From an optimization exercise on the open Yosys and OpenROAD flow, aimed at small area; shortcuts taken in it are not production practice. Function was checked by simulation only, so behaviour that the tests miss may differ from the original. Not every run is shown, and edits may drop behaviour that the tests do not exercise. Power figures rest on the tool's default switching activity, not on a simulated workload.

===== design/flow/run.sh =====
#!/bin/bash
# synth_recipe.tcl (not shown) runs the flow's synth.tcl, then flattens the netlist and writes it again
# the make line also repeats each setting of config.mk as NAME=value (left out here)
make -C /OpenROAD-flow-scripts/flow DESIGN_CONFIG=/design/flow/config.mk WORK_HOME=/design/flow/orfs CLKGATE_MAP_FILE= SYNTH_SCRIPT=/design/flow/synth_recipe.tcl finish

===== design/flow/constraint.sdc =====
create_clock -name core_clock -period 20.0 [get_ports {i_Clock}]
set_input_delay 4.0000 -clock core_clock [delete_from_list [all_inputs] [get_ports {i_Clock}]]
set_output_delay 4.0000 -clock core_clock [all_outputs]
set_load 0.01 [all_outputs]

===== design/flow/design.v =====
module SamplePos_RAM
	(
		input wire clk_i,
		input wire rst_i,
		input wire wr_en_i,
		input wire [15:0] wr_data_i,
		input wire [7:0] addr_i,
		input wire [1:0] i_Phase,
		output wire [15:0] rd_data_o
	);
	reg [15:0] Word0;
	always @(posedge clk_i) begin
		if (rst_i)
			Word0 <= 16'h0000;
		else if (wr_en_i && addr_i == 8'd0)
			Word0 <= wr_data_i;
	end
	reg [7:0] Write_Addr;
	reg [2:0] Write_Count;
	reg [7:0] Written;
	always @(posedge clk_i) begin
		if (rst_i) begin
			Write_Count <= 3'd0;
			Written <= 8'd0;
		end
		else if (wr_en_i && addr_i != 8'd0) begin
			Write_Addr <= addr_i;
			Write_Count <= 3'd4;
			if (addr_i > Written)
				Written <= addr_i;
		end
		else if (Write_Count != 3'd0)
			Write_Count <= Write_Count - 1'b1;
	end
	wire Writing = (Write_Count != 3'd0);
	reg [3:0] Write_Nibble;
	always @* begin
		case (i_Phase)
			2'd0: Write_Nibble = wr_data_i[3:0];
			2'd1: Write_Nibble = wr_data_i[7:4];
			2'd2: Write_Nibble = wr_data_i[11:8];
			default: Write_Nibble = wr_data_i[15:12];
		endcase
	end
	wire [7:0] Next_Addr = addr_i + 1'b1;
	wire [3:0] head_terms [0:255];
	assign head_terms[0] = 4'd0;
	genvar k;
	generate for (k = 1; k < 256; k = k + 1) begin : word
		reg [3:0] Slot0, Slot1, Slot2, Slot3;
		wire Put = Writing && (Write_Addr == k);
		always @(posedge clk_i) begin
			Slot0 <= Slot1;
			Slot1 <= Slot2;
			Slot2 <= Slot3;
			Slot3 <= Put ? Write_Nibble : Slot0;
		end
		assign head_terms[k] = head_terms[k - 1] | (Slot0 & {4{addr_i == k - 1}});
	end endgenerate
	wire [3:0] Head = Writing && (Write_Addr == Next_Addr) ? Write_Nibble : head_terms[255];
	reg [15:0] Buffer0, Buffer1;
	always @(posedge clk_i) begin
		if (Next_Addr[0])
			case (i_Phase)
				2'd0: Buffer1[3:0] <= Head;
				2'd1: Buffer1[7:4] <= Head;
				2'd2: Buffer1[11:8] <= Head;
				default: Buffer1[15:12] <= Head;
			endcase
		else
			case (i_Phase)
				2'd0: Buffer0[3:0] <= Head;
				2'd1: Buffer0[7:4] <= Head;
				2'd2: Buffer0[11:8] <= Head;
				default: Buffer0[15:12] <= Head;
			endcase
	end
	reg [15:0] Init_Word;
	always @* begin
		case (addr_i)
			8'd1: Init_Word = 16'h2000;
			8'd2: Init_Word = 16'h0000;
			8'd3: Init_Word = 16'h3000;
			8'd4: Init_Word = 16'h0000;
			8'd5: Init_Word = 16'hA000;
			8'd6: Init_Word = 16'h0000;
			8'd7: Init_Word = 16'h67AE;
			8'd8: Init_Word = 16'h55C2;
			8'd9: Init_Word = 16'h4666;
			8'd10: Init_Word = 16'h2333;
			8'd11: Init_Word = 16'h9AE1;
			8'd12: Init_Word = 16'h58F5;
			8'd13: Init_Word = 16'hB28F;
			8'd14: Init_Word = 16'h451E;
			8'd15: Init_Word = 16'h8C28;
			8'd16: Init_Word = 16'hE51E;
			8'd17: Init_Word = 16'hA999;
			8'd18: Init_Word = 16'h6C28;
			8'd19: Init_Word = 16'hCE14;
			8'd20: Init_Word = 16'h13D7;
			8'd21: Init_Word = 16'h50A3;
			8'd22: Init_Word = 16'h81EB;
			8'd23: Init_Word = 16'h3EB8;
			8'd24: Init_Word = 16'h98F5;
			8'd25: Init_Word = 16'hD28F;
			8'd26: Init_Word = 16'h2F5C;
			8'd27: Init_Word = 16'hF70A;
			8'd28: Init_Word = 16'h3999;
			8'd29: Init_Word = 16'h8EB8;
			8'd30: Init_Word = 16'h10A3;
			8'd31: Init_Word = 16'hD5C2;
			8'd32: Init_Word = 16'h2C28;
			8'd33: Init_Word = 16'hB1EB;
			8'd34: Init_Word = 16'h447A;
			8'd35: Init_Word = 16'h25C2;
			8'd36: Init_Word = 16'h0999;
			8'd37: Init_Word = 16'hE0A3;
			8'd38: Init_Word = 16'hAA3D;
			8'd39: Init_Word = 16'h7F5C;
			8'd40: Init_Word = 16'h3AE1;
			8'd41: Init_Word = 16'hFB85;
			8'd42: Init_Word = 16'hB70A;
			8'd43: Init_Word = 16'h551E;
			8'd44: Init_Word = 16'hCC28;
			8'd45: Init_Word = 16'h27AE;
			8'd46: Init_Word = 16'h6147;
			8'd47: Init_Word = 16'h4AE1;
			8'd48: Init_Word = 16'hCB85;
			8'd49: Init_Word = 16'hF0A3;
			8'd50: Init_Word = 16'h50A3;
			8'd51: Init_Word = 16'h6CCC;
			8'd52: Init_Word = 16'h15C2;
			8'd53: Init_Word = 16'hAEB8;
			8'd54: Init_Word = 16'h1A3D;
			8'd55: Init_Word = 16'hA8F5;
			8'd56: Init_Word = 16'h0147;
			8'd57: Init_Word = 16'h347A;
			8'd58: Init_Word = 16'h1666;
			8'd59: Init_Word = 16'h4F5C;
			8'd60: Init_Word = 16'h428F;
			8'd61: Init_Word = 16'h27AE;
			8'd62: Init_Word = 16'h5666;
			8'd63: Init_Word = 16'h847A;
			8'd64: Init_Word = 16'hA51E;
			8'd65: Init_Word = 16'h4000;
			8'd66: Init_Word = 16'h0A3D;
			8'd67: Init_Word = 16'hF47A;
			8'd68: Init_Word = 16'h7333;
			8'd69: Init_Word = 16'h1999;
			8'd70: Init_Word = 16'hB8F5;
			8'd71: Init_Word = 16'h0147;
			8'd72: Init_Word = 16'h2000;
			8'd73: Init_Word = 16'h97AE;
			8'd74: Init_Word = 16'hCF5C;
			8'd75: Init_Word = 16'h5AE1;
			8'd76: Init_Word = 16'h65C2;
			8'd77: Init_Word = 16'h947A;
			8'd78: Init_Word = 16'h8CCC;
			8'd79: Init_Word = 16'hD28F;
			8'd80: Init_Word = 16'hC5C2;
			8'd81: Init_Word = 16'h9E14;
			8'd82: Init_Word = 16'h1B85;
			8'd83: Init_Word = 16'hB47A;
			8'd84: Init_Word = 16'hFAE1;
			8'd85: Init_Word = 16'h2851;
			8'd86: Init_Word = 16'h1D70;
			8'd87: Init_Word = 16'h4F5C;
			8'd88: Init_Word = 16'hEA3D;
			8'd89: Init_Word = 16'hB8F5;
			8'd90: Init_Word = 16'h847A;
			8'd91: Init_Word = 16'h0147;
			8'd92: Init_Word = 16'h128F;
			8'd93: Init_Word = 16'h7851;
			8'd94: Init_Word = 16'h2999;
			8'd95: Init_Word = 16'h9999;
			8'd96: Init_Word = 16'hB666;
			8'd97: Init_Word = 16'h5CCC;
			8'd98: Init_Word = 16'h8C28;
			8'd99: Init_Word = 16'hCEB8;
			8'd100: Init_Word = 16'h3666;
			8'd101: Init_Word = 16'h3666;
			8'd102: Init_Word = 16'h7E14;
			8'd103: Init_Word = 16'hE3D7;
			8'd104: Init_Word = 16'hC851;
			8'd105: Init_Word = 16'hB47A;
			8'd106: Init_Word = 16'hBB85;
			8'd107: Init_Word = 16'hD147;
			8'd108: Init_Word = 16'hCCCC;
			8'd109: Init_Word = 16'h1F5C;
			8'd110: Init_Word = 16'h951E;
			8'd111: Init_Word = 16'h95C2;
			8'd112: Init_Word = 16'h851E;
			8'd113: Init_Word = 16'hB0A3;
			8'd114: Init_Word = 16'hA666;
			8'd115: Init_Word = 16'h0AE1;
			8'd116: Init_Word = 16'hC666;
			8'd117: Init_Word = 16'h347A;
			8'd118: Init_Word = 16'hB47A;
			8'd119: Init_Word = 16'h8851;
			8'd120: Init_Word = 16'h2666;
			8'd121: Init_Word = 16'hAE14;
			8'd122: Init_Word = 16'h7AE1;
			8'd123: Init_Word = 16'h28F5;
			8'd124: Init_Word = 16'h6EB8;
			8'd125: Init_Word = 16'h7333;
			8'd126: Init_Word = 16'h95C2;
			8'd127: Init_Word = 16'hE147;
			8'd128: Init_Word = 16'h71EB;
			8'd129: Init_Word = 16'hC333;
			8'd130: Init_Word = 16'hC666;
			8'd131: Init_Word = 16'hFE14;
			8'd132: Init_Word = 16'h7000;
			8'd133: Init_Word = 16'h4A3D;
			8'd134: Init_Word = 16'hE51E;
			8'd135: Init_Word = 16'hEC28;
			8'd136: Init_Word = 16'h53D7;
			8'd137: Init_Word = 16'hA7AE;
			8'd138: Init_Word = 16'h047A;
			8'd139: Init_Word = 16'hF147;
			8'd140: Init_Word = 16'h151E;
			8'd141: Init_Word = 16'h2E14;
			8'd142: Init_Word = 16'hE8F5;
			8'd143: Init_Word = 16'h528F;
			8'd144: Init_Word = 16'h71EB;
			8'd145: Init_Word = 16'h30A3;
			8'd146: Init_Word = 16'hFAE1;
			8'd147: Init_Word = 16'hBC28;
			8'd148: Init_Word = 16'h8666;
			8'd149: Init_Word = 16'hB5C2;
			8'd150: Init_Word = 16'hE7AE;
			8'd151: Init_Word = 16'hF1EB;
			8'd152: Init_Word = 16'hF851;
			8'd153: Init_Word = 16'h1851;
			8'd154: Init_Word = 16'hE7AE;
			8'd155: Init_Word = 16'hD8F5;
			8'd156: Init_Word = 16'h1EB8;
			8'd157: Init_Word = 16'h6000;
			8'd158: Init_Word = 16'hB5C2;
			8'd159: Init_Word = 16'hE70A;
			8'd160: Init_Word = 16'h0C28;
			8'd161: Init_Word = 16'h4CCC;
			8'd162: Init_Word = 16'hA5C2;
			8'd163: Init_Word = 16'h8AE1;
			8'd164: Init_Word = 16'h2C28;
			8'd165: Init_Word = 16'h1333;
			8'd166: Init_Word = 16'h1EB8;
			8'd167: Init_Word = 16'hE3D7;
			8'd168: Init_Word = 16'hD0A3;
			8'd169: Init_Word = 16'hB851;
			8'd170: Init_Word = 16'h61EB;
			8'd171: Init_Word = 16'h5AE1;
			8'd172: Init_Word = 16'h4EB8;
			8'd173: Init_Word = 16'hFD70;
			8'd174: Init_Word = 16'h9000;
			8'd175: Init_Word = 16'hDA3D;
			8'd176: Init_Word = 16'h63D7;
			8'd177: Init_Word = 16'h3AE1;
			8'd178: Init_Word = 16'h751E;
			8'd179: Init_Word = 16'h8E14;
			8'd180: Init_Word = 16'h6999;
			8'd181: Init_Word = 16'hA1EB;
			8'd182: Init_Word = 16'h9C28;
			8'd183: Init_Word = 16'hC1EB;
			8'd184: Init_Word = 16'hE000;
			8'd185: Init_Word = 16'h00A3;
			8'd186: Init_Word = 16'h0A3D;
			8'd187: Init_Word = 16'hCD70;
			8'd188: Init_Word = 16'hA28F;
			8'd189: Init_Word = 16'h5000;
			8'd190: Init_Word = 16'hFA3D;
			8'd191: Init_Word = 16'hFCCC;
			8'd192: Init_Word = 16'hC147;
			8'd193: Init_Word = 16'hE333;
			8'd194: Init_Word = 16'hD70A;
			8'd195: Init_Word = 16'hF999;
			8'd196: Init_Word = 16'h15C2;
			8'd197: Init_Word = 16'hB999;
			8'd198: Init_Word = 16'h3E14;
			8'd199: Init_Word = 16'h9F5C;
			8'd200: Init_Word = 16'hB851;
			8'd201: Init_Word = 16'h728F;
			8'd202: Init_Word = 16'h670A;
			8'd203: Init_Word = 16'h70A3;
			8'd204: Init_Word = 16'hD28F;
			8'd205: Init_Word = 16'hF7AE;
			8'd206: Init_Word = 16'h128F;
			8'd207: Init_Word = 16'hCE14;
			8'd208: Init_Word = 16'h0C28;
			8'd209: Init_Word = 16'hD999;
			8'd210: Init_Word = 16'hE5C2;
			8'd211: Init_Word = 16'h247A;
			8'd212: Init_Word = 16'h7EB8;
			8'd213: Init_Word = 16'h147A;
			8'd214: Init_Word = 16'hC5C2;
			8'd215: Init_Word = 16'h9147;
			8'd216: Init_Word = 16'h0999;
			8'd217: Init_Word = 16'h970A;
			8'd218: Init_Word = 16'hBEB8;
			8'd219: Init_Word = 16'hC70A;
			8'd220: Init_Word = 16'h4333;
			8'd221: Init_Word = 16'hB999;
			8'd222: Init_Word = 16'hCD70;
			8'd223: Init_Word = 16'hD147;
			8'd224: Init_Word = 16'hD51E;
			8'd225: Init_Word = 16'hB999;
			8'd226: Init_Word = 16'hDB85;
			8'd227: Init_Word = 16'h98F5;
			8'd228: Init_Word = 16'hCCCC;
			8'd229: Init_Word = 16'h5AE1;
			8'd230: Init_Word = 16'hEA3D;
			8'd231: Init_Word = 16'hA851;
			8'd232: Init_Word = 16'h628F;
			8'd233: Init_Word = 16'h0A3D;
			8'd234: Init_Word = 16'h370A;
			8'd235: Init_Word = 16'hA47A;
			8'd236: Init_Word = 16'hF28F;
			8'd237: Init_Word = 16'h48F5;
			8'd238: Init_Word = 16'h151E;
			8'd239: Init_Word = 16'hC0A3;
			8'd240: Init_Word = 16'h53D7;
			8'd241: Init_Word = 16'h4EB8;
			8'd242: Init_Word = 16'hD51E;
			8'd243: Init_Word = 16'hE000;
			8'd244: Init_Word = 16'h4AE1;
			8'd245: Init_Word = 16'hD8F5;
			8'd246: Init_Word = 16'hD000;
			8'd247: Init_Word = 16'hB333;
			8'd248: Init_Word = 16'h751E;
			8'd249: Init_Word = 16'h90A3;
			8'd250: Init_Word = 16'hEA3D;
			8'd251: Init_Word = 16'hD28F;
			8'd252: Init_Word = 16'h9333;
			8'd253: Init_Word = 16'h0F5C;
			8'd254: Init_Word = 16'h07AE;
			8'd255: Init_Word = 16'h851E;
			default: Init_Word = 16'h0000;
		endcase
	end
	assign rd_data_o = (addr_i == 8'd0) ? Word0 : (addr_i <= Written) ? (addr_i[0] ? Buffer1 : Buffer0) : Init_Word;
endmodule
module Sine_LUT
	(
		input wire [10:0] rd_addr_i,
		output wire [15:0] rd_data_o
	);
	wire [9:0] idx = rd_addr_i[9] ? (10'd0 - rd_addr_i[9:0]) : rd_addr_i[9:0];
	reg [14:0] mag;
	always @* begin
		case (idx)
			10'd0: mag = 15'd0;
			10'd1: mag = 15'd101;
			10'd2: mag = 15'd201;
			10'd3: mag = 15'd302;
			10'd4: mag = 15'd402;
			10'd5: mag = 15'd503;
			10'd6: mag = 15'd603;
			10'd7: mag = 15'd704;
			10'd8: mag = 15'd804;
			10'd9: mag = 15'd905;
			10'd10: mag = 15'd1005;
			10'd11: mag = 15'd1106;
			10'd12: mag = 15'd1206;
			10'd13: mag = 15'd1307;
			10'd14: mag = 15'd1407;
			10'd15: mag = 15'd1507;
			10'd16: mag = 15'd1608;
			10'd17: mag = 15'd1708;
			10'd18: mag = 15'd1809;
			10'd19: mag = 15'd1909;
			10'd20: mag = 15'd2009;
			10'd21: mag = 15'd2110;
			10'd22: mag = 15'd2210;
			10'd23: mag = 15'd2310;
			10'd24: mag = 15'd2410;
			10'd25: mag = 15'd2511;
			10'd26: mag = 15'd2611;
			10'd27: mag = 15'd2711;
			10'd28: mag = 15'd2811;
			10'd29: mag = 15'd2911;
			10'd30: mag = 15'd3012;
			10'd31: mag = 15'd3112;
			10'd32: mag = 15'd3212;
			10'd33: mag = 15'd3312;
			10'd34: mag = 15'd3412;
			10'd35: mag = 15'd3512;
			10'd36: mag = 15'd3612;
			10'd37: mag = 15'd3712;
			10'd38: mag = 15'd3811;
			10'd39: mag = 15'd3911;
			10'd40: mag = 15'd4011;
			10'd41: mag = 15'd4111;
			10'd42: mag = 15'd4210;
			10'd43: mag = 15'd4310;
			10'd44: mag = 15'd4410;
			10'd45: mag = 15'd4509;
			10'd46: mag = 15'd4609;
			10'd47: mag = 15'd4708;
			10'd48: mag = 15'd4808;
			10'd49: mag = 15'd4907;
			10'd50: mag = 15'd5007;
			10'd51: mag = 15'd5106;
			10'd52: mag = 15'd5205;
			10'd53: mag = 15'd5305;
			10'd54: mag = 15'd5404;
			10'd55: mag = 15'd5503;
			10'd56: mag = 15'd5602;
			10'd57: mag = 15'd5701;
			10'd58: mag = 15'd5800;
			10'd59: mag = 15'd5899;
			10'd60: mag = 15'd5998;
			10'd61: mag = 15'd6096;
			10'd62: mag = 15'd6195;
			10'd63: mag = 15'd6294;
			10'd64: mag = 15'd6393;
			10'd65: mag = 15'd6491;
			10'd66: mag = 15'd6590;
			10'd67: mag = 15'd6688;
			10'd68: mag = 15'd6786;
			10'd69: mag = 15'd6885;
			10'd70: mag = 15'd6983;
			10'd71: mag = 15'd7081;
			10'd72: mag = 15'd7179;
			10'd73: mag = 15'd7277;
			10'd74: mag = 15'd7375;
			10'd75: mag = 15'd7473;
			10'd76: mag = 15'd7571;
			10'd77: mag = 15'd7669;
			10'd78: mag = 15'd7767;
			10'd79: mag = 15'd7864;
			10'd80: mag = 15'd7962;
			10'd81: mag = 15'd8059;
			10'd82: mag = 15'd8157;
			10'd83: mag = 15'd8254;
			10'd84: mag = 15'd8351;
			10'd85: mag = 15'd8448;
			10'd86: mag = 15'd8545;
			10'd87: mag = 15'd8642;
			10'd88: mag = 15'd8739;
			10'd89: mag = 15'd8836;
			10'd90: mag = 15'd8933;
			10'd91: mag = 15'd9030;
			10'd92: mag = 15'd9126;
			10'd93: mag = 15'd9223;
			10'd94: mag = 15'd9319;
			10'd95: mag = 15'd9416;
			10'd96: mag = 15'd9512;
			10'd97: mag = 15'd9608;
			10'd98: mag = 15'd9704;
			10'd99: mag = 15'd9800;
			10'd100: mag = 15'd9896;
			10'd101: mag = 15'd9992;
			10'd102: mag = 15'd10087;
			10'd103: mag = 15'd10183;
			10'd104: mag = 15'd10278;
			10'd105: mag = 15'd10374;
			10'd106: mag = 15'd10469;
			10'd107: mag = 15'd10564;
			10'd108: mag = 15'd10659;
			10'd109: mag = 15'd10754;
			10'd110: mag = 15'd10849;
			10'd111: mag = 15'd10944;
			10'd112: mag = 15'd11039;
			10'd113: mag = 15'd11133;
			10'd114: mag = 15'd11228;
			10'd115: mag = 15'd11322;
			10'd116: mag = 15'd11417;
			10'd117: mag = 15'd11511;
			10'd118: mag = 15'd11605;
			10'd119: mag = 15'd11699;
			10'd120: mag = 15'd11793;
			10'd121: mag = 15'd11886;
			10'd122: mag = 15'd11980;
			10'd123: mag = 15'd12074;
			10'd124: mag = 15'd12167;
			10'd125: mag = 15'd12260;
			10'd126: mag = 15'd12353;
			10'd127: mag = 15'd12446;
			10'd128: mag = 15'd12539;
			10'd129: mag = 15'd12632;
			10'd130: mag = 15'd12725;
			10'd131: mag = 15'd12817;
			10'd132: mag = 15'd12910;
			10'd133: mag = 15'd13002;
			10'd134: mag = 15'd13094;
			10'd135: mag = 15'd13187;
			10'd136: mag = 15'd13279;
			10'd137: mag = 15'd13370;
			10'd138: mag = 15'd13462;
			10'd139: mag = 15'd13554;
			10'd140: mag = 15'd13645;
			10'd141: mag = 15'd13736;
			10'd142: mag = 15'd13828;
			10'd143: mag = 15'd13919;
			10'd144: mag = 15'd14010;
			10'd145: mag = 15'd14101;
			10'd146: mag = 15'd14191;
			10'd147: mag = 15'd14282;
			10'd148: mag = 15'd14372;
			10'd149: mag = 15'd14462;
			10'd150: mag = 15'd14553;
			10'd151: mag = 15'd14643;
			10'd152: mag = 15'd14732;
			10'd153: mag = 15'd14822;
			10'd154: mag = 15'd14912;
			10'd155: mag = 15'd15001;
			10'd156: mag = 15'd15090;
			10'd157: mag = 15'd15180;
			10'd158: mag = 15'd15269;
			10'd159: mag = 15'd15358;
			10'd160: mag = 15'd15446;
			10'd161: mag = 15'd15535;
			10'd162: mag = 15'd15623;
			10'd163: mag = 15'd15712;
			10'd164: mag = 15'd15800;
			10'd165: mag = 15'd15888;
			10'd166: mag = 15'd15976;
			10'd167: mag = 15'd16063;
			10'd168: mag = 15'd16151;
			10'd169: mag = 15'd16238;
			10'd170: mag = 15'd16325;
			10'd171: mag = 15'd16413;
			10'd172: mag = 15'd16499;
			10'd173: mag = 15'd16586;
			10'd174: mag = 15'd16673;
			10'd175: mag = 15'd16759;
			10'd176: mag = 15'd16846;
			10'd177: mag = 15'd16932;
			10'd178: mag = 15'd17018;
			10'd179: mag = 15'd17104;
			10'd180: mag = 15'd17189;
			10'd181: mag = 15'd17275;
			10'd182: mag = 15'd17360;
			10'd183: mag = 15'd17445;
			10'd184: mag = 15'd17530;
			10'd185: mag = 15'd17615;
			10'd186: mag = 15'd17700;
			10'd187: mag = 15'd17784;
			10'd188: mag = 15'd17869;
			10'd189: mag = 15'd17953;
			10'd190: mag = 15'd18037;
			10'd191: mag = 15'd18121;
			10'd192: mag = 15'd18204;
			10'd193: mag = 15'd18288;
			10'd194: mag = 15'd18371;
			10'd195: mag = 15'd18454;
			10'd196: mag = 15'd18537;
			10'd197: mag = 15'd18620;
			10'd198: mag = 15'd18703;
			10'd199: mag = 15'd18785;
			10'd200: mag = 15'd18868;
			10'd201: mag = 15'd18950;
			10'd202: mag = 15'd19032;
			10'd203: mag = 15'd19113;
			10'd204: mag = 15'd19195;
			10'd205: mag = 15'd19276;
			10'd206: mag = 15'd19357;
			10'd207: mag = 15'd19438;
			10'd208: mag = 15'd19519;
			10'd209: mag = 15'd19600;
			10'd210: mag = 15'd19680;
			10'd211: mag = 15'd19761;
			10'd212: mag = 15'd19841;
			10'd213: mag = 15'd19921;
			10'd214: mag = 15'd20000;
			10'd215: mag = 15'd20080;
			10'd216: mag = 15'd20159;
			10'd217: mag = 15'd20238;
			10'd218: mag = 15'd20317;
			10'd219: mag = 15'd20396;
			10'd220: mag = 15'd20475;
			10'd221: mag = 15'd20553;
			10'd222: mag = 15'd20631;
			10'd223: mag = 15'd20709;
			10'd224: mag = 15'd20787;
			10'd225: mag = 15'd20865;
			10'd226: mag = 15'd20942;
			10'd227: mag = 15'd21019;
			10'd228: mag = 15'd21096;
			10'd229: mag = 15'd21173;
			10'd230: mag = 15'd21250;
			10'd231: mag = 15'd21326;
			10'd232: mag = 15'd21403;
			10'd233: mag = 15'd21479;
			10'd234: mag = 15'd21554;
			10'd235: mag = 15'd21630;
			10'd236: mag = 15'd21705;
			10'd237: mag = 15'd21781;
			10'd238: mag = 15'd21856;
			10'd239: mag = 15'd21930;
			10'd240: mag = 15'd22005;
			10'd241: mag = 15'd22079;
			10'd242: mag = 15'd22154;
			10'd243: mag = 15'd22227;
			10'd244: mag = 15'd22301;
			10'd245: mag = 15'd22375;
			10'd246: mag = 15'd22448;
			10'd247: mag = 15'd22521;
			10'd248: mag = 15'd22594;
			10'd249: mag = 15'd22667;
			10'd250: mag = 15'd22739;
			10'd251: mag = 15'd22812;
			10'd252: mag = 15'd22884;
			10'd253: mag = 15'd22956;
			10'd254: mag = 15'd23027;
			10'd255: mag = 15'd23099;
			10'd256: mag = 15'd23170;
			10'd257: mag = 15'd23241;
			10'd258: mag = 15'd23311;
			10'd259: mag = 15'd23382;
			10'd260: mag = 15'd23452;
			10'd261: mag = 15'd23522;
			10'd262: mag = 15'd23592;
			10'd263: mag = 15'd23662;
			10'd264: mag = 15'd23731;
			10'd265: mag = 15'd23801;
			10'd266: mag = 15'd23870;
			10'd267: mag = 15'd23938;
			10'd268: mag = 15'd24007;
			10'd269: mag = 15'd24075;
			10'd270: mag = 15'd24143;
			10'd271: mag = 15'd24211;
			10'd272: mag = 15'd24279;
			10'd273: mag = 15'd24346;
			10'd274: mag = 15'd24413;
			10'd275: mag = 15'd24480;
			10'd276: mag = 15'd24547;
			10'd277: mag = 15'd24613;
			10'd278: mag = 15'd24680;
			10'd279: mag = 15'd24746;
			10'd280: mag = 15'd24811;
			10'd281: mag = 15'd24877;
			10'd282: mag = 15'd24942;
			10'd283: mag = 15'd25007;
			10'd284: mag = 15'd25072;
			10'd285: mag = 15'd25137;
			10'd286: mag = 15'd25201;
			10'd287: mag = 15'd25265;
			10'd288: mag = 15'd25329;
			10'd289: mag = 15'd25393;
			10'd290: mag = 15'd25456;
			10'd291: mag = 15'd25519;
			10'd292: mag = 15'd25582;
			10'd293: mag = 15'd25645;
			10'd294: mag = 15'd25708;
			10'd295: mag = 15'd25770;
			10'd296: mag = 15'd25832;
			10'd297: mag = 15'd25893;
			10'd298: mag = 15'd25955;
			10'd299: mag = 15'd26016;
			10'd300: mag = 15'd26077;
			10'd301: mag = 15'd26138;
			10'd302: mag = 15'd26198;
			10'd303: mag = 15'd26259;
			10'd304: mag = 15'd26319;
			10'd305: mag = 15'd26378;
			10'd306: mag = 15'd26438;
			10'd307: mag = 15'd26497;
			10'd308: mag = 15'd26556;
			10'd309: mag = 15'd26615;
			10'd310: mag = 15'd26674;
			10'd311: mag = 15'd26732;
			10'd312: mag = 15'd26790;
			10'd313: mag = 15'd26848;
			10'd314: mag = 15'd26905;
			10'd315: mag = 15'd26962;
			10'd316: mag = 15'd27019;
			10'd317: mag = 15'd27076;
			10'd318: mag = 15'd27133;
			10'd319: mag = 15'd27189;
			10'd320: mag = 15'd27245;
			10'd321: mag = 15'd27300;
			10'd322: mag = 15'd27356;
			10'd323: mag = 15'd27411;
			10'd324: mag = 15'd27466;
			10'd325: mag = 15'd27521;
			10'd326: mag = 15'd27575;
			10'd327: mag = 15'd27629;
			10'd328: mag = 15'd27683;
			10'd329: mag = 15'd27737;
			10'd330: mag = 15'd27790;
			10'd331: mag = 15'd27843;
			10'd332: mag = 15'd27896;
			10'd333: mag = 15'd27949;
			10'd334: mag = 15'd28001;
			10'd335: mag = 15'd28053;
			10'd336: mag = 15'd28105;
			10'd337: mag = 15'd28157;
			10'd338: mag = 15'd28208;
			10'd339: mag = 15'd28259;
			10'd340: mag = 15'd28310;
			10'd341: mag = 15'd28360;
			10'd342: mag = 15'd28411;
			10'd343: mag = 15'd28460;
			10'd344: mag = 15'd28510;
			10'd345: mag = 15'd28560;
			10'd346: mag = 15'd28609;
			10'd347: mag = 15'd28658;
			10'd348: mag = 15'd28706;
			10'd349: mag = 15'd28755;
			10'd350: mag = 15'd28803;
			10'd351: mag = 15'd28850;
			10'd352: mag = 15'd28898;
			10'd353: mag = 15'd28945;
			10'd354: mag = 15'd28992;
			10'd355: mag = 15'd29039;
			10'd356: mag = 15'd29085;
			10'd357: mag = 15'd29131;
			10'd358: mag = 15'd29177;
			10'd359: mag = 15'd29223;
			10'd360: mag = 15'd29268;
			10'd361: mag = 15'd29313;
			10'd362: mag = 15'd29358;
			10'd363: mag = 15'd29403;
			10'd364: mag = 15'd29447;
			10'd365: mag = 15'd29491;
			10'd366: mag = 15'd29534;
			10'd367: mag = 15'd29578;
			10'd368: mag = 15'd29621;
			10'd369: mag = 15'd29664;
			10'd370: mag = 15'd29706;
			10'd371: mag = 15'd29749;
			10'd372: mag = 15'd29791;
			10'd373: mag = 15'd29832;
			10'd374: mag = 15'd29874;
			10'd375: mag = 15'd29915;
			10'd376: mag = 15'd29956;
			10'd377: mag = 15'd29997;
			10'd378: mag = 15'd30037;
			10'd379: mag = 15'd30077;
			10'd380: mag = 15'd30117;
			10'd381: mag = 15'd30156;
			10'd382: mag = 15'd30195;
			10'd383: mag = 15'd30234;
			10'd384: mag = 15'd30273;
			10'd385: mag = 15'd30311;
			10'd386: mag = 15'd30349;
			10'd387: mag = 15'd30387;
			10'd388: mag = 15'd30424;
			10'd389: mag = 15'd30462;
			10'd390: mag = 15'd30498;
			10'd391: mag = 15'd30535;
			10'd392: mag = 15'd30571;
			10'd393: mag = 15'd30607;
			10'd394: mag = 15'd30643;
			10'd395: mag = 15'd30679;
			10'd396: mag = 15'd30714;
			10'd397: mag = 15'd30749;
			10'd398: mag = 15'd30783;
			10'd399: mag = 15'd30818;
			10'd400: mag = 15'd30852;
			10'd401: mag = 15'd30885;
			10'd402: mag = 15'd30919;
			10'd403: mag = 15'd30952;
			10'd404: mag = 15'd30985;
			10'd405: mag = 15'd31017;
			10'd406: mag = 15'd31050;
			10'd407: mag = 15'd31082;
			10'd408: mag = 15'd31113;
			10'd409: mag = 15'd31145;
			10'd410: mag = 15'd31176;
			10'd411: mag = 15'd31206;
			10'd412: mag = 15'd31237;
			10'd413: mag = 15'd31267;
			10'd414: mag = 15'd31297;
			10'd415: mag = 15'd31327;
			10'd416: mag = 15'd31356;
			10'd417: mag = 15'd31385;
			10'd418: mag = 15'd31414;
			10'd419: mag = 15'd31442;
			10'd420: mag = 15'd31470;
			10'd421: mag = 15'd31498;
			10'd422: mag = 15'd31526;
			10'd423: mag = 15'd31553;
			10'd424: mag = 15'd31580;
			10'd425: mag = 15'd31607;
			10'd426: mag = 15'd31633;
			10'd427: mag = 15'd31659;
			10'd428: mag = 15'd31685;
			10'd429: mag = 15'd31710;
			10'd430: mag = 15'd31736;
			10'd431: mag = 15'd31760;
			10'd432: mag = 15'd31785;
			10'd433: mag = 15'd31809;
			10'd434: mag = 15'd31833;
			10'd435: mag = 15'd31857;
			10'd436: mag = 15'd31880;
			10'd437: mag = 15'd31903;
			10'd438: mag = 15'd31926;
			10'd439: mag = 15'd31949;
			10'd440: mag = 15'd31971;
			10'd441: mag = 15'd31993;
			10'd442: mag = 15'd32014;
			10'd443: mag = 15'd32036;
			10'd444: mag = 15'd32057;
			10'd445: mag = 15'd32077;
			10'd446: mag = 15'd32098;
			10'd447: mag = 15'd32118;
			10'd448: mag = 15'd32137;
			10'd449: mag = 15'd32157;
			10'd450: mag = 15'd32176;
			10'd451: mag = 15'd32195;
			10'd452: mag = 15'd32213;
			10'd453: mag = 15'd32232;
			10'd454: mag = 15'd32250;
			10'd455: mag = 15'd32267;
			10'd456: mag = 15'd32285;
			10'd457: mag = 15'd32302;
			10'd458: mag = 15'd32318;
			10'd459: mag = 15'd32335;
			10'd460: mag = 15'd32351;
			10'd461: mag = 15'd32367;
			10'd462: mag = 15'd32382;
			10'd463: mag = 15'd32397;
			10'd464: mag = 15'd32412;
			10'd465: mag = 15'd32427;
			10'd466: mag = 15'd32441;
			10'd467: mag = 15'd32455;
			10'd468: mag = 15'd32469;
			10'd469: mag = 15'd32482;
			10'd470: mag = 15'd32495;
			10'd471: mag = 15'd32508;
			10'd472: mag = 15'd32521;
			10'd473: mag = 15'd32533;
			10'd474: mag = 15'd32545;
			10'd475: mag = 15'd32556;
			10'd476: mag = 15'd32567;
			10'd477: mag = 15'd32578;
			10'd478: mag = 15'd32589;
			10'd479: mag = 15'd32599;
			10'd480: mag = 15'd32609;
			10'd481: mag = 15'd32619;
			10'd482: mag = 15'd32628;
			10'd483: mag = 15'd32637;
			10'd484: mag = 15'd32646;
			10'd485: mag = 15'd32655;
			10'd486: mag = 15'd32663;
			10'd487: mag = 15'd32671;
			10'd488: mag = 15'd32678;
			10'd489: mag = 15'd32685;
			10'd490: mag = 15'd32692;
			10'd491: mag = 15'd32699;
			10'd492: mag = 15'd32705;
			10'd493: mag = 15'd32711;
			10'd494: mag = 15'd32717;
			10'd495: mag = 15'd32722;
			10'd496: mag = 15'd32728;
			10'd497: mag = 15'd32732;
			10'd498: mag = 15'd32737;
			10'd499: mag = 15'd32741;
			10'd500: mag = 15'd32745;
			10'd501: mag = 15'd32748;
			10'd502: mag = 15'd32752;
			10'd503: mag = 15'd32755;
			10'd504: mag = 15'd32757;
			10'd505: mag = 15'd32759;
			10'd506: mag = 15'd32761;
			10'd507: mag = 15'd32763;
			10'd508: mag = 15'd32765;
			10'd509: mag = 15'd32766;
			10'd510: mag = 15'd32766;
			10'd511: mag = 15'd32767;
			10'd512: mag = 15'd32767;
			default: mag = 15'd0;
		endcase
	end
	assign rd_data_o = rd_addr_i[10] ? -{1'b0, mag} : {1'b0, mag};
endmodule
module Sample_Position
	(
		input wire i_Reset,
		input wire i_Clock,
		input wire [15:0] i_Frequency,
		input wire [15:0] i_Freq_Offset,				 
		input wire [7:0] i_Harmonic,
		input wire [1:0] i_Phase,						 
		output wire o_Sample_Ready,			 
		input wire i_Next_Sample,						 
		output wire [15:0] o_Sample_Value,
		output reg o_Freq_Too_High
	);
	localparam [2:0] sm_init = 3'd0;
	localparam [2:0] sm_sample_pos = 3'd1;
	localparam [2:0] sm_sine_lut = 3'd2;
	localparam [2:0] sm_offset = 3'd3;
	localparam [2:0] sm_waiting = 3'd4;
	reg [2:0] SM_Sample_Position;
	wire [15:0] Sample_Pos_Read;
	reg [15:0] Sample_Position;
	SamplePos_RAM sp_ram (
		.clk_i(i_Clock),
		.rst_i(i_Reset),
		.wr_en_i(SM_Sample_Position == sm_sine_lut),
		.wr_data_i(Sample_Position),
		.addr_i(i_Harmonic),
		.i_Phase(i_Phase),
		.rd_data_o(Sample_Pos_Read)
	);
	Sine_LUT sin_lut (
		.rd_addr_i(Sample_Position[15:5]),
		.rd_data_o(o_Sample_Value)
	);
	assign o_Sample_Ready = (SM_Sample_Position == sm_offset) || (SM_Sample_Position == sm_waiting);
	reg [15:0] Accumulated_Frequency;
	reg [15:0] Accumulated_Freq_Offset;
	reg Offset_Up;						 
	always @(posedge i_Clock) begin
		if (i_Reset) begin
			Sample_Position <= 1'b0;
			o_Freq_Too_High <= 1'b0;
			Accumulated_Frequency <= 1'b0;
			Accumulated_Freq_Offset <= 1'b0;
			SM_Sample_Position <= sm_init;
		end
		else begin
			case (SM_Sample_Position)
				sm_init:
					begin
						Accumulated_Frequency <= i_Frequency;
						Accumulated_Freq_Offset <= 1'b0;
						o_Freq_Too_High <= 1'b0;
						SM_Sample_Position <= sm_sample_pos;
					end
				sm_sample_pos:
					begin
						Sample_Position <= Sample_Pos_Read + Accumulated_Frequency;
						SM_Sample_Position <= sm_sine_lut;
					end
				sm_sine_lut:
					begin
						SM_Sample_Position <= sm_offset;
						Accumulated_Frequency <= Accumulated_Frequency + i_Frequency;
					end
				sm_offset:
					SM_Sample_Position <= sm_waiting;
				default:	 
					begin
						if (Accumulated_Frequency > 20000)
							o_Freq_Too_High <= 1'b1;
						if (i_Next_Sample) begin
							Accumulated_Frequency <= Offset_Up ? Accumulated_Frequency + Accumulated_Freq_Offset : Accumulated_Frequency - Accumulated_Freq_Offset;
							Accumulated_Freq_Offset <= Accumulated_Freq_Offset + i_Freq_Offset;
							SM_Sample_Position <= (i_Harmonic == 1'b0) ? sm_init : sm_sample_pos;
						end
					end
			endcase
		end
	end
	always @(posedge i_Clock)
		if (SM_Sample_Position == sm_offset)
			Offset_Up <= i_Harmonic[0];
endmodule
module Adder
	#(parameter DIVISOR_BITS = 11)
	(
		input wire i_Clock, i_Reset, i_Start, i_Clear_Accumulator, i_Last_Harmonic, i_Channel,
		input wire [DIVISOR_BITS - 1:0] i_Multiple,
		input wire signed [15:0] i_Sample,
		output reg [21:0] o_Accumulator0,
		output reg [21:0] o_Accumulator1
	);
	wire [DIVISOR_BITS - 1:0] Multiple = i_Last_Harmonic ? {i_Multiple[DIVISOR_BITS - 1], i_Multiple[DIVISOR_BITS - 1:1]} : i_Multiple;
	wire signed [27:0] Working_Total = i_Sample * $signed({1'b0, Multiple});
	wire [21:0] Scaled = {{DIVISOR_BITS - 6{Working_Total[27]}}, Working_Total[27:DIVISOR_BITS]};	 
	wire [21:0] Sum = (i_Channel ? o_Accumulator1 : o_Accumulator0) + Scaled;
	always @(posedge i_Clock) begin
		if (i_Reset || i_Clear_Accumulator) begin
			o_Accumulator0 <= 1'b0;
			o_Accumulator1 <= 1'b0;
		end
		else if (i_Start) begin
			if (i_Channel)
				o_Accumulator1 <= Sum;
			else
				o_Accumulator0 <= Sum;
		end
	end
endmodule
module Scale_Mult
	#(parameter DIV_BIT = 11)
	(
		input i_Clock,
		input wire i_Reset,
		input wire i_Start,
		input wire i_Restart,
		input wire [DIV_BIT - 1:0] i_Scale,
		input wire [DIV_BIT - 1:0] i_Initial,
		output reg [DIV_BIT - 1:0] o_Mult
	);
	always @(posedge i_Clock) begin
		if (i_Reset)
			o_Mult <= 1'b0;
		else if (i_Restart)
			o_Mult <= i_Initial;
		else if (i_Start) begin
			if (o_Mult >= i_Scale)
				o_Mult <= o_Mult - i_Scale;
			else
				o_Mult <= 1'b0;
		end
	end
endmodule
module Ring_Mod
	#(parameter SAMPLE_OFFSET = 20'sh7FFF)
	(
		input wire i_Clock,
		input wire i_Reset,
		input wire i_Load,
		input wire i_Ring,
		input wire [15:0] i_Value,
		input wire signed [19:0] i_Sample1,
		input wire signed [19:0] i_Sample2,
		output reg [15:0] o_Result
	);
	function [15:0] limit;
		input signed [19:0] x;
		limit = x > SAMPLE_OFFSET ? SAMPLE_OFFSET[15:0] : x < -SAMPLE_OFFSET ? -SAMPLE_OFFSET[15:0] : x[15:0];
	endfunction
	reg signed [15:0] Sample1_Scaled;		 
	reg signed [16:0] Calc_High;			 
	reg [4:0] Step;
	reg Busy;
	wire Last_Step = (Step == 5'd15);
	wire signed [16:0] Addend = o_Result[0] ? (Last_Step ? -Sample1_Scaled : Sample1_Scaled) : 17'sd0;	 
	wire signed [16:0] Partial = Calc_High + Addend;
	wire signed [19:0] Calc_Scaled = {{1{Calc_High[13]}}, Calc_High[13:0], o_Result[15:11]};	 
	always @(posedge i_Clock) begin
		if (i_Reset) begin
			o_Result <= 1'b0;
			Busy <= 1'b0;
		end
		else if (i_Load) begin
			if (i_Ring) begin
				Sample1_Scaled <= limit(i_Sample1);
				o_Result <= limit(i_Sample2);
				Calc_High <= 1'b0;
				Step <= 1'b0;
				Busy <= 1'b1;
			end
			else
				o_Result <= i_Value;
		end
		else if (Busy) begin
			if (Step == 5'd16) begin
				o_Result <= limit(Calc_Scaled);
				Busy <= 1'b0;
			end
			else begin
				Calc_High <= Partial >>> 1;
				o_Result <= {Partial[0], o_Result[15:1]};
				Step <= Step + 1'b1;
			end
		end
	end
endmodule
module DAC_I2S
	(
		input wire i_Clock,
		input wire i_Reset,
		input wire [15:0] i_Data_Odd,
		input wire [15:0] i_Data_Even,
		output reg o_LR_Clock,
		output wire o_Bit_Clock,
		output reg o_Data,
		output wire o_Frame_End,
		output wire [1:0] o_Phase
	);
	reg [3:0] Clock_Counter;
	reg [5:0] Bit_Counter;
	reg [15:0] Send_Odd;
	assign o_Bit_Clock = Clock_Counter[3];
	assign o_Phase = Clock_Counter[1:0];
	assign o_Frame_End = (Clock_Counter == 4'd15) && (Bit_Counter == 6'd63);
	always @(posedge i_Clock) begin
		if (i_Reset) begin
			Clock_Counter <= 1'b0;
			Bit_Counter <= 1'b0;
			o_LR_Clock <= 1'b0;					 
			Send_Odd <= 1'b0;
			o_Data <= 1'b0;
		end
		else begin
			Clock_Counter <= Clock_Counter + 1'b1;
			if (Clock_Counter == 4'd15) begin
				Bit_Counter <= Bit_Counter + 1'b1;
				if (Bit_Counter == 6'd30 || Bit_Counter == 6'd62)
					o_LR_Clock <= ~o_LR_Clock;
				if (Bit_Counter == 6'd63)
					Send_Odd <= i_Data_Odd;
			end
			case (Bit_Counter[5:4])
				2'd0: o_Data <= Send_Odd[~Bit_Counter[3:0]];
				2'd2: o_Data <= i_Data_Even[~Bit_Counter[3:0]];
				default: o_Data <= 1'b0;
			endcase
		end
	end
endmodule
module Sample_Output
	#(parameter SAMPLE_LIMIT = 20'sd20000)
	(
		input wire i_Clock,
		input wire i_Reset,
		input wire i_Start,
		input wire [21:0] i_Sample_L,
		input wire [21:0] i_Sample_R,
		input wire i_Mix,
		input wire i_Ring_Mod,
		output wire o_I2S_LR_Clock,
		output wire o_I2S_Bit_Clock,
		output wire o_I2S_Data,
		output wire o_Frame_End,
		output wire [1:0] o_Phase
	);
	function [15:0] limit;
		input signed [19:0] x;
		limit = x < -SAMPLE_LIMIT ? -SAMPLE_LIMIT : x > SAMPLE_LIMIT ? SAMPLE_LIMIT : x[15:0];
	endfunction
	wire signed [19:0] Sample_L = i_Sample_L[21:2];
	wire signed [19:0] Sample_R = i_Sample_R[21:2];
	wire signed [19:0] Sample_Mix = Sample_L + Sample_R;
	reg [15:0] Output_Odd;
	wire [15:0] Output_Even;
	always @(posedge i_Clock) begin
		if (i_Reset)
			Output_Odd <= 1'b0;
		else if (i_Start)
			Output_Odd <= limit(i_Mix ? Sample_Mix : Sample_L);
	end
	Ring_Mod rm(.i_Clock(i_Clock), .i_Reset(i_Reset), .i_Load(i_Start), .i_Ring(i_Ring_Mod), .i_Value(limit(Sample_R)),
		.i_Sample1(Sample_L), .i_Sample2(Sample_R), .o_Result(Output_Even));
	DAC_I2S dac2(.i_Clock(i_Clock), .i_Reset(i_Reset), .i_Data_Odd(Output_Odd), .i_Data_Even(Output_Even),
		.o_LR_Clock(o_I2S_LR_Clock), .o_Bit_Clock(o_I2S_Bit_Clock), .o_Data(o_I2S_Data), .o_Frame_End(o_Frame_End), .o_Phase(o_Phase));
endmodule
module ADC_SPI_In
	(
		input wire i_Reset,
		input wire i_Clock,
		input wire i_SPI_CS,
		input wire i_SPI_Clock,
		input wire i_SPI_Data,
		output reg [83:0] o_Bits,
		output reg o_Data_Received
	);
	localparam sm_waiting = 1'b0;
	localparam sm_receiving = 1'b1;
	reg SM_ADC_In;
	reg [6:0] Receive_Pos;				 
	reg Clock_State;
	reg Clock_Stable;
	reg CS_State;
	reg CS_Stable;
	reg Data_State;
	reg [1:0] Count_Stable;				 
	always @(posedge i_Clock) begin
		if (i_Reset) begin
			CS_Stable <= 1'b1;
			Clock_State <= 1'b0;
			Clock_Stable <= 1'b0;
			CS_State <= 1'b0;
			Data_State <= 1'b0;
			Count_Stable <= 1'b0;
		end
		else begin
			Clock_State <= i_SPI_Clock;
			Data_State <= i_SPI_Data;
			CS_State <= i_SPI_CS;
			if (i_SPI_Clock == Clock_State && i_SPI_Data == Data_State && i_SPI_CS == CS_State) begin
				if (Count_Stable != 2'd3)
					Count_Stable <= Count_Stable + 1'b1;
				if (Count_Stable == 2'd2) begin
					CS_Stable <= i_SPI_CS;
					Clock_Stable <= i_SPI_Clock;
				end
			end
			else begin
				Count_Stable <= 1'b0;
			end
		end
	end
	reg Clock_Stable_Last;
	always @(posedge i_Clock) begin
		if (i_Reset)
			Clock_Stable_Last <= 1'b0;
		else
			Clock_Stable_Last <= Clock_Stable;
	end
	wire Bit_In = !CS_Stable && Clock_Stable && !Clock_Stable_Last;
	wire [2:0] Word = Receive_Pos[6:4];
	wire [3:0] Bit = Receive_Pos[3:0];
	wire Used = (Word == 3'd0 || Word == 3'd5) || (Word == 3'd6 ? Bit >= 4'd8 : Bit >= 4'd5);
	always @(posedge i_Clock) begin
		if (i_Reset) begin
			SM_ADC_In <= sm_waiting;
			Receive_Pos <= 1'b0;
			o_Data_Received <= 1'b0;
		end
		else if (CS_Stable) begin
			SM_ADC_In <= sm_waiting;
		end
		else if (Bit_In) begin
			if (SM_ADC_In == sm_waiting) begin
				SM_ADC_In <= sm_receiving;
				Receive_Pos <= 7'd1;
				o_Data_Received <= 1'b0;
			end
			else begin
				Receive_Pos <= Receive_Pos + 1'b1;
				if (Receive_Pos == 7'd111) begin		 
					o_Data_Received <= 1'b1;
					SM_ADC_In <= sm_waiting;
				end
			end
		end
	end
	always @(posedge i_Clock)
		if (Bit_In && (SM_ADC_In == sm_waiting || Used))
			o_Bits <= {o_Bits[82:0], Data_State};
endmodule
module addatone
	(
		input wire i_Clock,
		input wire reset_n,
		output reg test,
		input wire i_ADC_Data,
		input wire i_ADC_Clock,
		input wire i_ADC_CS,
		input wire i_Mix,
		input wire i_Ring_Mod,
		output wire o_DAC_Data,
		output wire o_DAC_Bit_Clock,
		output wire o_DAC_LR_Clock
	);
	wire Reset;
	assign Reset = ~reset_n;
	wire Main_Clock;
	assign Main_Clock = i_Clock;
	localparam sm_init = 3'd0;
	localparam sm_adder_mult = 3'd1;
	localparam sm_check_mute = 3'd2;
	localparam sm_adder_start = 3'd3;
	localparam sm_adder_wait = 3'd4;
	localparam sm_next_harmonic = 3'd5;
	localparam sm_calc_done = 3'd6;
	localparam sm_ready_to_send = 3'd7;
	reg [2:0] SM_Top;
	reg [5:0] Sample_Timer_High;
	wire [1:0] Phase;									 
	wire Frame_End;										 
	wire Timer_Done = Frame_End && (Sample_Timer_High == 6'd0);
	reg [7:0] Harmonic;							 
	reg [7:0] Harmonic_Count;							 
	reg DAC_Send;										 
	wire Next_Sample = (SM_Top == sm_adder_mult) || (SM_Top == sm_calc_done) || DAC_Send;
	wire signed [15:0] Sample_Value;
	reg [15:0] Frequency;
	reg [15:0] Freq_Scale;
	wire Sample_Ready, Freq_Too_High;
	Sample_Position sample_position(
		.i_Reset(Reset),
		.i_Clock(Main_Clock),
		.i_Frequency(Frequency),
		.i_Freq_Offset(Freq_Scale),
		.i_Harmonic(Harmonic),
		.i_Phase(Phase),
		.o_Sample_Ready(Sample_Ready),
		.i_Next_Sample(Next_Sample),
		.o_Sample_Value(Sample_Value),
		.o_Freq_Too_High(Freq_Too_High)
	);
	wire [83:0] ADC_Bits;
	wire ADC_Data_Received;
	ADC_SPI_In adc (
		.i_Reset(Reset),
		.i_Clock(Main_Clock),
		.i_SPI_CS(i_ADC_CS),
		.i_SPI_Clock(i_ADC_Clock),
		.i_SPI_Data(i_ADC_Data),
		.o_Bits(ADC_Bits),
		.o_Data_Received(ADC_Data_Received)
	);
	parameter DIV_BIT = 11;
	reg [DIV_BIT - 1:0] Harmonic_Scale[1:0];			 
	reg [DIV_BIT - 1:0] Scale_Initial[1:0];
	wire [DIV_BIT - 1:0] Adder_Mult[1:0];
	wire [21:0] Adder_Total[1:0];
	wire Adder_Start = (SM_Top == sm_adder_start) && Sample_Ready;
	wire Last_Harmonic = (Harmonic == Harmonic_Count - 1);
	Adder #(.DIVISOR_BITS(DIV_BIT)) adder (
		.i_Clock(Main_Clock),
		.i_Reset(Reset),
		.i_Start(Adder_Start),
		.i_Clear_Accumulator(DAC_Send),			 
		.i_Last_Harmonic(Last_Harmonic),
		.i_Channel(Harmonic[0]),
		.i_Multiple(Adder_Mult[Harmonic[0]]),
		.i_Sample(Sample_Value),
		.o_Accumulator0(Adder_Total[0]),
		.o_Accumulator1(Adder_Total[1])
	);
	genvar s;
	for (s = 0; s < 2; s = s + 1) begin:genscaler
		Scale_Mult #(.DIV_BIT(DIV_BIT)) scaler (
			.i_Clock(Main_Clock),
			.i_Reset(Reset),
			.i_Start((SM_Top == sm_check_mute) && (Harmonic[0] == s)),
			.i_Restart(DAC_Send),
			.i_Scale(Harmonic_Scale[s]),
			.i_Initial(Scale_Initial[s]),
			.o_Mult(Adder_Mult[s])
		);
	end
	Sample_Output sample_output (
		.i_Clock(Main_Clock),
		.i_Reset(Reset),
		.i_Start(DAC_Send),
		.i_Sample_L(Adder_Total[0]),
		.i_Sample_R(Adder_Total[1]),
		.i_Mix(i_Mix),
		.i_Ring_Mod(i_Ring_Mod),
		.o_I2S_LR_Clock(o_DAC_LR_Clock),
		.o_I2S_Bit_Clock(o_DAC_Bit_Clock),
		.o_I2S_Data(o_DAC_Data),
		.o_Frame_End(Frame_End),
		.o_Phase(Phase)
	);
	reg ADC_Data_Received_Last;
	always @(posedge Main_Clock) begin
		if (Reset)
			ADC_Data_Received_Last <= 1'b0;
		else
			ADC_Data_Received_Last <= ADC_Data_Received;
	end
	always @(posedge Main_Clock) begin
		if (Reset) begin
			Frequency <= 16'd90;
			Harmonic_Scale[0] <= 1'b0;
			Scale_Initial[0] <= 1'b0;
			Harmonic_Scale[1] <= 1'b0;
			Scale_Initial[1] <= 1'b0;
			Freq_Scale <= 16'd0;
			Harmonic_Count <= 1'b0;
		end
		else if (ADC_Data_Received && !ADC_Data_Received_Last) begin
			Frequency <= ADC_Bits[83:68];
			Harmonic_Scale[0] <= ADC_Bits[67:57];			 
			Scale_Initial[0] <= ADC_Bits[56:46];			 
			Harmonic_Scale[1] <= ADC_Bits[45:35];			 
			Scale_Initial[1] <= ADC_Bits[34:24];			 
			Freq_Scale <= ADC_Bits[23:8];					 
			Harmonic_Count <= ADC_Bits[7:0];				 
		end
	end
	always @(posedge Main_Clock) begin
		if (Reset) begin
			Sample_Timer_High <= 1'b0;
			DAC_Send <= 1'b0;
			Harmonic <= 8'b0;
			test <= 1'b0;
			SM_Top <= sm_init;
		end
		else begin
			if (Frame_End)
				Sample_Timer_High <= Sample_Timer_High + 1'b1;
			case (SM_Top)
				sm_init:
					begin
						DAC_Send <= 1'b0;
						SM_Top <= sm_adder_start;
					end
				sm_adder_mult:
					SM_Top <= sm_check_mute;
				sm_check_mute:
					SM_Top <= sm_adder_start;
				sm_adder_start:
					begin
						if (Sample_Ready)
							SM_Top <= sm_adder_wait;
					end
				sm_adder_wait:
					begin
						test <= 1'b0;
						SM_Top <= sm_next_harmonic;
					end
				sm_next_harmonic:
					begin
						Harmonic <= Harmonic + 2'b1;						 
						SM_Top <= (Harmonic >= Harmonic_Count || Freq_Too_High) ? sm_calc_done : sm_adder_mult;
					end
				sm_calc_done:
					SM_Top <= sm_ready_to_send;
				sm_ready_to_send:
					if (Timer_Done) begin
						test <= 1'b1;
						DAC_Send <= 1'b1;
						Sample_Timer_High <= 1'b0;
						Harmonic <= 8'b0;
						SM_Top <= sm_init;
					end
			endcase
		end
	end
endmodule

===== design/flow/config.mk =====
export PLATFORM = sky130hd
export DESIGN_NAME = addatone
export DESIGN_NICKNAME = addatone
export VERILOG_FILES = /design/flow/design.v
export SDC_FILE = /design/flow/constraint.sdc
export NUM_CORES = 4
export LEC_CHECK = 0
export CAP_MARGIN = 20
export CORE_MARGIN = 2
export CORE_UTILIZATION = 35
export PLACE_DENSITY = 0.5
export SLEW_MARGIN = 20
export SYNTH_MEMORY_MAX_BITS = 65536

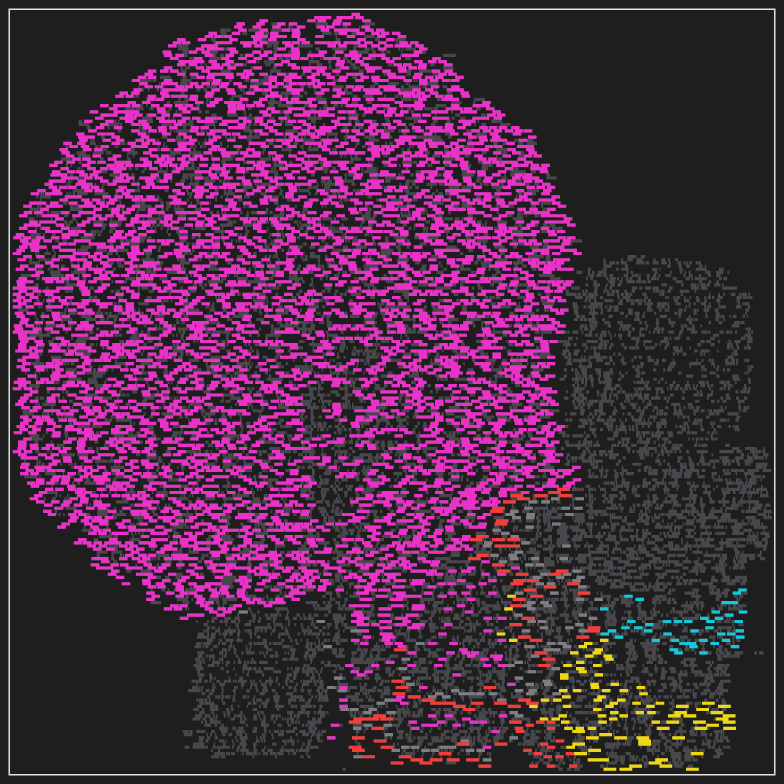
(run_1/blocks.png)
legend:
  yellow:
    scope: sample_output
    placed_flops: 98
    where: south-east
  cyan:
    scope: adder
    placed_flops: 44
    where: south-east
  red:
    scope: adc
    placed_flops: 101
  magenta:
    scope: sample_position
    placed_flops: 4216
floorplan die area: 437000 um2
final cell utilization of the core: 40.2%
Cell Count, Final, Fillers Out: 19900

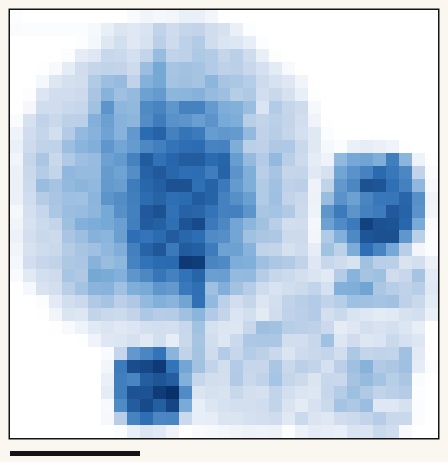
(run_1/route_heat.png)
The bar under the picture is 200 um long. 33 x 33 tiles, from white (low) to dark blue (high), scaled to the fullest tile. Values are wire area over tile area, all layers added.
densest ninth of the die: centre
tiles over half the peak: 21%
fullest tile: 0.78

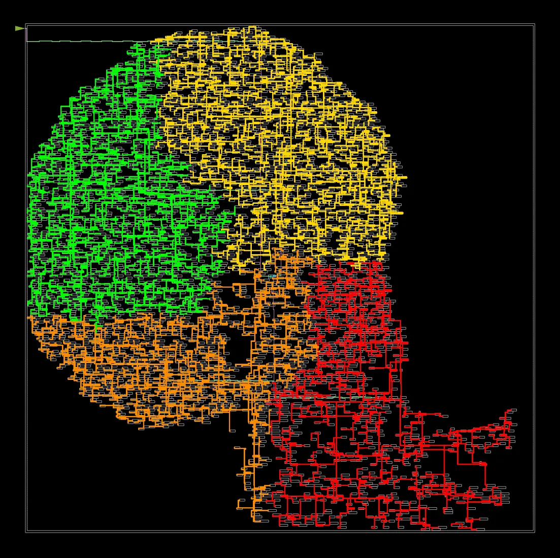
(run_1/cts.png)
clock root buffer: clkbuf_16
CTS HTree Levels: 5
total clock buffers created by CTS: 438
number of sinks on the clock net: 4585

-- run 1: registers in the layout (all words and copies together), names as in the netlist, 22 cells and up --
name / flops
sample_position.sp_ram.word.Slot1: 1020
Scale_Initial: 22
adc.o_Bits: 84
sample_position.sp_ram.word.Slot0: 1020
adder.o_Accumulator1: 22
sample_position.sp_ram.word.Slot3: 1020
sample_position.sp_ram.word.Slot2: 1020
adder.o_Accumulator0: 22
Harmonic_Scale: 22
genscaler.scaler.o_Mult: 22
-- run 1: metal layers --
metal  track usage [%]  part of all wire (%)  vias to the layer above  wire (um)
met2              38.8                    42                     5557     248000
met3              5.67                   8.9                     1402      52100
li1                  -                     -                    48700          -
met5                 0                 0.013                        -         75
met1              35.5                    43                    53700     253000
met4              12.5                   5.8                       12      33900
-- run 1: final cells by class --
class,instances,area (um2)
inverters,381,1440
clock buffers,643,12800
well taps,5710,7140
diodes,17,42.5
multi-input cells,8074,53500
repair buffers,358,2770
clock inverters,156,2030
fillers,41600,257000
flip-flops and latches,4585,93400
-- run 1: stage by stage --
stage	worst slack (ps)	instances
5_1_grt	4780	19900
6_report	5670	19900
4_1_cts	5800	19900
3_5_place_dp	5830	19100
3_3_place_gp	5820	19100
2_1_floorplan	7460	13900
==> summary.txt, run 1 <==
result of the run no timing/DRC/antenna violations; mux share of post-synthesis cell area between 4 and 5%; average cell area after synthesis approximately 11 um2; total DRC errors in the routed layout 0; wire length of the first global-routing pass 808000 um; maximum VDD drop approximately 0.083 mV; first-pass detailed-route iteration total 10; register-to-register path setup slack 5670 ps; crit path launch sample_position.Sample_Position[5]; r2r startpoint sample_position.Sample_Position[5]; transition at the pin with the smallest max-transition slack between 1000 and 1500 ps; die height around 660 um; Post-Syn Nets about 14000; post-cts hold buffer count 0; sw frac between 20% and 30%; placement-stage cell area 158000 um2; Hold Crit Start sample_position.sp_ram.word[188].Slot3[3]; clock transition at the register clock pins on the worst setup and hold paths after CTS roughly 60 ps; cell leakage power around 65 nW; Syn. warnings 14; nets@finish between 10000 and 15000; required time of the critical path around 21000 ps; worst-case clock skew about 110 ps; library cell appearing most often on the critical path fa_1; area share of fa/ha/maj cells after synthesis about 4.5%; Synth Flop Type dfxtp_1; cell count after synthesis ~14000; largest cells by area after synthesis dfxtp_1 59%, nand2_1 4.1%, mux2_2 3.7%, o21ai_0 3.3%, edfxtp_1 3.2%; final HPWL from detailed placement 402000 um; RSZ-0062 raised after global routing no; gpl congestion about 1.0; maximum number of buffers from clock root to sink 4; Switch Pwr between 4 and 5 mW; largest fanout on the critical path 39; CP bufs+invs 8; startpoint-to-endpoint class of the critical path reg2reg; number of enable-type register cells in the synthesized netlist ~160; power share of the clock group 44.6%; Design Area, Final around 170000 um2; post-DR vias/cell between 5 and 6; proportion of synthesized chip area in sequential cells ~62%; number of rows created at floorplan between 200 and 250; combinational family with the most area after synthesis compound AO/OA/AOI/OAI gates; area share of the largest cell type after synthesis 58.7%; routed wire length per instance 29.4 um; Clock net power 8.45 mW; total gr overflow 0; number of buffers inserted to repair setup after CTS 0; clock network latency to the later pin of the worst-skew pair between 1000 and 1500 ps; sequential share of power 49.0%; remaining number of nets flagged by the antenna check after routing 0; CP Launch Type register; TritonCTS clock tree yes; most common cell after layout, fill and taps aside dfxtp_1; FFs w/ async S/R, synth 0%; x dimension of the die 661 um; top library cells by usage in the layout, fill and taps aside 4415 x dfxtp_1, 1630 x nand2_1, 1002 x o21ai_0; final-report setup violation count 0; worst hold path stage count 0; period utilization a little under three quarters; share of total power in combinational logic about 6.4%; antenna violations before repair 56; Post-Synthesis Cell Area roughly 150000 um2; number of buffer cells added on primary ports 10; power in combinational cells 1.21 mW; minimum hold slack ~260 ps; Netlist cell types 106; cell at the slowest stage of the critical path xor2_1; power density relative to cell area about 110 nW/um2; Std-Cell Core Area between 400000 and 500000 um2; initial drt markers ~14000; top-count cell post-synth dfxtp_1; stages on the worst setup path 47; post-detailed-routing wire length approximately 600000 um; sequential group power approximately 9.3 mW; type of the worst min-delay path reg2reg; num ports 11; total number of vias around 110k; signal arrival time at the worst endpoint roughly 15000 ps; via count of the first global-routing pass approximately 100k; number of endpoints with negative hold slack in the final report 0; category of cells accounting for the largest share of critical-path delay adder cells; compound-cell area share of the yosys netlist between 10% and 20%
--- run 2 (changed files replaced; the others as in run 1) ---
==> design/flow/design.v <==
module SamplePos_RAM
	(
		input wire clk_i,
		input wire rst_i,
		input wire wr_en_i,
		input wire [15:0] wr_data_i,
		input wire [7:0] addr_i,
		input wire [1:0] i_Phase,
		output wire [15:0] rd_data_o
	);
	reg [15:0] Word0;
	always @(posedge clk_i) begin
		if (rst_i)
			Word0 <= 16'h0000;
		else if (wr_en_i && addr_i == 8'd0)
			Word0 <= wr_data_i;
	end
	reg [7:0] Write_Addr;
	reg [2:0] Write_Count;
	reg [7:0] Written;
	always @(posedge clk_i) begin
		if (rst_i) begin
			Write_Count <= 3'd0;
			Written <= 8'd0;
		end
		else if (wr_en_i && addr_i != 8'd0) begin
			Write_Addr <= addr_i;
			Write_Count <= 3'd4;
			if (addr_i > Written)
				Written <= addr_i;
		end
		else if (Write_Count != 3'd0)
			Write_Count <= Write_Count - 1'b1;
	end
	wire Writing = (Write_Count != 3'd0);
	reg Flip;
	always @(posedge clk_i)
		if (i_Phase == 2'd3)
			Flip <= ~Flip;
	reg [3:0] Write_Nibble;
	always @* begin
		case (i_Phase)
			2'd0: Write_Nibble = wr_data_i[3:0];
			2'd1: Write_Nibble = wr_data_i[7:4];
			2'd2: Write_Nibble = wr_data_i[11:8];
			default: Write_Nibble = wr_data_i[15:12];
		endcase
	end
	wire [3:0] Write_Stored = Write_Nibble ^ {4{Flip}};
	wire [7:0] Next_Addr = addr_i + 1'b1;
	wire [3:0] head_terms [0:255];
	assign head_terms[0] = 4'd0;
	genvar k;
	generate for (k = 1; k < 256; k = k + 1) begin : word
		reg [3:0] Slot0, Slot1, Slot2, Slot3;
		wire Put = Writing && (Write_Addr == k);
		always @(posedge clk_i) begin
			Slot0 <= Slot1;
			Slot1 <= Slot2;
			Slot2 <= Slot3;
			Slot3 <= ~((Write_Stored & {4{Put}}) | (Slot0 & {4{~Put}}));
		end
		assign head_terms[k] = head_terms[k - 1] | (Slot0 & {4{addr_i == k - 1}});
	end endgenerate
	wire [3:0] Head = Writing && (Write_Addr == Next_Addr) ? Write_Nibble : (head_terms[255] ^ {4{Flip}});
	reg [15:0] Buffer0, Buffer1;
	always @(posedge clk_i) begin
		if (Next_Addr[0])
			case (i_Phase)
				2'd0: Buffer1[3:0] <= Head;
				2'd1: Buffer1[7:4] <= Head;
				2'd2: Buffer1[11:8] <= Head;
				default: Buffer1[15:12] <= Head;
			endcase
		else
			case (i_Phase)
				2'd0: Buffer0[3:0] <= Head;
				2'd1: Buffer0[7:4] <= Head;
				2'd2: Buffer0[11:8] <= Head;
				default: Buffer0[15:12] <= Head;
			endcase
	end
	reg [15:0] Init_Word;
	always @* begin
		case (addr_i)
			8'd1: Init_Word = 16'h2000;
			8'd2: Init_Word = 16'h0000;
			8'd3: Init_Word = 16'h3000;
			8'd4: Init_Word = 16'h0000;
			8'd5: Init_Word = 16'hA000;
			8'd6: Init_Word = 16'h0000;
			8'd7: Init_Word = 16'h67AE;
			8'd8: Init_Word = 16'h55C2;
			8'd9: Init_Word = 16'h4666;
			8'd10: Init_Word = 16'h2333;
			8'd11: Init_Word = 16'h9AE1;
			8'd12: Init_Word = 16'h58F5;
			8'd13: Init_Word = 16'hB28F;
			8'd14: Init_Word = 16'h451E;
			8'd15: Init_Word = 16'h8C28;
			8'd16: Init_Word = 16'hE51E;
			8'd17: Init_Word = 16'hA999;
			8'd18: Init_Word = 16'h6C28;
			8'd19: Init_Word = 16'hCE14;
			8'd20: Init_Word = 16'h13D7;
			8'd21: Init_Word = 16'h50A3;
			8'd22: Init_Word = 16'h81EB;
			8'd23: Init_Word = 16'h3EB8;
			8'd24: Init_Word = 16'h98F5;
			8'd25: Init_Word = 16'hD28F;
			8'd26: Init_Word = 16'h2F5C;
			8'd27: Init_Word = 16'hF70A;
			8'd28: Init_Word = 16'h3999;
			8'd29: Init_Word = 16'h8EB8;
			8'd30: Init_Word = 16'h10A3;
			8'd31: Init_Word = 16'hD5C2;
			8'd32: Init_Word = 16'h2C28;
			8'd33: Init_Word = 16'hB1EB;
			8'd34: Init_Word = 16'h447A;
			8'd35: Init_Word = 16'h25C2;
			8'd36: Init_Word = 16'h0999;
			8'd37: Init_Word = 16'hE0A3;
			8'd38: Init_Word = 16'hAA3D;
			8'd39: Init_Word = 16'h7F5C;
			8'd40: Init_Word = 16'h3AE1;
			8'd41: Init_Word = 16'hFB85;
			8'd42: Init_Word = 16'hB70A;
			8'd43: Init_Word = 16'h551E;
			8'd44: Init_Word = 16'hCC28;
			8'd45: Init_Word = 16'h27AE;
			8'd46: Init_Word = 16'h6147;
			8'd47: Init_Word = 16'h4AE1;
			8'd48: Init_Word = 16'hCB85;
			8'd49: Init_Word = 16'hF0A3;
			8'd50: Init_Word = 16'h50A3;
			8'd51: Init_Word = 16'h6CCC;
			8'd52: Init_Word = 16'h15C2;
			8'd53: Init_Word = 16'hAEB8;
			8'd54: Init_Word = 16'h1A3D;
			8'd55: Init_Word = 16'hA8F5;
			8'd56: Init_Word = 16'h0147;
			8'd57: Init_Word = 16'h347A;
			8'd58: Init_Word = 16'h1666;
			8'd59: Init_Word = 16'h4F5C;
			8'd60: Init_Word = 16'h428F;
			8'd61: Init_Word = 16'h27AE;
			8'd62: Init_Word = 16'h5666;
			8'd63: Init_Word = 16'h847A;
			8'd64: Init_Word = 16'hA51E;
			8'd65: Init_Word = 16'h4000;
			8'd66: Init_Word = 16'h0A3D;
			8'd67: Init_Word = 16'hF47A;
			8'd68: Init_Word = 16'h7333;
			8'd69: Init_Word = 16'h1999;
			8'd70: Init_Word = 16'hB8F5;
			8'd71: Init_Word = 16'h0147;
			8'd72: Init_Word = 16'h2000;
			8'd73: Init_Word = 16'h97AE;
			8'd74: Init_Word = 16'hCF5C;
			8'd75: Init_Word = 16'h5AE1;
			8'd76: Init_Word = 16'h65C2;
			8'd77: Init_Word = 16'h947A;
			8'd78: Init_Word = 16'h8CCC;
			8'd79: Init_Word = 16'hD28F;
			8'd80: Init_Word = 16'hC5C2;
			8'd81: Init_Word = 16'h9E14;
			8'd82: Init_Word = 16'h1B85;
			8'd83: Init_Word = 16'hB47A;
			8'd84: Init_Word = 16'hFAE1;
			8'd85: Init_Word = 16'h2851;
			8'd86: Init_Word = 16'h1D70;
			8'd87: Init_Word = 16'h4F5C;
			8'd88: Init_Word = 16'hEA3D;
			8'd89: Init_Word = 16'hB8F5;
			8'd90: Init_Word = 16'h847A;
			8'd91: Init_Word = 16'h0147;
			8'd92: Init_Word = 16'h128F;
			8'd93: Init_Word = 16'h7851;
			8'd94: Init_Word = 16'h2999;
			8'd95: Init_Word = 16'h9999;
			8'd96: Init_Word = 16'hB666;
			8'd97: Init_Word = 16'h5CCC;
			8'd98: Init_Word = 16'h8C28;
			8'd99: Init_Word = 16'hCEB8;
			8'd100: Init_Word = 16'h3666;
			8'd101: Init_Word = 16'h3666;
			8'd102: Init_Word = 16'h7E14;
			8'd103: Init_Word = 16'hE3D7;
			8'd104: Init_Word = 16'hC851;
			8'd105: Init_Word = 16'hB47A;
			8'd106: Init_Word = 16'hBB85;
			8'd107: Init_Word = 16'hD147;
			8'd108: Init_Word = 16'hCCCC;
			8'd109: Init_Word = 16'h1F5C;
			8'd110: Init_Word = 16'h951E;
			8'd111: Init_Word = 16'h95C2;
			8'd112: Init_Word = 16'h851E;
			8'd113: Init_Word = 16'hB0A3;
			8'd114: Init_Word = 16'hA666;
			8'd115: Init_Word = 16'h0AE1;
			8'd116: Init_Word = 16'hC666;
			8'd117: Init_Word = 16'h347A;
			8'd118: Init_Word = 16'hB47A;
			8'd119: Init_Word = 16'h8851;
			8'd120: Init_Word = 16'h2666;
			8'd121: Init_Word = 16'hAE14;
			8'd122: Init_Word = 16'h7AE1;
			8'd123: Init_Word = 16'h28F5;
			8'd124: Init_Word = 16'h6EB8;
			8'd125: Init_Word = 16'h7333;
			8'd126: Init_Word = 16'h95C2;
			8'd127: Init_Word = 16'hE147;
			8'd128: Init_Word = 16'h71EB;
			8'd129: Init_Word = 16'hC333;
			8'd130: Init_Word = 16'hC666;
			8'd131: Init_Word = 16'hFE14;
			8'd132: Init_Word = 16'h7000;
			8'd133: Init_Word = 16'h4A3D;
			8'd134: Init_Word = 16'hE51E;
			8'd135: Init_Word = 16'hEC28;
			8'd136: Init_Word = 16'h53D7;
			8'd137: Init_Word = 16'hA7AE;
			8'd138: Init_Word = 16'h047A;
			8'd139: Init_Word = 16'hF147;
			8'd140: Init_Word = 16'h151E;
			8'd141: Init_Word = 16'h2E14;
			8'd142: Init_Word = 16'hE8F5;
			8'd143: Init_Word = 16'h528F;
			8'd144: Init_Word = 16'h71EB;
			8'd145: Init_Word = 16'h30A3;
			8'd146: Init_Word = 16'hFAE1;
			8'd147: Init_Word = 16'hBC28;
			8'd148: Init_Word = 16'h8666;
			8'd149: Init_Word = 16'hB5C2;
			8'd150: Init_Word = 16'hE7AE;
			8'd151: Init_Word = 16'hF1EB;
			8'd152: Init_Word = 16'hF851;
			8'd153: Init_Word = 16'h1851;
			8'd154: Init_Word = 16'hE7AE;
			8'd155: Init_Word = 16'hD8F5;
			8'd156: Init_Word = 16'h1EB8;
			8'd157: Init_Word = 16'h6000;
			8'd158: Init_Word = 16'hB5C2;
			8'd159: Init_Word = 16'hE70A;
			8'd160: Init_Word = 16'h0C28;
			8'd161: Init_Word = 16'h4CCC;
			8'd162: Init_Word = 16'hA5C2;
			8'd163: Init_Word = 16'h8AE1;
			8'd164: Init_Word = 16'h2C28;
			8'd165: Init_Word = 16'h1333;
			8'd166: Init_Word = 16'h1EB8;
			8'd167: Init_Word = 16'hE3D7;
			8'd168: Init_Word = 16'hD0A3;
			8'd169: Init_Word = 16'hB851;
			8'd170: Init_Word = 16'h61EB;
			8'd171: Init_Word = 16'h5AE1;
			8'd172: Init_Word = 16'h4EB8;
			8'd173: Init_Word = 16'hFD70;
			8'd174: Init_Word = 16'h9000;
			8'd175: Init_Word = 16'hDA3D;
			8'd176: Init_Word = 16'h63D7;
			8'd177: Init_Word = 16'h3AE1;
			8'd178: Init_Word = 16'h751E;
			8'd179: Init_Word = 16'h8E14;
			8'd180: Init_Word = 16'h6999;
			8'd181: Init_Word = 16'hA1EB;
			8'd182: Init_Word = 16'h9C28;
			8'd183: Init_Word = 16'hC1EB;
			8'd184: Init_Word = 16'hE000;
			8'd185: Init_Word = 16'h00A3;
			8'd186: Init_Word = 16'h0A3D;
			8'd187: Init_Word = 16'hCD70;
			8'd188: Init_Word = 16'hA28F;
			8'd189: Init_Word = 16'h5000;
			8'd190: Init_Word = 16'hFA3D;
			8'd191: Init_Word = 16'hFCCC;
			8'd192: Init_Word = 16'hC147;
			8'd193: Init_Word = 16'hE333;
			8'd194: Init_Word = 16'hD70A;
			8'd195: Init_Word = 16'hF999;
			8'd196: Init_Word = 16'h15C2;
			8'd197: Init_Word = 16'hB999;
			8'd198: Init_Word = 16'h3E14;
			8'd199: Init_Word = 16'h9F5C;
			8'd200: Init_Word = 16'hB851;
			8'd201: Init_Word = 16'h728F;
			8'd202: Init_Word = 16'h670A;
			8'd203: Init_Word = 16'h70A3;
			8'd204: Init_Word = 16'hD28F;
			8'd205: Init_Word = 16'hF7AE;
			8'd206: Init_Word = 16'h128F;
			8'd207: Init_Word = 16'hCE14;
			8'd208: Init_Word = 16'h0C28;
			8'd209: Init_Word = 16'hD999;
			8'd210: Init_Word = 16'hE5C2;
			8'd211: Init_Word = 16'h247A;
			8'd212: Init_Word = 16'h7EB8;
			8'd213: Init_Word = 16'h147A;
			8'd214: Init_Word = 16'hC5C2;
			8'd215: Init_Word = 16'h9147;
			8'd216: Init_Word = 16'h0999;
			8'd217: Init_Word = 16'h970A;
			8'd218: Init_Word = 16'hBEB8;
			8'd219: Init_Word = 16'hC70A;
			8'd220: Init_Word = 16'h4333;
			8'd221: Init_Word = 16'hB999;
			8'd222: Init_Word = 16'hCD70;
			8'd223: Init_Word = 16'hD147;
			8'd224: Init_Word = 16'hD51E;
			8'd225: Init_Word = 16'hB999;
			8'd226: Init_Word = 16'hDB85;
			8'd227: Init_Word = 16'h98F5;
			8'd228: Init_Word = 16'hCCCC;
			8'd229: Init_Word = 16'h5AE1;
			8'd230: Init_Word = 16'hEA3D;
			8'd231: Init_Word = 16'hA851;
			8'd232: Init_Word = 16'h628F;
			8'd233: Init_Word = 16'h0A3D;
			8'd234: Init_Word = 16'h370A;
			8'd235: Init_Word = 16'hA47A;
			8'd236: Init_Word = 16'hF28F;
			8'd237: Init_Word = 16'h48F5;
			8'd238: Init_Word = 16'h151E;
			8'd239: Init_Word = 16'hC0A3;
			8'd240: Init_Word = 16'h53D7;
			8'd241: Init_Word = 16'h4EB8;
			8'd242: Init_Word = 16'hD51E;
			8'd243: Init_Word = 16'hE000;
			8'd244: Init_Word = 16'h4AE1;
			8'd245: Init_Word = 16'hD8F5;
			8'd246: Init_Word = 16'hD000;
			8'd247: Init_Word = 16'hB333;
			8'd248: Init_Word = 16'h751E;
			8'd249: Init_Word = 16'h90A3;
			8'd250: Init_Word = 16'hEA3D;
			8'd251: Init_Word = 16'hD28F;
			8'd252: Init_Word = 16'h9333;
			8'd253: Init_Word = 16'h0F5C;
			8'd254: Init_Word = 16'h07AE;
			8'd255: Init_Word = 16'h851E;
			default: Init_Word = 16'h0000;
		endcase
	end
	assign rd_data_o = (addr_i == 8'd0) ? Word0 : (addr_i <= Written) ? (addr_i[0] ? Buffer1 : Buffer0) : Init_Word;
endmodule
module Sine_LUT
	(
		input wire [10:0] rd_addr_i,
		output wire [15:0] rd_data_o
	);
	wire [9:0] idx = rd_addr_i[9] ? (10'd0 - rd_addr_i[9:0]) : rd_addr_i[9:0];
	reg [14:0] Base;
	reg [6:0] Slope;
	reg [2:0] Corr;
	always @* begin
		case (idx[9:3])
			7'd0: begin Base = 15'd0; Slope = 7'd100; end
			7'd1: begin Base = 15'd804; Slope = 7'd100; end
			7'd2: begin Base = 15'd1608; Slope = 7'd100; end
			7'd3: begin Base = 15'd2410; Slope = 7'd100; end
			7'd4: begin Base = 15'd3212; Slope = 7'd99; end
			7'd5: begin Base = 15'd4011; Slope = 7'd99; end
			7'd6: begin Base = 15'd4808; Slope = 7'd99; end
			7'd7: begin Base = 15'd5602; Slope = 7'd98; end
			7'd8: begin Base = 15'd6393; Slope = 7'd98; end
			7'd9: begin Base = 15'd7179; Slope = 7'd97; end
			7'd10: begin Base = 15'd7962; Slope = 7'd97; end
			7'd11: begin Base = 15'd8739; Slope = 7'd96; end
			7'd12: begin Base = 15'd9512; Slope = 7'd95; end
			7'd13: begin Base = 15'd10278; Slope = 7'd95; end
			7'd14: begin Base = 15'd11039; Slope = 7'd94; end
			7'd15: begin Base = 15'd11793; Slope = 7'd93; end
			7'd16: begin Base = 15'd12539; Slope = 7'd92; end
			7'd17: begin Base = 15'd13279; Slope = 7'd91; end
			7'd18: begin Base = 15'd14010; Slope = 7'd90; end
			7'd19: begin Base = 15'd14732; Slope = 7'd89; end
			7'd20: begin Base = 15'd15446; Slope = 7'd88; end
			7'd21: begin Base = 15'd16151; Slope = 7'd86; end
			7'd22: begin Base = 15'd16846; Slope = 7'd85; end
			7'd23: begin Base = 15'd17530; Slope = 7'd84; end
			7'd24: begin Base = 15'd18204; Slope = 7'd83; end
			7'd25: begin Base = 15'd18868; Slope = 7'd81; end
			7'd26: begin Base = 15'd19519; Slope = 7'd80; end
			7'd27: begin Base = 15'd20159; Slope = 7'd78; end
			7'd28: begin Base = 15'd20787; Slope = 7'd77; end
			7'd29: begin Base = 15'd21403; Slope = 7'd75; end
			7'd30: begin Base = 15'd22005; Slope = 7'd73; end
			7'd31: begin Base = 15'd22594; Slope = 7'd72; end
			7'd32: begin Base = 15'd23170; Slope = 7'd70; end
			7'd33: begin Base = 15'd23731; Slope = 7'd68; end
			7'd34: begin Base = 15'd24279; Slope = 7'd66; end
			7'd35: begin Base = 15'd24811; Slope = 7'd64; end
			7'd36: begin Base = 15'd25329; Slope = 7'd62; end
			7'd37: begin Base = 15'd25832; Slope = 7'd60; end
			7'd38: begin Base = 15'd26319; Slope = 7'd58; end
			7'd39: begin Base = 15'd26790; Slope = 7'd56; end
			7'd40: begin Base = 15'd27245; Slope = 7'd54; end
			7'd41: begin Base = 15'd27683; Slope = 7'd52; end
			7'd42: begin Base = 15'd28105; Slope = 7'd50; end
			7'd43: begin Base = 15'd28510; Slope = 7'd48; end
			7'd44: begin Base = 15'd28898; Slope = 7'd46; end
			7'd45: begin Base = 15'd29268; Slope = 7'd44; end
			7'd46: begin Base = 15'd29621; Slope = 7'd41; end
			7'd47: begin Base = 15'd29956; Slope = 7'd39; end
			7'd48: begin Base = 15'd30273; Slope = 7'd37; end
			7'd49: begin Base = 15'd30571; Slope = 7'd35; end
			7'd50: begin Base = 15'd30852; Slope = 7'd32; end
			7'd51: begin Base = 15'd31113; Slope = 7'd30; end
			7'd52: begin Base = 15'd31356; Slope = 7'd28; end
			7'd53: begin Base = 15'd31580; Slope = 7'd25; end
			7'd54: begin Base = 15'd31785; Slope = 7'd23; end
			7'd55: begin Base = 15'd31971; Slope = 7'd20; end
			7'd56: begin Base = 15'd32137; Slope = 7'd18; end
			7'd57: begin Base = 15'd32285; Slope = 7'd15; end
			7'd58: begin Base = 15'd32412; Slope = 7'd13; end
			7'd59: begin Base = 15'd32521; Slope = 7'd11; end
			7'd60: begin Base = 15'd32609; Slope = 7'd8; end
			7'd61: begin Base = 15'd32678; Slope = 7'd6; end
			7'd62: begin Base = 15'd32728; Slope = 7'd3; end
			7'd63: begin Base = 15'd32757; Slope = 7'd1; end
			7'd64: begin Base = 15'd32767; Slope = 7'd0; end
			default: begin Base = 15'd0; Slope = 7'd0; end
		endcase
	end
	always @* begin
		case (idx)
			10'd0: Corr = 3'd0;
			10'd1: Corr = 3'd1;
			10'd2: Corr = 3'd1;
			10'd3: Corr = 3'd2;
			10'd4: Corr = 3'd2;
			10'd5: Corr = 3'd3;
			10'd6: Corr = 3'd3;
			10'd7: Corr = 3'd4;
			10'd8: Corr = 3'd0;
			10'd9: Corr = 3'd1;
			10'd10: Corr = 3'd1;
			10'd11: Corr = 3'd2;
			10'd12: Corr = 3'd2;
			10'd13: Corr = 3'd3;
			10'd14: Corr = 3'd3;
			10'd15: Corr = 3'd3;
			10'd16: Corr = 3'd0;
			10'd17: Corr = 3'd0;
			10'd18: Corr = 3'd1;
			10'd19: Corr = 3'd1;
			10'd20: Corr = 3'd1;
			10'd21: Corr = 3'd2;
			10'd22: Corr = 3'd2;
			10'd23: Corr = 3'd2;
			10'd24: Corr = 3'd0;
			10'd25: Corr = 3'd1;
			10'd26: Corr = 3'd1;
			10'd27: Corr = 3'd1;
			10'd28: Corr = 3'd1;
			10'd29: Corr = 3'd1;
			10'd30: Corr = 3'd2;
			10'd31: Corr = 3'd2;
			10'd32: Corr = 3'd0;
			10'd33: Corr = 3'd1;
			10'd34: Corr = 3'd2;
			10'd35: Corr = 3'd3;
			10'd36: Corr = 3'd4;
			10'd37: Corr = 3'd5;
			10'd38: Corr = 3'd5;
			10'd39: Corr = 3'd6;
			10'd40: Corr = 3'd0;
			10'd41: Corr = 3'd1;
			10'd42: Corr = 3'd1;
			10'd43: Corr = 3'd2;
			10'd44: Corr = 3'd3;
			10'd45: Corr = 3'd3;
			10'd46: Corr = 3'd4;
			10'd47: Corr = 3'd4;
			10'd48: Corr = 3'd0;
			10'd49: Corr = 3'd0;
			10'd50: Corr = 3'd1;
			10'd51: Corr = 3'd1;
			10'd52: Corr = 3'd1;
			10'd53: Corr = 3'd2;
			10'd54: Corr = 3'd2;
			10'd55: Corr = 3'd2;
			10'd56: Corr = 3'd0;
			10'd57: Corr = 3'd1;
			10'd58: Corr = 3'd2;
			10'd59: Corr = 3'd3;
			10'd60: Corr = 3'd4;
			10'd61: Corr = 3'd4;
			10'd62: Corr = 3'd5;
			10'd63: Corr = 3'd6;
			10'd64: Corr = 3'd0;
			10'd65: Corr = 3'd0;
			10'd66: Corr = 3'd1;
			10'd67: Corr = 3'd1;
			10'd68: Corr = 3'd1;
			10'd69: Corr = 3'd2;
			10'd70: Corr = 3'd2;
			10'd71: Corr = 3'd2;
			10'd72: Corr = 3'd0;
			10'd73: Corr = 3'd1;
			10'd74: Corr = 3'd2;
			10'd75: Corr = 3'd3;
			10'd76: Corr = 3'd4;
			10'd77: Corr = 3'd5;
			10'd78: Corr = 3'd6;
			10'd79: Corr = 3'd6;
			10'd80: Corr = 3'd0;
			10'd81: Corr = 3'd0;
			10'd82: Corr = 3'd1;
			10'd83: Corr = 3'd1;
			10'd84: Corr = 3'd1;
			10'd85: Corr = 3'd1;
			10'd86: Corr = 3'd1;
			10'd87: Corr = 3'd1;
			10'd88: Corr = 3'd0;
			10'd89: Corr = 3'd1;
			10'd90: Corr = 3'd2;
			10'd91: Corr = 3'd3;
			10'd92: Corr = 3'd3;
			10'd93: Corr = 3'd4;
			10'd94: Corr = 3'd4;
			10'd95: Corr = 3'd5;
			10'd96: Corr = 3'd0;
			10'd97: Corr = 3'd1;
			10'd98: Corr = 3'd2;
			10'd99: Corr = 3'd3;
			10'd100: Corr = 3'd4;
			10'd101: Corr = 3'd5;
			10'd102: Corr = 3'd5;
			10'd103: Corr = 3'd6;
			10'd104: Corr = 3'd0;
			10'd105: Corr = 3'd1;
			10'd106: Corr = 3'd1;
			10'd107: Corr = 3'd1;
			10'd108: Corr = 3'd1;
			10'd109: Corr = 3'd1;
			10'd110: Corr = 3'd1;
			10'd111: Corr = 3'd1;
			10'd112: Corr = 3'd0;
			10'd113: Corr = 3'd0;
			10'd114: Corr = 3'd1;
			10'd115: Corr = 3'd1;
			10'd116: Corr = 3'd2;
			10'd117: Corr = 3'd2;
			10'd118: Corr = 3'd2;
			10'd119: Corr = 3'd2;
			10'd120: Corr = 3'd0;
			10'd121: Corr = 3'd0;
			10'd122: Corr = 3'd1;
			10'd123: Corr = 3'd2;
			10'd124: Corr = 3'd2;
			10'd125: Corr = 3'd2;
			10'd126: Corr = 3'd2;
			10'd127: Corr = 3'd2;
			10'd128: Corr = 3'd0;
			10'd129: Corr = 3'd1;
			10'd130: Corr = 3'd2;
			10'd131: Corr = 3'd2;
			10'd132: Corr = 3'd3;
			10'd133: Corr = 3'd3;
			10'd134: Corr = 3'd3;
			10'd135: Corr = 3'd4;
			10'd136: Corr = 3'd0;
			10'd137: Corr = 3'd0;
			10'd138: Corr = 3'd1;
			10'd139: Corr = 3'd2;
			10'd140: Corr = 3'd2;
			10'd141: Corr = 3'd2;
			10'd142: Corr = 3'd3;
			10'd143: Corr = 3'd3;
			10'd144: Corr = 3'd0;
			10'd145: Corr = 3'd1;
			10'd146: Corr = 3'd1;
			10'd147: Corr = 3'd2;
			10'd148: Corr = 3'd2;
			10'd149: Corr = 3'd2;
			10'd150: Corr = 3'd3;
			10'd151: Corr = 3'd3;
			10'd152: Corr = 3'd0;
			10'd153: Corr = 3'd1;
			10'd154: Corr = 3'd2;
			10'd155: Corr = 3'd2;
			10'd156: Corr = 3'd2;
			10'd157: Corr = 3'd3;
			10'd158: Corr = 3'd3;
			10'd159: Corr = 3'd3;
			10'd160: Corr = 3'd0;
			10'd161: Corr = 3'd1;
			10'd162: Corr = 3'd1;
			10'd163: Corr = 3'd2;
			10'd164: Corr = 3'd2;
			10'd165: Corr = 3'd2;
			10'd166: Corr = 3'd2;
			10'd167: Corr = 3'd1;
			10'd168: Corr = 3'd0;
			10'd169: Corr = 3'd1;
			10'd170: Corr = 3'd2;
			10'd171: Corr = 3'd4;
			10'd172: Corr = 3'd4;
			10'd173: Corr = 3'd5;
			10'd174: Corr = 3'd6;
			10'd175: Corr = 3'd6;
			10'd176: Corr = 3'd0;
			10'd177: Corr = 3'd1;
			10'd178: Corr = 3'd2;
			10'd179: Corr = 3'd3;
			10'd180: Corr = 3'd3;
			10'd181: Corr = 3'd4;
			10'd182: Corr = 3'd4;
			10'd183: Corr = 3'd4;
			10'd184: Corr = 3'd0;
			10'd185: Corr = 3'd1;
			10'd186: Corr = 3'd2;
			10'd187: Corr = 3'd2;
			10'd188: Corr = 3'd3;
			10'd189: Corr = 3'd3;
			10'd190: Corr = 3'd3;
			10'd191: Corr = 3'd3;
			10'd192: Corr = 3'd0;
			10'd193: Corr = 3'd1;
			10'd194: Corr = 3'd1;
			10'd195: Corr = 3'd1;
			10'd196: Corr = 3'd1;
			10'd197: Corr = 3'd1;
			10'd198: Corr = 3'd1;
			10'd199: Corr = 3'd0;
			10'd200: Corr = 3'd0;
			10'd201: Corr = 3'd1;
			10'd202: Corr = 3'd2;
			10'd203: Corr = 3'd2;
			10'd204: Corr = 3'd3;
			10'd205: Corr = 3'd3;
			10'd206: Corr = 3'd3;
			10'd207: Corr = 3'd3;
			10'd208: Corr = 3'd0;
			10'd209: Corr = 3'd1;
			10'd210: Corr = 3'd1;
			10'd211: Corr = 3'd2;
			10'd212: Corr = 3'd2;
			10'd213: Corr = 3'd2;
			10'd214: Corr = 3'd1;
			10'd215: Corr = 3'd1;
			10'd216: Corr = 3'd0;
			10'd217: Corr = 3'd1;
			10'd218: Corr = 3'd2;
			10'd219: Corr = 3'd3;
			10'd220: Corr = 3'd4;
			10'd221: Corr = 3'd4;
			10'd222: Corr = 3'd4;
			10'd223: Corr = 3'd4;
			10'd224: Corr = 3'd0;
			10'd225: Corr = 3'd1;
			10'd226: Corr = 3'd1;
			10'd227: Corr = 3'd1;
			10'd228: Corr = 3'd1;
			10'd229: Corr = 3'd1;
			10'd230: Corr = 3'd1;
			10'd231: Corr = 3'd0;
			10'd232: Corr = 3'd0;
			10'd233: Corr = 3'd1;
			10'd234: Corr = 3'd1;
			10'd235: Corr = 3'd2;
			10'd236: Corr = 3'd2;
			10'd237: Corr = 3'd3;
			10'd238: Corr = 3'd3;
			10'd239: Corr = 3'd2;
			10'd240: Corr = 3'd0;
			10'd241: Corr = 3'd1;
			10'd242: Corr = 3'd3;
			10'd243: Corr = 3'd3;
			10'd244: Corr = 3'd4;
			10'd245: Corr = 3'd5;
			10'd246: Corr = 3'd5;
			10'd247: Corr = 3'd5;
			10'd248: Corr = 3'd0;
			10'd249: Corr = 3'd1;
			10'd250: Corr = 3'd1;
			10'd251: Corr = 3'd2;
			10'd252: Corr = 3'd2;
			10'd253: Corr = 3'd2;
			10'd254: Corr = 3'd1;
			10'd255: Corr = 3'd1;
			10'd256: Corr = 3'd0;
			10'd257: Corr = 3'd1;
			10'd258: Corr = 3'd1;
			10'd259: Corr = 3'd2;
			10'd260: Corr = 3'd2;
			10'd261: Corr = 3'd2;
			10'd262: Corr = 3'd2;
			10'd263: Corr = 3'd2;
			10'd264: Corr = 3'd0;
			10'd265: Corr = 3'd2;
			10'd266: Corr = 3'd3;
			10'd267: Corr = 3'd3;
			10'd268: Corr = 3'd4;
			10'd269: Corr = 3'd4;
			10'd270: Corr = 3'd4;
			10'd271: Corr = 3'd4;
			10'd272: Corr = 3'd0;
			10'd273: Corr = 3'd1;
			10'd274: Corr = 3'd2;
			10'd275: Corr = 3'd3;
			10'd276: Corr = 3'd4;
			10'd277: Corr = 3'd4;
			10'd278: Corr = 3'd5;
			10'd279: Corr = 3'd5;
			10'd280: Corr = 3'd0;
			10'd281: Corr = 3'd2;
			10'd282: Corr = 3'd3;
			10'd283: Corr = 3'd4;
			10'd284: Corr = 3'd5;
			10'd285: Corr = 3'd6;
			10'd286: Corr = 3'd6;
			10'd287: Corr = 3'd6;
			10'd288: Corr = 3'd0;
			10'd289: Corr = 3'd2;
			10'd290: Corr = 3'd3;
			10'd291: Corr = 3'd4;
			10'd292: Corr = 3'd5;
			10'd293: Corr = 3'd6;
			10'd294: Corr = 3'd7;
			10'd295: Corr = 3'd7;
			10'd296: Corr = 3'd0;
			10'd297: Corr = 3'd1;
			10'd298: Corr = 3'd3;
			10'd299: Corr = 3'd4;
			10'd300: Corr = 3'd5;
			10'd301: Corr = 3'd6;
			10'd302: Corr = 3'd6;
			10'd303: Corr = 3'd7;
			10'd304: Corr = 3'd0;
			10'd305: Corr = 3'd1;
			10'd306: Corr = 3'd3;
			10'd307: Corr = 3'd4;
			10'd308: Corr = 3'd5;
			10'd309: Corr = 3'd6;
			10'd310: Corr = 3'd7;
			10'd311: Corr = 3'd7;
			10'd312: Corr = 3'd0;
			10'd313: Corr = 3'd2;
			10'd314: Corr = 3'd3;
			10'd315: Corr = 3'd4;
			10'd316: Corr = 3'd5;
			10'd317: Corr = 3'd6;
			10'd318: Corr = 3'd7;
			10'd319: Corr = 3'd7;
			10'd320: Corr = 3'd0;
			10'd321: Corr = 3'd1;
			10'd322: Corr = 3'd3;
			10'd323: Corr = 3'd4;
			10'd324: Corr = 3'd5;
			10'd325: Corr = 3'd6;
			10'd326: Corr = 3'd6;
			10'd327: Corr = 3'd6;
			10'd328: Corr = 3'd0;
			10'd329: Corr = 3'd2;
			10'd330: Corr = 3'd3;
			10'd331: Corr = 3'd4;
			10'd332: Corr = 3'd5;
			10'd333: Corr = 3'd6;
			10'd334: Corr = 3'd6;
			10'd335: Corr = 3'd6;
			10'd336: Corr = 3'd0;
			10'd337: Corr = 3'd2;
			10'd338: Corr = 3'd3;
			10'd339: Corr = 3'd4;
			10'd340: Corr = 3'd5;
			10'd341: Corr = 3'd5;
			10'd342: Corr = 3'd6;
			10'd343: Corr = 3'd5;
			10'd344: Corr = 3'd0;
			10'd345: Corr = 3'd2;
			10'd346: Corr = 3'd3;
			10'd347: Corr = 3'd4;
			10'd348: Corr = 3'd4;
			10'd349: Corr = 3'd5;
			10'd350: Corr = 3'd5;
			10'd351: Corr = 3'd4;
			10'd352: Corr = 3'd0;
			10'd353: Corr = 3'd1;
			10'd354: Corr = 3'd2;
			10'd355: Corr = 3'd3;
			10'd356: Corr = 3'd3;
			10'd357: Corr = 3'd3;
			10'd358: Corr = 3'd3;
			10'd359: Corr = 3'd3;
			10'd360: Corr = 3'd0;
			10'd361: Corr = 3'd1;
			10'd362: Corr = 3'd2;
			10'd363: Corr = 3'd3;
			10'd364: Corr = 3'd3;
			10'd365: Corr = 3'd3;
			10'd366: Corr = 3'd2;
			10'd367: Corr = 3'd2;
			10'd368: Corr = 3'd0;
			10'd369: Corr = 3'd2;
			10'd370: Corr = 3'd3;
			10'd371: Corr = 3'd5;
			10'd372: Corr = 3'd6;
			10'd373: Corr = 3'd6;
			10'd374: Corr = 3'd7;
			10'd375: Corr = 3'd7;
			10'd376: Corr = 3'd0;
			10'd377: Corr = 3'd2;
			10'd378: Corr = 3'd3;
			10'd379: Corr = 3'd4;
			10'd380: Corr = 3'd5;
			10'd381: Corr = 3'd5;
			10'd382: Corr = 3'd5;
			10'd383: Corr = 3'd5;
			10'd384: Corr = 3'd0;
			10'd385: Corr = 3'd1;
			10'd386: Corr = 3'd2;
			10'd387: Corr = 3'd3;
			10'd388: Corr = 3'd3;
			10'd389: Corr = 3'd4;
			10'd390: Corr = 3'd3;
			10'd391: Corr = 3'd3;
			10'd392: Corr = 3'd0;
			10'd393: Corr = 3'd1;
			10'd394: Corr = 3'd2;
			10'd395: Corr = 3'd3;
			10'd396: Corr = 3'd3;
			10'd397: Corr = 3'd3;
			10'd398: Corr = 3'd2;
			10'd399: Corr = 3'd2;
			10'd400: Corr = 3'd0;
			10'd401: Corr = 3'd1;
			10'd402: Corr = 3'd3;
			10'd403: Corr = 3'd4;
			10'd404: Corr = 3'd5;
			10'd405: Corr = 3'd5;
			10'd406: Corr = 3'd6;
			10'd407: Corr = 3'd6;
			10'd408: Corr = 3'd0;
			10'd409: Corr = 3'd2;
			10'd410: Corr = 3'd3;
			10'd411: Corr = 3'd3;
			10'd412: Corr = 3'd4;
			10'd413: Corr = 3'd4;
			10'd414: Corr = 3'd4;
			10'd415: Corr = 3'd4;
			10'd416: Corr = 3'd0;
			10'd417: Corr = 3'd1;
			10'd418: Corr = 3'd2;
			10'd419: Corr = 3'd2;
			10'd420: Corr = 3'd2;
			10'd421: Corr = 3'd2;
			10'd422: Corr = 3'd2;
			10'd423: Corr = 3'd1;
			10'd424: Corr = 3'd0;
			10'd425: Corr = 3'd2;
			10'd426: Corr = 3'd3;
			10'd427: Corr = 3'd4;
			10'd428: Corr = 3'd5;
			10'd429: Corr = 3'd5;
			10'd430: Corr = 3'd6;
			10'd431: Corr = 3'd5;
			10'd432: Corr = 3'd0;
			10'd433: Corr = 3'd1;
			10'd434: Corr = 3'd2;
			10'd435: Corr = 3'd3;
			10'd436: Corr = 3'd3;
			10'd437: Corr = 3'd3;
			10'd438: Corr = 3'd3;
			10'd439: Corr = 3'd3;
			10'd440: Corr = 3'd0;
			10'd441: Corr = 3'd2;
			10'd442: Corr = 3'd3;
			10'd443: Corr = 3'd5;
			10'd444: Corr = 3'd6;
			10'd445: Corr = 3'd6;
			10'd446: Corr = 3'd7;
			10'd447: Corr = 3'd7;
			10'd448: Corr = 3'd0;
			10'd449: Corr = 3'd2;
			10'd450: Corr = 3'd3;
			10'd451: Corr = 3'd4;
			10'd452: Corr = 3'd4;
			10'd453: Corr = 3'd5;
			10'd454: Corr = 3'd5;
			10'd455: Corr = 3'd4;
			10'd456: Corr = 3'd0;
			10'd457: Corr = 3'd2;
			10'd458: Corr = 3'd3;
			10'd459: Corr = 3'd5;
			10'd460: Corr = 3'd6;
			10'd461: Corr = 3'd7;
			10'd462: Corr = 3'd7;
			10'd463: Corr = 3'd7;
			10'd464: Corr = 3'd0;
			10'd465: Corr = 3'd2;
			10'd466: Corr = 3'd3;
			10'd467: Corr = 3'd4;
			10'd468: Corr = 3'd5;
			10'd469: Corr = 3'd5;
			10'd470: Corr = 3'd5;
			10'd471: Corr = 3'd5;
			10'd472: Corr = 3'd0;
			10'd473: Corr = 3'd1;
			10'd474: Corr = 3'd2;
			10'd475: Corr = 3'd2;
			10'd476: Corr = 3'd2;
			10'd477: Corr = 3'd2;
			10'd478: Corr = 3'd2;
			10'd479: Corr = 3'd1;
			10'd480: Corr = 3'd0;
			10'd481: Corr = 3'd2;
			10'd482: Corr = 3'd3;
			10'd483: Corr = 3'd4;
			10'd484: Corr = 3'd5;
			10'd485: Corr = 3'd6;
			10'd486: Corr = 3'd6;
			10'd487: Corr = 3'd6;
			10'd488: Corr = 3'd0;
			10'd489: Corr = 3'd1;
			10'd490: Corr = 3'd2;
			10'd491: Corr = 3'd3;
			10'd492: Corr = 3'd3;
			10'd493: Corr = 3'd3;
			10'd494: Corr = 3'd3;
			10'd495: Corr = 3'd2;
			10'd496: Corr = 3'd0;
			10'd497: Corr = 3'd1;
			10'd498: Corr = 3'd3;
			10'd499: Corr = 3'd4;
			10'd500: Corr = 3'd5;
			10'd501: Corr = 3'd5;
			10'd502: Corr = 3'd6;
			10'd503: Corr = 3'd6;
			10'd504: Corr = 3'd0;
			10'd505: Corr = 3'd1;
			10'd506: Corr = 3'd2;
			10'd507: Corr = 3'd3;
			10'd508: Corr = 3'd4;
			10'd509: Corr = 3'd4;
			10'd510: Corr = 3'd3;
			10'd511: Corr = 3'd3;
			10'd512: Corr = 3'd0;
			default: Corr = 3'd0;
		endcase
	end
	wire [14:0] mag = Base + Slope * idx[2:0] + Corr;
	assign rd_data_o = rd_addr_i[10] ? -{1'b0, mag} : {1'b0, mag};
endmodule
module Sample_Position
	(
		input wire i_Reset,
		input wire i_Clock,
		input wire [15:0] i_Frequency,
		input wire [15:0] i_Freq_Offset,				 
		input wire [7:0] i_Harmonic,
		input wire [1:0] i_Phase,						 
		output wire o_Sample_Ready,			 
		input wire i_Next_Sample,						 
		output wire [15:0] o_Sample_Value,
		output reg o_Freq_Too_High
	);
	localparam [2:0] sm_init = 3'd0;
	localparam [2:0] sm_sample_pos = 3'd1;
	localparam [2:0] sm_sine_lut = 3'd2;
	localparam [2:0] sm_offset = 3'd3;
	localparam [2:0] sm_waiting = 3'd4;
	reg [2:0] SM_Sample_Position;
	wire [15:0] Sample_Pos_Read;
	reg [15:0] Sample_Position;
	SamplePos_RAM sp_ram (
		.clk_i(i_Clock),
		.rst_i(i_Reset),
		.wr_en_i(SM_Sample_Position == sm_sine_lut),
		.wr_data_i(Sample_Position),
		.addr_i(i_Harmonic),
		.i_Phase(i_Phase),
		.rd_data_o(Sample_Pos_Read)
	);
	Sine_LUT sin_lut (
		.rd_addr_i(Sample_Position[15:5]),
		.rd_data_o(o_Sample_Value)
	);
	assign o_Sample_Ready = (SM_Sample_Position == sm_offset) || (SM_Sample_Position == sm_waiting);
	reg [15:0] Accumulated_Frequency;
	reg [15:0] Accumulated_Freq_Offset;
	reg Offset_Up;						 
	wire Add_Frequency = (SM_Sample_Position == sm_sine_lut);
	wire [15:0] Freq_Step = Add_Frequency ? i_Frequency : (Offset_Up ? Accumulated_Freq_Offset : ~Accumulated_Freq_Offset);
	wire [15:0] Freq_Sum = Accumulated_Frequency + Freq_Step + (!Add_Frequency && !Offset_Up);
	always @(posedge i_Clock) begin
		if (i_Reset) begin
			Sample_Position <= 1'b0;
			o_Freq_Too_High <= 1'b0;
			Accumulated_Frequency <= 1'b0;
			Accumulated_Freq_Offset <= 1'b0;
			SM_Sample_Position <= sm_init;
		end
		else begin
			case (SM_Sample_Position)
				sm_init:
					begin
						Accumulated_Frequency <= i_Frequency;
						Accumulated_Freq_Offset <= 1'b0;
						o_Freq_Too_High <= 1'b0;
						SM_Sample_Position <= sm_sample_pos;
					end
				sm_sample_pos:
					begin
						Sample_Position <= Sample_Pos_Read + Accumulated_Frequency;
						SM_Sample_Position <= sm_sine_lut;
					end
				sm_sine_lut:
					begin
						SM_Sample_Position <= sm_offset;
						Accumulated_Frequency <= Freq_Sum;
					end
				sm_offset:
					SM_Sample_Position <= sm_waiting;
				default:	 
					begin
						if (Accumulated_Frequency > 20000)
							o_Freq_Too_High <= 1'b1;
						if (i_Next_Sample) begin
							Accumulated_Frequency <= Freq_Sum;
							Accumulated_Freq_Offset <= Accumulated_Freq_Offset + i_Freq_Offset;
							SM_Sample_Position <= (i_Harmonic == 1'b0) ? sm_init : sm_sample_pos;
						end
					end
			endcase
		end
	end
	always @(posedge i_Clock)
		if (SM_Sample_Position == sm_offset)
			Offset_Up <= i_Harmonic[0];
endmodule
module Adder
	#(parameter DIVISOR_BITS = 11)
	(
		input wire i_Clock, i_Reset, i_Start, i_Clear_Accumulator, i_Last_Harmonic, i_Channel,
		input wire [DIVISOR_BITS - 1:0] i_Multiple0,
		input wire [DIVISOR_BITS - 1:0] i_Multiple1,
		input wire signed [15:0] i_Sample,
		output reg [21:0] o_Accumulator0,
		output reg [21:0] o_Accumulator1
	);
	reg [2:0] Step;					 
	reg Channel, Last;
	wire Use_Channel = i_Start ? i_Channel : Channel;
	wire Use_Last = i_Start ? i_Last_Harmonic : Last;
	wire [10:0] Mult_In = Use_Channel ? i_Multiple1 : i_Multiple0;
	wire [10:0] Multiple = Use_Last ? {Mult_In[10], Mult_In[10:1]} : Mult_In;
	reg [2:0] Chunk;
	always @* begin
		case (Step[1:0])
			2'd0: Chunk = Multiple[2:0];
			2'd1: Chunk = Multiple[5:3];
			2'd2: Chunk = Multiple[8:6];
			default: Chunk = {1'b0, Multiple[10:9]};
		endcase
	end
	reg signed [19:0] Partial;		 
	wire signed [19:0] Product = i_Sample * $signed({1'b0, Chunk});
	wire signed [19:0] Partial_Next = (i_Start ? 20'sd0 : (Partial >>> 3)) + Product;
	wire [21:0] Scaled = {{4{Partial[19]}}, Partial[19:2]};		 
	wire [21:0] Sum = (Channel ? o_Accumulator1 : o_Accumulator0) + Scaled;
	always @(posedge i_Clock) begin
		if (i_Reset)
			Step <= 3'd0;
		else if (i_Start) begin
			Step <= 3'd1;
			Channel <= i_Channel;
			Last <= i_Last_Harmonic;
		end
		else if (Step != 3'd0)
			Step <= (Step == 3'd4) ? 3'd0 : Step + 1'b1;
	end
	always @(posedge i_Clock)
		if (i_Start || (Step != 3'd0 && Step != 3'd4))
			Partial <= Partial_Next;
	always @(posedge i_Clock) begin
		if (i_Reset || i_Clear_Accumulator) begin
			o_Accumulator0 <= 1'b0;
			o_Accumulator1 <= 1'b0;
		end
		else if (Step == 3'd4) begin
			if (Channel)
				o_Accumulator1 <= Sum;
			else
				o_Accumulator0 <= Sum;
		end
	end
endmodule
module Scale_Mult
	#(parameter DIV_BIT = 11)
	(
		input i_Clock,
		input wire i_Reset,
		input wire i_Start,
		input wire i_Restart,
		input wire [DIV_BIT - 1:0] i_Scale,
		input wire [DIV_BIT - 1:0] i_Initial,
		output reg [DIV_BIT - 1:0] o_Mult
	);
	always @(posedge i_Clock) begin
		if (i_Reset)
			o_Mult <= 1'b0;
		else if (i_Restart)
			o_Mult <= i_Initial;
		else if (i_Start) begin
			if (o_Mult >= i_Scale)
				o_Mult <= o_Mult - i_Scale;
			else
				o_Mult <= 1'b0;
		end
	end
endmodule
module Ring_Mod
	#(parameter SAMPLE_OFFSET = 20'sh7FFF)
	(
		input wire i_Clock,
		input wire i_Reset,
		input wire i_Load,
		input wire i_Ring,
		input wire [15:0] i_Value,
		input wire signed [19:0] i_Sample1,
		input wire signed [19:0] i_Sample2,
		output reg [15:0] o_Result
	);
	function [15:0] limit;
		input signed [19:0] x;
		limit = x > SAMPLE_OFFSET ? SAMPLE_OFFSET[15:0] : x < -SAMPLE_OFFSET ? -SAMPLE_OFFSET[15:0] : x[15:0];
	endfunction
	reg signed [15:0] Sample1_Scaled;		 
	reg signed [16:0] Calc_High;			 
	reg [4:0] Step;
	reg Busy;
	wire Last_Step = (Step == 5'd15);
	wire signed [16:0] Addend = o_Result[0] ? (Last_Step ? -Sample1_Scaled : Sample1_Scaled) : 17'sd0;	 
	wire signed [16:0] Partial = Calc_High + Addend;
	wire signed [19:0] Calc_Scaled = {{1{Calc_High[13]}}, Calc_High[13:0], o_Result[15:11]};	 
	always @(posedge i_Clock) begin
		if (i_Reset) begin
			o_Result <= 1'b0;
			Busy <= 1'b0;
		end
		else if (i_Load) begin
			if (i_Ring) begin
				Sample1_Scaled <= limit(i_Sample1);
				o_Result <= limit(i_Sample2);
				Calc_High <= 1'b0;
				Step <= 1'b0;
				Busy <= 1'b1;
			end
			else
				o_Result <= i_Value;
		end
		else if (Busy) begin
			if (Step == 5'd16) begin
				o_Result <= limit(Calc_Scaled);
				Busy <= 1'b0;
			end
			else begin
				Calc_High <= Partial >>> 1;
				o_Result <= {Partial[0], o_Result[15:1]};
				Step <= Step + 1'b1;
			end
		end
	end
endmodule
module DAC_I2S
	(
		input wire i_Clock,
		input wire i_Reset,
		input wire [15:0] i_Data_Odd,
		input wire [15:0] i_Data_Even,
		output reg o_LR_Clock,
		output wire o_Bit_Clock,
		output reg o_Data,
		output wire o_Frame_End,
		output wire [1:0] o_Phase
	);
	reg [3:0] Clock_Counter;
	reg [5:0] Bit_Counter;
	reg [15:0] Send_Odd;
	assign o_Bit_Clock = Clock_Counter[3];
	assign o_Phase = Clock_Counter[1:0];
	assign o_Frame_End = (Clock_Counter == 4'd15) && (Bit_Counter == 6'd63);
	always @(posedge i_Clock) begin
		if (i_Reset) begin
			Clock_Counter <= 1'b0;
			Bit_Counter <= 1'b0;
			o_LR_Clock <= 1'b0;					 
			Send_Odd <= 1'b0;
			o_Data <= 1'b0;
		end
		else begin
			Clock_Counter <= Clock_Counter + 1'b1;
			if (Clock_Counter == 4'd15) begin
				Bit_Counter <= Bit_Counter + 1'b1;
				if (Bit_Counter == 6'd30 || Bit_Counter == 6'd62)
					o_LR_Clock <= ~o_LR_Clock;
				if (Bit_Counter == 6'd63)
					Send_Odd <= i_Data_Odd;
			end
			case (Bit_Counter[5:4])
				2'd0: o_Data <= Send_Odd[~Bit_Counter[3:0]];
				2'd2: o_Data <= i_Data_Even[~Bit_Counter[3:0]];
				default: o_Data <= 1'b0;
			endcase
		end
	end
endmodule
module Sample_Output
	#(parameter SAMPLE_LIMIT = 20'sd20000)
	(
		input wire i_Clock,
		input wire i_Reset,
		input wire i_Start,
		input wire [21:0] i_Sample_L,
		input wire [21:0] i_Sample_R,
		input wire i_Mix,
		input wire i_Ring_Mod,
		output wire o_I2S_LR_Clock,
		output wire o_I2S_Bit_Clock,
		output wire o_I2S_Data,
		output wire o_Frame_End,
		output wire [1:0] o_Phase
	);
	function [15:0] limit;
		input signed [19:0] x;
		limit = x < -SAMPLE_LIMIT ? -SAMPLE_LIMIT : x > SAMPLE_LIMIT ? SAMPLE_LIMIT : x[15:0];
	endfunction
	wire signed [19:0] Sample_L = i_Sample_L[21:2];
	wire signed [19:0] Sample_R = i_Sample_R[21:2];
	wire signed [19:0] Sample_Mix = Sample_L + Sample_R;
	reg [15:0] Output_Odd;
	wire [15:0] Output_Even;
	always @(posedge i_Clock) begin
		if (i_Reset)
			Output_Odd <= 1'b0;
		else if (i_Start)
			Output_Odd <= limit(i_Mix ? Sample_Mix : Sample_L);
	end
	Ring_Mod rm(.i_Clock(i_Clock), .i_Reset(i_Reset), .i_Load(i_Start), .i_Ring(i_Ring_Mod), .i_Value(limit(Sample_R)),
		.i_Sample1(Sample_L), .i_Sample2(Sample_R), .o_Result(Output_Even));
	DAC_I2S dac2(.i_Clock(i_Clock), .i_Reset(i_Reset), .i_Data_Odd(Output_Odd), .i_Data_Even(Output_Even),
		.o_LR_Clock(o_I2S_LR_Clock), .o_Bit_Clock(o_I2S_Bit_Clock), .o_Data(o_I2S_Data), .o_Frame_End(o_Frame_End), .o_Phase(o_Phase));
endmodule
module ADC_SPI_In
	(
		input wire i_Reset,
		input wire i_Clock,
		input wire i_SPI_CS,
		input wire i_SPI_Clock,
		input wire i_SPI_Data,
		output reg [83:0] o_Bits,
		output reg o_Data_Received
	);
	localparam sm_waiting = 1'b0;
	localparam sm_receiving = 1'b1;
	reg SM_ADC_In;
	reg [6:0] Receive_Pos;				 
	reg Clock_State;
	reg Clock_Stable;
	reg CS_State;
	reg CS_Stable;
	reg Data_State;
	reg [1:0] Count_Stable;				 
	always @(posedge i_Clock) begin
		if (i_Reset) begin
			CS_Stable <= 1'b1;
			Clock_State <= 1'b0;
			Clock_Stable <= 1'b0;
			CS_State <= 1'b0;
			Data_State <= 1'b0;
			Count_Stable <= 1'b0;
		end
		else begin
			Clock_State <= i_SPI_Clock;
			Data_State <= i_SPI_Data;
			CS_State <= i_SPI_CS;
			if (i_SPI_Clock == Clock_State && i_SPI_Data == Data_State && i_SPI_CS == CS_State) begin
				if (Count_Stable != 2'd3)
					Count_Stable <= Count_Stable + 1'b1;
				if (Count_Stable == 2'd2) begin
					CS_Stable <= i_SPI_CS;
					Clock_Stable <= i_SPI_Clock;
				end
			end
			else begin
				Count_Stable <= 1'b0;
			end
		end
	end
	reg Clock_Stable_Last;
	always @(posedge i_Clock) begin
		if (i_Reset)
			Clock_Stable_Last <= 1'b0;
		else
			Clock_Stable_Last <= Clock_Stable;
	end
	wire Bit_In = !CS_Stable && Clock_Stable && !Clock_Stable_Last;
	wire [2:0] Word = Receive_Pos[6:4];
	wire [3:0] Bit = Receive_Pos[3:0];
	wire Used = (Word == 3'd0 || Word == 3'd5) || (Word == 3'd6 ? Bit >= 4'd8 : Bit >= 4'd5);
	always @(posedge i_Clock) begin
		if (i_Reset) begin
			SM_ADC_In <= sm_waiting;
			Receive_Pos <= 1'b0;
			o_Data_Received <= 1'b0;
		end
		else if (CS_Stable) begin
			SM_ADC_In <= sm_waiting;
		end
		else if (Bit_In) begin
			if (SM_ADC_In == sm_waiting) begin
				SM_ADC_In <= sm_receiving;
				Receive_Pos <= 7'd1;
				o_Data_Received <= 1'b0;
			end
			else begin
				Receive_Pos <= Receive_Pos + 1'b1;
				if (Receive_Pos == 7'd111) begin		 
					o_Data_Received <= 1'b1;
					SM_ADC_In <= sm_waiting;
				end
			end
		end
	end
	always @(posedge i_Clock)
		if (Bit_In && (SM_ADC_In == sm_waiting || Used))
			o_Bits <= {o_Bits[82:0], Data_State};
endmodule
module addatone
	(
		input wire i_Clock,
		input wire reset_n,
		output reg test,
		input wire i_ADC_Data,
		input wire i_ADC_Clock,
		input wire i_ADC_CS,
		input wire i_Mix,
		input wire i_Ring_Mod,
		output wire o_DAC_Data,
		output wire o_DAC_Bit_Clock,
		output wire o_DAC_LR_Clock
	);
	wire Reset;
	assign Reset = ~reset_n;
	wire Main_Clock;
	assign Main_Clock = i_Clock;
	localparam sm_init = 3'd0;
	localparam sm_adder_mult = 3'd1;
	localparam sm_check_mute = 3'd2;
	localparam sm_adder_start = 3'd3;
	localparam sm_adder_wait = 3'd4;
	localparam sm_next_harmonic = 3'd5;
	localparam sm_calc_done = 3'd6;
	localparam sm_ready_to_send = 3'd7;
	reg [2:0] SM_Top;
	reg [5:0] Sample_Timer_High;
	wire [1:0] Phase;									 
	wire Frame_End;										 
	wire Timer_Done = Frame_End && (Sample_Timer_High == 6'd0);
	reg [7:0] Harmonic;							 
	reg [7:0] Harmonic_Count;							 
	reg DAC_Send;										 
	wire Next_Sample = (SM_Top == sm_adder_mult) || (SM_Top == sm_calc_done) || DAC_Send;
	wire signed [15:0] Sample_Value;
	reg [15:0] Frequency;
	reg [15:0] Freq_Scale;
	wire Sample_Ready, Freq_Too_High;
	Sample_Position sample_position(
		.i_Reset(Reset),
		.i_Clock(Main_Clock),
		.i_Frequency(Frequency),
		.i_Freq_Offset(Freq_Scale),
		.i_Harmonic(Harmonic),
		.i_Phase(Phase),
		.o_Sample_Ready(Sample_Ready),
		.i_Next_Sample(Next_Sample),
		.o_Sample_Value(Sample_Value),
		.o_Freq_Too_High(Freq_Too_High)
	);
	wire [83:0] ADC_Bits;
	wire ADC_Data_Received;
	ADC_SPI_In adc (
		.i_Reset(Reset),
		.i_Clock(Main_Clock),
		.i_SPI_CS(i_ADC_CS),
		.i_SPI_Clock(i_ADC_Clock),
		.i_SPI_Data(i_ADC_Data),
		.o_Bits(ADC_Bits),
		.o_Data_Received(ADC_Data_Received)
	);
	parameter DIV_BIT = 11;
	reg [DIV_BIT - 1:0] Harmonic_Scale[1:0];			 
	reg [DIV_BIT - 1:0] Scale_Initial[1:0];
	wire [DIV_BIT - 1:0] Adder_Mult[1:0];
	wire [21:0] Adder_Total[1:0];
	wire Adder_Start = (SM_Top == sm_adder_start) && Sample_Ready;
	wire Last_Harmonic = (Harmonic == Harmonic_Count - 1);
	Adder #(.DIVISOR_BITS(DIV_BIT)) adder (
		.i_Clock(Main_Clock),
		.i_Reset(Reset),
		.i_Start(Adder_Start),
		.i_Clear_Accumulator(DAC_Send),			 
		.i_Last_Harmonic(Last_Harmonic),
		.i_Channel(Harmonic[0]),
		.i_Multiple0(Adder_Mult[0]),
		.i_Multiple1(Adder_Mult[1]),
		.i_Sample(Sample_Value),
		.o_Accumulator0(Adder_Total[0]),
		.o_Accumulator1(Adder_Total[1])
	);
	genvar s;
	for (s = 0; s < 2; s = s + 1) begin:genscaler
		Scale_Mult #(.DIV_BIT(DIV_BIT)) scaler (
			.i_Clock(Main_Clock),
			.i_Reset(Reset),
			.i_Start((SM_Top == sm_check_mute) && (Harmonic[0] == s)),
			.i_Restart(DAC_Send),
			.i_Scale(Harmonic_Scale[s]),
			.i_Initial(Scale_Initial[s]),
			.o_Mult(Adder_Mult[s])
		);
	end
	Sample_Output sample_output (
		.i_Clock(Main_Clock),
		.i_Reset(Reset),
		.i_Start(DAC_Send),
		.i_Sample_L(Adder_Total[0]),
		.i_Sample_R(Adder_Total[1]),
		.i_Mix(i_Mix),
		.i_Ring_Mod(i_Ring_Mod),
		.o_I2S_LR_Clock(o_DAC_LR_Clock),
		.o_I2S_Bit_Clock(o_DAC_Bit_Clock),
		.o_I2S_Data(o_DAC_Data),
		.o_Frame_End(Frame_End),
		.o_Phase(Phase)
	);
	reg ADC_Data_Received_Last;
	always @(posedge Main_Clock) begin
		if (Reset)
			ADC_Data_Received_Last <= 1'b0;
		else
			ADC_Data_Received_Last <= ADC_Data_Received;
	end
	always @(posedge Main_Clock) begin
		if (Reset) begin
			Frequency <= 16'd90;
			Harmonic_Scale[0] <= 1'b0;
			Scale_Initial[0] <= 1'b0;
			Harmonic_Scale[1] <= 1'b0;
			Scale_Initial[1] <= 1'b0;
			Freq_Scale <= 16'd0;
			Harmonic_Count <= 1'b0;
		end
		else if (ADC_Data_Received && !ADC_Data_Received_Last) begin
			Frequency <= ADC_Bits[83:68];
			Harmonic_Scale[0] <= ADC_Bits[67:57];			 
			Scale_Initial[0] <= ADC_Bits[56:46];			 
			Harmonic_Scale[1] <= ADC_Bits[45:35];			 
			Scale_Initial[1] <= ADC_Bits[34:24];			 
			Freq_Scale <= ADC_Bits[23:8];					 
			Harmonic_Count <= ADC_Bits[7:0];				 
		end
	end
	always @(posedge Main_Clock) begin
		if (Reset) begin
			Sample_Timer_High <= 1'b0;
			DAC_Send <= 1'b0;
			Harmonic <= 8'b0;
			test <= 1'b0;
			SM_Top <= sm_init;
		end
		else begin
			if (Frame_End)
				Sample_Timer_High <= Sample_Timer_High + 1'b1;
			case (SM_Top)
				sm_init:
					begin
						DAC_Send <= 1'b0;
						SM_Top <= sm_adder_start;
					end
				sm_adder_mult:
					SM_Top <= sm_check_mute;
				sm_check_mute:
					SM_Top <= sm_adder_start;
				sm_adder_start:
					begin
						if (Sample_Ready)
							SM_Top <= sm_adder_wait;
					end
				sm_adder_wait:
					begin
						test <= 1'b0;
						SM_Top <= sm_next_harmonic;
					end
				sm_next_harmonic:
					begin
						Harmonic <= Harmonic + 2'b1;						 
						SM_Top <= (Harmonic >= Harmonic_Count || Freq_Too_High) ? sm_calc_done : sm_adder_mult;
					end
				sm_calc_done:
					SM_Top <= sm_ready_to_send;
				sm_ready_to_send:
					if (Timer_Done) begin
						test <= 1'b1;
						DAC_Send <= 1'b1;
						Sample_Timer_High <= 1'b0;
						Harmonic <= 8'b0;
						SM_Top <= sm_init;
					end
			endcase
		end
	end
endmodule
==> design/flow/config.mk <==
export PLATFORM = sky130hd
export DESIGN_NAME = addatone
export DESIGN_NICKNAME = addatone
export VERILOG_FILES = /design/flow/design.v
export SDC_FILE = /design/flow/constraint.sdc
export NUM_CORES = 4
export LEC_CHECK = 0
export CAP_MARGIN = 10
export CORE_MARGIN = 2
export CORE_UTILIZATION = 35
export CTS_BUF_LIST = sky130_fd_sc_hd__clkbuf_4 sky130_fd_sc_hd__clkbuf_8
export GPL_TIMING_DRIVEN = 0
export PLACE_DENSITY = 0.5
export SLEW_MARGIN = 10
export SYNTH_MEMORY_MAX_BITS = 65536
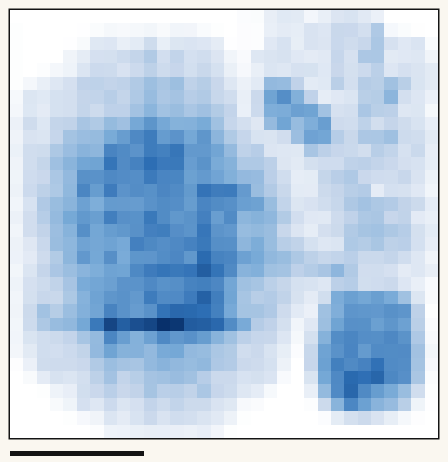
(run_2/route_heat.png)
The bar under the picture is 200 um long. 32 x 32 tiles, from white (low) to dark blue (high), scaled to the fullest tile. Values are wire area over tile area, all layers added.
tiles over half the peak: 23%
fullest tile: 0.95
emptiest ninth of the die: north-west

==> summary.txt, run 2 <==
cell count after synthesis 13000 (was 13900); Post-Synthesis Cell Area 141000 um2 (was 151000 um2); Netlist cell types 113 (was 106); placement-stage cell area 149000 um2 (was 158000 um2); cell at the slowest stage of the critical path clkbuf_1 (was xor2_1); largest fanout on the critical path 12 (was 39); Std-Cell Core Area 400000 um2 (was 430000 um2); number of endpoints with negative hold slack in the final report 0 (unchanged); min setup slack post-route 5000 ps (was 5670 ps); met2 wirelength from detailed routing 286000 um (was 248000 um); number of buffer cells added on primary ports 9 (was 10); CP Launch Type register (unchanged); FF-to-FF path depth 47 (unchanged); remaining number of nets flagged by the antenna check after routing 0 (unchanged); total power of the final layout 20.0 mW (was 18.9 mW); final HPWL from detailed placement 515000 um (was 402000 um); global routing usage summed across all routing layers 32.6% (was 26.0%); share of total power in combinational logic 8.9% (was 6.4%); combinational family with the most area after synthesis compound AO/OA/AOI/OAI gates (unchanged); routed length on met3 55300 um (was 52100 um); post-cts hold buffer count 0 (unchanged); sequential group power 9.71 mW (was 9.28 mW); result of the run failed layout checks (was no timing/DRC/antenna violations); die height 638 um (was 661 um); r2r startpoint sample_position.Sample_Position[5] (unchanged); delay contributed by the slowest stage of the critical path 750 ps (was 830 ps); total gr overflow 0 (unchanged); top-count cell post-synth dfxtp_1 (unchanged); CP bufs+invs 11 (was 8); Critical R2R Capture adder.Partial[19] (was adder.o_Accumulator0[21]); total number of vias 106000 (was 109000); type of the worst min-delay path reg2reg (unchanged); FFs w/ async S/R, synth 0% (unchanged); Worst setup endpoint adder.Partial[19] (was adder.o_Accumulator0[21]); crit path launch sample_position.Sample_Position[5] (unchanged); final-report setup violation count 0 (unchanged); number of rows created at floorplan 232 (was 241); M3 GR Usage 7.49% (was 5.67%); filler cell count in the final layout 38700 (was 41600); Internal Dissipation 14.8 mW (was 14.4 mW); flops & latches, synth 4609 (was 4585); top library cells by usage in the layout, fill and taps aside 4426 x dfxtp_1, 1484 x nand2_1, 1228 x nor2_1 (was 4415 x dfxtp_1, 1630 x nand2_1, 1002 x o21ai_0); worst hold path stage count 0 (unchanged); number of sinks on the clock net 4609 (was 4585); met1 WL 282000 um (was 253000 um); wire length of the first global-routing pass 895000 um (was 808000 um); final cell utilization of the core 41.2% (was 40.2%); num ports 11 (unchanged); gpl congestion 1.08 (was 0.998); post-DR vias/cell 5.39 (was 5.49); sequential share of power 48.5% (was 49.0%); minimum hold slack 238 ps (was 261 ps); Cell Count, Final, Fillers Out 19600 (was 19900); max cap viols 4 (was 0); maximum number of buffers from clock root to sink 4 (unchanged); power share of the clock group 42.6% (was 44.6%); pre-CTS setup slack 5310 ps (was 5830 ps); maximum operating frequency 66.7 MHz (was 69.8 MHz); stages on the worst setup path 47 (unchanged); x dimension of the die 638 um (was 661 um); XOR/XNOR share of the synthesized area 1.39% (was 1.21%); library cell appearing most often on the critical path clkbuf_1 (was fa_1); kind of end point of the critical path register (unchanged); Post-Syn Nets 13300 (was 14300); maximum VDD drop 0.0789 mV (was 0.0828 mV); register-to-register path setup slack 5000 ps (was 5670 ps); transition at the pin with the smallest max-transition slack 1510 ps (was 1340 ps); clock transition at the register clock pins on the worst setup and hold paths after CTS 60 ps (about the same); Starting Density 35.2% (was 35.1%); Switch Pwr 5.25 mW (was 4.56 mW); share of layout cells above drive strength 1 11.6% (was 12.3%); nets@finish 14100 (was 14300); total DRC errors in the routed layout 0 (unchanged); top routing layer in use met5 (unchanged); area share of fa/ha/maj cells after synthesis 3.23% (was 4.49%); met1 track demand over resource in global routing 41.5% (was 35.5%); antenna violations before repair 67 (was 56); largest cells by area after synthesis dfxtp_1 63%, nand2_1 4.0%, a21oi_1 3.9%, edfxtp_1 3.9%, nor2_1 3.3% (was dfxtp_1 59%, nand2_1 4.1%, mux2_2 3.7%, o21ai_0 3.3%, edfxtp_1 3.2%); number of instances in the placed design 18300 (was 19100); routed wire length per instance 34.8 um (was 29.4 um); Final TNS setup 0 ps (unchanged); Synth Flop Type dfxtp_1 (unchanged); cell leakage power 62.6 nW (was 65.4 nW); Hold Path Sink sample_position.sp_ram.word[239].Slot1[1] (was sample_position.sp_ram.word[188].Slot2[3]); area share of the largest cell type after synthesis 63.0% (was 58.7%); most common cell after layout, fill and taps aside dfxtp_1 (unchanged); floorplan die area 407000 um2 (was 437000 um2); TritonCTS clock tree yes (unchanged); final critical-path required period 15000 ps (was 14330 ps); post-detailed-routing wire length 683000 um (was 587000 um); category of cells accounting for the largest share of critical-path delay adder cells (unchanged); met2 layer usage reported by global route 48.2% (was 38.8%); power in combinational cells 1.78 mW (was 1.21 mW); main power-consuming group registers (unchanged); period utilization 75.0% (was 71.7%); compound-cell area share of the yosys netlist 14.6% (was 14.4%); Hold Crit Start sample_position.sp_ram.word[239].Slot2[1] (was sample_position.sp_ram.word[188].Slot3[3]); power density relative to cell area 122 nW/um2 (was 109 nW/um2); via count of the first global-routing pass 98700 (was 101000); required time of the critical path 20950 ps (was 20850 ps); growth of design area from synthesis to finish 17.1% (was 14.7%); dominant cell type by area after synthesis dfxtp_1 (unchanged); initial drt markers 12500 (was 13800); post-cts resize count 0 (unchanged); mux share of post-synthesis cell area 0.894% (was 4.69%); clock network latency to the later pin of the worst-skew pair 1340 ps (was 1050 ps); pin count of the biggest net entering global routing 27 (was 99); Clock net power 8.52 mW (was 8.45 mW); number of enable-type register cells in the synthesized netlist 183 (was 162); proportion of synthesized chip area in sequential cells 66.9% (was 61.9%); simple-gate share of the synthesized area 10.5% (was 10.2%); Design Area, Final 165000 um2 (was 173000 um2); Pins Over Slew Limit 22 (was 0); startpoint-to-endpoint class of the critical path reg2reg (unchanged); number of buffers inserted to repair setup after CTS 0 (unchanged); Syn. warnings 14 (unchanged); most common library cells after synthesis 4426 x dfxtp_1, 1484 x nand2_1, 1242 x nor2_1 (was 4423 x dfxtp_1, 1632 x nand2_1, 1005 x o21ai_0); set of violated layout checks capacitance limit, slew limit; average cell area after synthesis 10.8 um2 (was 10.9 um2); signal arrival time at the worst endpoint 15960 ps (was 15180 ps); GR peak layer met2 (unchanged); RSZ-0062 raised after global routing no (unchanged); slew margin rel. -0.848% (was 10.6%); first-pass detailed-route iteration total 9 (was 10); sw frac 26.2% (was 24.1%); worst-case clock skew 155 ps (was 114 ps)
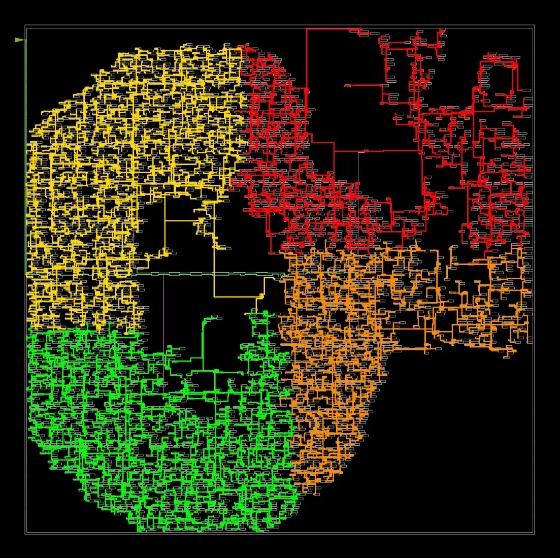
(run_2/cts.png)
CTS HTree Levels: 6
total clock buffers created by CTS: 714
clock root buffer: clkbuf_8
final sequential cell count: 4609

run 2: changes by cell type after synthesis, moves of 65 or more:
| cell | previous run | this run |
|---|---|---|
| clkbuf_1 | 602 | 537 |
| nand2_1 | 1632 | 1484 |
| inv_1 | 373 | 264 |
| mux2_2 | 496 | 31 |
| nand3_1 | 250 | 157 |
| a21oi_1 | 614 | 1098 |
| o21ai_0 | 1005 | 893 |
| buf_2 | 115 | 33 |
| fa_1 | 168 | 57 |
| nor2_1 | 761 | 1242 |
run 2: cell type report:
| class | count | area [um2] | area share [%] |
|---|---|---|---|
| inverter | 273 | 1020 | 0.622 |
| clock inverter | 147 | 1680 | 1.02 |
| buffer | 644 | 2650 | 1.61 |
| sequential | 4609 | 94100 | 57.1 |
| multi-input combinational | 7446 | 43200 | 26.2 |
| clock buffer | 1132 | 14100 | 8.56 |
| tap | 5265 | 6590 | 4.00 |
| timing repair buffer | 82 | 1260 | 0.767 |
| antenna | 32 | 80.1 | 0.0486 |
run 2: cell families after synthesis:
kind of cell / count (synthesis)
fa+ha+maj: 329
compound gates: 3319
xor+xnor: 218
simple gates: 3475
mux: 105
buf+inv: 917
flops: 4609
==> inputs of run 3 (changes only) <==
==> design/flow/config.mk (replaced) <==
export PLATFORM = sky130hd
export DESIGN_NAME = addatone
export DESIGN_NICKNAME = addatone
export VERILOG_FILES = /design/flow/design.v
export SDC_FILE = /design/flow/constraint.sdc
export NUM_CORES = 4
export LEC_CHECK = 0
export CAP_MARGIN = 40
export CORE_MARGIN = 2
export CORE_UTILIZATION = 35
export PLACE_DENSITY = 0.5
export SLEW_MARGIN = 40
export SYNTH_MEMORY_MAX_BITS = 65536
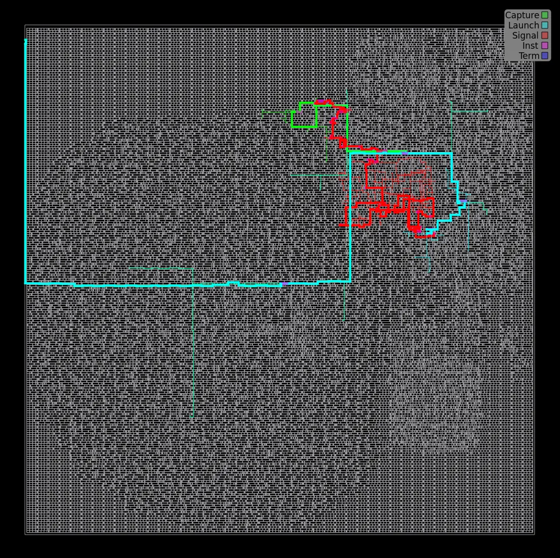
(run_3/critical_path.png)
final cell utilization of the core: 40.8%
Cell Count, Final, Fillers Out: 18700
Final TNS setup: 0 ps
min setup slack post-route: 6980 ps

==> summary.txt, run 3 <==
result of the run no timing/DRC/antenna violations (was failed layout checks); delay contributed by the slowest stage of the critical path 690 ps (was 750 ps); Std-Cell Core Area 400000 um2 (unchanged); Syn. warnings 14 (unchanged); signal arrival time at the worst endpoint 13680 ps (was 15960 ps); total power of the final layout 19.8 mW (was 20.0 mW); most common library cells after synthesis 4426 x dfxtp_1, 1484 x nand2_1, 1242 x nor2_1 (unchanged); initial drt markers 12200 (was 12500); Synth Flop Type dfxtp_1 (unchanged); Hold Crit Start sample_position.sp_ram.word[183].Slot3[3] (was sample_position.sp_ram.word[239].Slot2[1]); met2 wirelength from detailed routing 218000 um (was 286000 um); met1 WL 226000 um (was 282000 um); floorplan die area 407000 um2 (unchanged); via count of the first global-routing pass 90700 (was 98700); maximum operating frequency 76.8 MHz (was 66.7 MHz); crit path launch sample_position.Sample_Position[5] (unchanged); dominant cell type by area after synthesis dfxtp_1 (unchanged); Post-Synthesis Cell Area 141000 um2 (unchanged); die height 638 um (unchanged); most common cell after layout, fill and taps aside dfxtp_1 (unchanged); M3 GR Usage 5.65% (was 7.49%); area share of fa/ha/maj cells after synthesis 3.23% (unchanged); x dimension of the die 638 um (unchanged); Starting Density 35.2% (unchanged); r2r startpoint sample_position.Sample_Position[5] (unchanged); routed length on met3 46000 um (was 55300 um); post-cts resize count 0 (unchanged); number of rows created at floorplan 232 (unchanged); compound-cell area share of the yosys netlist 14.6% (unchanged); wire length of the first global-routing pass 719000 um (was 895000 um); largest fanout on the critical path 60 (was 12); Pins Over Slew Limit 0 (was 22); stages on the worst setup path 46 (was 47); clock network latency to the later pin of the worst-skew pair 1030 ps (was 1340 ps); Post-Syn Nets 13300 (unchanged); CP Launch Type register (unchanged); combinational family with the most area after synthesis compound AO/OA/AOI/OAI gates (unchanged); transition at the pin with the smallest max-transition slack 1040 ps (was 1510 ps); proportion of synthesized chip area in sequential cells 66.9% (unchanged); worst hold path stage count 0 (unchanged); top routing layer in use met5 (unchanged); number of sinks on the clock net 4609 (unchanged); nets@finish 13400 (was 14100); gpl congestion 0.997 (was 1.08); total gr overflow 0 (unchanged); GR peak layer met2 (unchanged); XOR/XNOR share of the synthesized area 1.39% (unchanged); minimum hold slack 280 ps (was 238 ps); remaining number of nets flagged by the antenna check after routing 0 (unchanged); slew margin rel. 30.3% (was -0.848%); library cell appearing most often on the critical path a21oi_1 (was clkbuf_1); Worst setup endpoint adder.Partial[18] (was adder.Partial[19]); maximum number of buffers from clock root to sink 4 (unchanged); post-cts hold buffer count 0 (unchanged); max cap viols 0 (was 4); Critical R2R Capture adder.Partial[18] (was adder.Partial[19]); number of buffers inserted to repair setup after CTS 0 (unchanged); met1 track demand over resource in global routing 33.8% (was 41.5%); number of buffer cells added on primary ports 10 (was 9); simple-gate share of the synthesized area 10.5% (unchanged); period utilization 65.1% (was 75.0%); number of instances in the placed design 17900 (was 18300); RSZ-0062 raised after global routing no (unchanged); pre-CTS setup slack 7060 ps (was 5310 ps); register-to-register path setup slack 6980 ps (was 5000 ps); clock root buffer clkbuf_16 (was clkbuf_8); cell count after synthesis 13000 (unchanged); kind of end point of the critical path register (unchanged); number of enable-type register cells in the synthesized netlist 183 (unchanged); maximum VDD drop 0.0850 mV (was 0.0789 mV); largest cells by area after synthesis dfxtp_1 63%, nand2_1 4.0%, a21oi_1 3.9%, edfxtp_1 3.9%, nor2_1 3.3% (unchanged); flops & latches, synth 4609 (unchanged); growth of design area from synthesis to finish 16.1% (was 17.1%); first-pass detailed-route iteration total 8 (was 9); mux share of post-synthesis cell area 0.894% (unchanged); cell at the slowest stage of the critical path ha_1 (was clkbuf_1); num ports 11 (unchanged); clock transition at the register clock pins on the worst setup and hold paths after CTS 60 ps (about the same); startpoint-to-endpoint class of the critical path reg2reg (unchanged); pin count of the biggest net entering global routing 122 (was 27); final critical-path required period 13020 ps (was 15000 ps); CP bufs+invs 8 (was 11); total DRC errors in the routed layout 0 (unchanged); total clock buffers created by CTS 444 (was 714)
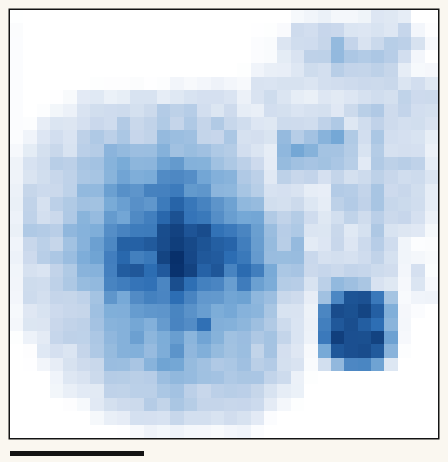
(run_3/route_heat.png)
The bar under the picture is 200 um long. 32 x 32 tiles, from white (low) to dark blue (high), scaled to the fullest tile. Values are wire area over tile area, all layers added.
global routing usage summed across all routing layers: 24.7%
post-detailed-routing wire length: 520000 um
total number of vias: 99200
routed wire length per instance: 27.8 um

[run 3: cells by family (layout without fill, tap and decap cells)]
family,after synthesis,in the layout
flip-flops,4609,4609
AND/OR/NAND/NOR,3475,3475
AO/OA/AOI/OAI,3319,3319
buffers and inverters,917,1409
adder cells (fa/ha/maj),329,329
XOR/XNOR,218,218
multiplexers,105,105
other,0,10
[run 3: power breakdown]
part / switching, mW / internal, mW
clock: 3.64 / 4.93
sequential: 0.140 / 9.52
combinational: 1.06 / 0.485
[run 3: per-stage QoR]
| stage | area [um2] | util [%] |
|---|---|---|
| 2_1_floorplan | 141000 | - |
| 3_3_place_gp | 147000 | 36.9 |
| 3_5_place_dp | 148000 | 37.0 |
| 4_1_cts | 163000 | 40.8 |
| 5_1_grt | 163000 | 40.8 |
| 6_report | 163000 | 40.8 |
[run 3: layout make-up]
type / count / area [um2] / share of cell area (%)
Sequential cell: 4609 / 94100 / 57.7
Multi-Input combinational cell: 7446 / 43800 / 26.8
Clock buffer: 660 / 13100 / 8.04
Tap cell: 5265 / 6590 / 4.04
Timing Repair Buffer: 316 / 2530 / 1.55
Clock inverter: 160 / 2010 / 1.23
Inverter: 273 / 1030 / 0.632
Antenna cell: 10 / 25.0 / 0.0153
==> inputs of run 4 (changes only) <==
--- a/design/flow/design.v
+++ b/design/flow/design.v
@@ -5,7 +5,10 @@
 		input wire wr_en_i,
 		input wire [15:0] wr_data_i,
 		input wire [7:0] addr_i,
+		input wire [7:0] i_Next_Addr,			 
 		input wire [1:0] i_Phase,
+		input wire i_Step,					 
+		input wire i_Read,					 
 		output wire [15:0] rd_data_o
 	);
 	reg [15:0] Word0;
@@ -18,6 +21,8 @@
 	reg [7:0] Write_Addr;
 	reg [2:0] Write_Count;
 	reg [7:0] Written;
+	wire Addr_Written;					 
+	Ripple_Add #(.W(8)) cmp_written (.a(Written), .b(~addr_i), .ci(1'b1), .s(), .co(Addr_Written));
 	always @(posedge clk_i) begin
 		if (rst_i) begin
 			Write_Count <= 3'd0;
@@ -26,7 +31,7 @@
 		else if (wr_en_i && addr_i != 8'd0) begin
 			Write_Addr <= addr_i;
 			Write_Count <= 3'd4;
-			if (addr_i > Written)
+			if (!Addr_Written)
 				Written <= addr_i;
 		end
 		else if (Write_Count != 3'd0)
@@ -47,7 +52,7 @@
 		endcase
 	end
 	wire [3:0] Write_Stored = Write_Nibble ^ {4{Flip}};
-	wire [7:0] Next_Addr = addr_i + 1'b1;
+	wire [7:0] Next_Addr = i_Next_Addr;
 	wire [3:0] head_terms [0:255];
 	assign head_terms[0] = 4'd0;
 	genvar k;
@@ -63,21 +68,23 @@
 		assign head_terms[k] = head_terms[k - 1] | (Slot0 & {4{addr_i == k - 1}});
 	end endgenerate
 	wire [3:0] Head = Writing && (Write_Addr == Next_Addr) ? Write_Nibble : (head_terms[255] ^ {4{Flip}});
-	reg [15:0] Buffer0, Buffer1;
+	reg [15:0] Buffer;
+	reg Hold;							 
 	always @(posedge clk_i) begin
-		if (Next_Addr[0])
-			case (i_Phase)
-				2'd0: Buffer1[3:0] <= Head;
-				2'd1: Buffer1[7:4] <= Head;
-				2'd2: Buffer1[11:8] <= Head;
-				default: Buffer1[15:12] <= Head;
-			endcase
-		else
+		if (rst_i)
+			Hold <= 1'b0;
+		else if (i_Step)
+			Hold <= 1'b1;
+		else if (i_Read)
+			Hold <= 1'b0;
+	end
+	always @(posedge clk_i) begin
+		if (!Hold)
 			case (i_Phase)
-				2'd0: Buffer0[3:0] <= Head;
-				2'd1: Buffer0[7:4] <= Head;
-				2'd2: Buffer0[11:8] <= Head;
-				default: Buffer0[15:12] <= Head;
+				2'd0: Buffer[3:0] <= Head;
+				2'd1: Buffer[7:4] <= Head;
+				2'd2: Buffer[11:8] <= Head;
+				default: Buffer[15:12] <= Head;
 			endcase
 	end
 	reg [15:0] Init_Word;
@@ -341,14 +348,16 @@
 			default: Init_Word = 16'h0000;
 		endcase
 	end
-	assign rd_data_o = (addr_i == 8'd0) ? Word0 : (addr_i <= Written) ? (addr_i[0] ? Buffer1 : Buffer0) : Init_Word;
+	assign rd_data_o = (addr_i == 8'd0) ? Word0 : Addr_Written ? Buffer : Init_Word;
 endmodule
 module Sine_LUT
 	(
 		input wire [10:0] rd_addr_i,
 		output wire [15:0] rd_data_o
 	);
-	wire [9:0] idx = rd_addr_i[9] ? (10'd0 - rd_addr_i[9:0]) : rd_addr_i[9:0];
+	wire [9:0] neg_addr;
+	Ripple_Add #(.W(10)) add_neg (.a(~rd_addr_i[9:0]), .b(10'd0), .ci(1'b1), .s(neg_addr), .co());
+	wire [9:0] idx = rd_addr_i[9] ? neg_addr : rd_addr_i[9:0];
 	reg [14:0] Base;
 	reg [6:0] Slope;
 	reg [2:0] Corr;
@@ -940,8 +949,15 @@
 			default: Corr = 3'd0;
 		endcase
 	end
-	wire [14:0] mag = Base + Slope * idx[2:0] + Corr;
-	assign rd_data_o = rd_addr_i[10] ? -{1'b0, mag} : {1'b0, mag};
+	wire [14:0] Step1 = idx[0] ? {8'd0, Slope} : 15'd0;
+	wire [14:0] Step2 = idx[1] ? {7'd0, Slope, 1'b0} : 15'd0;
+	wire [14:0] Step4 = idx[2] ? {6'd0, Slope, 2'b0} : 15'd0;
+	wire [14:0] Sum12, Sum124, Sum_Base, mag;
+	Ripple_Add #(.W(15)) add_s12 (.a(Step1), .b(Step2), .ci(1'b0), .s(Sum12), .co());
+	Ripple_Add #(.W(15)) add_s4 (.a(Sum12), .b(Step4), .ci(1'b0), .s(Sum124), .co());
+	Ripple_Add #(.W(15)) add_base (.a(Sum124), .b(Base), .ci(1'b0), .s(Sum_Base), .co());
+	Ripple_Add #(.W(15)) add_corr (.a(Sum_Base), .b({12'd0, Corr}), .ci(1'b0), .s(mag), .co());
+	Ripple_Add #(.W(16)) add_sign (.a({1'b0, mag} ^ {16{rd_addr_i[10]}}), .b(16'd0), .ci(rd_addr_i[10]), .s(rd_data_o), .co());
 endmodule
 module Sample_Position
 	(
@@ -950,6 +966,8 @@
 		input wire [15:0] i_Frequency,
 		input wire [15:0] i_Freq_Offset,				 
 		input wire [7:0] i_Harmonic,
+		input wire [7:0] i_Harmonic_Next,				 
+		input wire i_Harmonic_Step,						 
 		input wire [1:0] i_Phase,						 
 		output wire o_Sample_Ready,			 
 		input wire i_Next_Sample,						 
@@ -970,6 +988,9 @@
 		.wr_en_i(SM_Sample_Position == sm_sine_lut),
 		.wr_data_i(Sample_Position),
 		.addr_i(i_Harmonic),
+		.i_Next_Addr(i_Harmonic_Next),
+		.i_Step(i_Harmonic_Step && i_Harmonic_Next != 8'd0),
+		.i_Read(SM_Sample_Position == sm_sample_pos),
 		.i_Phase(i_Phase),
 		.rd_data_o(Sample_Pos_Read)
 	);
@@ -983,7 +1004,10 @@
 	reg Offset_Up;						 
 	wire Add_Frequency = (SM_Sample_Position == sm_sine_lut);
 	wire [15:0] Freq_Step = Add_Frequency ? i_Frequency : (Offset_Up ? Accumulated_Freq_Offset : ~Accumulated_Freq_Offset);
-	wire [15:0] Freq_Sum = Accumulated_Frequency + Freq_Step + (!Add_Frequency && !Offset_Up);
+	wire [15:0] Freq_Sum, Offset_Sum, Position_Sum;
+	Ripple_Add #(.W(16)) add_freq (.a(Accumulated_Frequency), .b(Freq_Step), .ci(!Add_Frequency && !Offset_Up), .s(Freq_Sum), .co());
+	Ripple_Add #(.W(16)) add_offset (.a(Accumulated_Freq_Offset), .b(i_Freq_Offset), .ci(1'b0), .s(Offset_Sum), .co());
+	Ripple_Add #(.W(16)) add_position (.a(Sample_Pos_Read), .b(Accumulated_Frequency), .ci(1'b0), .s(Position_Sum), .co());
 	always @(posedge i_Clock) begin
 		if (i_Reset) begin
 			Sample_Position <= 1'b0;
@@ -1003,7 +1027,7 @@
 					end
 				sm_sample_pos:
 					begin
-						Sample_Position <= Sample_Pos_Read + Accumulated_Frequency;
+						Sample_Position <= Position_Sum;
 						SM_Sample_Position <= sm_sine_lut;
 					end
 				sm_sine_lut:
@@ -1019,7 +1043,7 @@
 							o_Freq_Too_High <= 1'b1;
 						if (i_Next_Sample) begin
 							Accumulated_Frequency <= Freq_Sum;
-							Accumulated_Freq_Offset <= Accumulated_Freq_Offset + i_Freq_Offset;
+							Accumulated_Freq_Offset <= Offset_Sum;
 							SM_Sample_Position <= (i_Harmonic == 1'b0) ? sm_init : sm_sample_pos;
 						end
 					end
@@ -1055,11 +1079,18 @@
 			default: Chunk = {1'b0, Multiple[10:9]};
 		endcase
 	end
-	reg signed [19:0] Partial;		 
-	wire signed [19:0] Product = i_Sample * $signed({1'b0, Chunk});
-	wire signed [19:0] Partial_Next = (i_Start ? 20'sd0 : (Partial >>> 3)) + Product;
+	reg [19:0] Partial;				 
+	wire [19:0] Copy0 = Chunk[0] ? {{4{i_Sample[15]}}, i_Sample} : 20'd0;
+	wire [19:0] Copy1 = Chunk[1] ? {{3{i_Sample[15]}}, i_Sample, 1'b0} : 20'd0;
+	wire [19:0] Copy2 = Chunk[2] ? {{2{i_Sample[15]}}, i_Sample, 2'b0} : 20'd0;
+	wire [19:0] Partial_Shifted = i_Start ? 20'd0 : {{3{Partial[19]}}, Partial[19:3]};
+	wire [19:0] Sum01, Sum012, Partial_Next;
+	Ripple_Add #(.W(20)) add_copy01 (.a(Copy0), .b(Copy1), .ci(1'b0), .s(Sum01), .co());
+	Ripple_Add #(.W(20)) add_copy2 (.a(Sum01), .b(Copy2), .ci(1'b0), .s(Sum012), .co());
+	Ripple_Add #(.W(20)) add_partial (.a(Sum012), .b(Partial_Shifted), .ci(1'b0), .s(Partial_Next), .co());
 	wire [21:0] Scaled = {{4{Partial[19]}}, Partial[19:2]};		 
-	wire [21:0] Sum = (Channel ? o_Accumulator1 : o_Accumulator0) + Scaled;
+	wire [21:0] Sum;
+	Ripple_Add #(.W(22)) add_total (.a(Channel ? o_Accumulator1 : o_Accumulator0), .b(Scaled), .ci(1'b0), .s(Sum), .co());
 	always @(posedge i_Clock) begin
 		if (i_Reset)
 			Step <= 3'd0;
@@ -1087,6 +1118,24 @@
 		end
 	end
 endmodule
+module Ripple_Add
+	#(parameter W = 16)
+	(
+		input wire [W - 1:0] a,
+		input wire [W - 1:0] b,
+		input wire ci,
+		output wire [W - 1:0] s,
+		output wire co
+	);
+	wire [W:0] c;
+	assign c[0] = ci;
+	genvar i;
+	generate for (i = 0; i < W; i = i + 1) begin : bit_add
+		assign s[i] = a[i] ^ b[i] ^ c[i];
+		assign c[i + 1] = (a[i] & b[i]) | (c[i] & (a[i] ^ b[i]));
+	end endgenerate
+	assign co = c[W];
+endmodule
 module Scale_Mult
 	#(parameter DIV_BIT = 11)
 	(
@@ -1098,14 +1147,17 @@
 		input wire [DIV_BIT - 1:0] i_Initial,
 		output reg [DIV_BIT - 1:0] o_Mult
 	);
+	wire [DIV_BIT - 1:0] Difference;
+	wire Not_Below;						 
+	Ripple_Add #(.W(DIV_BIT)) sub (.a(o_Mult), .b(~i_Scale), .ci(1'b1), .s(Difference), .co(Not_Below));
 	always @(posedge i_Clock) begin
 		if (i_Reset)
 			o_Mult <= 1'b0;
 		else if (i_Restart)
 			o_Mult <= i_Initial;
 		else if (i_Start) begin
-			if (o_Mult >= i_Scale)
-				o_Mult <= o_Mult - i_Scale;
+			if (Not_Below)
+				o_Mult <= Difference;
 			else
 				o_Mult <= 1'b0;
 		end
@@ -1132,8 +1184,12 @@
 	reg [4:0] Step;
 	reg Busy;
 	wire Last_Step = (Step == 5'd15);
-	wire signed [16:0] Addend = o_Result[0] ? (Last_Step ? -Sample1_Scaled : Sample1_Scaled) : 17'sd0;	 
-	wire signed [16:0] Partial = Calc_High + Addend;
+	wire Subtract = o_Result[0] && Last_Step;
+	wire [16:0] Addend = o_Result[0] ? ({Sample1_Scaled[15], Sample1_Scaled} ^ {17{Last_Step}}) : 17'd0;
+	wire signed [16:0] Partial;
+	Ripple_Add #(.W(17)) add_partial (.a(Calc_High), .b(Addend), .ci(Subtract), .s(Partial), .co());
+	wire [4:0] Step_Next;
+	Ripple_Add #(.W(5)) add_step (.a(Step), .b(5'd0), .ci(1'b1), .s(Step_Next), .co());
 	wire signed [19:0] Calc_Scaled = {{1{Calc_High[13]}}, Calc_High[13:0], o_Result[15:11]};	 
 	always @(posedge i_Clock) begin
 		if (i_Reset) begin
@@ -1159,7 +1215,7 @@
 			else begin
 				Calc_High <= Partial >>> 1;
 				o_Result <= {Partial[0], o_Result[15:1]};
-				Step <= Step + 1'b1;
+				Step <= Step_Next;
 			end
 		end
 	end
@@ -1182,6 +1238,8 @@
 	assign o_Bit_Clock = Clock_Counter[3];
 	assign o_Phase = Clock_Counter[1:0];
 	assign o_Frame_End = (Clock_Counter == 4'd15) && (Bit_Counter == 6'd63);
+	wire [9:0] Count_Next;
+	Ripple_Add #(.W(10)) add_count (.a({Bit_Counter, Clock_Counter}), .b(10'd0), .ci(1'b1), .s(Count_Next), .co());
 	always @(posedge i_Clock) begin
 		if (i_Reset) begin
 			Clock_Counter <= 1'b0;
@@ -1191,9 +1249,8 @@
 			o_Data <= 1'b0;
 		end
 		else begin
-			Clock_Counter <= Clock_Counter + 1'b1;
+			{Bit_Counter, Clock_Counter} <= Count_Next;
 			if (Clock_Counter == 4'd15) begin
-				Bit_Counter <= Bit_Counter + 1'b1;
 				if (Bit_Counter == 6'd30 || Bit_Counter == 6'd62)
 					o_LR_Clock <= ~o_LR_Clock;
 				if (Bit_Counter == 6'd63)
@@ -1229,7 +1286,8 @@
 	endfunction
 	wire signed [19:0] Sample_L = i_Sample_L[21:2];
 	wire signed [19:0] Sample_R = i_Sample_R[21:2];
-	wire signed [19:0] Sample_Mix = Sample_L + Sample_R;
+	wire signed [19:0] Sample_Mix;
+	Ripple_Add #(.W(20)) add_mix (.a(Sample_L), .b(Sample_R), .ci(1'b0), .s(Sample_Mix), .co());
 	reg [15:0] Output_Odd;
 	wire [15:0] Output_Even;
 	always @(posedge i_Clock) begin
@@ -1297,6 +1355,8 @@
 			Clock_Stable_Last <= Clock_Stable;
 	end
 	wire Bit_In = !CS_Stable && Clock_Stable && !Clock_Stable_Last;
+	wire [6:0] Receive_Pos_Next;
+	Ripple_Add #(.W(7)) add_pos (.a(Receive_Pos), .b(7'd0), .ci(1'b1), .s(Receive_Pos_Next), .co());
 	wire [2:0] Word = Receive_Pos[6:4];
 	wire [3:0] Bit = Receive_Pos[3:0];
 	wire Used = (Word == 3'd0 || Word == 3'd5) || (Word == 3'd6 ? Bit >= 4'd8 : Bit >= 4'd5);
@@ -1316,7 +1376,7 @@
 				o_Data_Received <= 1'b0;
 			end
 			else begin
-				Receive_Pos <= Receive_Pos + 1'b1;
+				Receive_Pos <= Receive_Pos_Next;
 				if (Receive_Pos == 7'd111) begin		 
 					o_Data_Received <= 1'b1;
 					SM_ADC_In <= sm_waiting;
@@ -1373,6 +1433,8 @@
 		.i_Frequency(Frequency),
 		.i_Freq_Offset(Freq_Scale),
 		.i_Harmonic(Harmonic),
+		.i_Harmonic_Next(Harmonic_Next),
+		.i_Harmonic_Step(SM_Top == sm_next_harmonic),
 		.i_Phase(Phase),
 		.o_Sample_Ready(Sample_Ready),
 		.i_Next_Sample(Next_Sample),
@@ -1396,7 +1458,13 @@
 	wire [DIV_BIT - 1:0] Adder_Mult[1:0];
 	wire [21:0] Adder_Total[1:0];
 	wire Adder_Start = (SM_Top == sm_adder_start) && Sample_Ready;
-	wire Last_Harmonic = (Harmonic == Harmonic_Count - 1);
+	wire [7:0] Harmonic_Next;
+	Ripple_Add #(.W(8)) add_harmonic (.a(Harmonic), .b(8'd0), .ci(1'b1), .s(Harmonic_Next), .co());
+	wire Harmonics_Done;								 
+	Ripple_Add #(.W(8)) cmp_harmonic (.a(Harmonic), .b(~Harmonic_Count), .ci(1'b1), .s(), .co(Harmonics_Done));
+	wire Last_Harmonic = (Harmonic_Count != 8'd0) && (Harmonic_Next == Harmonic_Count);	 
+	wire [5:0] Sample_Timer_High_Next;
+	Ripple_Add #(.W(6)) add_timer (.a(Sample_Timer_High), .b(6'd0), .ci(1'b1), .s(Sample_Timer_High_Next), .co());
 	Adder #(.DIVISOR_BITS(DIV_BIT)) adder (
 		.i_Clock(Main_Clock),
 		.i_Reset(Reset),
@@ -1473,7 +1541,7 @@
 		end
 		else begin
 			if (Frame_End)
-				Sample_Timer_High <= Sample_Timer_High + 1'b1;
+				Sample_Timer_High <= Sample_Timer_High_Next;
 			case (SM_Top)
 				sm_init:
 					begin
@@ -1496,8 +1564,8 @@
 					end
 				sm_next_harmonic:
 					begin
-						Harmonic <= Harmonic + 2'b1;						 
-						SM_Top <= (Harmonic >= Harmonic_Count || Freq_Too_High) ? sm_calc_done : sm_adder_mult;
+						Harmonic <= Harmonic_Next;						 
+						SM_Top <= (Harmonics_Done || Freq_Too_High) ? sm_calc_done : sm_adder_mult;
 					end
 				sm_calc_done:
 					SM_Top <= sm_ready_to_send;
--- a/design/flow/config.mk
+++ b/design/flow/config.mk
@@ -8,6 +8,8 @@
 export CAP_MARGIN = 40
 export CORE_MARGIN = 2
 export CORE_UTILIZATION = 35
+export CTS_CLUSTER_DIAMETER = 150
+export CTS_CLUSTER_SIZE = 24
 export PLACE_DENSITY = 0.5
 export SLEW_MARGIN = 40
 export SYNTH_MEMORY_MAX_BITS = 65536
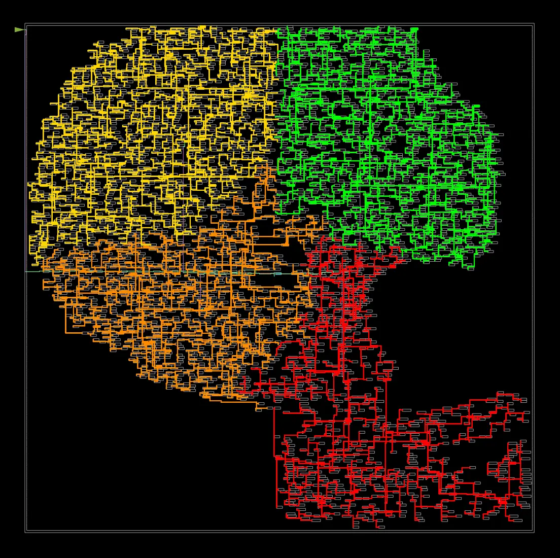
(run_4/cts.png)
final sequential cell count: 4594
total clock buffers created by CTS: 215
clock root buffer: clkbuf_16
CTS HTree Levels: 4

==> summary.txt, run 4 <==
wire length of the first global-routing pass 749000 um (was 719000 um); Std-Cell Core Area 389000 um2 (was 400000 um2); Post-Syn Nets 12600 (was 13300); clk cell area share 3.89% (was 9.27%); Non-CTS inverters 251 (was 273); layout buffering overhead excluding clock cells 1.88% (was 1.55%); nets@finish 12500 (was 13400); register cell area after layout 93600 um2 (was 94100 um2); register-to-register path setup slack 3670 ps (was 6980 ps); max cap viols 0 (unchanged); post-DR vias/cell 5.43 (was 5.29); die height 628 um (was 638 um); total area of multi-input combinational cells 40200 um2 (was 43800 um2); number of antenna cells inserted 20 (was 10); Worst setup endpoint adder.Partial[19] (was adder.Partial[18]); cell group occupying the most layout area flip-flops and latches (unchanged); via count of the first global-routing pass 88600 (was 90700); top library cells by usage in the layout, fill and taps aside 4422 x dfxtp_1, 1304 x nand2_1, 1068 x nor2_1 (was 4424 x dfxtp_1, 1476 x nand2_1, 1173 x nor2_1); flops & latches, synth 4594 (was 4609); average cell area after synthesis 11.2 um2 (was 10.8 um2); maximum number of buffers from clock root to sink 4 (unchanged); CP Launch Type register (unchanged); maximum VDD drop 0.0840 mV (was 0.0850 mV); period utilization 81.6% (was 65.1%); maximum operating frequency 61.2 MHz (was 76.8 MHz); kind of end point of the critical path register (unchanged); dominant cell type by area after synthesis dfxtp_1 (unchanged); Netlist cell types 104 (was 113); number of sinks on the clock net 4594 (was 4609); clock transition at the register clock pins on the worst setup and hold paths after CTS 100 ps (was 60 ps); worst hold path stage count 0 (unchanged); most common library cells after synthesis 4427 x dfxtp_1, 1311 x nand2_1, 1130 x nor2_1 (was 4426 x dfxtp_1, 1484 x nand2_1, 1242 x nor2_1); number of buffers inserted to repair setup after CTS 0 (unchanged); required time of the critical path 20690 ps (was 20660 ps); transition at the pin with the smallest max-transition slack 1020 ps (was 1040 ps); total power of the final layout 16.2 mW (was 19.8 mW); total gr overflow 0 (unchanged); Syn. warnings 14 (unchanged); TritonCTS clock tree yes (unchanged); number of buffer cells added on primary ports 10 (unchanged); power density relative to cell area 108 nW/um2 (was 121 nW/um2); filler cell count in the final layout 37500 (was 38400); Starting Density 35.1% (was 35.2%); Cell Count, Final, Fillers Out 17400 (was 18700); routed wire length per instance 31.6 um (was 27.8 um); RSZ-0062 raised after global routing no (unchanged); FFs w/ async S/R, synth 0% (unchanged); area share of the largest cell type after synthesis 64.9% (was 63.0%); top-count cell post-synth dfxtp_1 (unchanged); final HPWL from detailed placement 378000 um (was 352000 um); pin count of the biggest net entering global routing 115 (was 122); type of the worst min-delay path reg2reg (unchanged); x dimension of the die 628 um (was 638 um); Pins Over Slew Limit 0 (unchanged); Critical R2R Capture adder.Partial[19] (was adder.Partial[18]); signal arrival time at the worst endpoint 17020 ps (was 13680 ps); most common cell after layout, fill and taps aside dfxtp_1 (unchanged); final-report setup violation count 0 (unchanged); share of layout cells above drive strength 1 6.89% (was 9.71%); clock network latency to the later pin of the worst-skew pair 1020 ps (was 1030 ps); total DRC errors in the routed layout 0 (unchanged); total number of vias 94400 (was 99200); cell count after synthesis 12200 (was 13000); worst-case clock skew 148 ps (was 103 ps); share of cell area taken by flip-flops and latches 62.4% (was 57.7%); crit path launch sample_position.Sample_Position[5] (unchanged); largest fanout on the critical path 41 (was 60); Final TNS setup 0 ps (unchanged); growth of design area from synthesis to finish 9.95% (was 16.1%); post-cts hold buffer count 0 (unchanged); startpoint-to-endpoint class of the critical path reg2reg (unchanged); Hold Crit Start sample_position.sp_ram.word[190].Slot1[3] (was sample_position.sp_ram.word[183].Slot3[3]); Post-Synthesis Cell Area 136000 um2 (was 141000 um2); slew margin rel. 32.1% (was 30.3%); r2r startpoint sample_position.Sample_Position[5] (unchanged); largest cells by area after synthesis dfxtp_1 65%, a21oi_1 3.8%, edfxtp_1 3.7%, nand2_1 3.6%, nor2_1 3.1% (was dfxtp_1 63%, nand2_1 4.0%, a21oi_1 3.9%, edfxtp_1 3.9%, nor2_1 3.3%); cell leakage power 55.0 nW (was 61.5 nW); CLK BUF 238 (was 660); num ports 11 (unchanged); number of rows created at floorplan 229 (was 232); antenna violations before repair 45 (was 28); CP bufs+invs 7 (was 8); pre-CTS setup slack 3730 ps (was 7060 ps); number of enable-type register cells in the synthesized netlist 167 (was 183); Hold Path Sink sample_position.sp_ram.word[190].Slot0[3] (was sample_position.sp_ram.word[183].Slot2[3]); delay contributed by the slowest stage of the critical path 800 ps (was 690 ps); post-cts resize count 0 (unchanged); remaining number of nets flagged by the antenna check after routing 0 (unchanged); Design Area, Final 150000 um2 (was 163000 um2); layout buffer count excluding clock buffers 342 (was 316); global routing usage summed across all routing layers 26.9% (was 24.7%); cell at the slowest stage of the critical path clkinv_2 (was ha_1); library cell appearing most often on the critical path fa_1 (was a21oi_1); first-pass detailed-route iteration total 6 (was 8); num tapcells 5197 (was 5265); proportion of synthesized chip area in sequential cells 68.6% (was 66.9%); number of instances in the placed design 17100 (was 17900); gpl congestion 0.969 (was 0.997); placement-stage cell area 144000 um2 (was 148000 um2); minimum hold slack 187 ps (was 280 ps); stages on the worst setup path 50 (was 46); Synth Flop Type dfxtp_1 (unchanged); multi-input gate share of the layout cell area 26.8% (about the same); initial drt markers 12700 (was 12200); FF-to-FF path depth 50 (was 46); result of the run no timing/DRC/antenna violations (unchanged); post-detailed-routing wire length 549000 um (was 520000 um); layout multi-input combinational cell count 6732 (was 7446); category of cells accounting for the largest share of critical-path delay adder cells (unchanged); floorplan die area 395000 um2 (was 407000 um2); number of endpoints with negative hold slack in the final report 0 (unchanged)
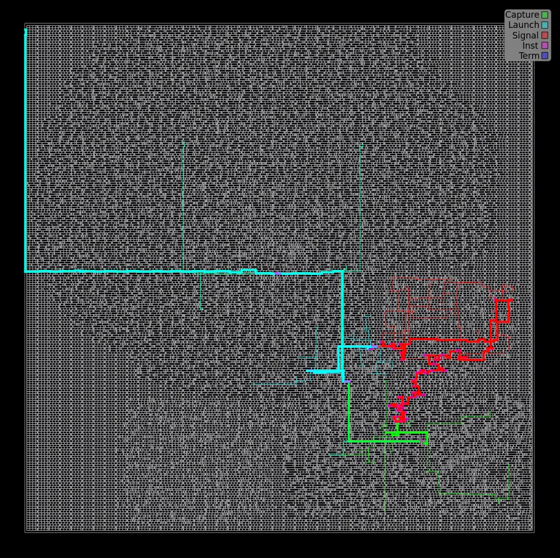
(run_4/critical_path.png)
final cell utilization of the core: 38.6%
final critical-path required period: 16330 ps
min setup slack post-route: 3670 ps

[run 4: cell types whose count changed in the layout (fill, tap and decap cells not counted), sizes merged, moves of 69 or more]
cell	change
a32oi	-77
clkbuf	-424
nor2	-114
ha	-121
o21ai	-157
clkinv	-96
a21oi	-69
xnor2	-92
nand2	-173
fa	+131
nand3	+224
[run 4: logic make-up (layout without fill, tap and decap cells)]
group | Yosys count | in the layout | synth area share, %
xor gates and xnor gates | 97 | 97 | 0.622
other | 0 | 20 | 0
DFF | 4594 | 4594 | 68.6
muxes | 92 | 92 | 0.752
buffers and inverters | 906 | 844 | 2.62
adders and majority gates | 338 | 338 | 4.13
AOI/OAI and AO/OA | 2799 | 2799 | 12.4
and+or+nand+nor | 3406 | 3406 | 10.8
[run 4: power by group]
group / internal (mW) / leakage, nW / switching, mW / total (mW)
Combinational: 0.534 / 13.9 / 1.15 / 1.69
Clock: 1.98 / 2.83 / 2.91 / 4.89
Sequential: 9.52 / 38.2 / 0.139 / 9.66
Total: 12.0 / 55.0 / 4.20 / 16.2
[run 4: routing by layer]
layer  routed length (um)  GRT usage [%]
met5                   85              0
met4                26200           10.7
met3                52100           6.18
met2               224000           38.5
met1               247000           38.8
==> inputs of run 5 (changes only) <==
--- a/design/flow/config.mk
+++ b/design/flow/config.mk
@@ -7,9 +7,9 @@
 export LEC_CHECK = 0
 export CAP_MARGIN = 40
 export CORE_MARGIN = 2
-export CORE_UTILIZATION = 35
+export CORE_UTILIZATION = 55
 export CTS_CLUSTER_DIAMETER = 150
 export CTS_CLUSTER_SIZE = 24
-export PLACE_DENSITY = 0.5
+export PLACE_DENSITY = 0.7
 export SLEW_MARGIN = 40
 export SYNTH_MEMORY_MAX_BITS = 65536
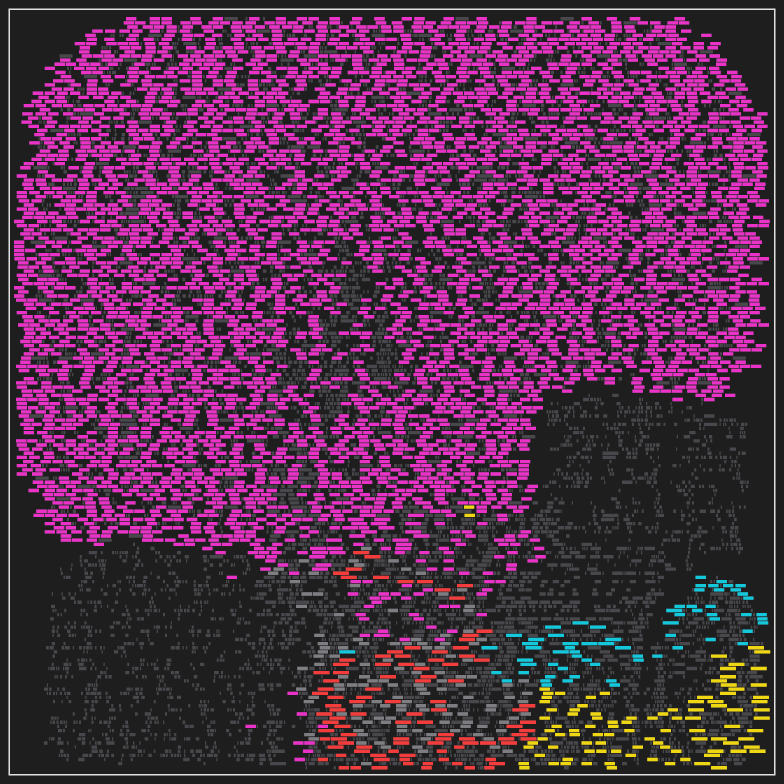
(run_5/blocks.png)
legend:
  red:
    scope: adc
    placed_flops: 101
    where: south
  cyan:
    scope: adder
    placed_flops: 67
    where: south-east
  magenta:
    scope: sample_position
    placed_flops: 4202
  yellow:
    scope: sample_output
    placed_flops: 98
    where: south-east
not coloured: 126

==> summary.txt, run 5 <==
sequential share of power 60.0% (was 59.5%); met1 track demand over resource in global routing 53.5% (was 38.8%); number of sinks on the clock net 4594 (unchanged); GR peak layer met1 (unchanged); M3 GR Usage 16.1% (was 6.18%); simple-gate share of the synthesized area 10.8% (unchanged); proportion of synthesized chip area in sequential cells 68.6% (unchanged); average cell area after synthesis 11.2 um2 (unchanged); CP bufs+invs 10 (was 7); multi-input gate share of the layout cell area 27.3% (was 26.8%); clk cell area share 3.95% (was 3.89%); main power-consuming group registers (unchanged); Post-Synthesis Cell Area 136000 um2 (unchanged); category of cells accounting for the largest share of critical-path delay adder cells (unchanged); share of total power in combinational logic 10.4% (about the same); RSZ-0062 raised after global routing no (unchanged); area share of fa/ha/maj cells after synthesis 4.13% (unchanged); cell group occupying the most layout area flip-flops and latches (unchanged); layout multi-input combinational cell count 6732 (unchanged); num ports 11 (unchanged); met1 WL 203000 um (was 247000 um); post-DR vias/cell 6.29 (was 5.43); most common library cells after synthesis 4427 x dfxtp_1, 1311 x nand2_1, 1130 x nor2_1 (unchanged); cell leakage power 54.8 nW (was 55.0 nW); final critical-path required period 16390 ps (was 16330 ps); die height 502 um (was 628 um); top routing layer in use met5 (unchanged); Syn. warnings 14 (unchanged); CTS HTree Levels 4 (unchanged); delay contributed by the slowest stage of the critical path 770 ps (was 800 ps); filler cell count in the final layout 20000 (was 37500); final HPWL from detailed placement 340000 um (was 378000 um); num tapcells 3312 (was 5197); Critical R2R Capture adder.Partial[19] (unchanged); compound-cell area share of the yosys netlist 12.4% (unchanged); x dimension of the die 502 um (was 628 um); number of antenna cells inserted 37 (was 20); number of endpoints with negative hold slack in the final report 0 (unchanged); period utilization 81.9% (was 81.6%); Hold Path Sink sample_position.sp_ram.word[98].Slot0[0] (was sample_position.sp_ram.word[190].Slot0[3]); pin count of the biggest net entering global routing 144 (was 115); power density relative to cell area 109 nW/um2 (was 108 nW/um2); result of the run no timing/DRC/antenna violations (unchanged); layout buffer count excluding clock buffers 316 (was 342); Post-Syn Nets 12600 (unchanged); TritonCTS clock tree yes (unchanged); top library cells by usage in the layout, fill and taps aside 4425 x dfxtp_1, 1302 x nand2_1, 1065 x nor2_1 (was 4422 x dfxtp_1, 1304 x nand2_1, 1068 x nor2_1); max cap viols 0 (unchanged); cell at the slowest stage of the critical path ha_1 (was clkinv_2); most common cell after layout, fill and taps aside dfxtp_1 (unchanged); met2 wirelength from detailed routing 194000 um (was 224000 um); share of layout cells above drive strength 1 6.65% (was 6.89%); type of the worst min-delay path reg2reg (unchanged); total power of the final layout 16.1 mW (was 16.2 mW); Final TNS setup 0 ps (unchanged); Synth Flop Type dfxtp_1 (unchanged); FFs w/ async S/R, synth 0% (unchanged); maximum VDD drop 0.0901 mV (was 0.0840 mV); Netlist cell types 104 (unchanged); area share of the largest cell type after synthesis 64.9% (unchanged); met2 layer usage reported by global route 51.7% (was 38.5%); combinational family with the most area after synthesis compound AO/OA/AOI/OAI gates (unchanged); total DRC errors in the routed layout 0 (unchanged)
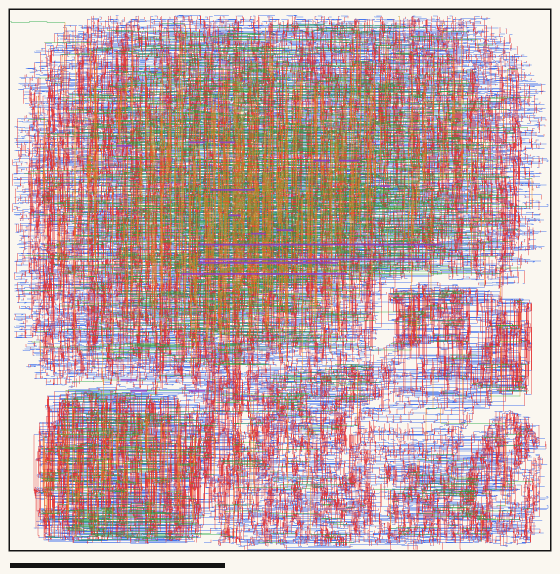
(run_5/layers.png)
The bar under the picture is 200 um long.
legend:
  blue:
    layer: M1
    wire_length: 203 mm
  red:
    layer: M2
    wire_length: 194 mm
  green:
    layer: M3
    wire_length: 71.6 mm
  orange:
    layer: M4
    wire_length: 29.9 mm
  purple:
    layer: M5
    wire_length: 913 um
routed wire length per instance: 32.3 um
total number of vias: 97400
post-detailed-routing wire length: 500000 um
global routing usage summed across all routing layers: 38.7%

-- run 5: cell types whose count changed in the layout (fill, tap and decap cells not counted), sizes merged --
cell | before | now
clkbuf | 238 | 240
inv | 253 | 251
clkdlybuf4s50 | 8 | 9
clkinv | 11 | 17
diode | 20 | 37
buf | 334 | 301
-- run 5: worst register-to-register path: cells and delay by family (launching register included) --
kind,cells,cell delay [ps]
adders and majority gates,29,11730
buffers and inverters,10,1900
AOI/OAI and AO/OA,3,890
xor gates and xnor gates,5,710
DFF,1,320
and+or+nand+nor,2,320
muxes,1,260
-- run 5: how the worst max path moves through the flow --
stage	from	endpoint	slack, ps	cells past startpoint
3_5_place_dp	sample_position.Sample_Position[5]	adder.Partial[19]	3600	50
2_1_floorplan	sample_position.Sample_Position[5]	adder.Partial[19]	5170	51
4_1_cts	sample_position.Sample_Position[5]	adder.Partial[19]	3570	50
6_report	sample_position.Sample_Position[5]	adder.Partial[19]	3610	50
5_1_grt	sample_position.Sample_Position[5]	adder.Partial[19]	2950	50
3_3_place_gp	sample_position.Sample_Position[5]	adder.Partial[19]	3580	50
==> inputs of run 6 (changes only) <==
--- a/design/flow/design.v
+++ b/design/flow/design.v
@@ -40,7 +40,9 @@
 	wire Writing = (Write_Count != 3'd0);
 	reg Flip;
 	always @(posedge clk_i)
-		if (i_Phase == 2'd3)
+		if (rst_i)
+			Flip <= 1'b0;
+		else if (i_Phase == 2'd3)
 			Flip <= ~Flip;
 	reg [3:0] Write_Nibble;
 	always @* begin
--- a/design/flow/config.mk
+++ b/design/flow/config.mk
@@ -7,9 +7,10 @@
 export LEC_CHECK = 0
 export CAP_MARGIN = 40
 export CORE_MARGIN = 2
-export CORE_UTILIZATION = 55
+export CORE_UTILIZATION = 35
 export CTS_CLUSTER_DIAMETER = 150
 export CTS_CLUSTER_SIZE = 24
-export PLACE_DENSITY = 0.7
+export GPL_TIMING_DRIVEN = 0
+export PLACE_DENSITY = 0.5
 export SLEW_MARGIN = 40
 export SYNTH_MEMORY_MAX_BITS = 65536
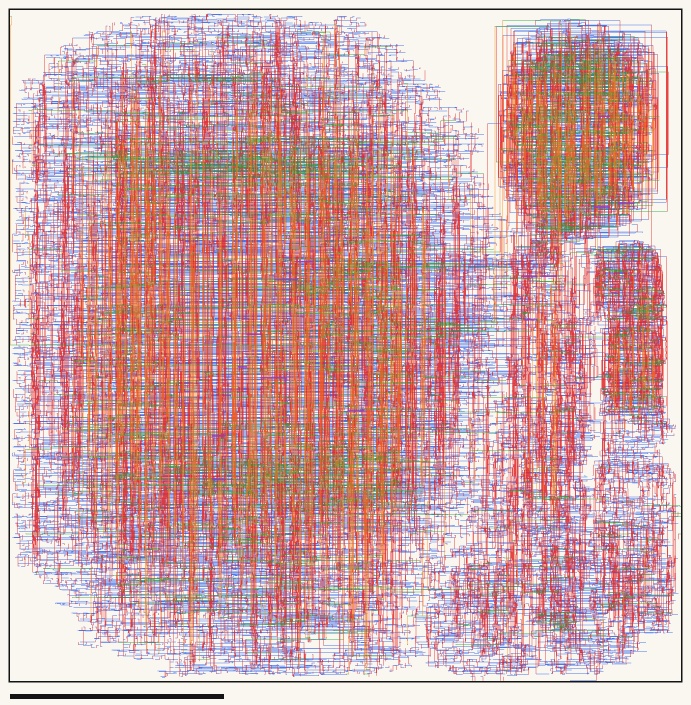
(run_6/layers.png)
The bar under the picture is 200 um long.
global routing usage summed across all routing layers: 34.9%
total number of vias: 98700

==> summary.txt, run 6 <==
sw frac 28.2% (was 25.4%); Std-Cell Core Area 389000 um2 (was 246000 um2); average cell area after synthesis 11.2 um2 (about the same); sequential group power 9.69 mW (was 9.66 mW); met1 WL 288000 um (was 203000 um); Switch Pwr 4.75 mW (was 4.09 mW); cell leakage power 56.1 nW (was 54.8 nW); final critical-path required period 17610 ps (was 16390 ps); Pins Over Slew Limit 0 (unchanged); Hold Path Sink sample_position.sp_ram.word[239].Slot1[0] (was sample_position.sp_ram.word[98].Slot0[0]); num ports 11 (unchanged); first-pass detailed-route iteration total 9 (was 12); Critical R2R Capture adder.Partial[19] (unchanged); worst-case clock skew 92.4 ps (was 79.8 ps); number of buffers inserted to repair setup after CTS 0 (unchanged); Synth Flop Type dfxtp_1 (unchanged); pre-CTS setup slack 2430 ps (was 3600 ps); met1 track demand over resource in global routing 44.3% (was 53.5%); period utilization 88.1% (was 81.9%); top library cells by usage in the layout, fill and taps aside 4427 x dfxtp_1, 1268 x nand2_1, 1052 x nor2_1 (was 4425 x dfxtp_1, 1302 x nand2_1, 1065 x nor2_1); CTS HTree Levels 4 (unchanged); post-cts hold buffer count 0 (unchanged); maximum number of buffers from clock root to sink 4 (was 3); via count of the first global-routing pass 90100 (was 89800); transition at the pin with the smallest max-transition slack 1000 ps (was 1050 ps); type of the worst min-delay path reg2reg (unchanged); category of cells accounting for the largest share of critical-path delay adder cells (unchanged); FF-to-FF path depth 53 (was 50); met2 wirelength from detailed routing 299000 um (was 194000 um); startpoint-to-endpoint class of the critical path reg2reg (unchanged); growth of design area from synthesis to finish 12.6% (was 8.14%); maximum operating frequency 56.8 MHz (was 61.0 MHz); worst hold path stage count 0 (unchanged); stages on the worst setup path 53 (was 50); nets@finish 13000 (was 12500); x dimension of the die 628 um (was 502 um); required time of the critical path 20750 ps (was 20650 ps); largest fanout on the critical path 12 (was 34); FFs w/ async S/R, synth 0% (unchanged); met2 layer usage reported by global route 52.0% (was 51.7%); area share of the largest cell type after synthesis 65.0% (was 64.9%); power in combinational cells 2.30 mW (was 1.67 mW); slew margin rel. 32.9% (was 29.9%); number of sinks on the clock net 4594 (unchanged); total power of the final layout 16.9 mW (was 16.1 mW); TritonCTS clock tree yes (unchanged); antenna violations before repair 101 (was 39); delay contributed by the slowest stage of the critical path 820 ps (was 770 ps); floorplan die area 395000 um2 (was 252000 um2); Starting Density 35.1% (was 55.4%); Post-Synthesis Cell Area 136000 um2 (about the same); r2r startpoint sample_position.Sample_Position[5] (unchanged); final-report setup violation count 0 (unchanged); signal arrival time at the worst endpoint 18370 ps (was 17040 ps); post-DR vias/cell 5.52 (was 6.29); pin count of the biggest net entering global routing 26 (was 144); largest cells by area after synthesis dfxtp_1 65%, a21oi_1 3.9%, edfxtp_1 3.7%, nand2_1 3.5%, nor2_1 3.0% (was dfxtp_1 65%, a21oi_1 3.8%, edfxtp_1 3.7%, nand2_1 3.6%, nor2_1 3.1%); cell count after synthesis 12200 (about the same); top routing layer in use met5 (unchanged); Design Area, Final 153000 um2 (was 148000 um2); dominant cell type by area after synthesis dfxtp_1 (unchanged); RSZ-0062 raised after global routing no (unchanged); maximum VDD drop 0.0849 mV (was 0.0901 mV); Clock net power 4.87 mW (was 4.76 mW); total gr overflow 0 (unchanged); Worst setup endpoint adder.Partial[19] (unchanged); sequential share of power 57.5% (was 60.0%); number of rows created at floorplan 229 (was 182); most common library cells after synthesis 4428 x dfxtp_1, 1280 x nand2_1, 1094 x nor2_1 (was 4427 x dfxtp_1, 1311 x nand2_1, 1130 x nor2_1); total DRC errors in the routed layout 0 (unchanged); most common cell after layout, fill and taps aside dfxtp_1 (unchanged); share of total power in combinational logic 13.6% (was 10.4%); die height 628 um (was 502 um); power density relative to cell area 110 nW/um2 (was 109 nW/um2); minimum hold slack 289 ps (was 262 ps); cell at the slowest stage of the critical path a311oi_1 (was ha_1); Hold Crit Start sample_position.sp_ram.word[239].Slot2[0] (was sample_position.sp_ram.word[98].Slot1[0]); share of layout cells above drive strength 1 8.30% (was 6.65%); flops & latches, synth 4594 (unchanged); number of endpoints with negative hold slack in the final report 0 (unchanged); number of instances in the placed design 17600 (was 15200); power share of the clock group 28.9% (was 29.6%); number of buffer cells added on primary ports 9 (was 10); initial drt markers 13300 (was 15500); clock network latency to the later pin of the worst-skew pair 1000 ps (was 930 ps); library cell appearing most often on the critical path fa_1 (unchanged); post-detailed-routing wire length 711000 um (was 500000 um); M3 GR Usage 6.84% (was 16.1%); Syn. warnings 14 (unchanged); routed wire length per instance 39.7 um (was 32.3 um); Post-Syn Nets 12500 (was 12600); crit path launch sample_position.Sample_Position[5] (unchanged); post-cts resize count 0 (unchanged); remaining number of nets flagged by the antenna check after routing 0 (unchanged); wire length of the first global-routing pass 910000 um (was 688000 um); Internal Dissipation 12.1 mW (was 12.0 mW); main power-consuming group registers (unchanged); GR peak layer met2 (was met1); CP bufs+invs 12 (was 10); number of enable-type register cells in the synthesized netlist 166 (was 167); gpl congestion 1.07 (was 1.04); total clock buffers created by CTS 214 (was 211); proportion of synthesized chip area in sequential cells 68.7% (was 68.6%); result of the run no timing/DRC/antenna violations (unchanged); final HPWL from detailed placement 556000 um (was 340000 um); top-count cell post-synth dfxtp_1 (unchanged); placement-stage cell area 148000 um2 (was 141000 um2); max cap viols 0 (unchanged); register-to-register path setup slack 2390 ps (was 3610 ps); CP Launch Type register (unchanged); Netlist cell types 101 (was 104); kind of end point of the critical path register (unchanged); routed length on met3 53100 um (was 71600 um); clock transition at the register clock pins on the worst setup and hold paths after CTS 120 ps (was 100 ps); clock root buffer clkbuf_16 (unchanged); filler cell count in the final layout 37900 (was 20000); Final TNS setup 0 ps (unchanged)
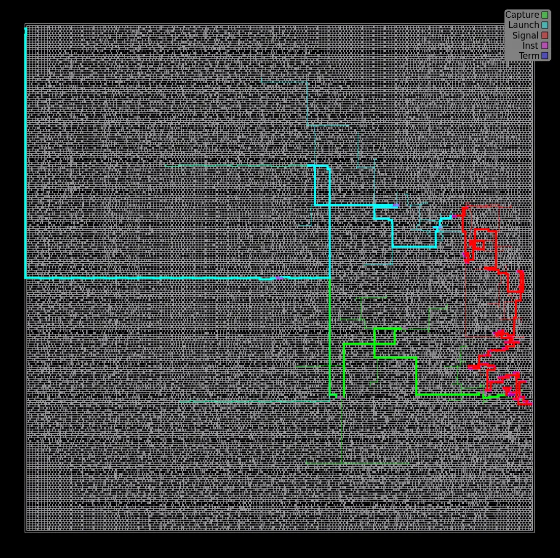
(run_6/critical_path.png)
Cell Count, Final, Fillers Out: 17900
min setup slack post-route: 2390 ps
final cell utilization of the core: 39.5%

[run 6: changes by cell type after synthesis, sizes merged, moves of 12 or more]
cell and change:
and2 -16, o211ai +15, o2111ai +12, o22ai +25, o21ai -28, a21oi +21
nor2 -37, and3 +17, nand2 -31, nor3 -14, a211oi -14
[run 6: area by class of cell]
cell class	count	area, um2	area share, %
Timing Repair Buffer	223	3320	2.16
Clock buffer	246	5520	3.60
Clock inverter	11	246	0.161
Buffer	654	3080	2.01
Tap cell	5197	6500	4.24
Antenna cell	38	95.1	0.0620
Inverter	252	946	0.616
Multi-Input combinational cell	6681	40100	26.2
Sequential cell	4594	93600	61.0
[run 6: worst reg2reg max path, delay by kind of cell (launching register included)]
family                     cells  cell delay [ps]
xor gates and xnor gates       5              720
AOI/OAI and AO/OA              2              960
buffers and inverters         12             2910
adders and majority gates     29            11350
and+or+nand+nor                4              670
muxes                          1              300
DFF                            1              460
[run 6: kinds of logic after synthesis]
group                    count (synthesis)  synth area share, %
flip-flops                            4594                 68.7
AND/OR/NAND/NOR                       3325                 10.6
AO/OA/AOI/OAI                         2837                 12.7
buffers and inverters                  906                 2.59
adder cells (fa/ha/maj)                338                 4.14
XOR/XNOR                                97                0.623
multiplexers                            84                0.682
==> inputs of run 7 (changes only) <==
--- a/design/flow/config.mk
+++ b/design/flow/config.mk
@@ -10,7 +10,6 @@
 export CORE_UTILIZATION = 35
 export CTS_CLUSTER_DIAMETER = 150
 export CTS_CLUSTER_SIZE = 24
-export GPL_TIMING_DRIVEN = 0
 export PLACE_DENSITY = 0.5
 export SLEW_MARGIN = 40
 export SYNTH_MEMORY_MAX_BITS = 65536
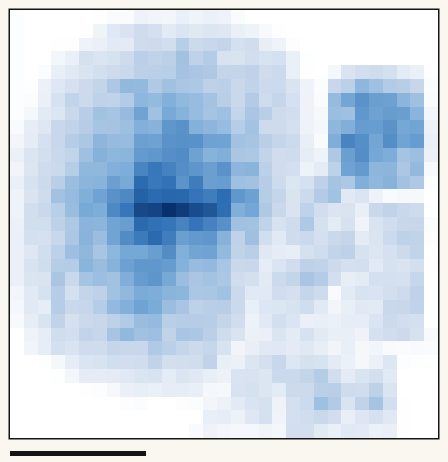
(run_7/route_heat.png)
The bar under the picture is 200 um long. 31 x 31 tiles, from white (low) to dark blue (high), scaled to the fullest tile. Values are wire area over tile area, all layers added.
global routing usage summed across all routing layers: 26.7%
total number of vias: 93600

==> summary.txt, run 7 <==
result of the run no timing/DRC/antenna violations (unchanged); x dimension of the die 628 um (unchanged); die height 628 um (unchanged); cell count after synthesis 12200 (unchanged); met2 wirelength from detailed routing 236000 um (was 299000 um); maximum VDD drop 0.0756 mV (was 0.0849 mV); mux share of post-synthesis cell area 0.682% (unchanged); share of total power in combinational logic 12.1% (was 13.6%); post-DR vias/cell 5.40 (was 5.52); Clock net power 4.87 mW (about the same); Synth Flop Type dfxtp_1 (unchanged); pin count of the biggest net entering global routing 147 (was 26); cell at the slowest stage of the critical path ha_1 (was a311oi_1); initial drt markers 11300 (was 13300); number of buffers inserted to repair setup after CTS 0 (unchanged); CP bufs+invs 12 (unchanged); met1 WL 230000 um (was 288000 um); M3 GR Usage 5.59% (was 6.84%); post-cts hold buffer count 0 (unchanged); first-pass detailed-route iteration total 9 (unchanged); clock transition at the register clock pins on the worst setup and hold paths after CTS 110 ps (was 120 ps); met1 track demand over resource in global routing 35.3% (was 44.3%); number of rows created at floorplan 229 (unchanged); total gr overflow 0 (unchanged); power share of the clock group 29.5% (was 28.9%); compound-cell area share of the yosys netlist 12.7% (unchanged); total clock buffers created by CTS 215 (was 214); XOR/XNOR share of the synthesized area 0.623% (unchanged); RSZ-0062 raised after global routing no (unchanged); remaining number of nets flagged by the antenna check after routing 0 (unchanged); power in combinational cells 1.99 mW (was 2.30 mW); Pins Over Slew Limit 0 (unchanged); startpoint-to-endpoint class of the critical path reg2reg (unchanged); category of cells accounting for the largest share of critical-path delay adder cells (unchanged); via count of the first global-routing pass 89500 (was 90100); Netlist cell types 101 (unchanged); combinational family with the most area after synthesis compound AO/OA/AOI/OAI gates (unchanged); largest cells by area after synthesis dfxtp_1 65%, a21oi_1 3.9%, edfxtp_1 3.7%, nand2_1 3.5%, nor2_1 3.0% (unchanged); Internal Dissipation 12.1 mW (about the same); Std-Cell Core Area 389000 um2 (unchanged); number of endpoints with negative hold slack in the final report 0 (unchanged); final critical-path required period 16680 ps (was 17610 ps); post-cts resize count 0 (unchanged); CP Launch Type register (unchanged); gpl congestion 0.976 (was 1.07); sequential group power 9.64 mW (was 9.69 mW); most common cell after layout, fill and taps aside dfxtp_1 (unchanged); required time of the critical path 20710 ps (was 20750 ps); kind of end point of the critical path register (unchanged); worst-case clock skew 71.4 ps (was 92.4 ps); antenna violations before repair 33 (was 101); Syn. warnings 14 (unchanged); cell leakage power 54.4 nW (was 56.1 nW); type of the worst min-delay path reg2reg (unchanged); Post-Syn Nets 12500 (unchanged); wire length of the first global-routing pass 748000 um (was 910000 um); share of layout cells above drive strength 1 7.10% (was 8.30%); final HPWL from detailed placement 375000 um (was 556000 um); clock root buffer clkbuf_16 (unchanged); top library cells by usage in the layout, fill and taps aside 4420 x dfxtp_1, 1268 x nand2_1, 1043 x a21oi_1 (was 4427 x dfxtp_1, 1268 x nand2_1, 1052 x nor2_1); final-report setup violation count 0 (unchanged); post-detailed-routing wire length 546000 um (was 711000 um); slew margin rel. 31.2% (was 32.9%); TritonCTS clock tree yes (unchanged); largest fanout on the critical path 30 (was 12); total DRC errors in the routed layout 0 (unchanged); routed wire length per instance 31.5 um (was 39.7 um); total power of the final layout 16.5 mW (was 16.9 mW); clock network latency to the later pin of the worst-skew pair 990 ps (was 1000 ps); simple-gate share of the synthesized area 10.6% (unchanged); top-count cell post-synth dfxtp_1 (unchanged); CTS HTree Levels 4 (unchanged); area share of fa/ha/maj cells after synthesis 4.14% (unchanged); floorplan die area 395000 um2 (unchanged); number of enable-type register cells in the synthesized netlist 166 (unchanged); flops & latches, synth 4594 (unchanged); met2 layer usage reported by global route 40.8% (was 52.0%); period utilization 83.4% (was 88.1%); max cap viols 0 (unchanged); library cell appearing most often on the critical path fa_1 (unchanged); average cell area after synthesis 11.2 um2 (unchanged); maximum number of buffers from clock root to sink 4 (unchanged); Post-Synthesis Cell Area 136000 um2 (unchanged); FFs w/ async S/R, synth 0% (unchanged); transition at the pin with the smallest max-transition slack 1020 ps (was 1000 ps); sequential share of power 58.4% (was 57.5%); area share of the largest cell type after synthesis 65.0% (unchanged); routed length on met3 43200 um (was 53100 um); main power-consuming group registers (unchanged); sw frac 26.8% (was 28.2%); Final TNS setup 0 ps (unchanged); nets@finish 12400 (was 13000); signal arrival time at the worst endpoint 17400 ps (was 18370 ps); Switch Pwr 4.43 mW (was 4.75 mW); GR peak layer met2 (unchanged); most common library cells after synthesis 4428 x dfxtp_1, 1280 x nand2_1, 1094 x nor2_1 (unchanged); Starting Density 35.1% (unchanged); dominant cell type by area after synthesis dfxtp_1 (unchanged); growth of design area from synthesis to finish 10.1% (was 12.6%); number of sinks on the clock net 4594 (unchanged); maximum operating frequency 59.9 MHz (was 56.8 MHz); proportion of synthesized chip area in sequential cells 68.7% (unchanged); delay contributed by the slowest stage of the critical path 650 ps (was 820 ps); top routing layer in use met5 (unchanged); power density relative to cell area 110 nW/um2 (about the same)
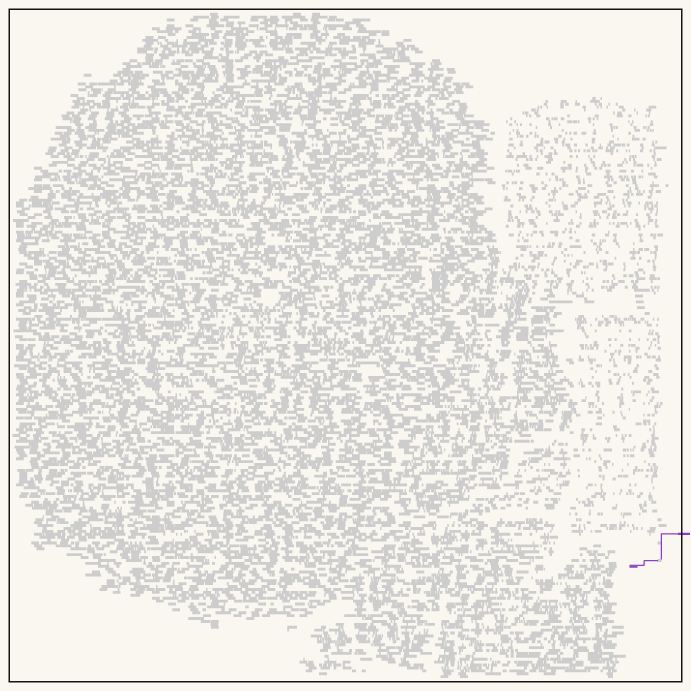
(run_7/port_trees.png)
legend:
  purple:
    port: o_DAC_Data
    bits: 1
    direction: output
    end_cells: 1
    buffers: 1
    wire: 65.9 um
num ports: 11
number of buffer cells added on primary ports: 10

run 7: through the flow:
| stage | cell area (um2) | setup slack (ps) | instances | utilization, % | hold WS [ps] |
|---|---|---|---|---|---|
| after floorplan | 136000 | 5200 | 12200 | - | 310 |
| after global placement | 143000 | 2770 | 17000 | 36.9 | 310 |
| after detailed placement | 144000 | 3070 | 17100 | 37.1 | 312 |
| after CTS | 150000 | 3070 | 17300 | 38.6 | 295 |
| after global routing | 150000 | 2400 | 17300 | 38.7 | 297 |
| final | 150000 | 3320 | 17300 | 38.7 | 294 |
run 7: final timing paths:
check,start,end,slack (ps),cells after the start
setup / recovery,sample_position.Sample_Position[5],adder.Partial[19],3320,54
hold reg to reg,sample_position.sp_ram.word[255].Slot2[3],sample_position.sp_ram.word[255].Slot1[3],290,0
setup reg to reg,sample_position.Sample_Position[5],adder.Partial[19],3320,54
hold / removal,sample_position.sp_ram.word[255].Slot2[3],sample_position.sp_ram.word[255].Slot1[3],290,0
run 7: final cells by class:
class	count	area [um2]
Antenna cell	8	20.0
Clock buffer	241	5520
Clock inverter	16	268
Fill cell	37600	238000
Inverter	252	956
Multi-Input combinational cell	6681	40400
Sequential cell	4594	93600
Tap cell	5197	6500
Timing Repair Buffer	349	2920
## Run 8: large edit since run 7, in outline
design/flow/design.v: 1585 -> 2354 lines; modules unchanged: 9
  SamplePos_RAM: edited, 354 -> 1121 lines
  Sample_Position: edited, 95 -> 97 lines
==> module Sample_Position as of run 8 <==
module Sample_Position
	(
		input wire i_Reset,
		input wire i_Clock,
		input wire [15:0] i_Frequency,
		input wire [15:0] i_Freq_Offset,				 
		input wire [7:0] i_Harmonic,
		input wire [7:0] i_Harmonic_Next,				 
		input wire i_Harmonic_Step,						 
		input wire [1:0] i_Phase,						 
		output wire o_Sample_Ready,			 
		input wire i_Next_Sample,						 
		output wire [15:0] o_Sample_Value,
		output reg o_Freq_Too_High
	);
	localparam [2:0] sm_init = 3'd0;
	localparam [2:0] sm_sample_pos = 3'd1;
	localparam [2:0] sm_sine_lut = 3'd2;
	localparam [2:0] sm_offset = 3'd3;
	localparam [2:0] sm_waiting = 3'd4;
	reg [2:0] SM_Sample_Position;
	wire [15:0] Sample_Pos_Read;
	reg [15:0] Sample_Position;
	SamplePos_RAM sp_ram (
		.clk_i(i_Clock),
		.rst_i(i_Reset),
		.wr_en_i(SM_Sample_Position == sm_sine_lut),
		.wr_data_i(Sample_Position),
		.addr_i(i_Harmonic),
		.i_Next_Addr(i_Harmonic_Next),
		.i_Step(i_Harmonic_Step && i_Harmonic_Next != 8'd0),
		.i_Read(SM_Sample_Position == sm_sample_pos),
		.i_Phase(i_Phase),
		.rd_data_o(Sample_Pos_Read)
	);
	Sine_LUT sin_lut (
		.rd_addr_i(Sample_Position[15:5]),
		.rd_data_o(o_Sample_Value)
	);
	assign o_Sample_Ready = (SM_Sample_Position == sm_offset) || (SM_Sample_Position == sm_waiting);
	reg [15:0] Accumulated_Frequency;
	reg [15:0] Accumulated_Freq_Offset;
	reg Offset_Up;						 
	wire Add_Frequency = (SM_Sample_Position == sm_sine_lut);
	wire [15:0] Freq_Step = Add_Frequency ? i_Frequency : (Offset_Up ? Accumulated_Freq_Offset : ~Accumulated_Freq_Offset);
	wire [15:0] Freq_Sum, Offset_Sum, Position_Sum;
	Ripple_Add #(.W(16)) add_freq (.a(Accumulated_Frequency), .b(Freq_Step), .ci(!Add_Frequency && !Offset_Up), .s(Freq_Sum), .co());
	Ripple_Add #(.W(16)) add_offset (.a(Accumulated_Freq_Offset), .b(i_Freq_Offset), .ci(1'b0), .s(Offset_Sum), .co());
	Ripple_Add #(.W(16)) add_position (.a(Sample_Pos_Read), .b(Accumulated_Frequency), .ci(1'b0), .s(Position_Sum), .co());
	always @(posedge i_Clock) begin
		if (i_Reset) begin
			Sample_Position <= 1'b0;
			o_Freq_Too_High <= 1'b0;
			Accumulated_Frequency <= 1'b0;
			Accumulated_Freq_Offset <= 1'b0;
			SM_Sample_Position <= sm_init;
		end
		else begin
			case (SM_Sample_Position)
				sm_init:
					begin
						Accumulated_Frequency <= i_Frequency;
						Accumulated_Freq_Offset <= 1'b0;
						o_Freq_Too_High <= 1'b0;
						SM_Sample_Position <= sm_sample_pos;
					end
				sm_sample_pos:
					begin
						Sample_Position <= Position_Sum;
						SM_Sample_Position <= sm_sine_lut;
					end
				sm_sine_lut:
					begin
						SM_Sample_Position <= sm_offset;
						Accumulated_Frequency <= Freq_Sum;
					end
				sm_offset:
					SM_Sample_Position <= sm_waiting;
				default:	 
					begin
						if (Accumulated_Frequency > 20000)
							o_Freq_Too_High <= 1'b1;
						if (i_Next_Sample) begin
							Accumulated_Frequency <= Freq_Sum;
							Accumulated_Freq_Offset <= Offset_Sum;
							SM_Sample_Position <= (i_Harmonic == 1'b0) ? sm_init : sm_sample_pos;
						end
					end
			endcase
		end
	end
	always @(posedge i_Clock)
		if (i_Reset)
			Offset_Up <= 1'b0;
		else if (SM_Sample_Position == sm_offset)
			Offset_Up <= i_Harmonic[0];
endmodule
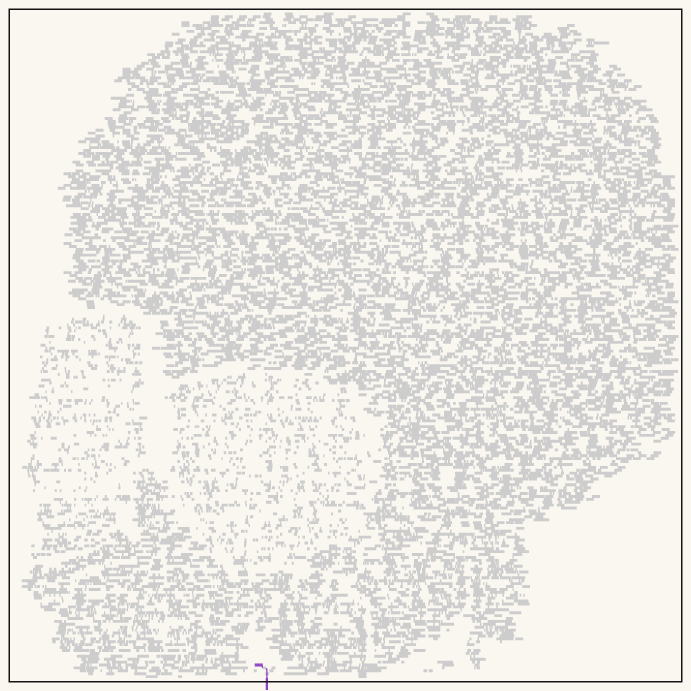
(run_8/port_trees.png)
legend:
  purple:
    port: o_DAC_Data
    bits: 1
    direction: output
    end_cells: 1
    buffers: 1
    wire: 13.7 um

==> summary.txt, run 8 <==
worst hold path stage count 0 (unchanged); Syn. warnings 14 (unchanged); largest cells by area after synthesis dfxtp_1 65%, a21oi_1 4.3%, edfxtp_1 3.6%, nand2_1 3.4%, nor2_1 3.4% (was dfxtp_1 65%, a21oi_1 3.9%, edfxtp_1 3.7%, nand2_1 3.5%, nor2_1 3.0%); power density relative to cell area 123 nW/um2 (was 110 nW/um2); transition at the pin with the smallest max-transition slack 1070 ps (was 1020 ps); via count of the first global-routing pass 88100 (was 89500); floorplan die area 394000 um2 (was 395000 um2); top-count cell post-synth dfxtp_1 (unchanged); maximum number of buffers from clock root to sink 4 (unchanged); post-DR vias/cell 5.41 (was 5.40); r2r startpoint sample_position.Sample_Position[5] (unchanged); delay contributed by the slowest stage of the critical path 550 ps (was 650 ps); x dimension of the die 628 um (about the same); type of the worst min-delay path reg2reg (unchanged); sequential share of power 52.6% (was 58.4%); average cell area after synthesis 11.1 um2 (was 11.2 um2); RSZ-0062 raised after global routing no (unchanged); combinational family with the most area after synthesis compound AO/OA/AOI/OAI gates (unchanged); die height 628 um (about the same); num ports 11 (unchanged); share of layout cells above drive strength 1 6.70% (was 7.10%); gpl congestion 0.987 (was 0.976); sw frac 31.0% (was 26.8%); maximum operating frequency 60.8 MHz (was 59.9 MHz); register-to-register path setup slack 3560 ps (was 3320 ps); min setup slack post-route 3560 ps (was 3320 ps); max cap viols 0 (unchanged); dominant cell type by area after synthesis dfxtp_1 (unchanged); clock transition at the register clock pins on the worst setup and hold paths after CTS 100 ps (was 110 ps); Netlist cell types 94 (was 101); power in combinational cells 3.91 mW (was 1.99 mW); initial drt markers 11800 (was 11300); antenna violations before repair 49 (was 33); proportion of synthesized chip area in sequential cells 68.5% (was 68.7%); kind of end point of the critical path register (unchanged); Starting Density 35.1% (about the same); power share of the clock group 26.2% (was 29.5%); final cell utilization of the core 38.6% (was 38.7%); Synth Flop Type dfxtp_1 (unchanged); Internal Dissipation 12.7 mW (was 12.1 mW); Hold Path Sink sample_position.sp_ram.word[73].Slot1[2] (was sample_position.sp_ram.word[255].Slot1[3]); Clock net power 4.84 mW (was 4.87 mW); area share of the largest cell type after synthesis 64.8% (was 65.0%); library cell appearing most often on the critical path fa_1 (unchanged); wire length of the first global-routing pass 746000 um (was 748000 um); Pins Over Slew Limit 0 (unchanged); largest fanout on the critical path 43 (was 30); category of cells accounting for the largest share of critical-path delay adder cells (unchanged); total gr overflow 0 (unchanged); slew margin rel. 28.6% (was 31.2%); filler cell count in the final layout 37400 (was 37600); number of endpoints with negative hold slack in the final report 0 (unchanged); post-cts resize count 0 (unchanged); first-pass detailed-route iteration total 8 (was 9); simple-gate share of the synthesized area 11.1% (was 10.6%); period utilization 82.2% (was 83.4%); Post-Synthesis Cell Area 136000 um2 (about the same); total clock buffers created by CTS 213 (was 215); most common cell after layout, fill and taps aside dfxtp_1 (unchanged); total power of the final layout 18.4 mW (was 16.5 mW); total number of vias 94100 (was 93600); final critical-path required period 16440 ps (was 16680 ps); total DRC errors in the routed layout 0 (unchanged); CTS HTree Levels 4 (unchanged); growth of design area from synthesis to finish 9.97% (was 10.1%); number of rows created at floorplan 229 (unchanged); cell count after synthesis 12300 (was 12200); mux share of post-synthesis cell area 0.716% (was 0.682%); routed wire length per instance 31.5 um (about the same); stages on the worst setup path 55 (was 54); number of buffer cells added on primary ports 10 (unchanged); nets@finish 12500 (was 12400); Final TNS setup 0 ps (unchanged); pre-CTS setup slack 3370 ps (was 3070 ps); result of the run no timing/DRC/antenna violations (unchanged); flops & latches, synth 4578 (was 4594); post-cts hold buffer count 0 (unchanged); Critical R2R Capture adder.Partial[19] (unchanged); top library cells by usage in the layout, fill and taps aside 4402 x dfxtp_1, 1234 x nand2_1, 1173 x a21oi_1 (was 4420 x dfxtp_1, 1268 x nand2_1, 1043 x a21oi_1); required time of the critical path 20690 ps (was 20710 ps); signal arrival time at the worst endpoint 17130 ps (was 17400 ps); cell leakage power 54.3 nW (was 54.4 nW); TritonCTS clock tree yes (unchanged); Post-Syn Nets 12600 (was 12500); FFs w/ async S/R, synth 0% (unchanged); cell at the slowest stage of the critical path buf_4 (was ha_1); Std-Cell Core Area 388000 um2 (was 389000 um2); maximum VDD drop 0.100 mV (was 0.0756 mV); Hold Crit Start sample_position.sp_ram.word[73].Slot2[2] (was sample_position.sp_ram.word[255].Slot2[3]); sequential group power 9.70 mW (was 9.64 mW); CP bufs+invs 11 (was 12); number of sinks on the clock net 4578 (was 4594); XOR/XNOR share of the synthesized area 0.617% (was 0.623%); Switch Pwr 5.72 mW (was 4.43 mW); clock root buffer clkbuf_16 (unchanged); clock network latency to the later pin of the worst-skew pair 1010 ps (was 990 ps); area share of fa/ha/maj cells after synthesis 4.12% (was 4.14%); most common library cells after synthesis 4413 x dfxtp_1, 1240 x nand2_1, 1221 x nor2_1 (was 4428 x dfxtp_1, 1280 x nand2_1, 1094 x nor2_1); final-report setup violation count 0 (unchanged); number of buffers inserted to repair setup after CTS 0 (unchanged); crit path launch sample_position.Sample_Position[5] (unchanged); startpoint-to-endpoint class of the critical path reg2reg (unchanged); CP Launch Type register (unchanged); final HPWL from detailed placement 379000 um (was 375000 um)
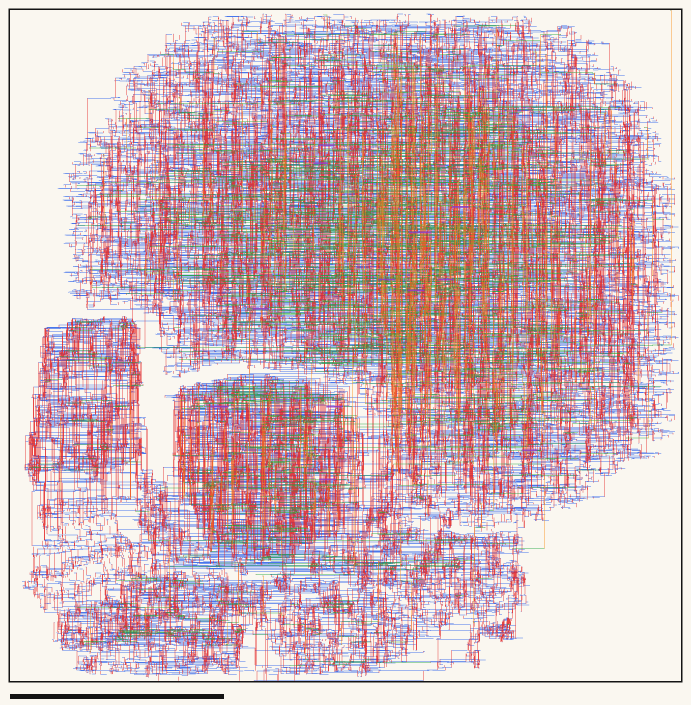
(run_8/layers.png)
The bar under the picture is 200 um long.
legend:
  orange:
    layer: M4
    wire_length: 24.5 mm
  purple:
    layer: M5
    wire_length: 169 um
  blue:
    layer: M1
    wire_length: 244 mm
  red:
    layer: M2
    wire_length: 224 mm
  green:
    layer: M3
    wire_length: 54.8 mm
global routing usage summed across all routing layers: 27.0%
post-detailed-routing wire length: 548000 um

[run 8: cell types whose count changed after synthesis, sizes merged, moves of 15 or more]
cell / change
clkbuf: +82
a222oi: -27
and3: -18
a221oi: +18
dfxtp: -15
nand2b: +17
nor2b: +46
a21oi: +127
o21ai: -95
o311ai: -16
buf: -50
o22ai: -30
nand2: -40
nor2: +127
[run 8: area by class of cell]
class,count,area (um2),area share (%)
sequential,4578,93300,62.3
multi-input combinational,6778,40500,27.0
tap,5197,6500,4.34
clock buffer,239,5490,3.66
timing repair buffer,328,2810,1.88
inverter,248,938,0.626
clock inverter,11,211,0.141
antenna,25,62.6,0.0418
[run 8: through the flow]
step | area, um2 | hold WS [ps] | cells
floorplan | 136000 | 310 | 12300
global placement | 143000 | 310 | 17100
detailed placement | 144000 | 312 | 17100
CTS | 150000 | 213 | 17400
global route | 150000 | 220 | 17400
finish | 150000 | 215 | 17400
[run 8: layer usage]
metal | vias up | share of wire [%] | track usage [%] | wire (um)
met5 | - | 0.031 | 0 | 169
li1 | 41500 | - | - | -
met1 | 47200 | 45 | 38.9 | 244000
met2 | 4449 | 41 | 38.7 | 224000
met4 | 24 | 4.5 | 10.3 | 24500
met3 | 918 | 10 | 6.83 | 54800
==> inputs of run 9 (changes only) <==
--- a/design/flow/config.mk
+++ b/design/flow/config.mk
@@ -5,11 +5,11 @@
 export SDC_FILE = /design/flow/constraint.sdc
 export NUM_CORES = 4
 export LEC_CHECK = 0
-export CAP_MARGIN = 40
+export CAP_MARGIN = 30
 export CORE_MARGIN = 2
 export CORE_UTILIZATION = 35
 export CTS_CLUSTER_DIAMETER = 150
 export CTS_CLUSTER_SIZE = 24
 export PLACE_DENSITY = 0.5
-export SLEW_MARGIN = 40
+export SLEW_MARGIN = 30
 export SYNTH_MEMORY_MAX_BITS = 65536
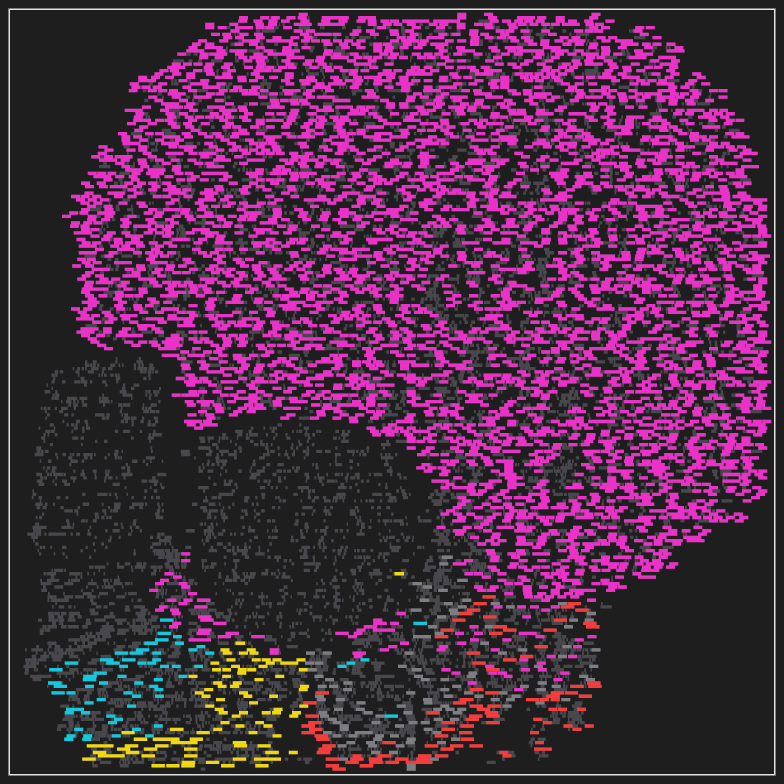
(run_9/blocks.png)
legend:
  cyan:
    scope: adder
    placed_flops: 67
    where: south-west
  magenta:
    scope: sample_position
    placed_flops: 4186
  red:
    scope: adc
    placed_flops: 101
  yellow:
    scope: sample_output
    placed_flops: 98
floorplan die area: 394000 um2
final cell utilization of the core: 38.5%
Cell Count, Final, Fillers Out: 17400

==> summary.txt, run 9 <==
result of the run no timing/DRC/antenna violations (unchanged); largest cells by area after synthesis dfxtp_1 65%, a21oi_1 4.3%, edfxtp_1 3.6%, nand2_1 3.4%, nor2_1 3.4% (unchanged); area share of fa/ha/maj cells after synthesis 4.12% (unchanged); total area of multi-input combinational cells 40200 um2 (was 40500 um2); Std-Cell Core Area 388000 um2 (unchanged); final-report setup violation count 0 (unchanged); routed wire length per instance 31.4 um (was 31.5 um); GR peak layer met1 (unchanged); number of endpoints with negative hold slack in the final report 0 (unchanged); number of buffers inserted to repair setup after CTS 0 (unchanged); die height 628 um (unchanged); flops & latches, synth 4578 (unchanged); cell leakage power 54.1 nW (was 54.3 nW); required time of the critical path 20720 ps (was 20690 ps); FFs w/ async S/R, synth 0% (unchanged); post-cts resize count 0 (unchanged); M3 GR Usage 6.24% (was 6.83%); number of enable-type register cells in the synthesized netlist 165 (unchanged); final critical-path required period 16460 ps (was 16440 ps); initial drt markers 12300 (was 11800); average cell area after synthesis 11.1 um2 (unchanged); first-pass detailed-route iteration total 8 (unchanged); share of total power in combinational logic 21.1% (was 21.2%); type of the worst min-delay path reg2reg (unchanged); power in combinational cells 3.89 mW (was 3.91 mW); max cap viols 0 (unchanged); nets@finish 12500 (about the same); cell at the slowest stage of the critical path buf_4 (unchanged); share of layout cells above drive strength 1 6.21% (was 6.70%); Netlist cell types 94 (unchanged); area share of the largest cell type after synthesis 64.8% (unchanged); startpoint-to-endpoint class of the critical path reg2reg (unchanged); Pins Over Slew Limit 0 (unchanged); num ports 11 (unchanged); met1 track demand over resource in global routing 39.1% (was 38.9%); Syn. warnings 14 (unchanged); filler cell count in the final layout 37500 (was 37400); total DRC errors in the routed layout 0 (unchanged); main power-consuming group registers (unchanged); most common library cells after synthesis 4413 x dfxtp_1, 1240 x nand2_1, 1221 x nor2_1 (unchanged); top library cells by usage in the layout, fill and taps aside 4403 x dfxtp_1, 1238 x nand2_1, 1178 x nor2_1 (was 4402 x dfxtp_1, 1234 x nand2_1, 1173 x a21oi_1); post-detailed-routing wire length 547000 um (was 548000 um); delay contributed by the slowest stage of the critical path 540 ps (was 550 ps); sequential group power 9.70 mW (about the same); worst-case clock skew 151 ps (was 153 ps); remaining number of nets flagged by the antenna check after routing 0 (unchanged); clock network latency to the later pin of the worst-skew pair 1040 ps (was 1010 ps); CTS HTree Levels 4 (unchanged); maximum operating frequency 60.7 MHz (was 60.8 MHz); antenna violations before repair 43 (was 49); Starting Density 35.1% (unchanged); library cell appearing most often on the critical path fa_1 (unchanged); number of rows created at floorplan 229 (unchanged); crit path launch sample_position.Sample_Position[5] (unchanged); wire length of the first global-routing pass 746000 um (about the same); growth of design area from synthesis to finish 9.63% (was 9.97%); Hold Crit Start sample_position.sp_ram.word[37].Slot2[3] (was sample_position.sp_ram.word[73].Slot2[2]); clock transition at the register clock pins on the worst setup and hold paths after CTS 100 ps (about the same); final HPWL from detailed placement 378000 um (was 379000 um); maximum number of buffers from clock root to sink 4 (unchanged); gpl congestion 0.987 (unchanged); dominant cell type by area after synthesis dfxtp_1 (unchanged); r2r startpoint sample_position.Sample_Position[5] (unchanged); clock root buffer clkbuf_16 (unchanged); combinational family with the most area after synthesis compound AO/OA/AOI/OAI gates (unchanged); category of cells accounting for the largest share of critical-path delay adder cells (unchanged); Post-Syn Nets 12600 (unchanged); Post-Synthesis Cell Area 136000 um2 (unchanged); total power of the final layout 18.4 mW (about the same); maximum VDD drop 0.0843 mV (was 0.100 mV); cell count after synthesis 12300 (unchanged); met2 layer usage reported by global route 38.7% (about the same); proportion of synthesized chip area in sequential cells 68.5% (unchanged); total gr overflow 0 (unchanged); Switch Pwr 5.71 mW (was 5.72 mW); total number of vias 94200 (was 94100); Synth Flop Type dfxtp_1 (unchanged); post-DR vias/cell 5.42 (was 5.41); kind of end point of the critical path register (unchanged); period utilization 82.3% (was 82.2%); register cell area after layout 93300 um2 (about the same); number of buffer cells added on primary ports 10 (unchanged); compound-cell area share of the yosys netlist 12.3% (unchanged); TritonCTS clock tree yes (unchanged); x dimension of the die 628 um (unchanged); signal arrival time at the worst endpoint 17180 ps (was 17130 ps); pin count of the biggest net entering global routing 127 (was 119); Clock net power 4.82 mW (was 4.84 mW); Final TNS setup 0 ps (unchanged); number of instances in the placed design 17100 (about the same); simple-gate share of the synthesized area 11.1% (unchanged); slew margin rel. 22.0% (was 28.6%); post-cts hold buffer count 0 (unchanged); via count of the first global-routing pass 88100 (about the same); mux share of post-synthesis cell area 0.716% (unchanged); top-count cell post-synth dfxtp_1 (unchanged); Internal Dissipation 12.7 mW (about the same); CP Launch Type register (unchanged); XOR/XNOR share of the synthesized area 0.617% (unchanged); RSZ-0062 raised after global routing no (unchanged); power density relative to cell area 123 nW/um2 (about the same); global routing usage summed across all routing layers 27.0% (about the same); power share of the clock group 26.2% (about the same); most common cell after layout, fill and taps aside dfxtp_1 (unchanged); sequential share of power 52.7% (was 52.6%); largest fanout on the critical path 43 (unchanged); sw frac 31.0% (about the same); CP bufs+invs 11 (unchanged); transition at the pin with the smallest max-transition slack 1170 ps (was 1070 ps)
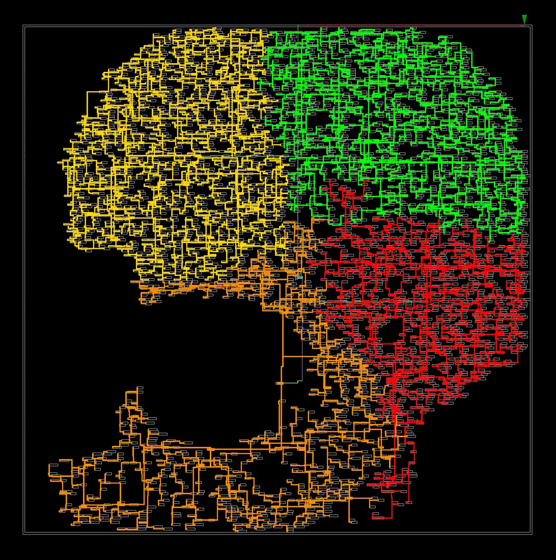
(run_9/cts.png)
number of sinks on the clock net: 4578
final sequential cell count: 4578
total clock buffers created by CTS: 213

==> run 9: cell counts after synthesis <==
No cell type changed its count.
==> run 9: layer usage <==
metal / share of wire [%] / wire [um]
met5: 0.015 / 83
met4: 4.6 / 25300
met3: 9.4 / 51500
met2: 41 / 224000
met1: 45 / 246000
==> run 9: area by class of cell <==
type                            count  share of cell area [%]
Tap cell                         5197                    4.35
Timing Repair Buffer              315                    1.76
Inverter                          248                   0.628
Multi-Input combinational cell   6778                    26.9
Clock buffer                      237                    3.64
Clock inverter                     13                   0.148
Sequential cell                  4578                    62.5
Antenna cell                       29                  0.0486
==> run 9: worst paths after layout <==
| check | to | slack [ps] | depth (start not counted) |
|---|---|---|---|
| max reg2reg | adder.Partial[19] | 3540 | 55 |
| max | adder.Partial[19] | 3540 | 55 |
| min | sample_position.sp_ram.word[37].Slot1[3] | 240 | 0 |
| min reg2reg | sample_position.sp_ram.word[37].Slot1[3] | 240 | 0 |
==> run 9: metrics by stage <==
stage               hold slack [ps]  util [%]  cell area [um2]  setup slack (ps)
finish                          237      38.5           149000              3540
global route                    238      38.5           149000              2720
CTS                             234      38.4           149000              3320
detailed placement              312      37.0           143000              3370
global placement                310      36.9           143000              3010
floorplan                       310         -           136000              4720
==> inputs of run 10 (changes only) <==
--- a/design/flow/design.v
+++ b/design/flow/design.v
@@ -1122,7 +1122,8 @@
 module Sine_LUT
 	(
 		input wire [10:0] rd_addr_i,
-		output wire [15:0] rd_data_o
+		output wire [15:0] rd_data_o,		 
+		output wire o_Negative				 
 	);
 	wire [9:0] neg_addr;
 	Ripple_Add #(.W(10)) add_neg (.a(~rd_addr_i[9:0]), .b(10'd0), .ci(1'b1), .s(neg_addr), .co());
@@ -1726,7 +1727,8 @@
 	Ripple_Add #(.W(15)) add_s4 (.a(Sum12), .b(Step4), .ci(1'b0), .s(Sum124), .co());
 	Ripple_Add #(.W(15)) add_base (.a(Sum124), .b(Base), .ci(1'b0), .s(Sum_Base), .co());
 	Ripple_Add #(.W(15)) add_corr (.a(Sum_Base), .b({12'd0, Corr}), .ci(1'b0), .s(mag), .co());
-	Ripple_Add #(.W(16)) add_sign (.a({1'b0, mag} ^ {16{rd_addr_i[10]}}), .b(16'd0), .ci(rd_addr_i[10]), .s(rd_data_o), .co());
+	assign o_Negative = rd_addr_i[10];
+	assign rd_data_o = {1'b0, mag} ^ {16{rd_addr_i[10]}};
 endmodule
 module Sample_Position
 	(
@@ -1740,7 +1742,8 @@
 		input wire [1:0] i_Phase,						 
 		output wire o_Sample_Ready,			 
 		input wire i_Next_Sample,						 
-		output wire [15:0] o_Sample_Value,
+		output wire [15:0] o_Sample_Value,				 
+		output wire o_Sample_Negative,
 		output reg o_Freq_Too_High
 	);
 	localparam [2:0] sm_init = 3'd0;
@@ -1765,7 +1768,8 @@
 	);
 	Sine_LUT sin_lut (
 		.rd_addr_i(Sample_Position[15:5]),
-		.rd_data_o(o_Sample_Value)
+		.rd_data_o(o_Sample_Value),
+		.o_Negative(o_Sample_Negative)
 	);
 	assign o_Sample_Ready = (SM_Sample_Position == sm_offset) || (SM_Sample_Position == sm_waiting);
 	reg [15:0] Accumulated_Frequency;
@@ -1773,10 +1777,11 @@
 	reg Offset_Up;						 
 	wire Add_Frequency = (SM_Sample_Position == sm_sine_lut);
 	wire [15:0] Freq_Step = Add_Frequency ? i_Frequency : (Offset_Up ? Accumulated_Freq_Offset : ~Accumulated_Freq_Offset);
-	wire [15:0] Freq_Sum, Offset_Sum, Position_Sum;
-	Ripple_Add #(.W(16)) add_freq (.a(Accumulated_Frequency), .b(Freq_Step), .ci(!Add_Frequency && !Offset_Up), .s(Freq_Sum), .co());
+	wire Add_Position = (SM_Sample_Position == sm_sample_pos);
+	wire [15:0] Freq_Sum, Offset_Sum;
+	Ripple_Add #(.W(16)) add_freq (.a(Accumulated_Frequency), .b(Add_Position ? Sample_Pos_Read : Freq_Step),
+		.ci(!Add_Position && !Add_Frequency && !Offset_Up), .s(Freq_Sum), .co());
 	Ripple_Add #(.W(16)) add_offset (.a(Accumulated_Freq_Offset), .b(i_Freq_Offset), .ci(1'b0), .s(Offset_Sum), .co());
-	Ripple_Add #(.W(16)) add_position (.a(Sample_Pos_Read), .b(Accumulated_Frequency), .ci(1'b0), .s(Position_Sum), .co());
 	always @(posedge i_Clock) begin
 		if (i_Reset) begin
 			Sample_Position <= 1'b0;
@@ -1796,7 +1801,7 @@
 					end
 				sm_sample_pos:
 					begin
-						Sample_Position <= Position_Sum;
+						Sample_Position <= Freq_Sum;
 						SM_Sample_Position <= sm_sine_lut;
 					end
 				sm_sine_lut:
@@ -1831,7 +1836,8 @@
 		input wire i_Clock, i_Reset, i_Start, i_Clear_Accumulator, i_Last_Harmonic, i_Channel,
 		input wire [DIVISOR_BITS - 1:0] i_Multiple0,
 		input wire [DIVISOR_BITS - 1:0] i_Multiple1,
-		input wire signed [15:0] i_Sample,
+		input wire signed [15:0] i_Sample,			 
+		input wire i_Negative,
 		output reg [21:0] o_Accumulator0,
 		output reg [21:0] o_Accumulator1
 	);
@@ -1852,13 +1858,13 @@
 	end
 	reg [19:0] Partial;				 
 	wire [19:0] Copy0 = Chunk[0] ? {{4{i_Sample[15]}}, i_Sample} : 20'd0;
-	wire [19:0] Copy1 = Chunk[1] ? {{3{i_Sample[15]}}, i_Sample, 1'b0} : 20'd0;
-	wire [19:0] Copy2 = Chunk[2] ? {{2{i_Sample[15]}}, i_Sample, 2'b0} : 20'd0;
+	wire [19:0] Copy1 = Chunk[1] ? {{3{i_Sample[15]}}, i_Sample, i_Negative} : 20'd0;
+	wire [19:0] Copy2 = Chunk[2] ? {{2{i_Sample[15]}}, i_Sample, {2{i_Negative}}} : 20'd0;
 	wire [19:0] Partial_Shifted = i_Start ? 20'd0 : {{3{Partial[19]}}, Partial[19:3]};
 	wire [19:0] Sum01, Sum012, Partial_Next;
-	Ripple_Add #(.W(20)) add_copy01 (.a(Copy0), .b(Copy1), .ci(1'b0), .s(Sum01), .co());
-	Ripple_Add #(.W(20)) add_copy2 (.a(Sum01), .b(Copy2), .ci(1'b0), .s(Sum012), .co());
-	Ripple_Add #(.W(20)) add_partial (.a(Sum012), .b(Partial_Shifted), .ci(1'b0), .s(Partial_Next), .co());
+	Ripple_Add #(.W(20)) add_copy01 (.a(Copy0), .b(Copy1), .ci(Chunk[0] && i_Negative), .s(Sum01), .co());
+	Ripple_Add #(.W(20)) add_copy2 (.a(Sum01), .b(Copy2), .ci(Chunk[1] && i_Negative), .s(Sum012), .co());
+	Ripple_Add #(.W(20)) add_partial (.a(Sum012), .b(Partial_Shifted), .ci(Chunk[2] && i_Negative), .s(Partial_Next), .co());
 	wire [21:0] Scaled = {{4{Partial[19]}}, Partial[19:2]};		 
 	wire [21:0] Sum;
 	Ripple_Add #(.W(22)) add_total (.a(Channel ? o_Accumulator1 : o_Accumulator0), .b(Scaled), .ci(1'b0), .s(Sum), .co());
@@ -2194,7 +2200,8 @@
 	reg [7:0] Harmonic_Count;							 
 	reg DAC_Send;										 
 	wire Next_Sample = (SM_Top == sm_adder_mult) || (SM_Top == sm_calc_done) || DAC_Send;
-	wire signed [15:0] Sample_Value;
+	wire signed [15:0] Sample_Value;				 
+	wire Sample_Negative;
 	reg [15:0] Frequency;
 	reg [15:0] Freq_Scale;
 	wire Sample_Ready, Freq_Too_High;
@@ -2210,6 +2217,7 @@
 		.o_Sample_Ready(Sample_Ready),
 		.i_Next_Sample(Next_Sample),
 		.o_Sample_Value(Sample_Value),
+		.o_Sample_Negative(Sample_Negative),
 		.o_Freq_Too_High(Freq_Too_High)
 	);
 	wire [83:0] ADC_Bits;
@@ -2246,6 +2254,7 @@
 		.i_Multiple0(Adder_Mult[0]),
 		.i_Multiple1(Adder_Mult[1]),
 		.i_Sample(Sample_Value),
+		.i_Negative(Sample_Negative),
 		.o_Accumulator0(Adder_Total[0]),
 		.o_Accumulator1(Adder_Total[1])
 	);
--- a/design/flow/config.mk
+++ b/design/flow/config.mk
@@ -5,11 +5,11 @@
 export SDC_FILE = /design/flow/constraint.sdc
 export NUM_CORES = 4
 export LEC_CHECK = 0
-export CAP_MARGIN = 30
+export CAP_MARGIN = 40
 export CORE_MARGIN = 2
 export CORE_UTILIZATION = 35
 export CTS_CLUSTER_DIAMETER = 150
 export CTS_CLUSTER_SIZE = 24
 export PLACE_DENSITY = 0.5
-export SLEW_MARGIN = 30
+export SLEW_MARGIN = 40
 export SYNTH_MEMORY_MAX_BITS = 65536
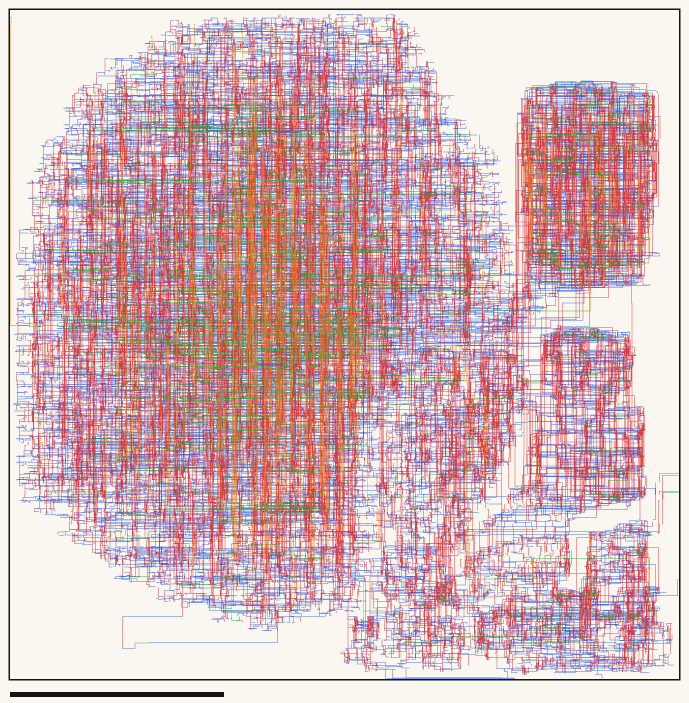
(run_10/layers.png)
The bar under the picture is 200 um long.
legend:
  purple:
    layer: M5
    wire_length: 78.2 um
  red:
    layer: M2
    wire_length: 230 mm
  green:
    layer: M3
    wire_length: 37.3 mm
  orange:
    layer: M4
    wire_length: 32.2 mm
  blue:
    layer: M1
    wire_length: 224 mm
post-detailed-routing wire length: 524000 um
routed wire length per instance: 30.3 um
global routing usage summed across all routing layers: 26.0%
total number of vias: 92100

==> summary.txt, run 10 <==
Post-Syn Nets 12500 (was 12600); multi-input gate share of the layout cell area 26.6% (was 26.9%); growth of design area from synthesis to finish 9.74% (was 9.63%); Syn. warnings 14 (unchanged); share of cell area taken by flip-flops and latches 62.8% (was 62.5%); period utilization 83.8% (was 82.3%); post-cts hold buffer count 0 (unchanged); number of buffer cells added on primary ports 10 (unchanged); die height 626 um (was 628 um); required time of the critical path 20690 ps (was 20720 ps); top routing layer in use met5 (unchanged); Netlist cell types 86 (was 94); CLK BUF 241 (was 237); final cell utilization of the core 38.6% (was 38.5%); total power of the final layout 16.3 mW (was 18.4 mW); cell leakage power 53.6 nW (was 54.1 nW); dominant cell type by area after synthesis dfxtp_1 (unchanged); Final TNS setup 0 ps (unchanged); worst-case clock skew 96.6 ps (was 151 ps); Cell Count, Final, Fillers Out 17300 (was 17400); post-cts resize count 0 (unchanged); signal arrival time at the worst endpoint 17460 ps (was 17180 ps); number of rows created at floorplan 228 (was 229); nets@finish 12400 (was 12500); most common cell after layout, fill and taps aside dfxtp_1 (unchanged); power share of the clock group 29.5% (was 26.2%); result of the run no timing/DRC/antenna violations (unchanged); post-DR vias/cell 5.33 (was 5.42); worst hold path stage count 0 (unchanged); via count of the first global-routing pass 87900 (was 88100); sequential share of power 58.6% (was 52.7%); total area of multi-input combinational cells 39500 um2 (was 40200 um2); layout buffering overhead excluding clock cells 1.76% (about the same); Switch Pwr 4.35 mW (was 5.71 mW); placement-stage cell area 143000 um2 (about the same); layout buffer count excluding clock buffers 308 (was 315); most common library cells after synthesis 4413 x dfxtp_1, 1261 x nand2_1, 1203 x nor2_1 (was 4413 x dfxtp_1, 1240 x nand2_1, 1221 x nor2_1); flops & latches, synth 4578 (unchanged); slew margin rel. 32.5% (was 22.0%); Internal Dissipation 12.0 mW (was 12.7 mW); met1 WL 224000 um (was 246000 um); gpl congestion 0.964 (was 0.987); delay contributed by the slowest stage of the critical path 670 ps (was 540 ps); top library cells by usage in the layout, fill and taps aside 4408 x dfxtp_1, 1253 x nand2_1, 1149 x nor2_1 (was 4403 x dfxtp_1, 1238 x nand2_1, 1178 x nor2_1); x dimension of the die 626 um (was 628 um); Hold Path Sink sample_position.sp_ram.word[192].Slot1[3] (was sample_position.sp_ram.word[37].Slot1[3]); largest fanout on the critical path 36 (was 43); total gr overflow 0 (unchanged); clock root buffer clkbuf_16 (unchanged); kind of end point of the critical path register (unchanged); cell at the slowest stage of the critical path ha_1 (was buf_4); CP Launch Type register (unchanged); number of sinks on the clock net 4578 (unchanged); number of endpoints with negative hold slack in the final report 0 (unchanged); average cell area after synthesis 11.1 um2 (about the same); number of antenna cells inserted 10 (was 29); area share of the largest cell type after synthesis 65.2% (was 64.8%); num tapcells 5175 (was 5197); GR peak layer met2 (was met1); met2 wirelength from detailed routing 230000 um (was 224000 um); clock transition at the register clock pins on the worst setup and hold paths after CTS 110 ps (was 100 ps); CTS HTree Levels 4 (unchanged); Worst setup endpoint adder.Partial[19] (unchanged); clk cell area share 3.83% (was 3.79%); filler cell count in the final layout 37200 (was 37500); routed length on met3 37300 um (was 51500 um); first-pass detailed-route iteration total 8 (unchanged); maximum VDD drop 0.0871 mV (was 0.0843 mV); maximum operating frequency 59.7 MHz (was 60.7 MHz); transition at the pin with the smallest max-transition slack 1010 ps (was 1170 ps); RSZ-0062 raised after global routing no (unchanged); library cell appearing most often on the critical path fa_1 (unchanged); largest cells by area after synthesis dfxtp_1 65%, a21oi_1 4.1%, edfxtp_1 3.7%, nand2_1 3.5%, nor2_1 3.3% (was dfxtp_1 65%, a21oi_1 4.3%, edfxtp_1 3.6%, nand2_1 3.4%, nor2_1 3.4%); cell count after synthesis 12200 (was 12300); crit path launch sample_position.Sample_Position[5] (unchanged); Post-Synthesis Cell Area 135000 um2 (was 136000 um2); Pins Over Slew Limit 0 (unchanged); TritonCTS clock tree yes (unchanged); register cell area after layout 93300 um2 (about the same); total clock buffers created by CTS 213 (unchanged); antenna violations before repair 21 (was 43); number of buffers inserted to repair setup after CTS 0 (unchanged); final HPWL from detailed placement 363000 um (was 378000 um); type of the worst min-delay path reg2reg (unchanged); initial drt markers 10700 (was 12300); register-to-register path setup slack 3240 ps (was 3540 ps); sequential group power 9.58 mW (was 9.70 mW); FF-to-FF path depth 51 (was 55); Synth Flop Type dfxtp_1 (unchanged); power in combinational cells 1.94 mW (was 3.89 mW)
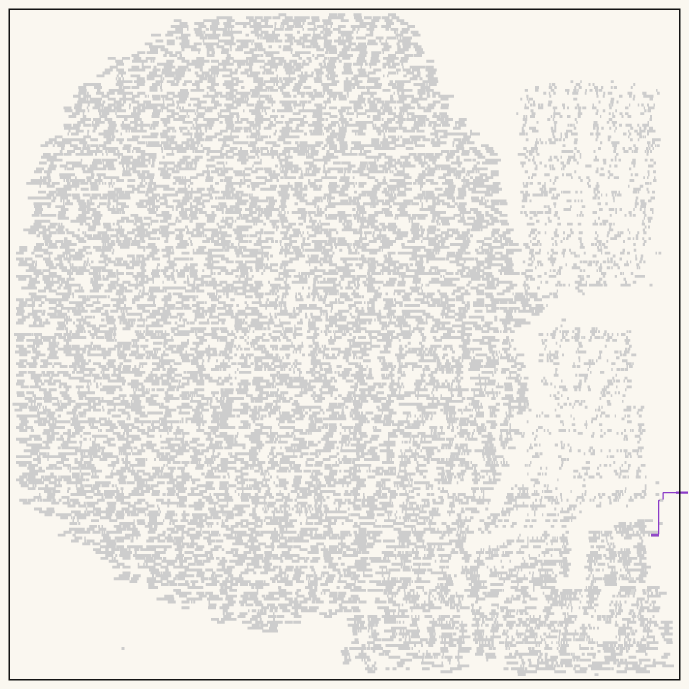
(run_10/port_trees.png)
legend:
  purple:
    port: o_DAC_Data
    bits: 1
    direction: output
    end_cells: 1
    buffers: 1
    wire: 53.3 um

-- run 10: changes by cell type after synthesis, sizes merged, moves of 19 or more --
cell    before   now
mux2i       58    35
nand3      372   460
a21oi     1179  1113
a32oi       45    26
clkbuf     584   562
and2        69    49
nand2     1240  1261
-- run 10: cell families (layout without fill, tap and decap cells) --
family	count (synthesis)	in the layout	synth area share, %
XOR/XNOR	92	92	0.595
flip-flops	4578	4578	68.9
AND/OR/NAND/NOR	3499	3499	11.2
multiplexers	58	58	0.508
other	0	10	0
adder cells (fa/ha/maj)	311	311	3.86
AO/OA/AOI/OAI	2762	2762	12.3
buffers and inverters	918	804	2.57
-- run 10: critical path, delay by kind of cell (launching register included) --
kind            cells  cell delay (ps)
mux                 1              470
buf+inv             9             1800
simple gates        4             1060
compound gates      2              520
flops               1              340
xor+xnor            5              750
fa+ha+maj          30            11580
-- run 10: through the flow --
step / hold WS (ps) / worst slack, ps
CTS: 293 / 2960
finish: 278 / 3240
global placement: 310 / 2750
detailed placement: 312 / 2910
floorplan: 310 / 4830
global route: 292 / 2460
==> inputs of run 11 (changes only) <==
--- a/design/flow/config.mk
+++ b/design/flow/config.mk
@@ -5,11 +5,11 @@
 export SDC_FILE = /design/flow/constraint.sdc
 export NUM_CORES = 4
 export LEC_CHECK = 0
-export CAP_MARGIN = 40
+export CAP_MARGIN = 30
 export CORE_MARGIN = 2
 export CORE_UTILIZATION = 35
 export CTS_CLUSTER_DIAMETER = 150
 export CTS_CLUSTER_SIZE = 24
 export PLACE_DENSITY = 0.5
-export SLEW_MARGIN = 40
+export SLEW_MARGIN = 30
 export SYNTH_MEMORY_MAX_BITS = 65536
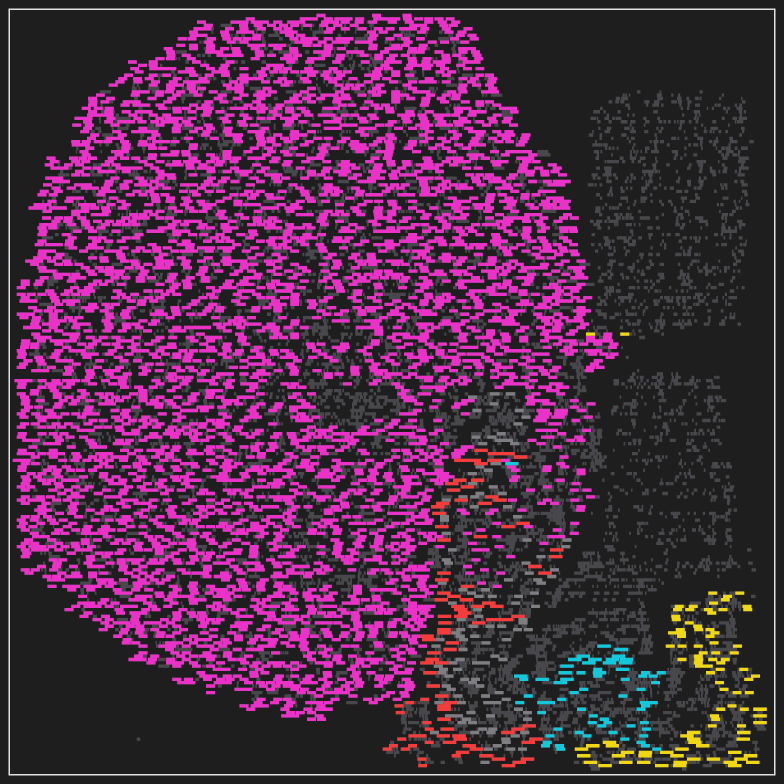
(run_11/blocks.png)
legend:
  yellow:
    scope: sample_output
    placed_flops: 98
    where: south-east
  red:
    scope: adc
    placed_flops: 101
    where: south
  magenta:
    scope: sample_position
    placed_flops: 4186
  cyan:
    scope: adder
    placed_flops: 67
    where: south-east
not coloured: 126

==> summary.txt, run 11 <==
cell count after synthesis 12200 (unchanged); number of sinks on the clock net 4578 (unchanged); min setup slack post-route 3210 ps (was 3240 ps); mux share of post-synthesis cell area 0.508% (unchanged); routed length on met3 36200 um (was 37300 um); FF-to-FF path depth 50 (was 51); met1 track demand over resource in global routing 34.7% (was 34.8%); startpoint-to-endpoint class of the critical path reg2reg (unchanged); Cell Count, Final, Fillers Out 17300 (about the same); main power-consuming group registers (unchanged); GR peak layer met2 (unchanged); Internal Dissipation 12.0 mW (about the same); met2 wirelength from detailed routing 229000 um (was 230000 um); area share of the largest cell type after synthesis 65.2% (unchanged); clock network latency to the later pin of the worst-skew pair 1010 ps (was 990 ps); sequential group power 9.58 mW (about the same); total power of the final layout 16.3 mW (about the same); Netlist cell types 86 (unchanged); proportion of synthesized chip area in sequential cells 68.9% (unchanged); floorplan die area 392000 um2 (unchanged); dominant cell type by area after synthesis dfxtp_1 (unchanged); simple-gate share of the synthesized area 11.2% (unchanged); num ports 11 (unchanged); Hold Path Sink sample_position.sp_ram.word[225].Slot0[0] (was sample_position.sp_ram.word[192].Slot1[3]); post-cts hold buffer count 0 (unchanged); Switch Pwr 4.34 mW (was 4.35 mW); gpl congestion 0.964 (unchanged); area share of fa/ha/maj cells after synthesis 3.86% (unchanged); antenna violations before repair 28 (was 21); post-detailed-routing wire length 523000 um (was 524000 um); maximum VDD drop 0.117 mV (was 0.0871 mV); clock transition at the register clock pins on the worst setup and hold paths after CTS 110 ps (about the same); sequential share of power 58.7% (was 58.6%); pre-CTS setup slack 2950 ps (was 2910 ps); sw frac 26.6% (about the same); power in combinational cells 1.92 mW (was 1.94 mW); M3 GR Usage 4.29% (was 4.23%); Std-Cell Core Area 385000 um2 (unchanged); r2r startpoint sample_position.Sample_Position[5] (unchanged); nets@finish 12400 (about the same); number of enable-type register cells in the synthesized netlist 165 (unchanged); worst-case clock skew 118 ps (was 96.6 ps); met2 layer usage reported by global route 40.0% (was 40.2%); final cell utilization of the core 38.5% (was 38.6%); CP Launch Type register (unchanged); max cap viols 0 (unchanged); post-DR vias/cell 5.31 (was 5.33); flops & latches, synth 4578 (unchanged); result of the run no timing/DRC/antenna violations (unchanged); Starting Density 35.1% (unchanged); met1 WL 224000 um (about the same); wire length of the first global-routing pass 720000 um (was 719000 um); FFs w/ async S/R, synth 0% (unchanged); largest cells by area after synthesis dfxtp_1 65%, a21oi_1 4.1%, edfxtp_1 3.7%, nand2_1 3.5%, nor2_1 3.3% (unchanged); CP bufs+invs 8 (was 9); period utilization 84.0% (was 83.8%); slew margin rel. 21.8% (was 32.5%); initial drt markers 10600 (was 10700); top-count cell post-synth dfxtp_1 (unchanged); via count of the first global-routing pass 88200 (was 87900); Critical R2R Capture adder.Partial[19] (unchanged); final-report setup violation count 0 (unchanged); CTS HTree Levels 4 (unchanged); remaining number of nets flagged by the antenna check after routing 0 (unchanged); type of the worst min-delay path reg2reg (unchanged); maximum operating frequency 59.6 MHz (was 59.7 MHz); Clock net power 4.83 mW (was 4.82 mW); kind of end point of the critical path register (unchanged); Post-Synthesis Cell Area 135000 um2 (unchanged); growth of design area from synthesis to finish 9.50% (was 9.74%); TritonCTS clock tree yes (unchanged); Pins Over Slew Limit 0 (unchanged); routed wire length per instance 30.3 um (about the same); top library cells by usage in the layout, fill and taps aside 4409 x dfxtp_1, 1258 x nand2_1, 1164 x nor2_1 (was 4408 x dfxtp_1, 1253 x nand2_1, 1149 x nor2_1); die height 626 um (unchanged); Final TNS setup 0 ps (unchanged); power density relative to cell area 110 nW/um2 (about the same); total clock buffers created by CTS 213 (unchanged); RSZ-0062 raised after global routing no (unchanged); delay contributed by the slowest stage of the critical path 770 ps (was 670 ps); power share of the clock group 29.6% (was 29.5%); clock root buffer clkbuf_16 (unchanged); maximum number of buffers from clock root to sink 4 (unchanged); global routing usage summed across all routing layers 26.0% (about the same); average cell area after synthesis 11.1 um2 (unchanged); Syn. warnings 14 (unchanged); placement-stage cell area 142000 um2 (was 143000 um2); Post-Syn Nets 12500 (unchanged); x dimension of the die 626 um (unchanged); final critical-path required period 16790 ps (was 16760 ps); minimum hold slack 270 ps (was 278 ps); transition at the pin with the smallest max-transition slack 1170 ps (was 1010 ps); Hold Crit Start sample_position.sp_ram.word[225].Slot1[0] (was sample_position.sp_ram.word[192].Slot2[3]); required time of the critical path 20690 ps (about the same); Design Area, Final 148000 um2 (was 149000 um2); category of cells accounting for the largest share of critical-path delay adder cells (unchanged); Synth Flop Type dfxtp_1 (unchanged); top routing layer in use met5 (unchanged); total DRC errors in the routed layout 0 (unchanged); post-cts resize count 0 (unchanged); worst hold path stage count 0 (unchanged); most common library cells after synthesis 4413 x dfxtp_1, 1261 x nand2_1, 1203 x nor2_1 (unchanged); XOR/XNOR share of the synthesized area 0.595% (unchanged); pin count of the biggest net entering global routing 135 (was 119); register-to-register path setup slack 3210 ps (was 3240 ps); cell leakage power 53.5 nW (was 53.6 nW); total gr overflow 0 (unchanged); compound-cell area share of the yosys netlist 12.3% (unchanged); most common cell after layout, fill and taps aside dfxtp_1 (unchanged); share of total power in combinational logic 11.8% (was 11.9%); number of instances in the placed design 17000 (about the same); number of rows created at floorplan 228 (unchanged); final HPWL from detailed placement 362000 um (was 363000 um); number of buffers inserted to repair setup after CTS 0 (unchanged); library cell appearing most often on the critical path fa_1 (unchanged); number of buffer cells added on primary ports 10 (unchanged); largest fanout on the critical path 39 (was 36); combinational family with the most area after synthesis compound AO/OA/AOI/OAI gates (unchanged); cell at the slowest stage of the critical path ha_1 (unchanged); total number of vias 91700 (was 92100); signal arrival time at the worst endpoint 17480 ps (was 17460 ps); number of endpoints with negative hold slack in the final report 0 (unchanged); share of layout cells above drive strength 1 5.88% (was 6.28%); first-pass detailed-route iteration total 8 (unchanged)
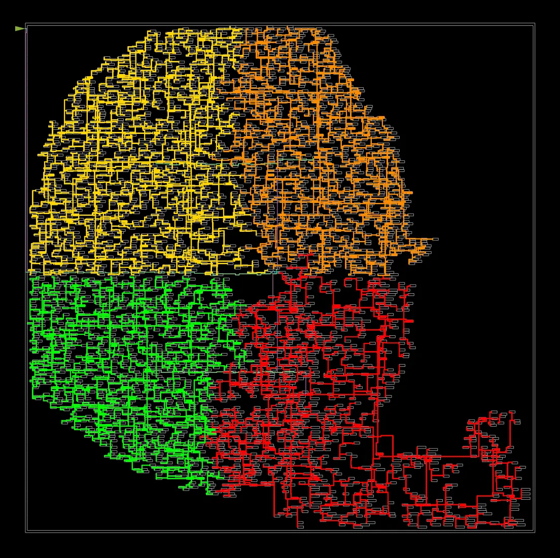
(run_11/cts.png)

run 11: cell counts after synthesis:
No cell type changed its count.
run 11: area by class of cell:
class / instances / area (um2)
well taps: 5175 / 6470
repair buffers: 298 / 2440
diodes: 10 / 25.0
multi-input cells: 6722 / 39400
fillers: 37300 / 237000
clock buffers: 239 / 5510
flip-flops and latches: 4578 / 93300
inverters: 247 / 935
clock inverters: 12 / 219
run 11: how the worst max path moves through the flow:
| stage | cells past startpoint | slack (ps) | start | endpoint |
|---|---|---|---|---|
| floorplan | 53 | 4830 | sample_position.Sample_Position[5] | adder.Partial[19] |
| global placement | 52 | 2750 | sample_position.Sample_Position[5] | adder.Partial[19] |
| detailed placement | 52 | 2950 | sample_position.Sample_Position[5] | adder.Partial[19] |
| CTS | 52 | 3010 | sample_position.Sample_Position[5] | adder.Partial[19] |
| global route | 52 | 2340 | sample_position.Sample_Position[5] | adder.Partial[19] |
| finish | 50 | 3210 | sample_position.Sample_Position[5] | adder.Partial[19] |
==> inputs of run 12 (changes only) <==
--- a/design/flow/config.mk
+++ b/design/flow/config.mk
@@ -5,11 +5,11 @@
 export SDC_FILE = /design/flow/constraint.sdc
 export NUM_CORES = 4
 export LEC_CHECK = 0
-export CAP_MARGIN = 30
+export CAP_MARGIN = 25
 export CORE_MARGIN = 2
 export CORE_UTILIZATION = 35
 export CTS_CLUSTER_DIAMETER = 150
 export CTS_CLUSTER_SIZE = 24
 export PLACE_DENSITY = 0.5
-export SLEW_MARGIN = 30
+export SLEW_MARGIN = 25
 export SYNTH_MEMORY_MAX_BITS = 65536
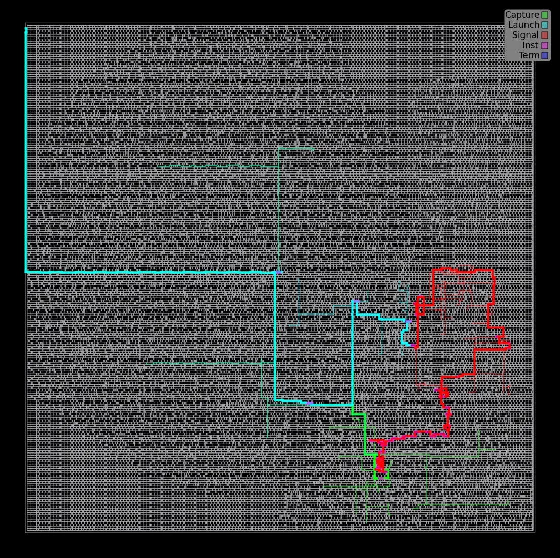
(run_12/critical_path.png)
min setup slack post-route: 3240 ps
final critical-path required period: 16760 ps

==> summary.txt, run 12 <==
compound-cell area share of the yosys netlist 12.3% (unchanged); wire length of the first global-routing pass 720000 um (about the same); transition at the pin with the smallest max-transition slack 1200 ps (was 1170 ps); TritonCTS clock tree yes (unchanged); signal arrival time at the worst endpoint 17460 ps (was 17480 ps); cell leakage power 53.4 nW (was 53.5 nW); Worst setup endpoint adder.Partial[19] (unchanged); total clock buffers created by CTS 214 (was 213); sw frac 26.7% (was 26.6%); Starting Density 35.1% (unchanged); area share of fa/ha/maj cells after synthesis 3.86% (unchanged); Non-CTS inverters 247 (unchanged); antenna violations before repair 29 (was 28); maximum number of buffers from clock root to sink 4 (unchanged); number of endpoints with negative hold slack in the final report 0 (unchanged); register cell area after layout 93300 um2 (unchanged); most common cell after layout, fill and taps aside dfxtp_1 (unchanged); Final TNS setup 0 ps (unchanged); cell at the slowest stage of the critical path ha_1 (unchanged); maximum VDD drop 0.0900 mV (was 0.117 mV); startpoint-to-endpoint class of the critical path reg2reg (unchanged); result of the run no timing/DRC/antenna violations (unchanged); cell group occupying the most layout area flip-flops and latches (unchanged); period utilization 83.8% (was 84.0%); required time of the critical path 20710 ps (was 20690 ps); number of enable-type register cells in the synthesized netlist 165 (unchanged); proportion of synthesized chip area in sequential cells 68.9% (unchanged); first-pass detailed-route iteration total 9 (was 8); mux share of post-synthesis cell area 0.508% (unchanged); delay contributed by the slowest stage of the critical path 770 ps (about the same); Pins Over Slew Limit 0 (unchanged); slew margin rel. 20.0% (was 21.8%); maximum operating frequency 59.7 MHz (was 59.6 MHz); clock network latency to the later pin of the worst-skew pair 1010 ps (about the same); Synth Flop Type dfxtp_1 (unchanged); top-count cell post-synth dfxtp_1 (unchanged); area share of the largest cell type after synthesis 65.2% (unchanged); flops & latches, synth 4578 (unchanged); Netlist cell types 86 (unchanged); total gr overflow 0 (unchanged); largest fanout on the critical path 39 (unchanged); gpl congestion 0.964 (unchanged); floorplan die area 392000 um2 (unchanged); total area of multi-input combinational cells 39300 um2 (was 39400 um2); sequential group power 9.58 mW (about the same); clock root buffer clkbuf_16 (unchanged); sequential share of power 58.7% (about the same); XOR/XNOR share of the synthesized area 0.595% (unchanged); CP Launch Type register (unchanged); total DRC errors in the routed layout 0 (unchanged); share of total power in combinational logic 11.8% (about the same); post-cts resize count 0 (unchanged); post-DR vias/cell 5.31 (about the same); Switch Pwr 4.35 mW (was 4.34 mW); minimum hold slack 263 ps (was 270 ps); RSZ-0062 raised after global routing no (unchanged); FF-to-FF path depth 50 (unchanged); total power of the final layout 16.3 mW (about the same); type of the worst min-delay path reg2reg (unchanged); Syn. warnings 14 (unchanged); simple-gate share of the synthesized area 11.2% (unchanged); die height 626 um (unchanged)
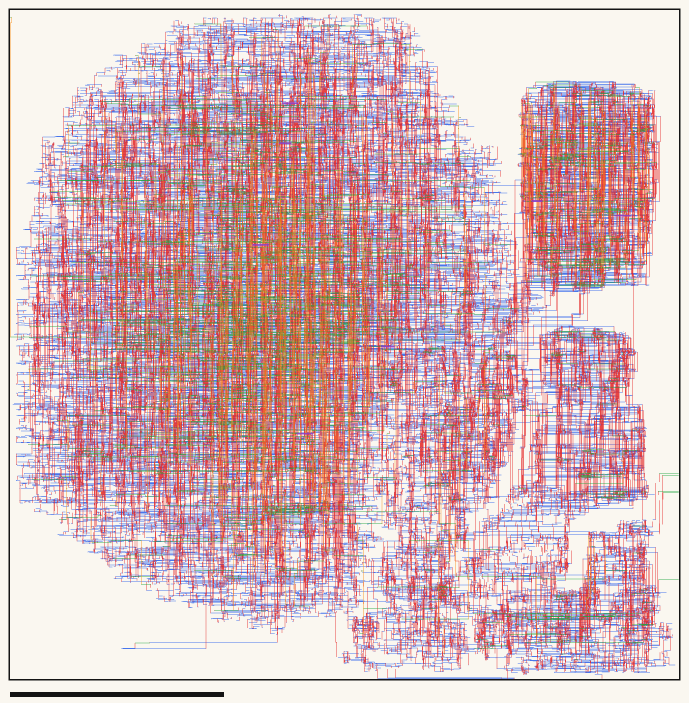
(run_12/layers.png)
The bar under the picture is 200 um long.
legend:
  blue:
    layer: M1
    wire_length: 224 mm
  purple:
    layer: M5
    wire_length: 84.6 um
  green:
    layer: M3
    wire_length: 37.5 mm
  red:
    layer: M2
    wire_length: 229 mm
  orange:
    layer: M4
    wire_length: 33.3 mm
global routing usage summed across all routing layers: 26.0%
post-detailed-routing wire length: 524000 um
routed wire length per instance: 30.3 um
total number of vias: 91700

-- run 12: cell counts after synthesis --
No cell type changed its count.
-- run 12: cells by family after synthesis --
logic type,Yosys count
AO/OA/AOI/OAI,2762
XOR/XNOR,92
adder cells (fa/ha/maj),311
buffers and inverters,918
flip-flops,4578
multiplexers,58
AND/OR/NAND/NOR,3499
-- run 12: worst max-delay path, delay by kind of cell, from the launching register on --
family,cells,cell delay [ps]
fa+ha+maj,28,11720
buf+inv,8,1360
compound gates,4,920
simple gates,4,920
xor+xnor,5,740
mux,1,470
flops,1,340
-- run 12: metal layers --
metal | routed length, um | vias to the layer above | global-route usage [%]
li1 | - | 41300 | -
met2 | 229000 | 3747 | 40.2
met4 | 33300 | 14 | 13.9
met5 | 84 | - | 0
met3 | 37500 | 970 | 4.61
met1 | 224000 | 45700 | 34.6
-- run 12: metrics by stage --
stage | utilization [%] | std cells | setup slack [ps]
3_3_place_gp | 36.9 | 17000 | 2750
6_report | 38.4 | 17300 | 3240
2_1_floorplan | - | 12200 | 4830
3_5_place_dp | 36.9 | 17000 | 2940
5_1_grt | 38.4 | 17300 | 2340
4_1_cts | 38.4 | 17300 | 3010
==> inputs of run 13 (changes only) <==
==> design/flow/config.mk (replaced) <==
export PLATFORM = sky130hd
export DESIGN_NAME = addatone
export DESIGN_NICKNAME = addatone
export VERILOG_FILES = /design/flow/design.v
export SDC_FILE = /design/flow/constraint.sdc
export NUM_CORES = 4
export LEC_CHECK = 0
export CAP_MARGIN = 30
export CORE_MARGIN = 2
export CORE_UTILIZATION = 35
export CTS_CLUSTER_DIAMETER = 150
export CTS_CLUSTER_SIZE = 26
export PLACE_DENSITY = 0.5
export SLEW_MARGIN = 30
export SYNTH_MEMORY_MAX_BITS = 65536
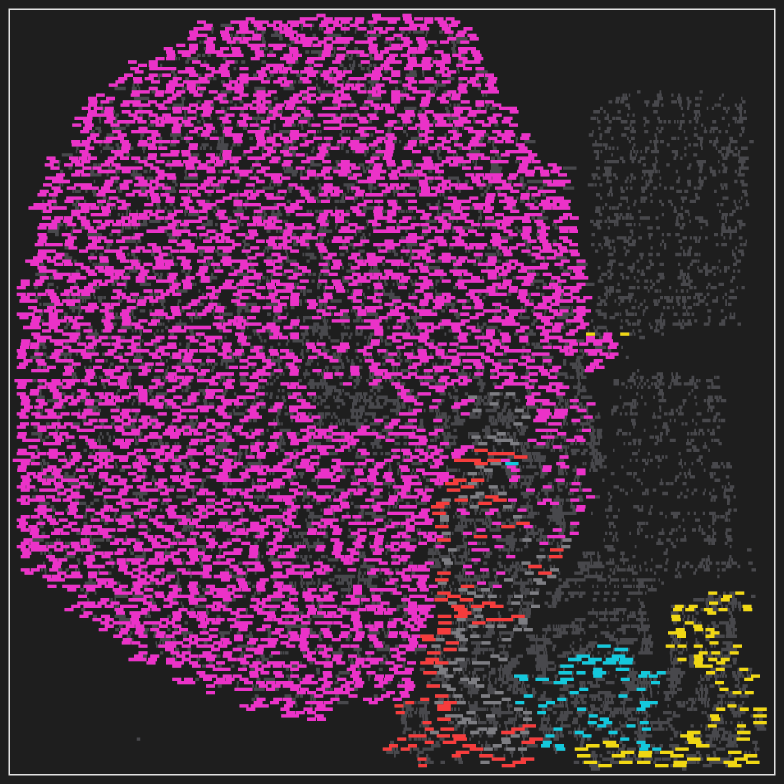
(run_13/blocks.png)
legend:
  red:
    scope: adc
    placed_flops: 101
    where: south
  yellow:
    scope: sample_output
    placed_flops: 98
    where: south-east
  magenta:
    scope: sample_position
    placed_flops: 4186
  cyan:
    scope: adder
    placed_flops: 67
    where: south-east
not coloured: 126

==> summary.txt, run 13 <==
number of endpoints with negative hold slack in the final report 0 (unchanged); post-cts hold buffer count 0 (unchanged); layout buffer count excluding clock buffers 296 (was 289); stages on the worst setup path 50 (unchanged); FF-to-FF path depth 50 (unchanged); total gr overflow 0 (unchanged); most common library cells after synthesis 4413 x dfxtp_1, 1261 x nand2_1, 1203 x nor2_1 (unchanged); TritonCTS clock tree yes (unchanged); maximum operating frequency 59.2 MHz (was 59.7 MHz); RSZ-0062 raised after global routing no (unchanged); share of cell area taken by flip-flops and latches 63.1% (was 63.0%); CP bufs+invs 8 (unchanged); Starting Density 35.1% (unchanged); largest cells by area after synthesis dfxtp_1 65%, a21oi_1 4.1%, edfxtp_1 3.7%, nand2_1 3.5%, nor2_1 3.3% (unchanged); number of antenna cells inserted 8 (unchanged); met1 track demand over resource in global routing 34.7% (was 34.6%); maximum VDD drop 0.109 mV (was 0.0900 mV); Non-CTS inverters 247 (unchanged); proportion of synthesized chip area in sequential cells 68.9% (unchanged); result of the run no timing/DRC/antenna violations (unchanged); Critical R2R Capture adder.Partial[19] (unchanged); clk cell area share 3.61% (was 3.85%); number of instances in the placed design 17000 (about the same); antenna violations before repair 31 (was 29); layout multi-input combinational cell count 6722 (unchanged); clock network latency to the later pin of the worst-skew pair 1010 ps (about the same); XOR/XNOR share of the synthesized area 0.595% (unchanged); required time of the critical path 20690 ps (was 20710 ps); nets@finish 12400 (about the same); worst hold path stage count 0 (unchanged); num ports 11 (unchanged); number of sinks on the clock net 4578 (unchanged); number of enable-type register cells in the synthesized netlist 165 (unchanged); Design Area, Final 148000 um2 (about the same); Internal Dissipation 11.9 mW (was 12.0 mW); power density relative to cell area 109 nW/um2 (was 110 nW/um2); FFs w/ async S/R, synth 0% (unchanged); largest fanout on the critical path 39 (unchanged); floorplan die area 392000 um2 (unchanged); Synth Flop Type dfxtp_1 (unchanged); Post-Synthesis Cell Area 135000 um2 (unchanged); placement-stage cell area 142000 um2 (about the same); number of buffers inserted to repair setup after CTS 0 (unchanged); compound-cell area share of the yosys netlist 12.3% (unchanged); remaining number of nets flagged by the antenna check after routing 0 (unchanged); signal arrival time at the worst endpoint 17570 ps (was 17460 ps); register-to-register path setup slack 3120 ps (was 3240 ps); total area of multi-input combinational cells 39400 um2 (was 39300 um2); die height 626 um (unchanged); top library cells by usage in the layout, fill and taps aside 4409 x dfxtp_1, 1258 x nand2_1, 1163 x nor2_1 (was 4409 x dfxtp_1, 1259 x nand2_1, 1170 x nor2_1); CLK BUF 224 (was 240); transition at the pin with the smallest max-transition slack 1190 ps (was 1200 ps); post-cts resize count 0 (unchanged); library cell appearing most often on the critical path fa_1 (unchanged); initial drt markers 10700 (was 10100); number of rows created at floorplan 228 (unchanged); clock root buffer clkbuf_16 (unchanged); average cell area after synthesis 11.1 um2 (unchanged); growth of design area from synthesis to finish 9.19% (was 9.38%); x dimension of the die 626 um (unchanged); pin count of the biggest net entering global routing 135 (unchanged); type of the worst min-delay path reg2reg (unchanged)
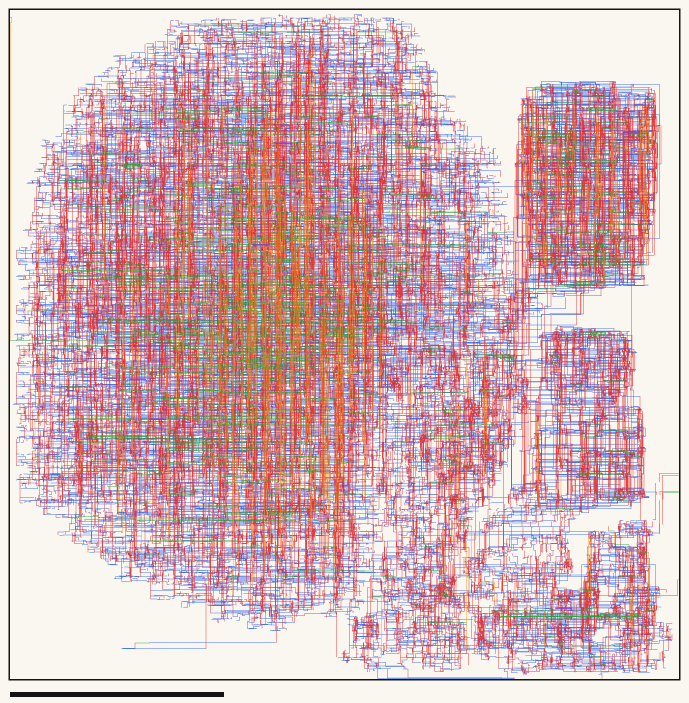
(run_13/layers.png)
The bar under the picture is 200 um long.
legend:
  orange:
    layer: M4
    wire_length: 33.7 mm
  purple:
    layer: M5
    wire_length: 82.8 um
  red:
    layer: M2
    wire_length: 230 mm
  blue:
    layer: M1
    wire_length: 224 mm
  green:
    layer: M3
    wire_length: 36.1 mm

[run 13: changes by cell type in the layout (fill, tap and decap cells not counted), sizes merged]
| cell | previous run | this run |
|---|---|---|
| clkinvlp | 0 | 1 |
| buf | 280 | 287 |
| clkinv | 9 | 12 |
| inv | 249 | 245 |
| clkbuf | 240 | 224 |
[run 13: layer usage]
metal	part of all wire, %	wire length [um]
met5	0.016	82
met4	6.4	33700
met3	6.9	36100
met2	44	230000
met1	43	224000
[run 13: power by group through the flow]
| stage | sequential [mW] | combinational (mW) | clock, mW |
|---|---|---|---|
| final | 9.58 | 1.92 | 4.67 |
| after global routing | 9.60 | 2.10 | 5.07 |
| after CTS | 9.58 | 1.95 | 4.75 |
| after detailed placement | 9.78 | 1.94 | 0 |
| after global placement | 9.77 | 1.98 | 0 |
| after floorplan | 9.72 | 1.20 | 0 |
[run 13: worst register-to-register path: cells and delay by family, from the launching register on]
kind            cells  cell delay [ps]
fa+ha+maj          28            11810
buf+inv             8             1400
compound gates      4              960
simple gates        4              940
xor+xnor            5              750
mux                 1              470
flops               1              350

==> screenshots <==
Clock tree branches.
shot_01.png
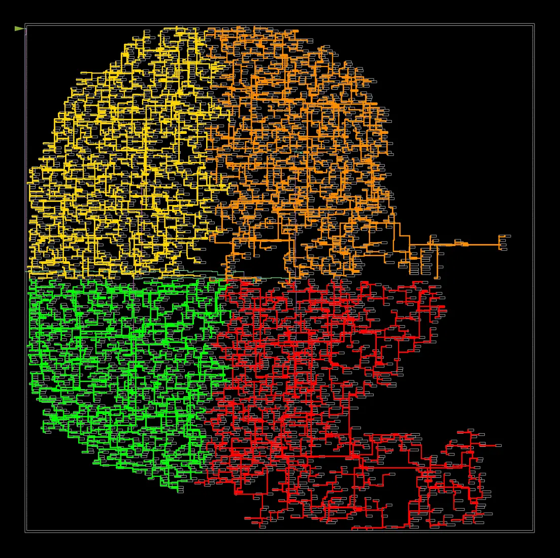
shot_02.png
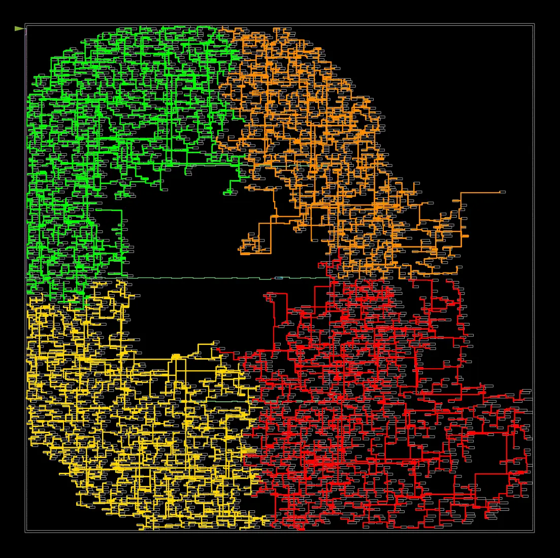
shot_03.png
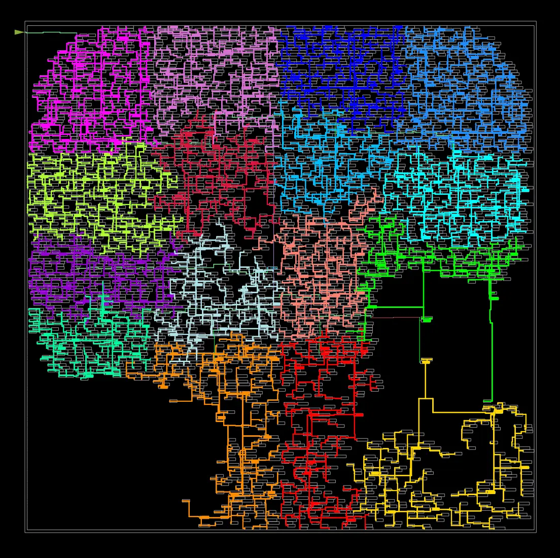
shot_04.png
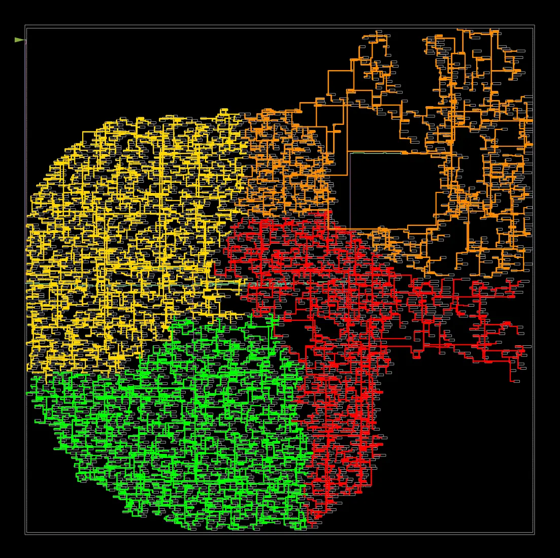
shot_05.png
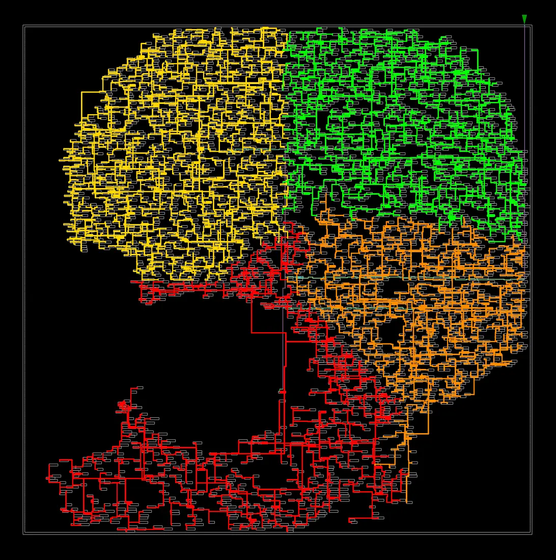
shot_03.png is run 5.
shot_01.png is run 7.
shot_05.png is run 8.
shot_04.png is run 3.
shot_02.png is run 6.

-- port drivers added, routing unchanged --
The flow's constraints put no driver on any port. The routed layouts listed below were extracted and timed again, unchanged, in two steps. Step 1 (the two cells are an assumption about what drives the block):
set clk [get_ports {i_Clock}]
set_driving_cell -lib_cell sky130_fd_sc_hd__clkbuf_16 $clk
set_driving_cell -lib_cell sky130_fd_sc_hd__buf_2 [delete_from_list [all_inputs] $clk]
Step 2 times the ports against the registers' clock, not the clock port: input delays grow and output delays shrink by t, the midpoint of the rising clock arrivals with the driver on. Slacks: ideal ports / drivers / drivers and shift; pairs: ideal ports / drivers.
| run | t, ns | slack for setup (ns) | clock arrival spread, ns | worst data-port slew with drivers (ns) |
|---|---|---|---|---|
| run 1 | 1.118 | 5.669 / 5.669 / 5.669 | 0.115 / 0.114 | 0.04 |
| run 2 | 1.356 | 4.998 / 4.998 / 4.998 | 0.154 / 0.154 | 0.07 |
| run 3 | 1.084 | 6.976 / 6.976 / 6.976 | 0.118 / 0.118 | 0.07 |
| run 4 | 1.054 | 3.673 / 3.673 / 3.673 | 0.158 / 0.159 | 0.04 |
| run 5 | 1.002 | 3.613 / 3.613 / 3.613 | 0.086 / 0.086 | 0.08 |
| run 6 | 1.077 | 2.386 / 2.386 / 2.386 | 0.101 / 0.101 | 0.10 |
| run 7 | 1.056 | 3.318 / 3.318 / 3.318 | 0.082 / 0.082 | 0.11 |
| run 8 | 1.052 | 3.561 / 3.561 / 3.561 | 0.160 / 0.161 | 0.13 |
| run 9 | 1.047 | 3.538 / 3.538 / 3.538 | 0.154 / 0.154 | 0.14 |
| run 10 | 1.053 | 3.237 / 3.237 / 3.237 | 0.097 / 0.096 | 0.15 |
| run 11 | 1.064 | 3.209 / 3.209 / 3.209 | 0.120 / 0.120 | 0.15 |
| run 12 | 1.069 | 3.242 / 3.242 / 3.242 | 0.105 / 0.106 | 0.15 |
| run 13 | 1.062 | 3.120 / 3.120 / 3.120 | 0.116 / 0.117 | 0.15 |
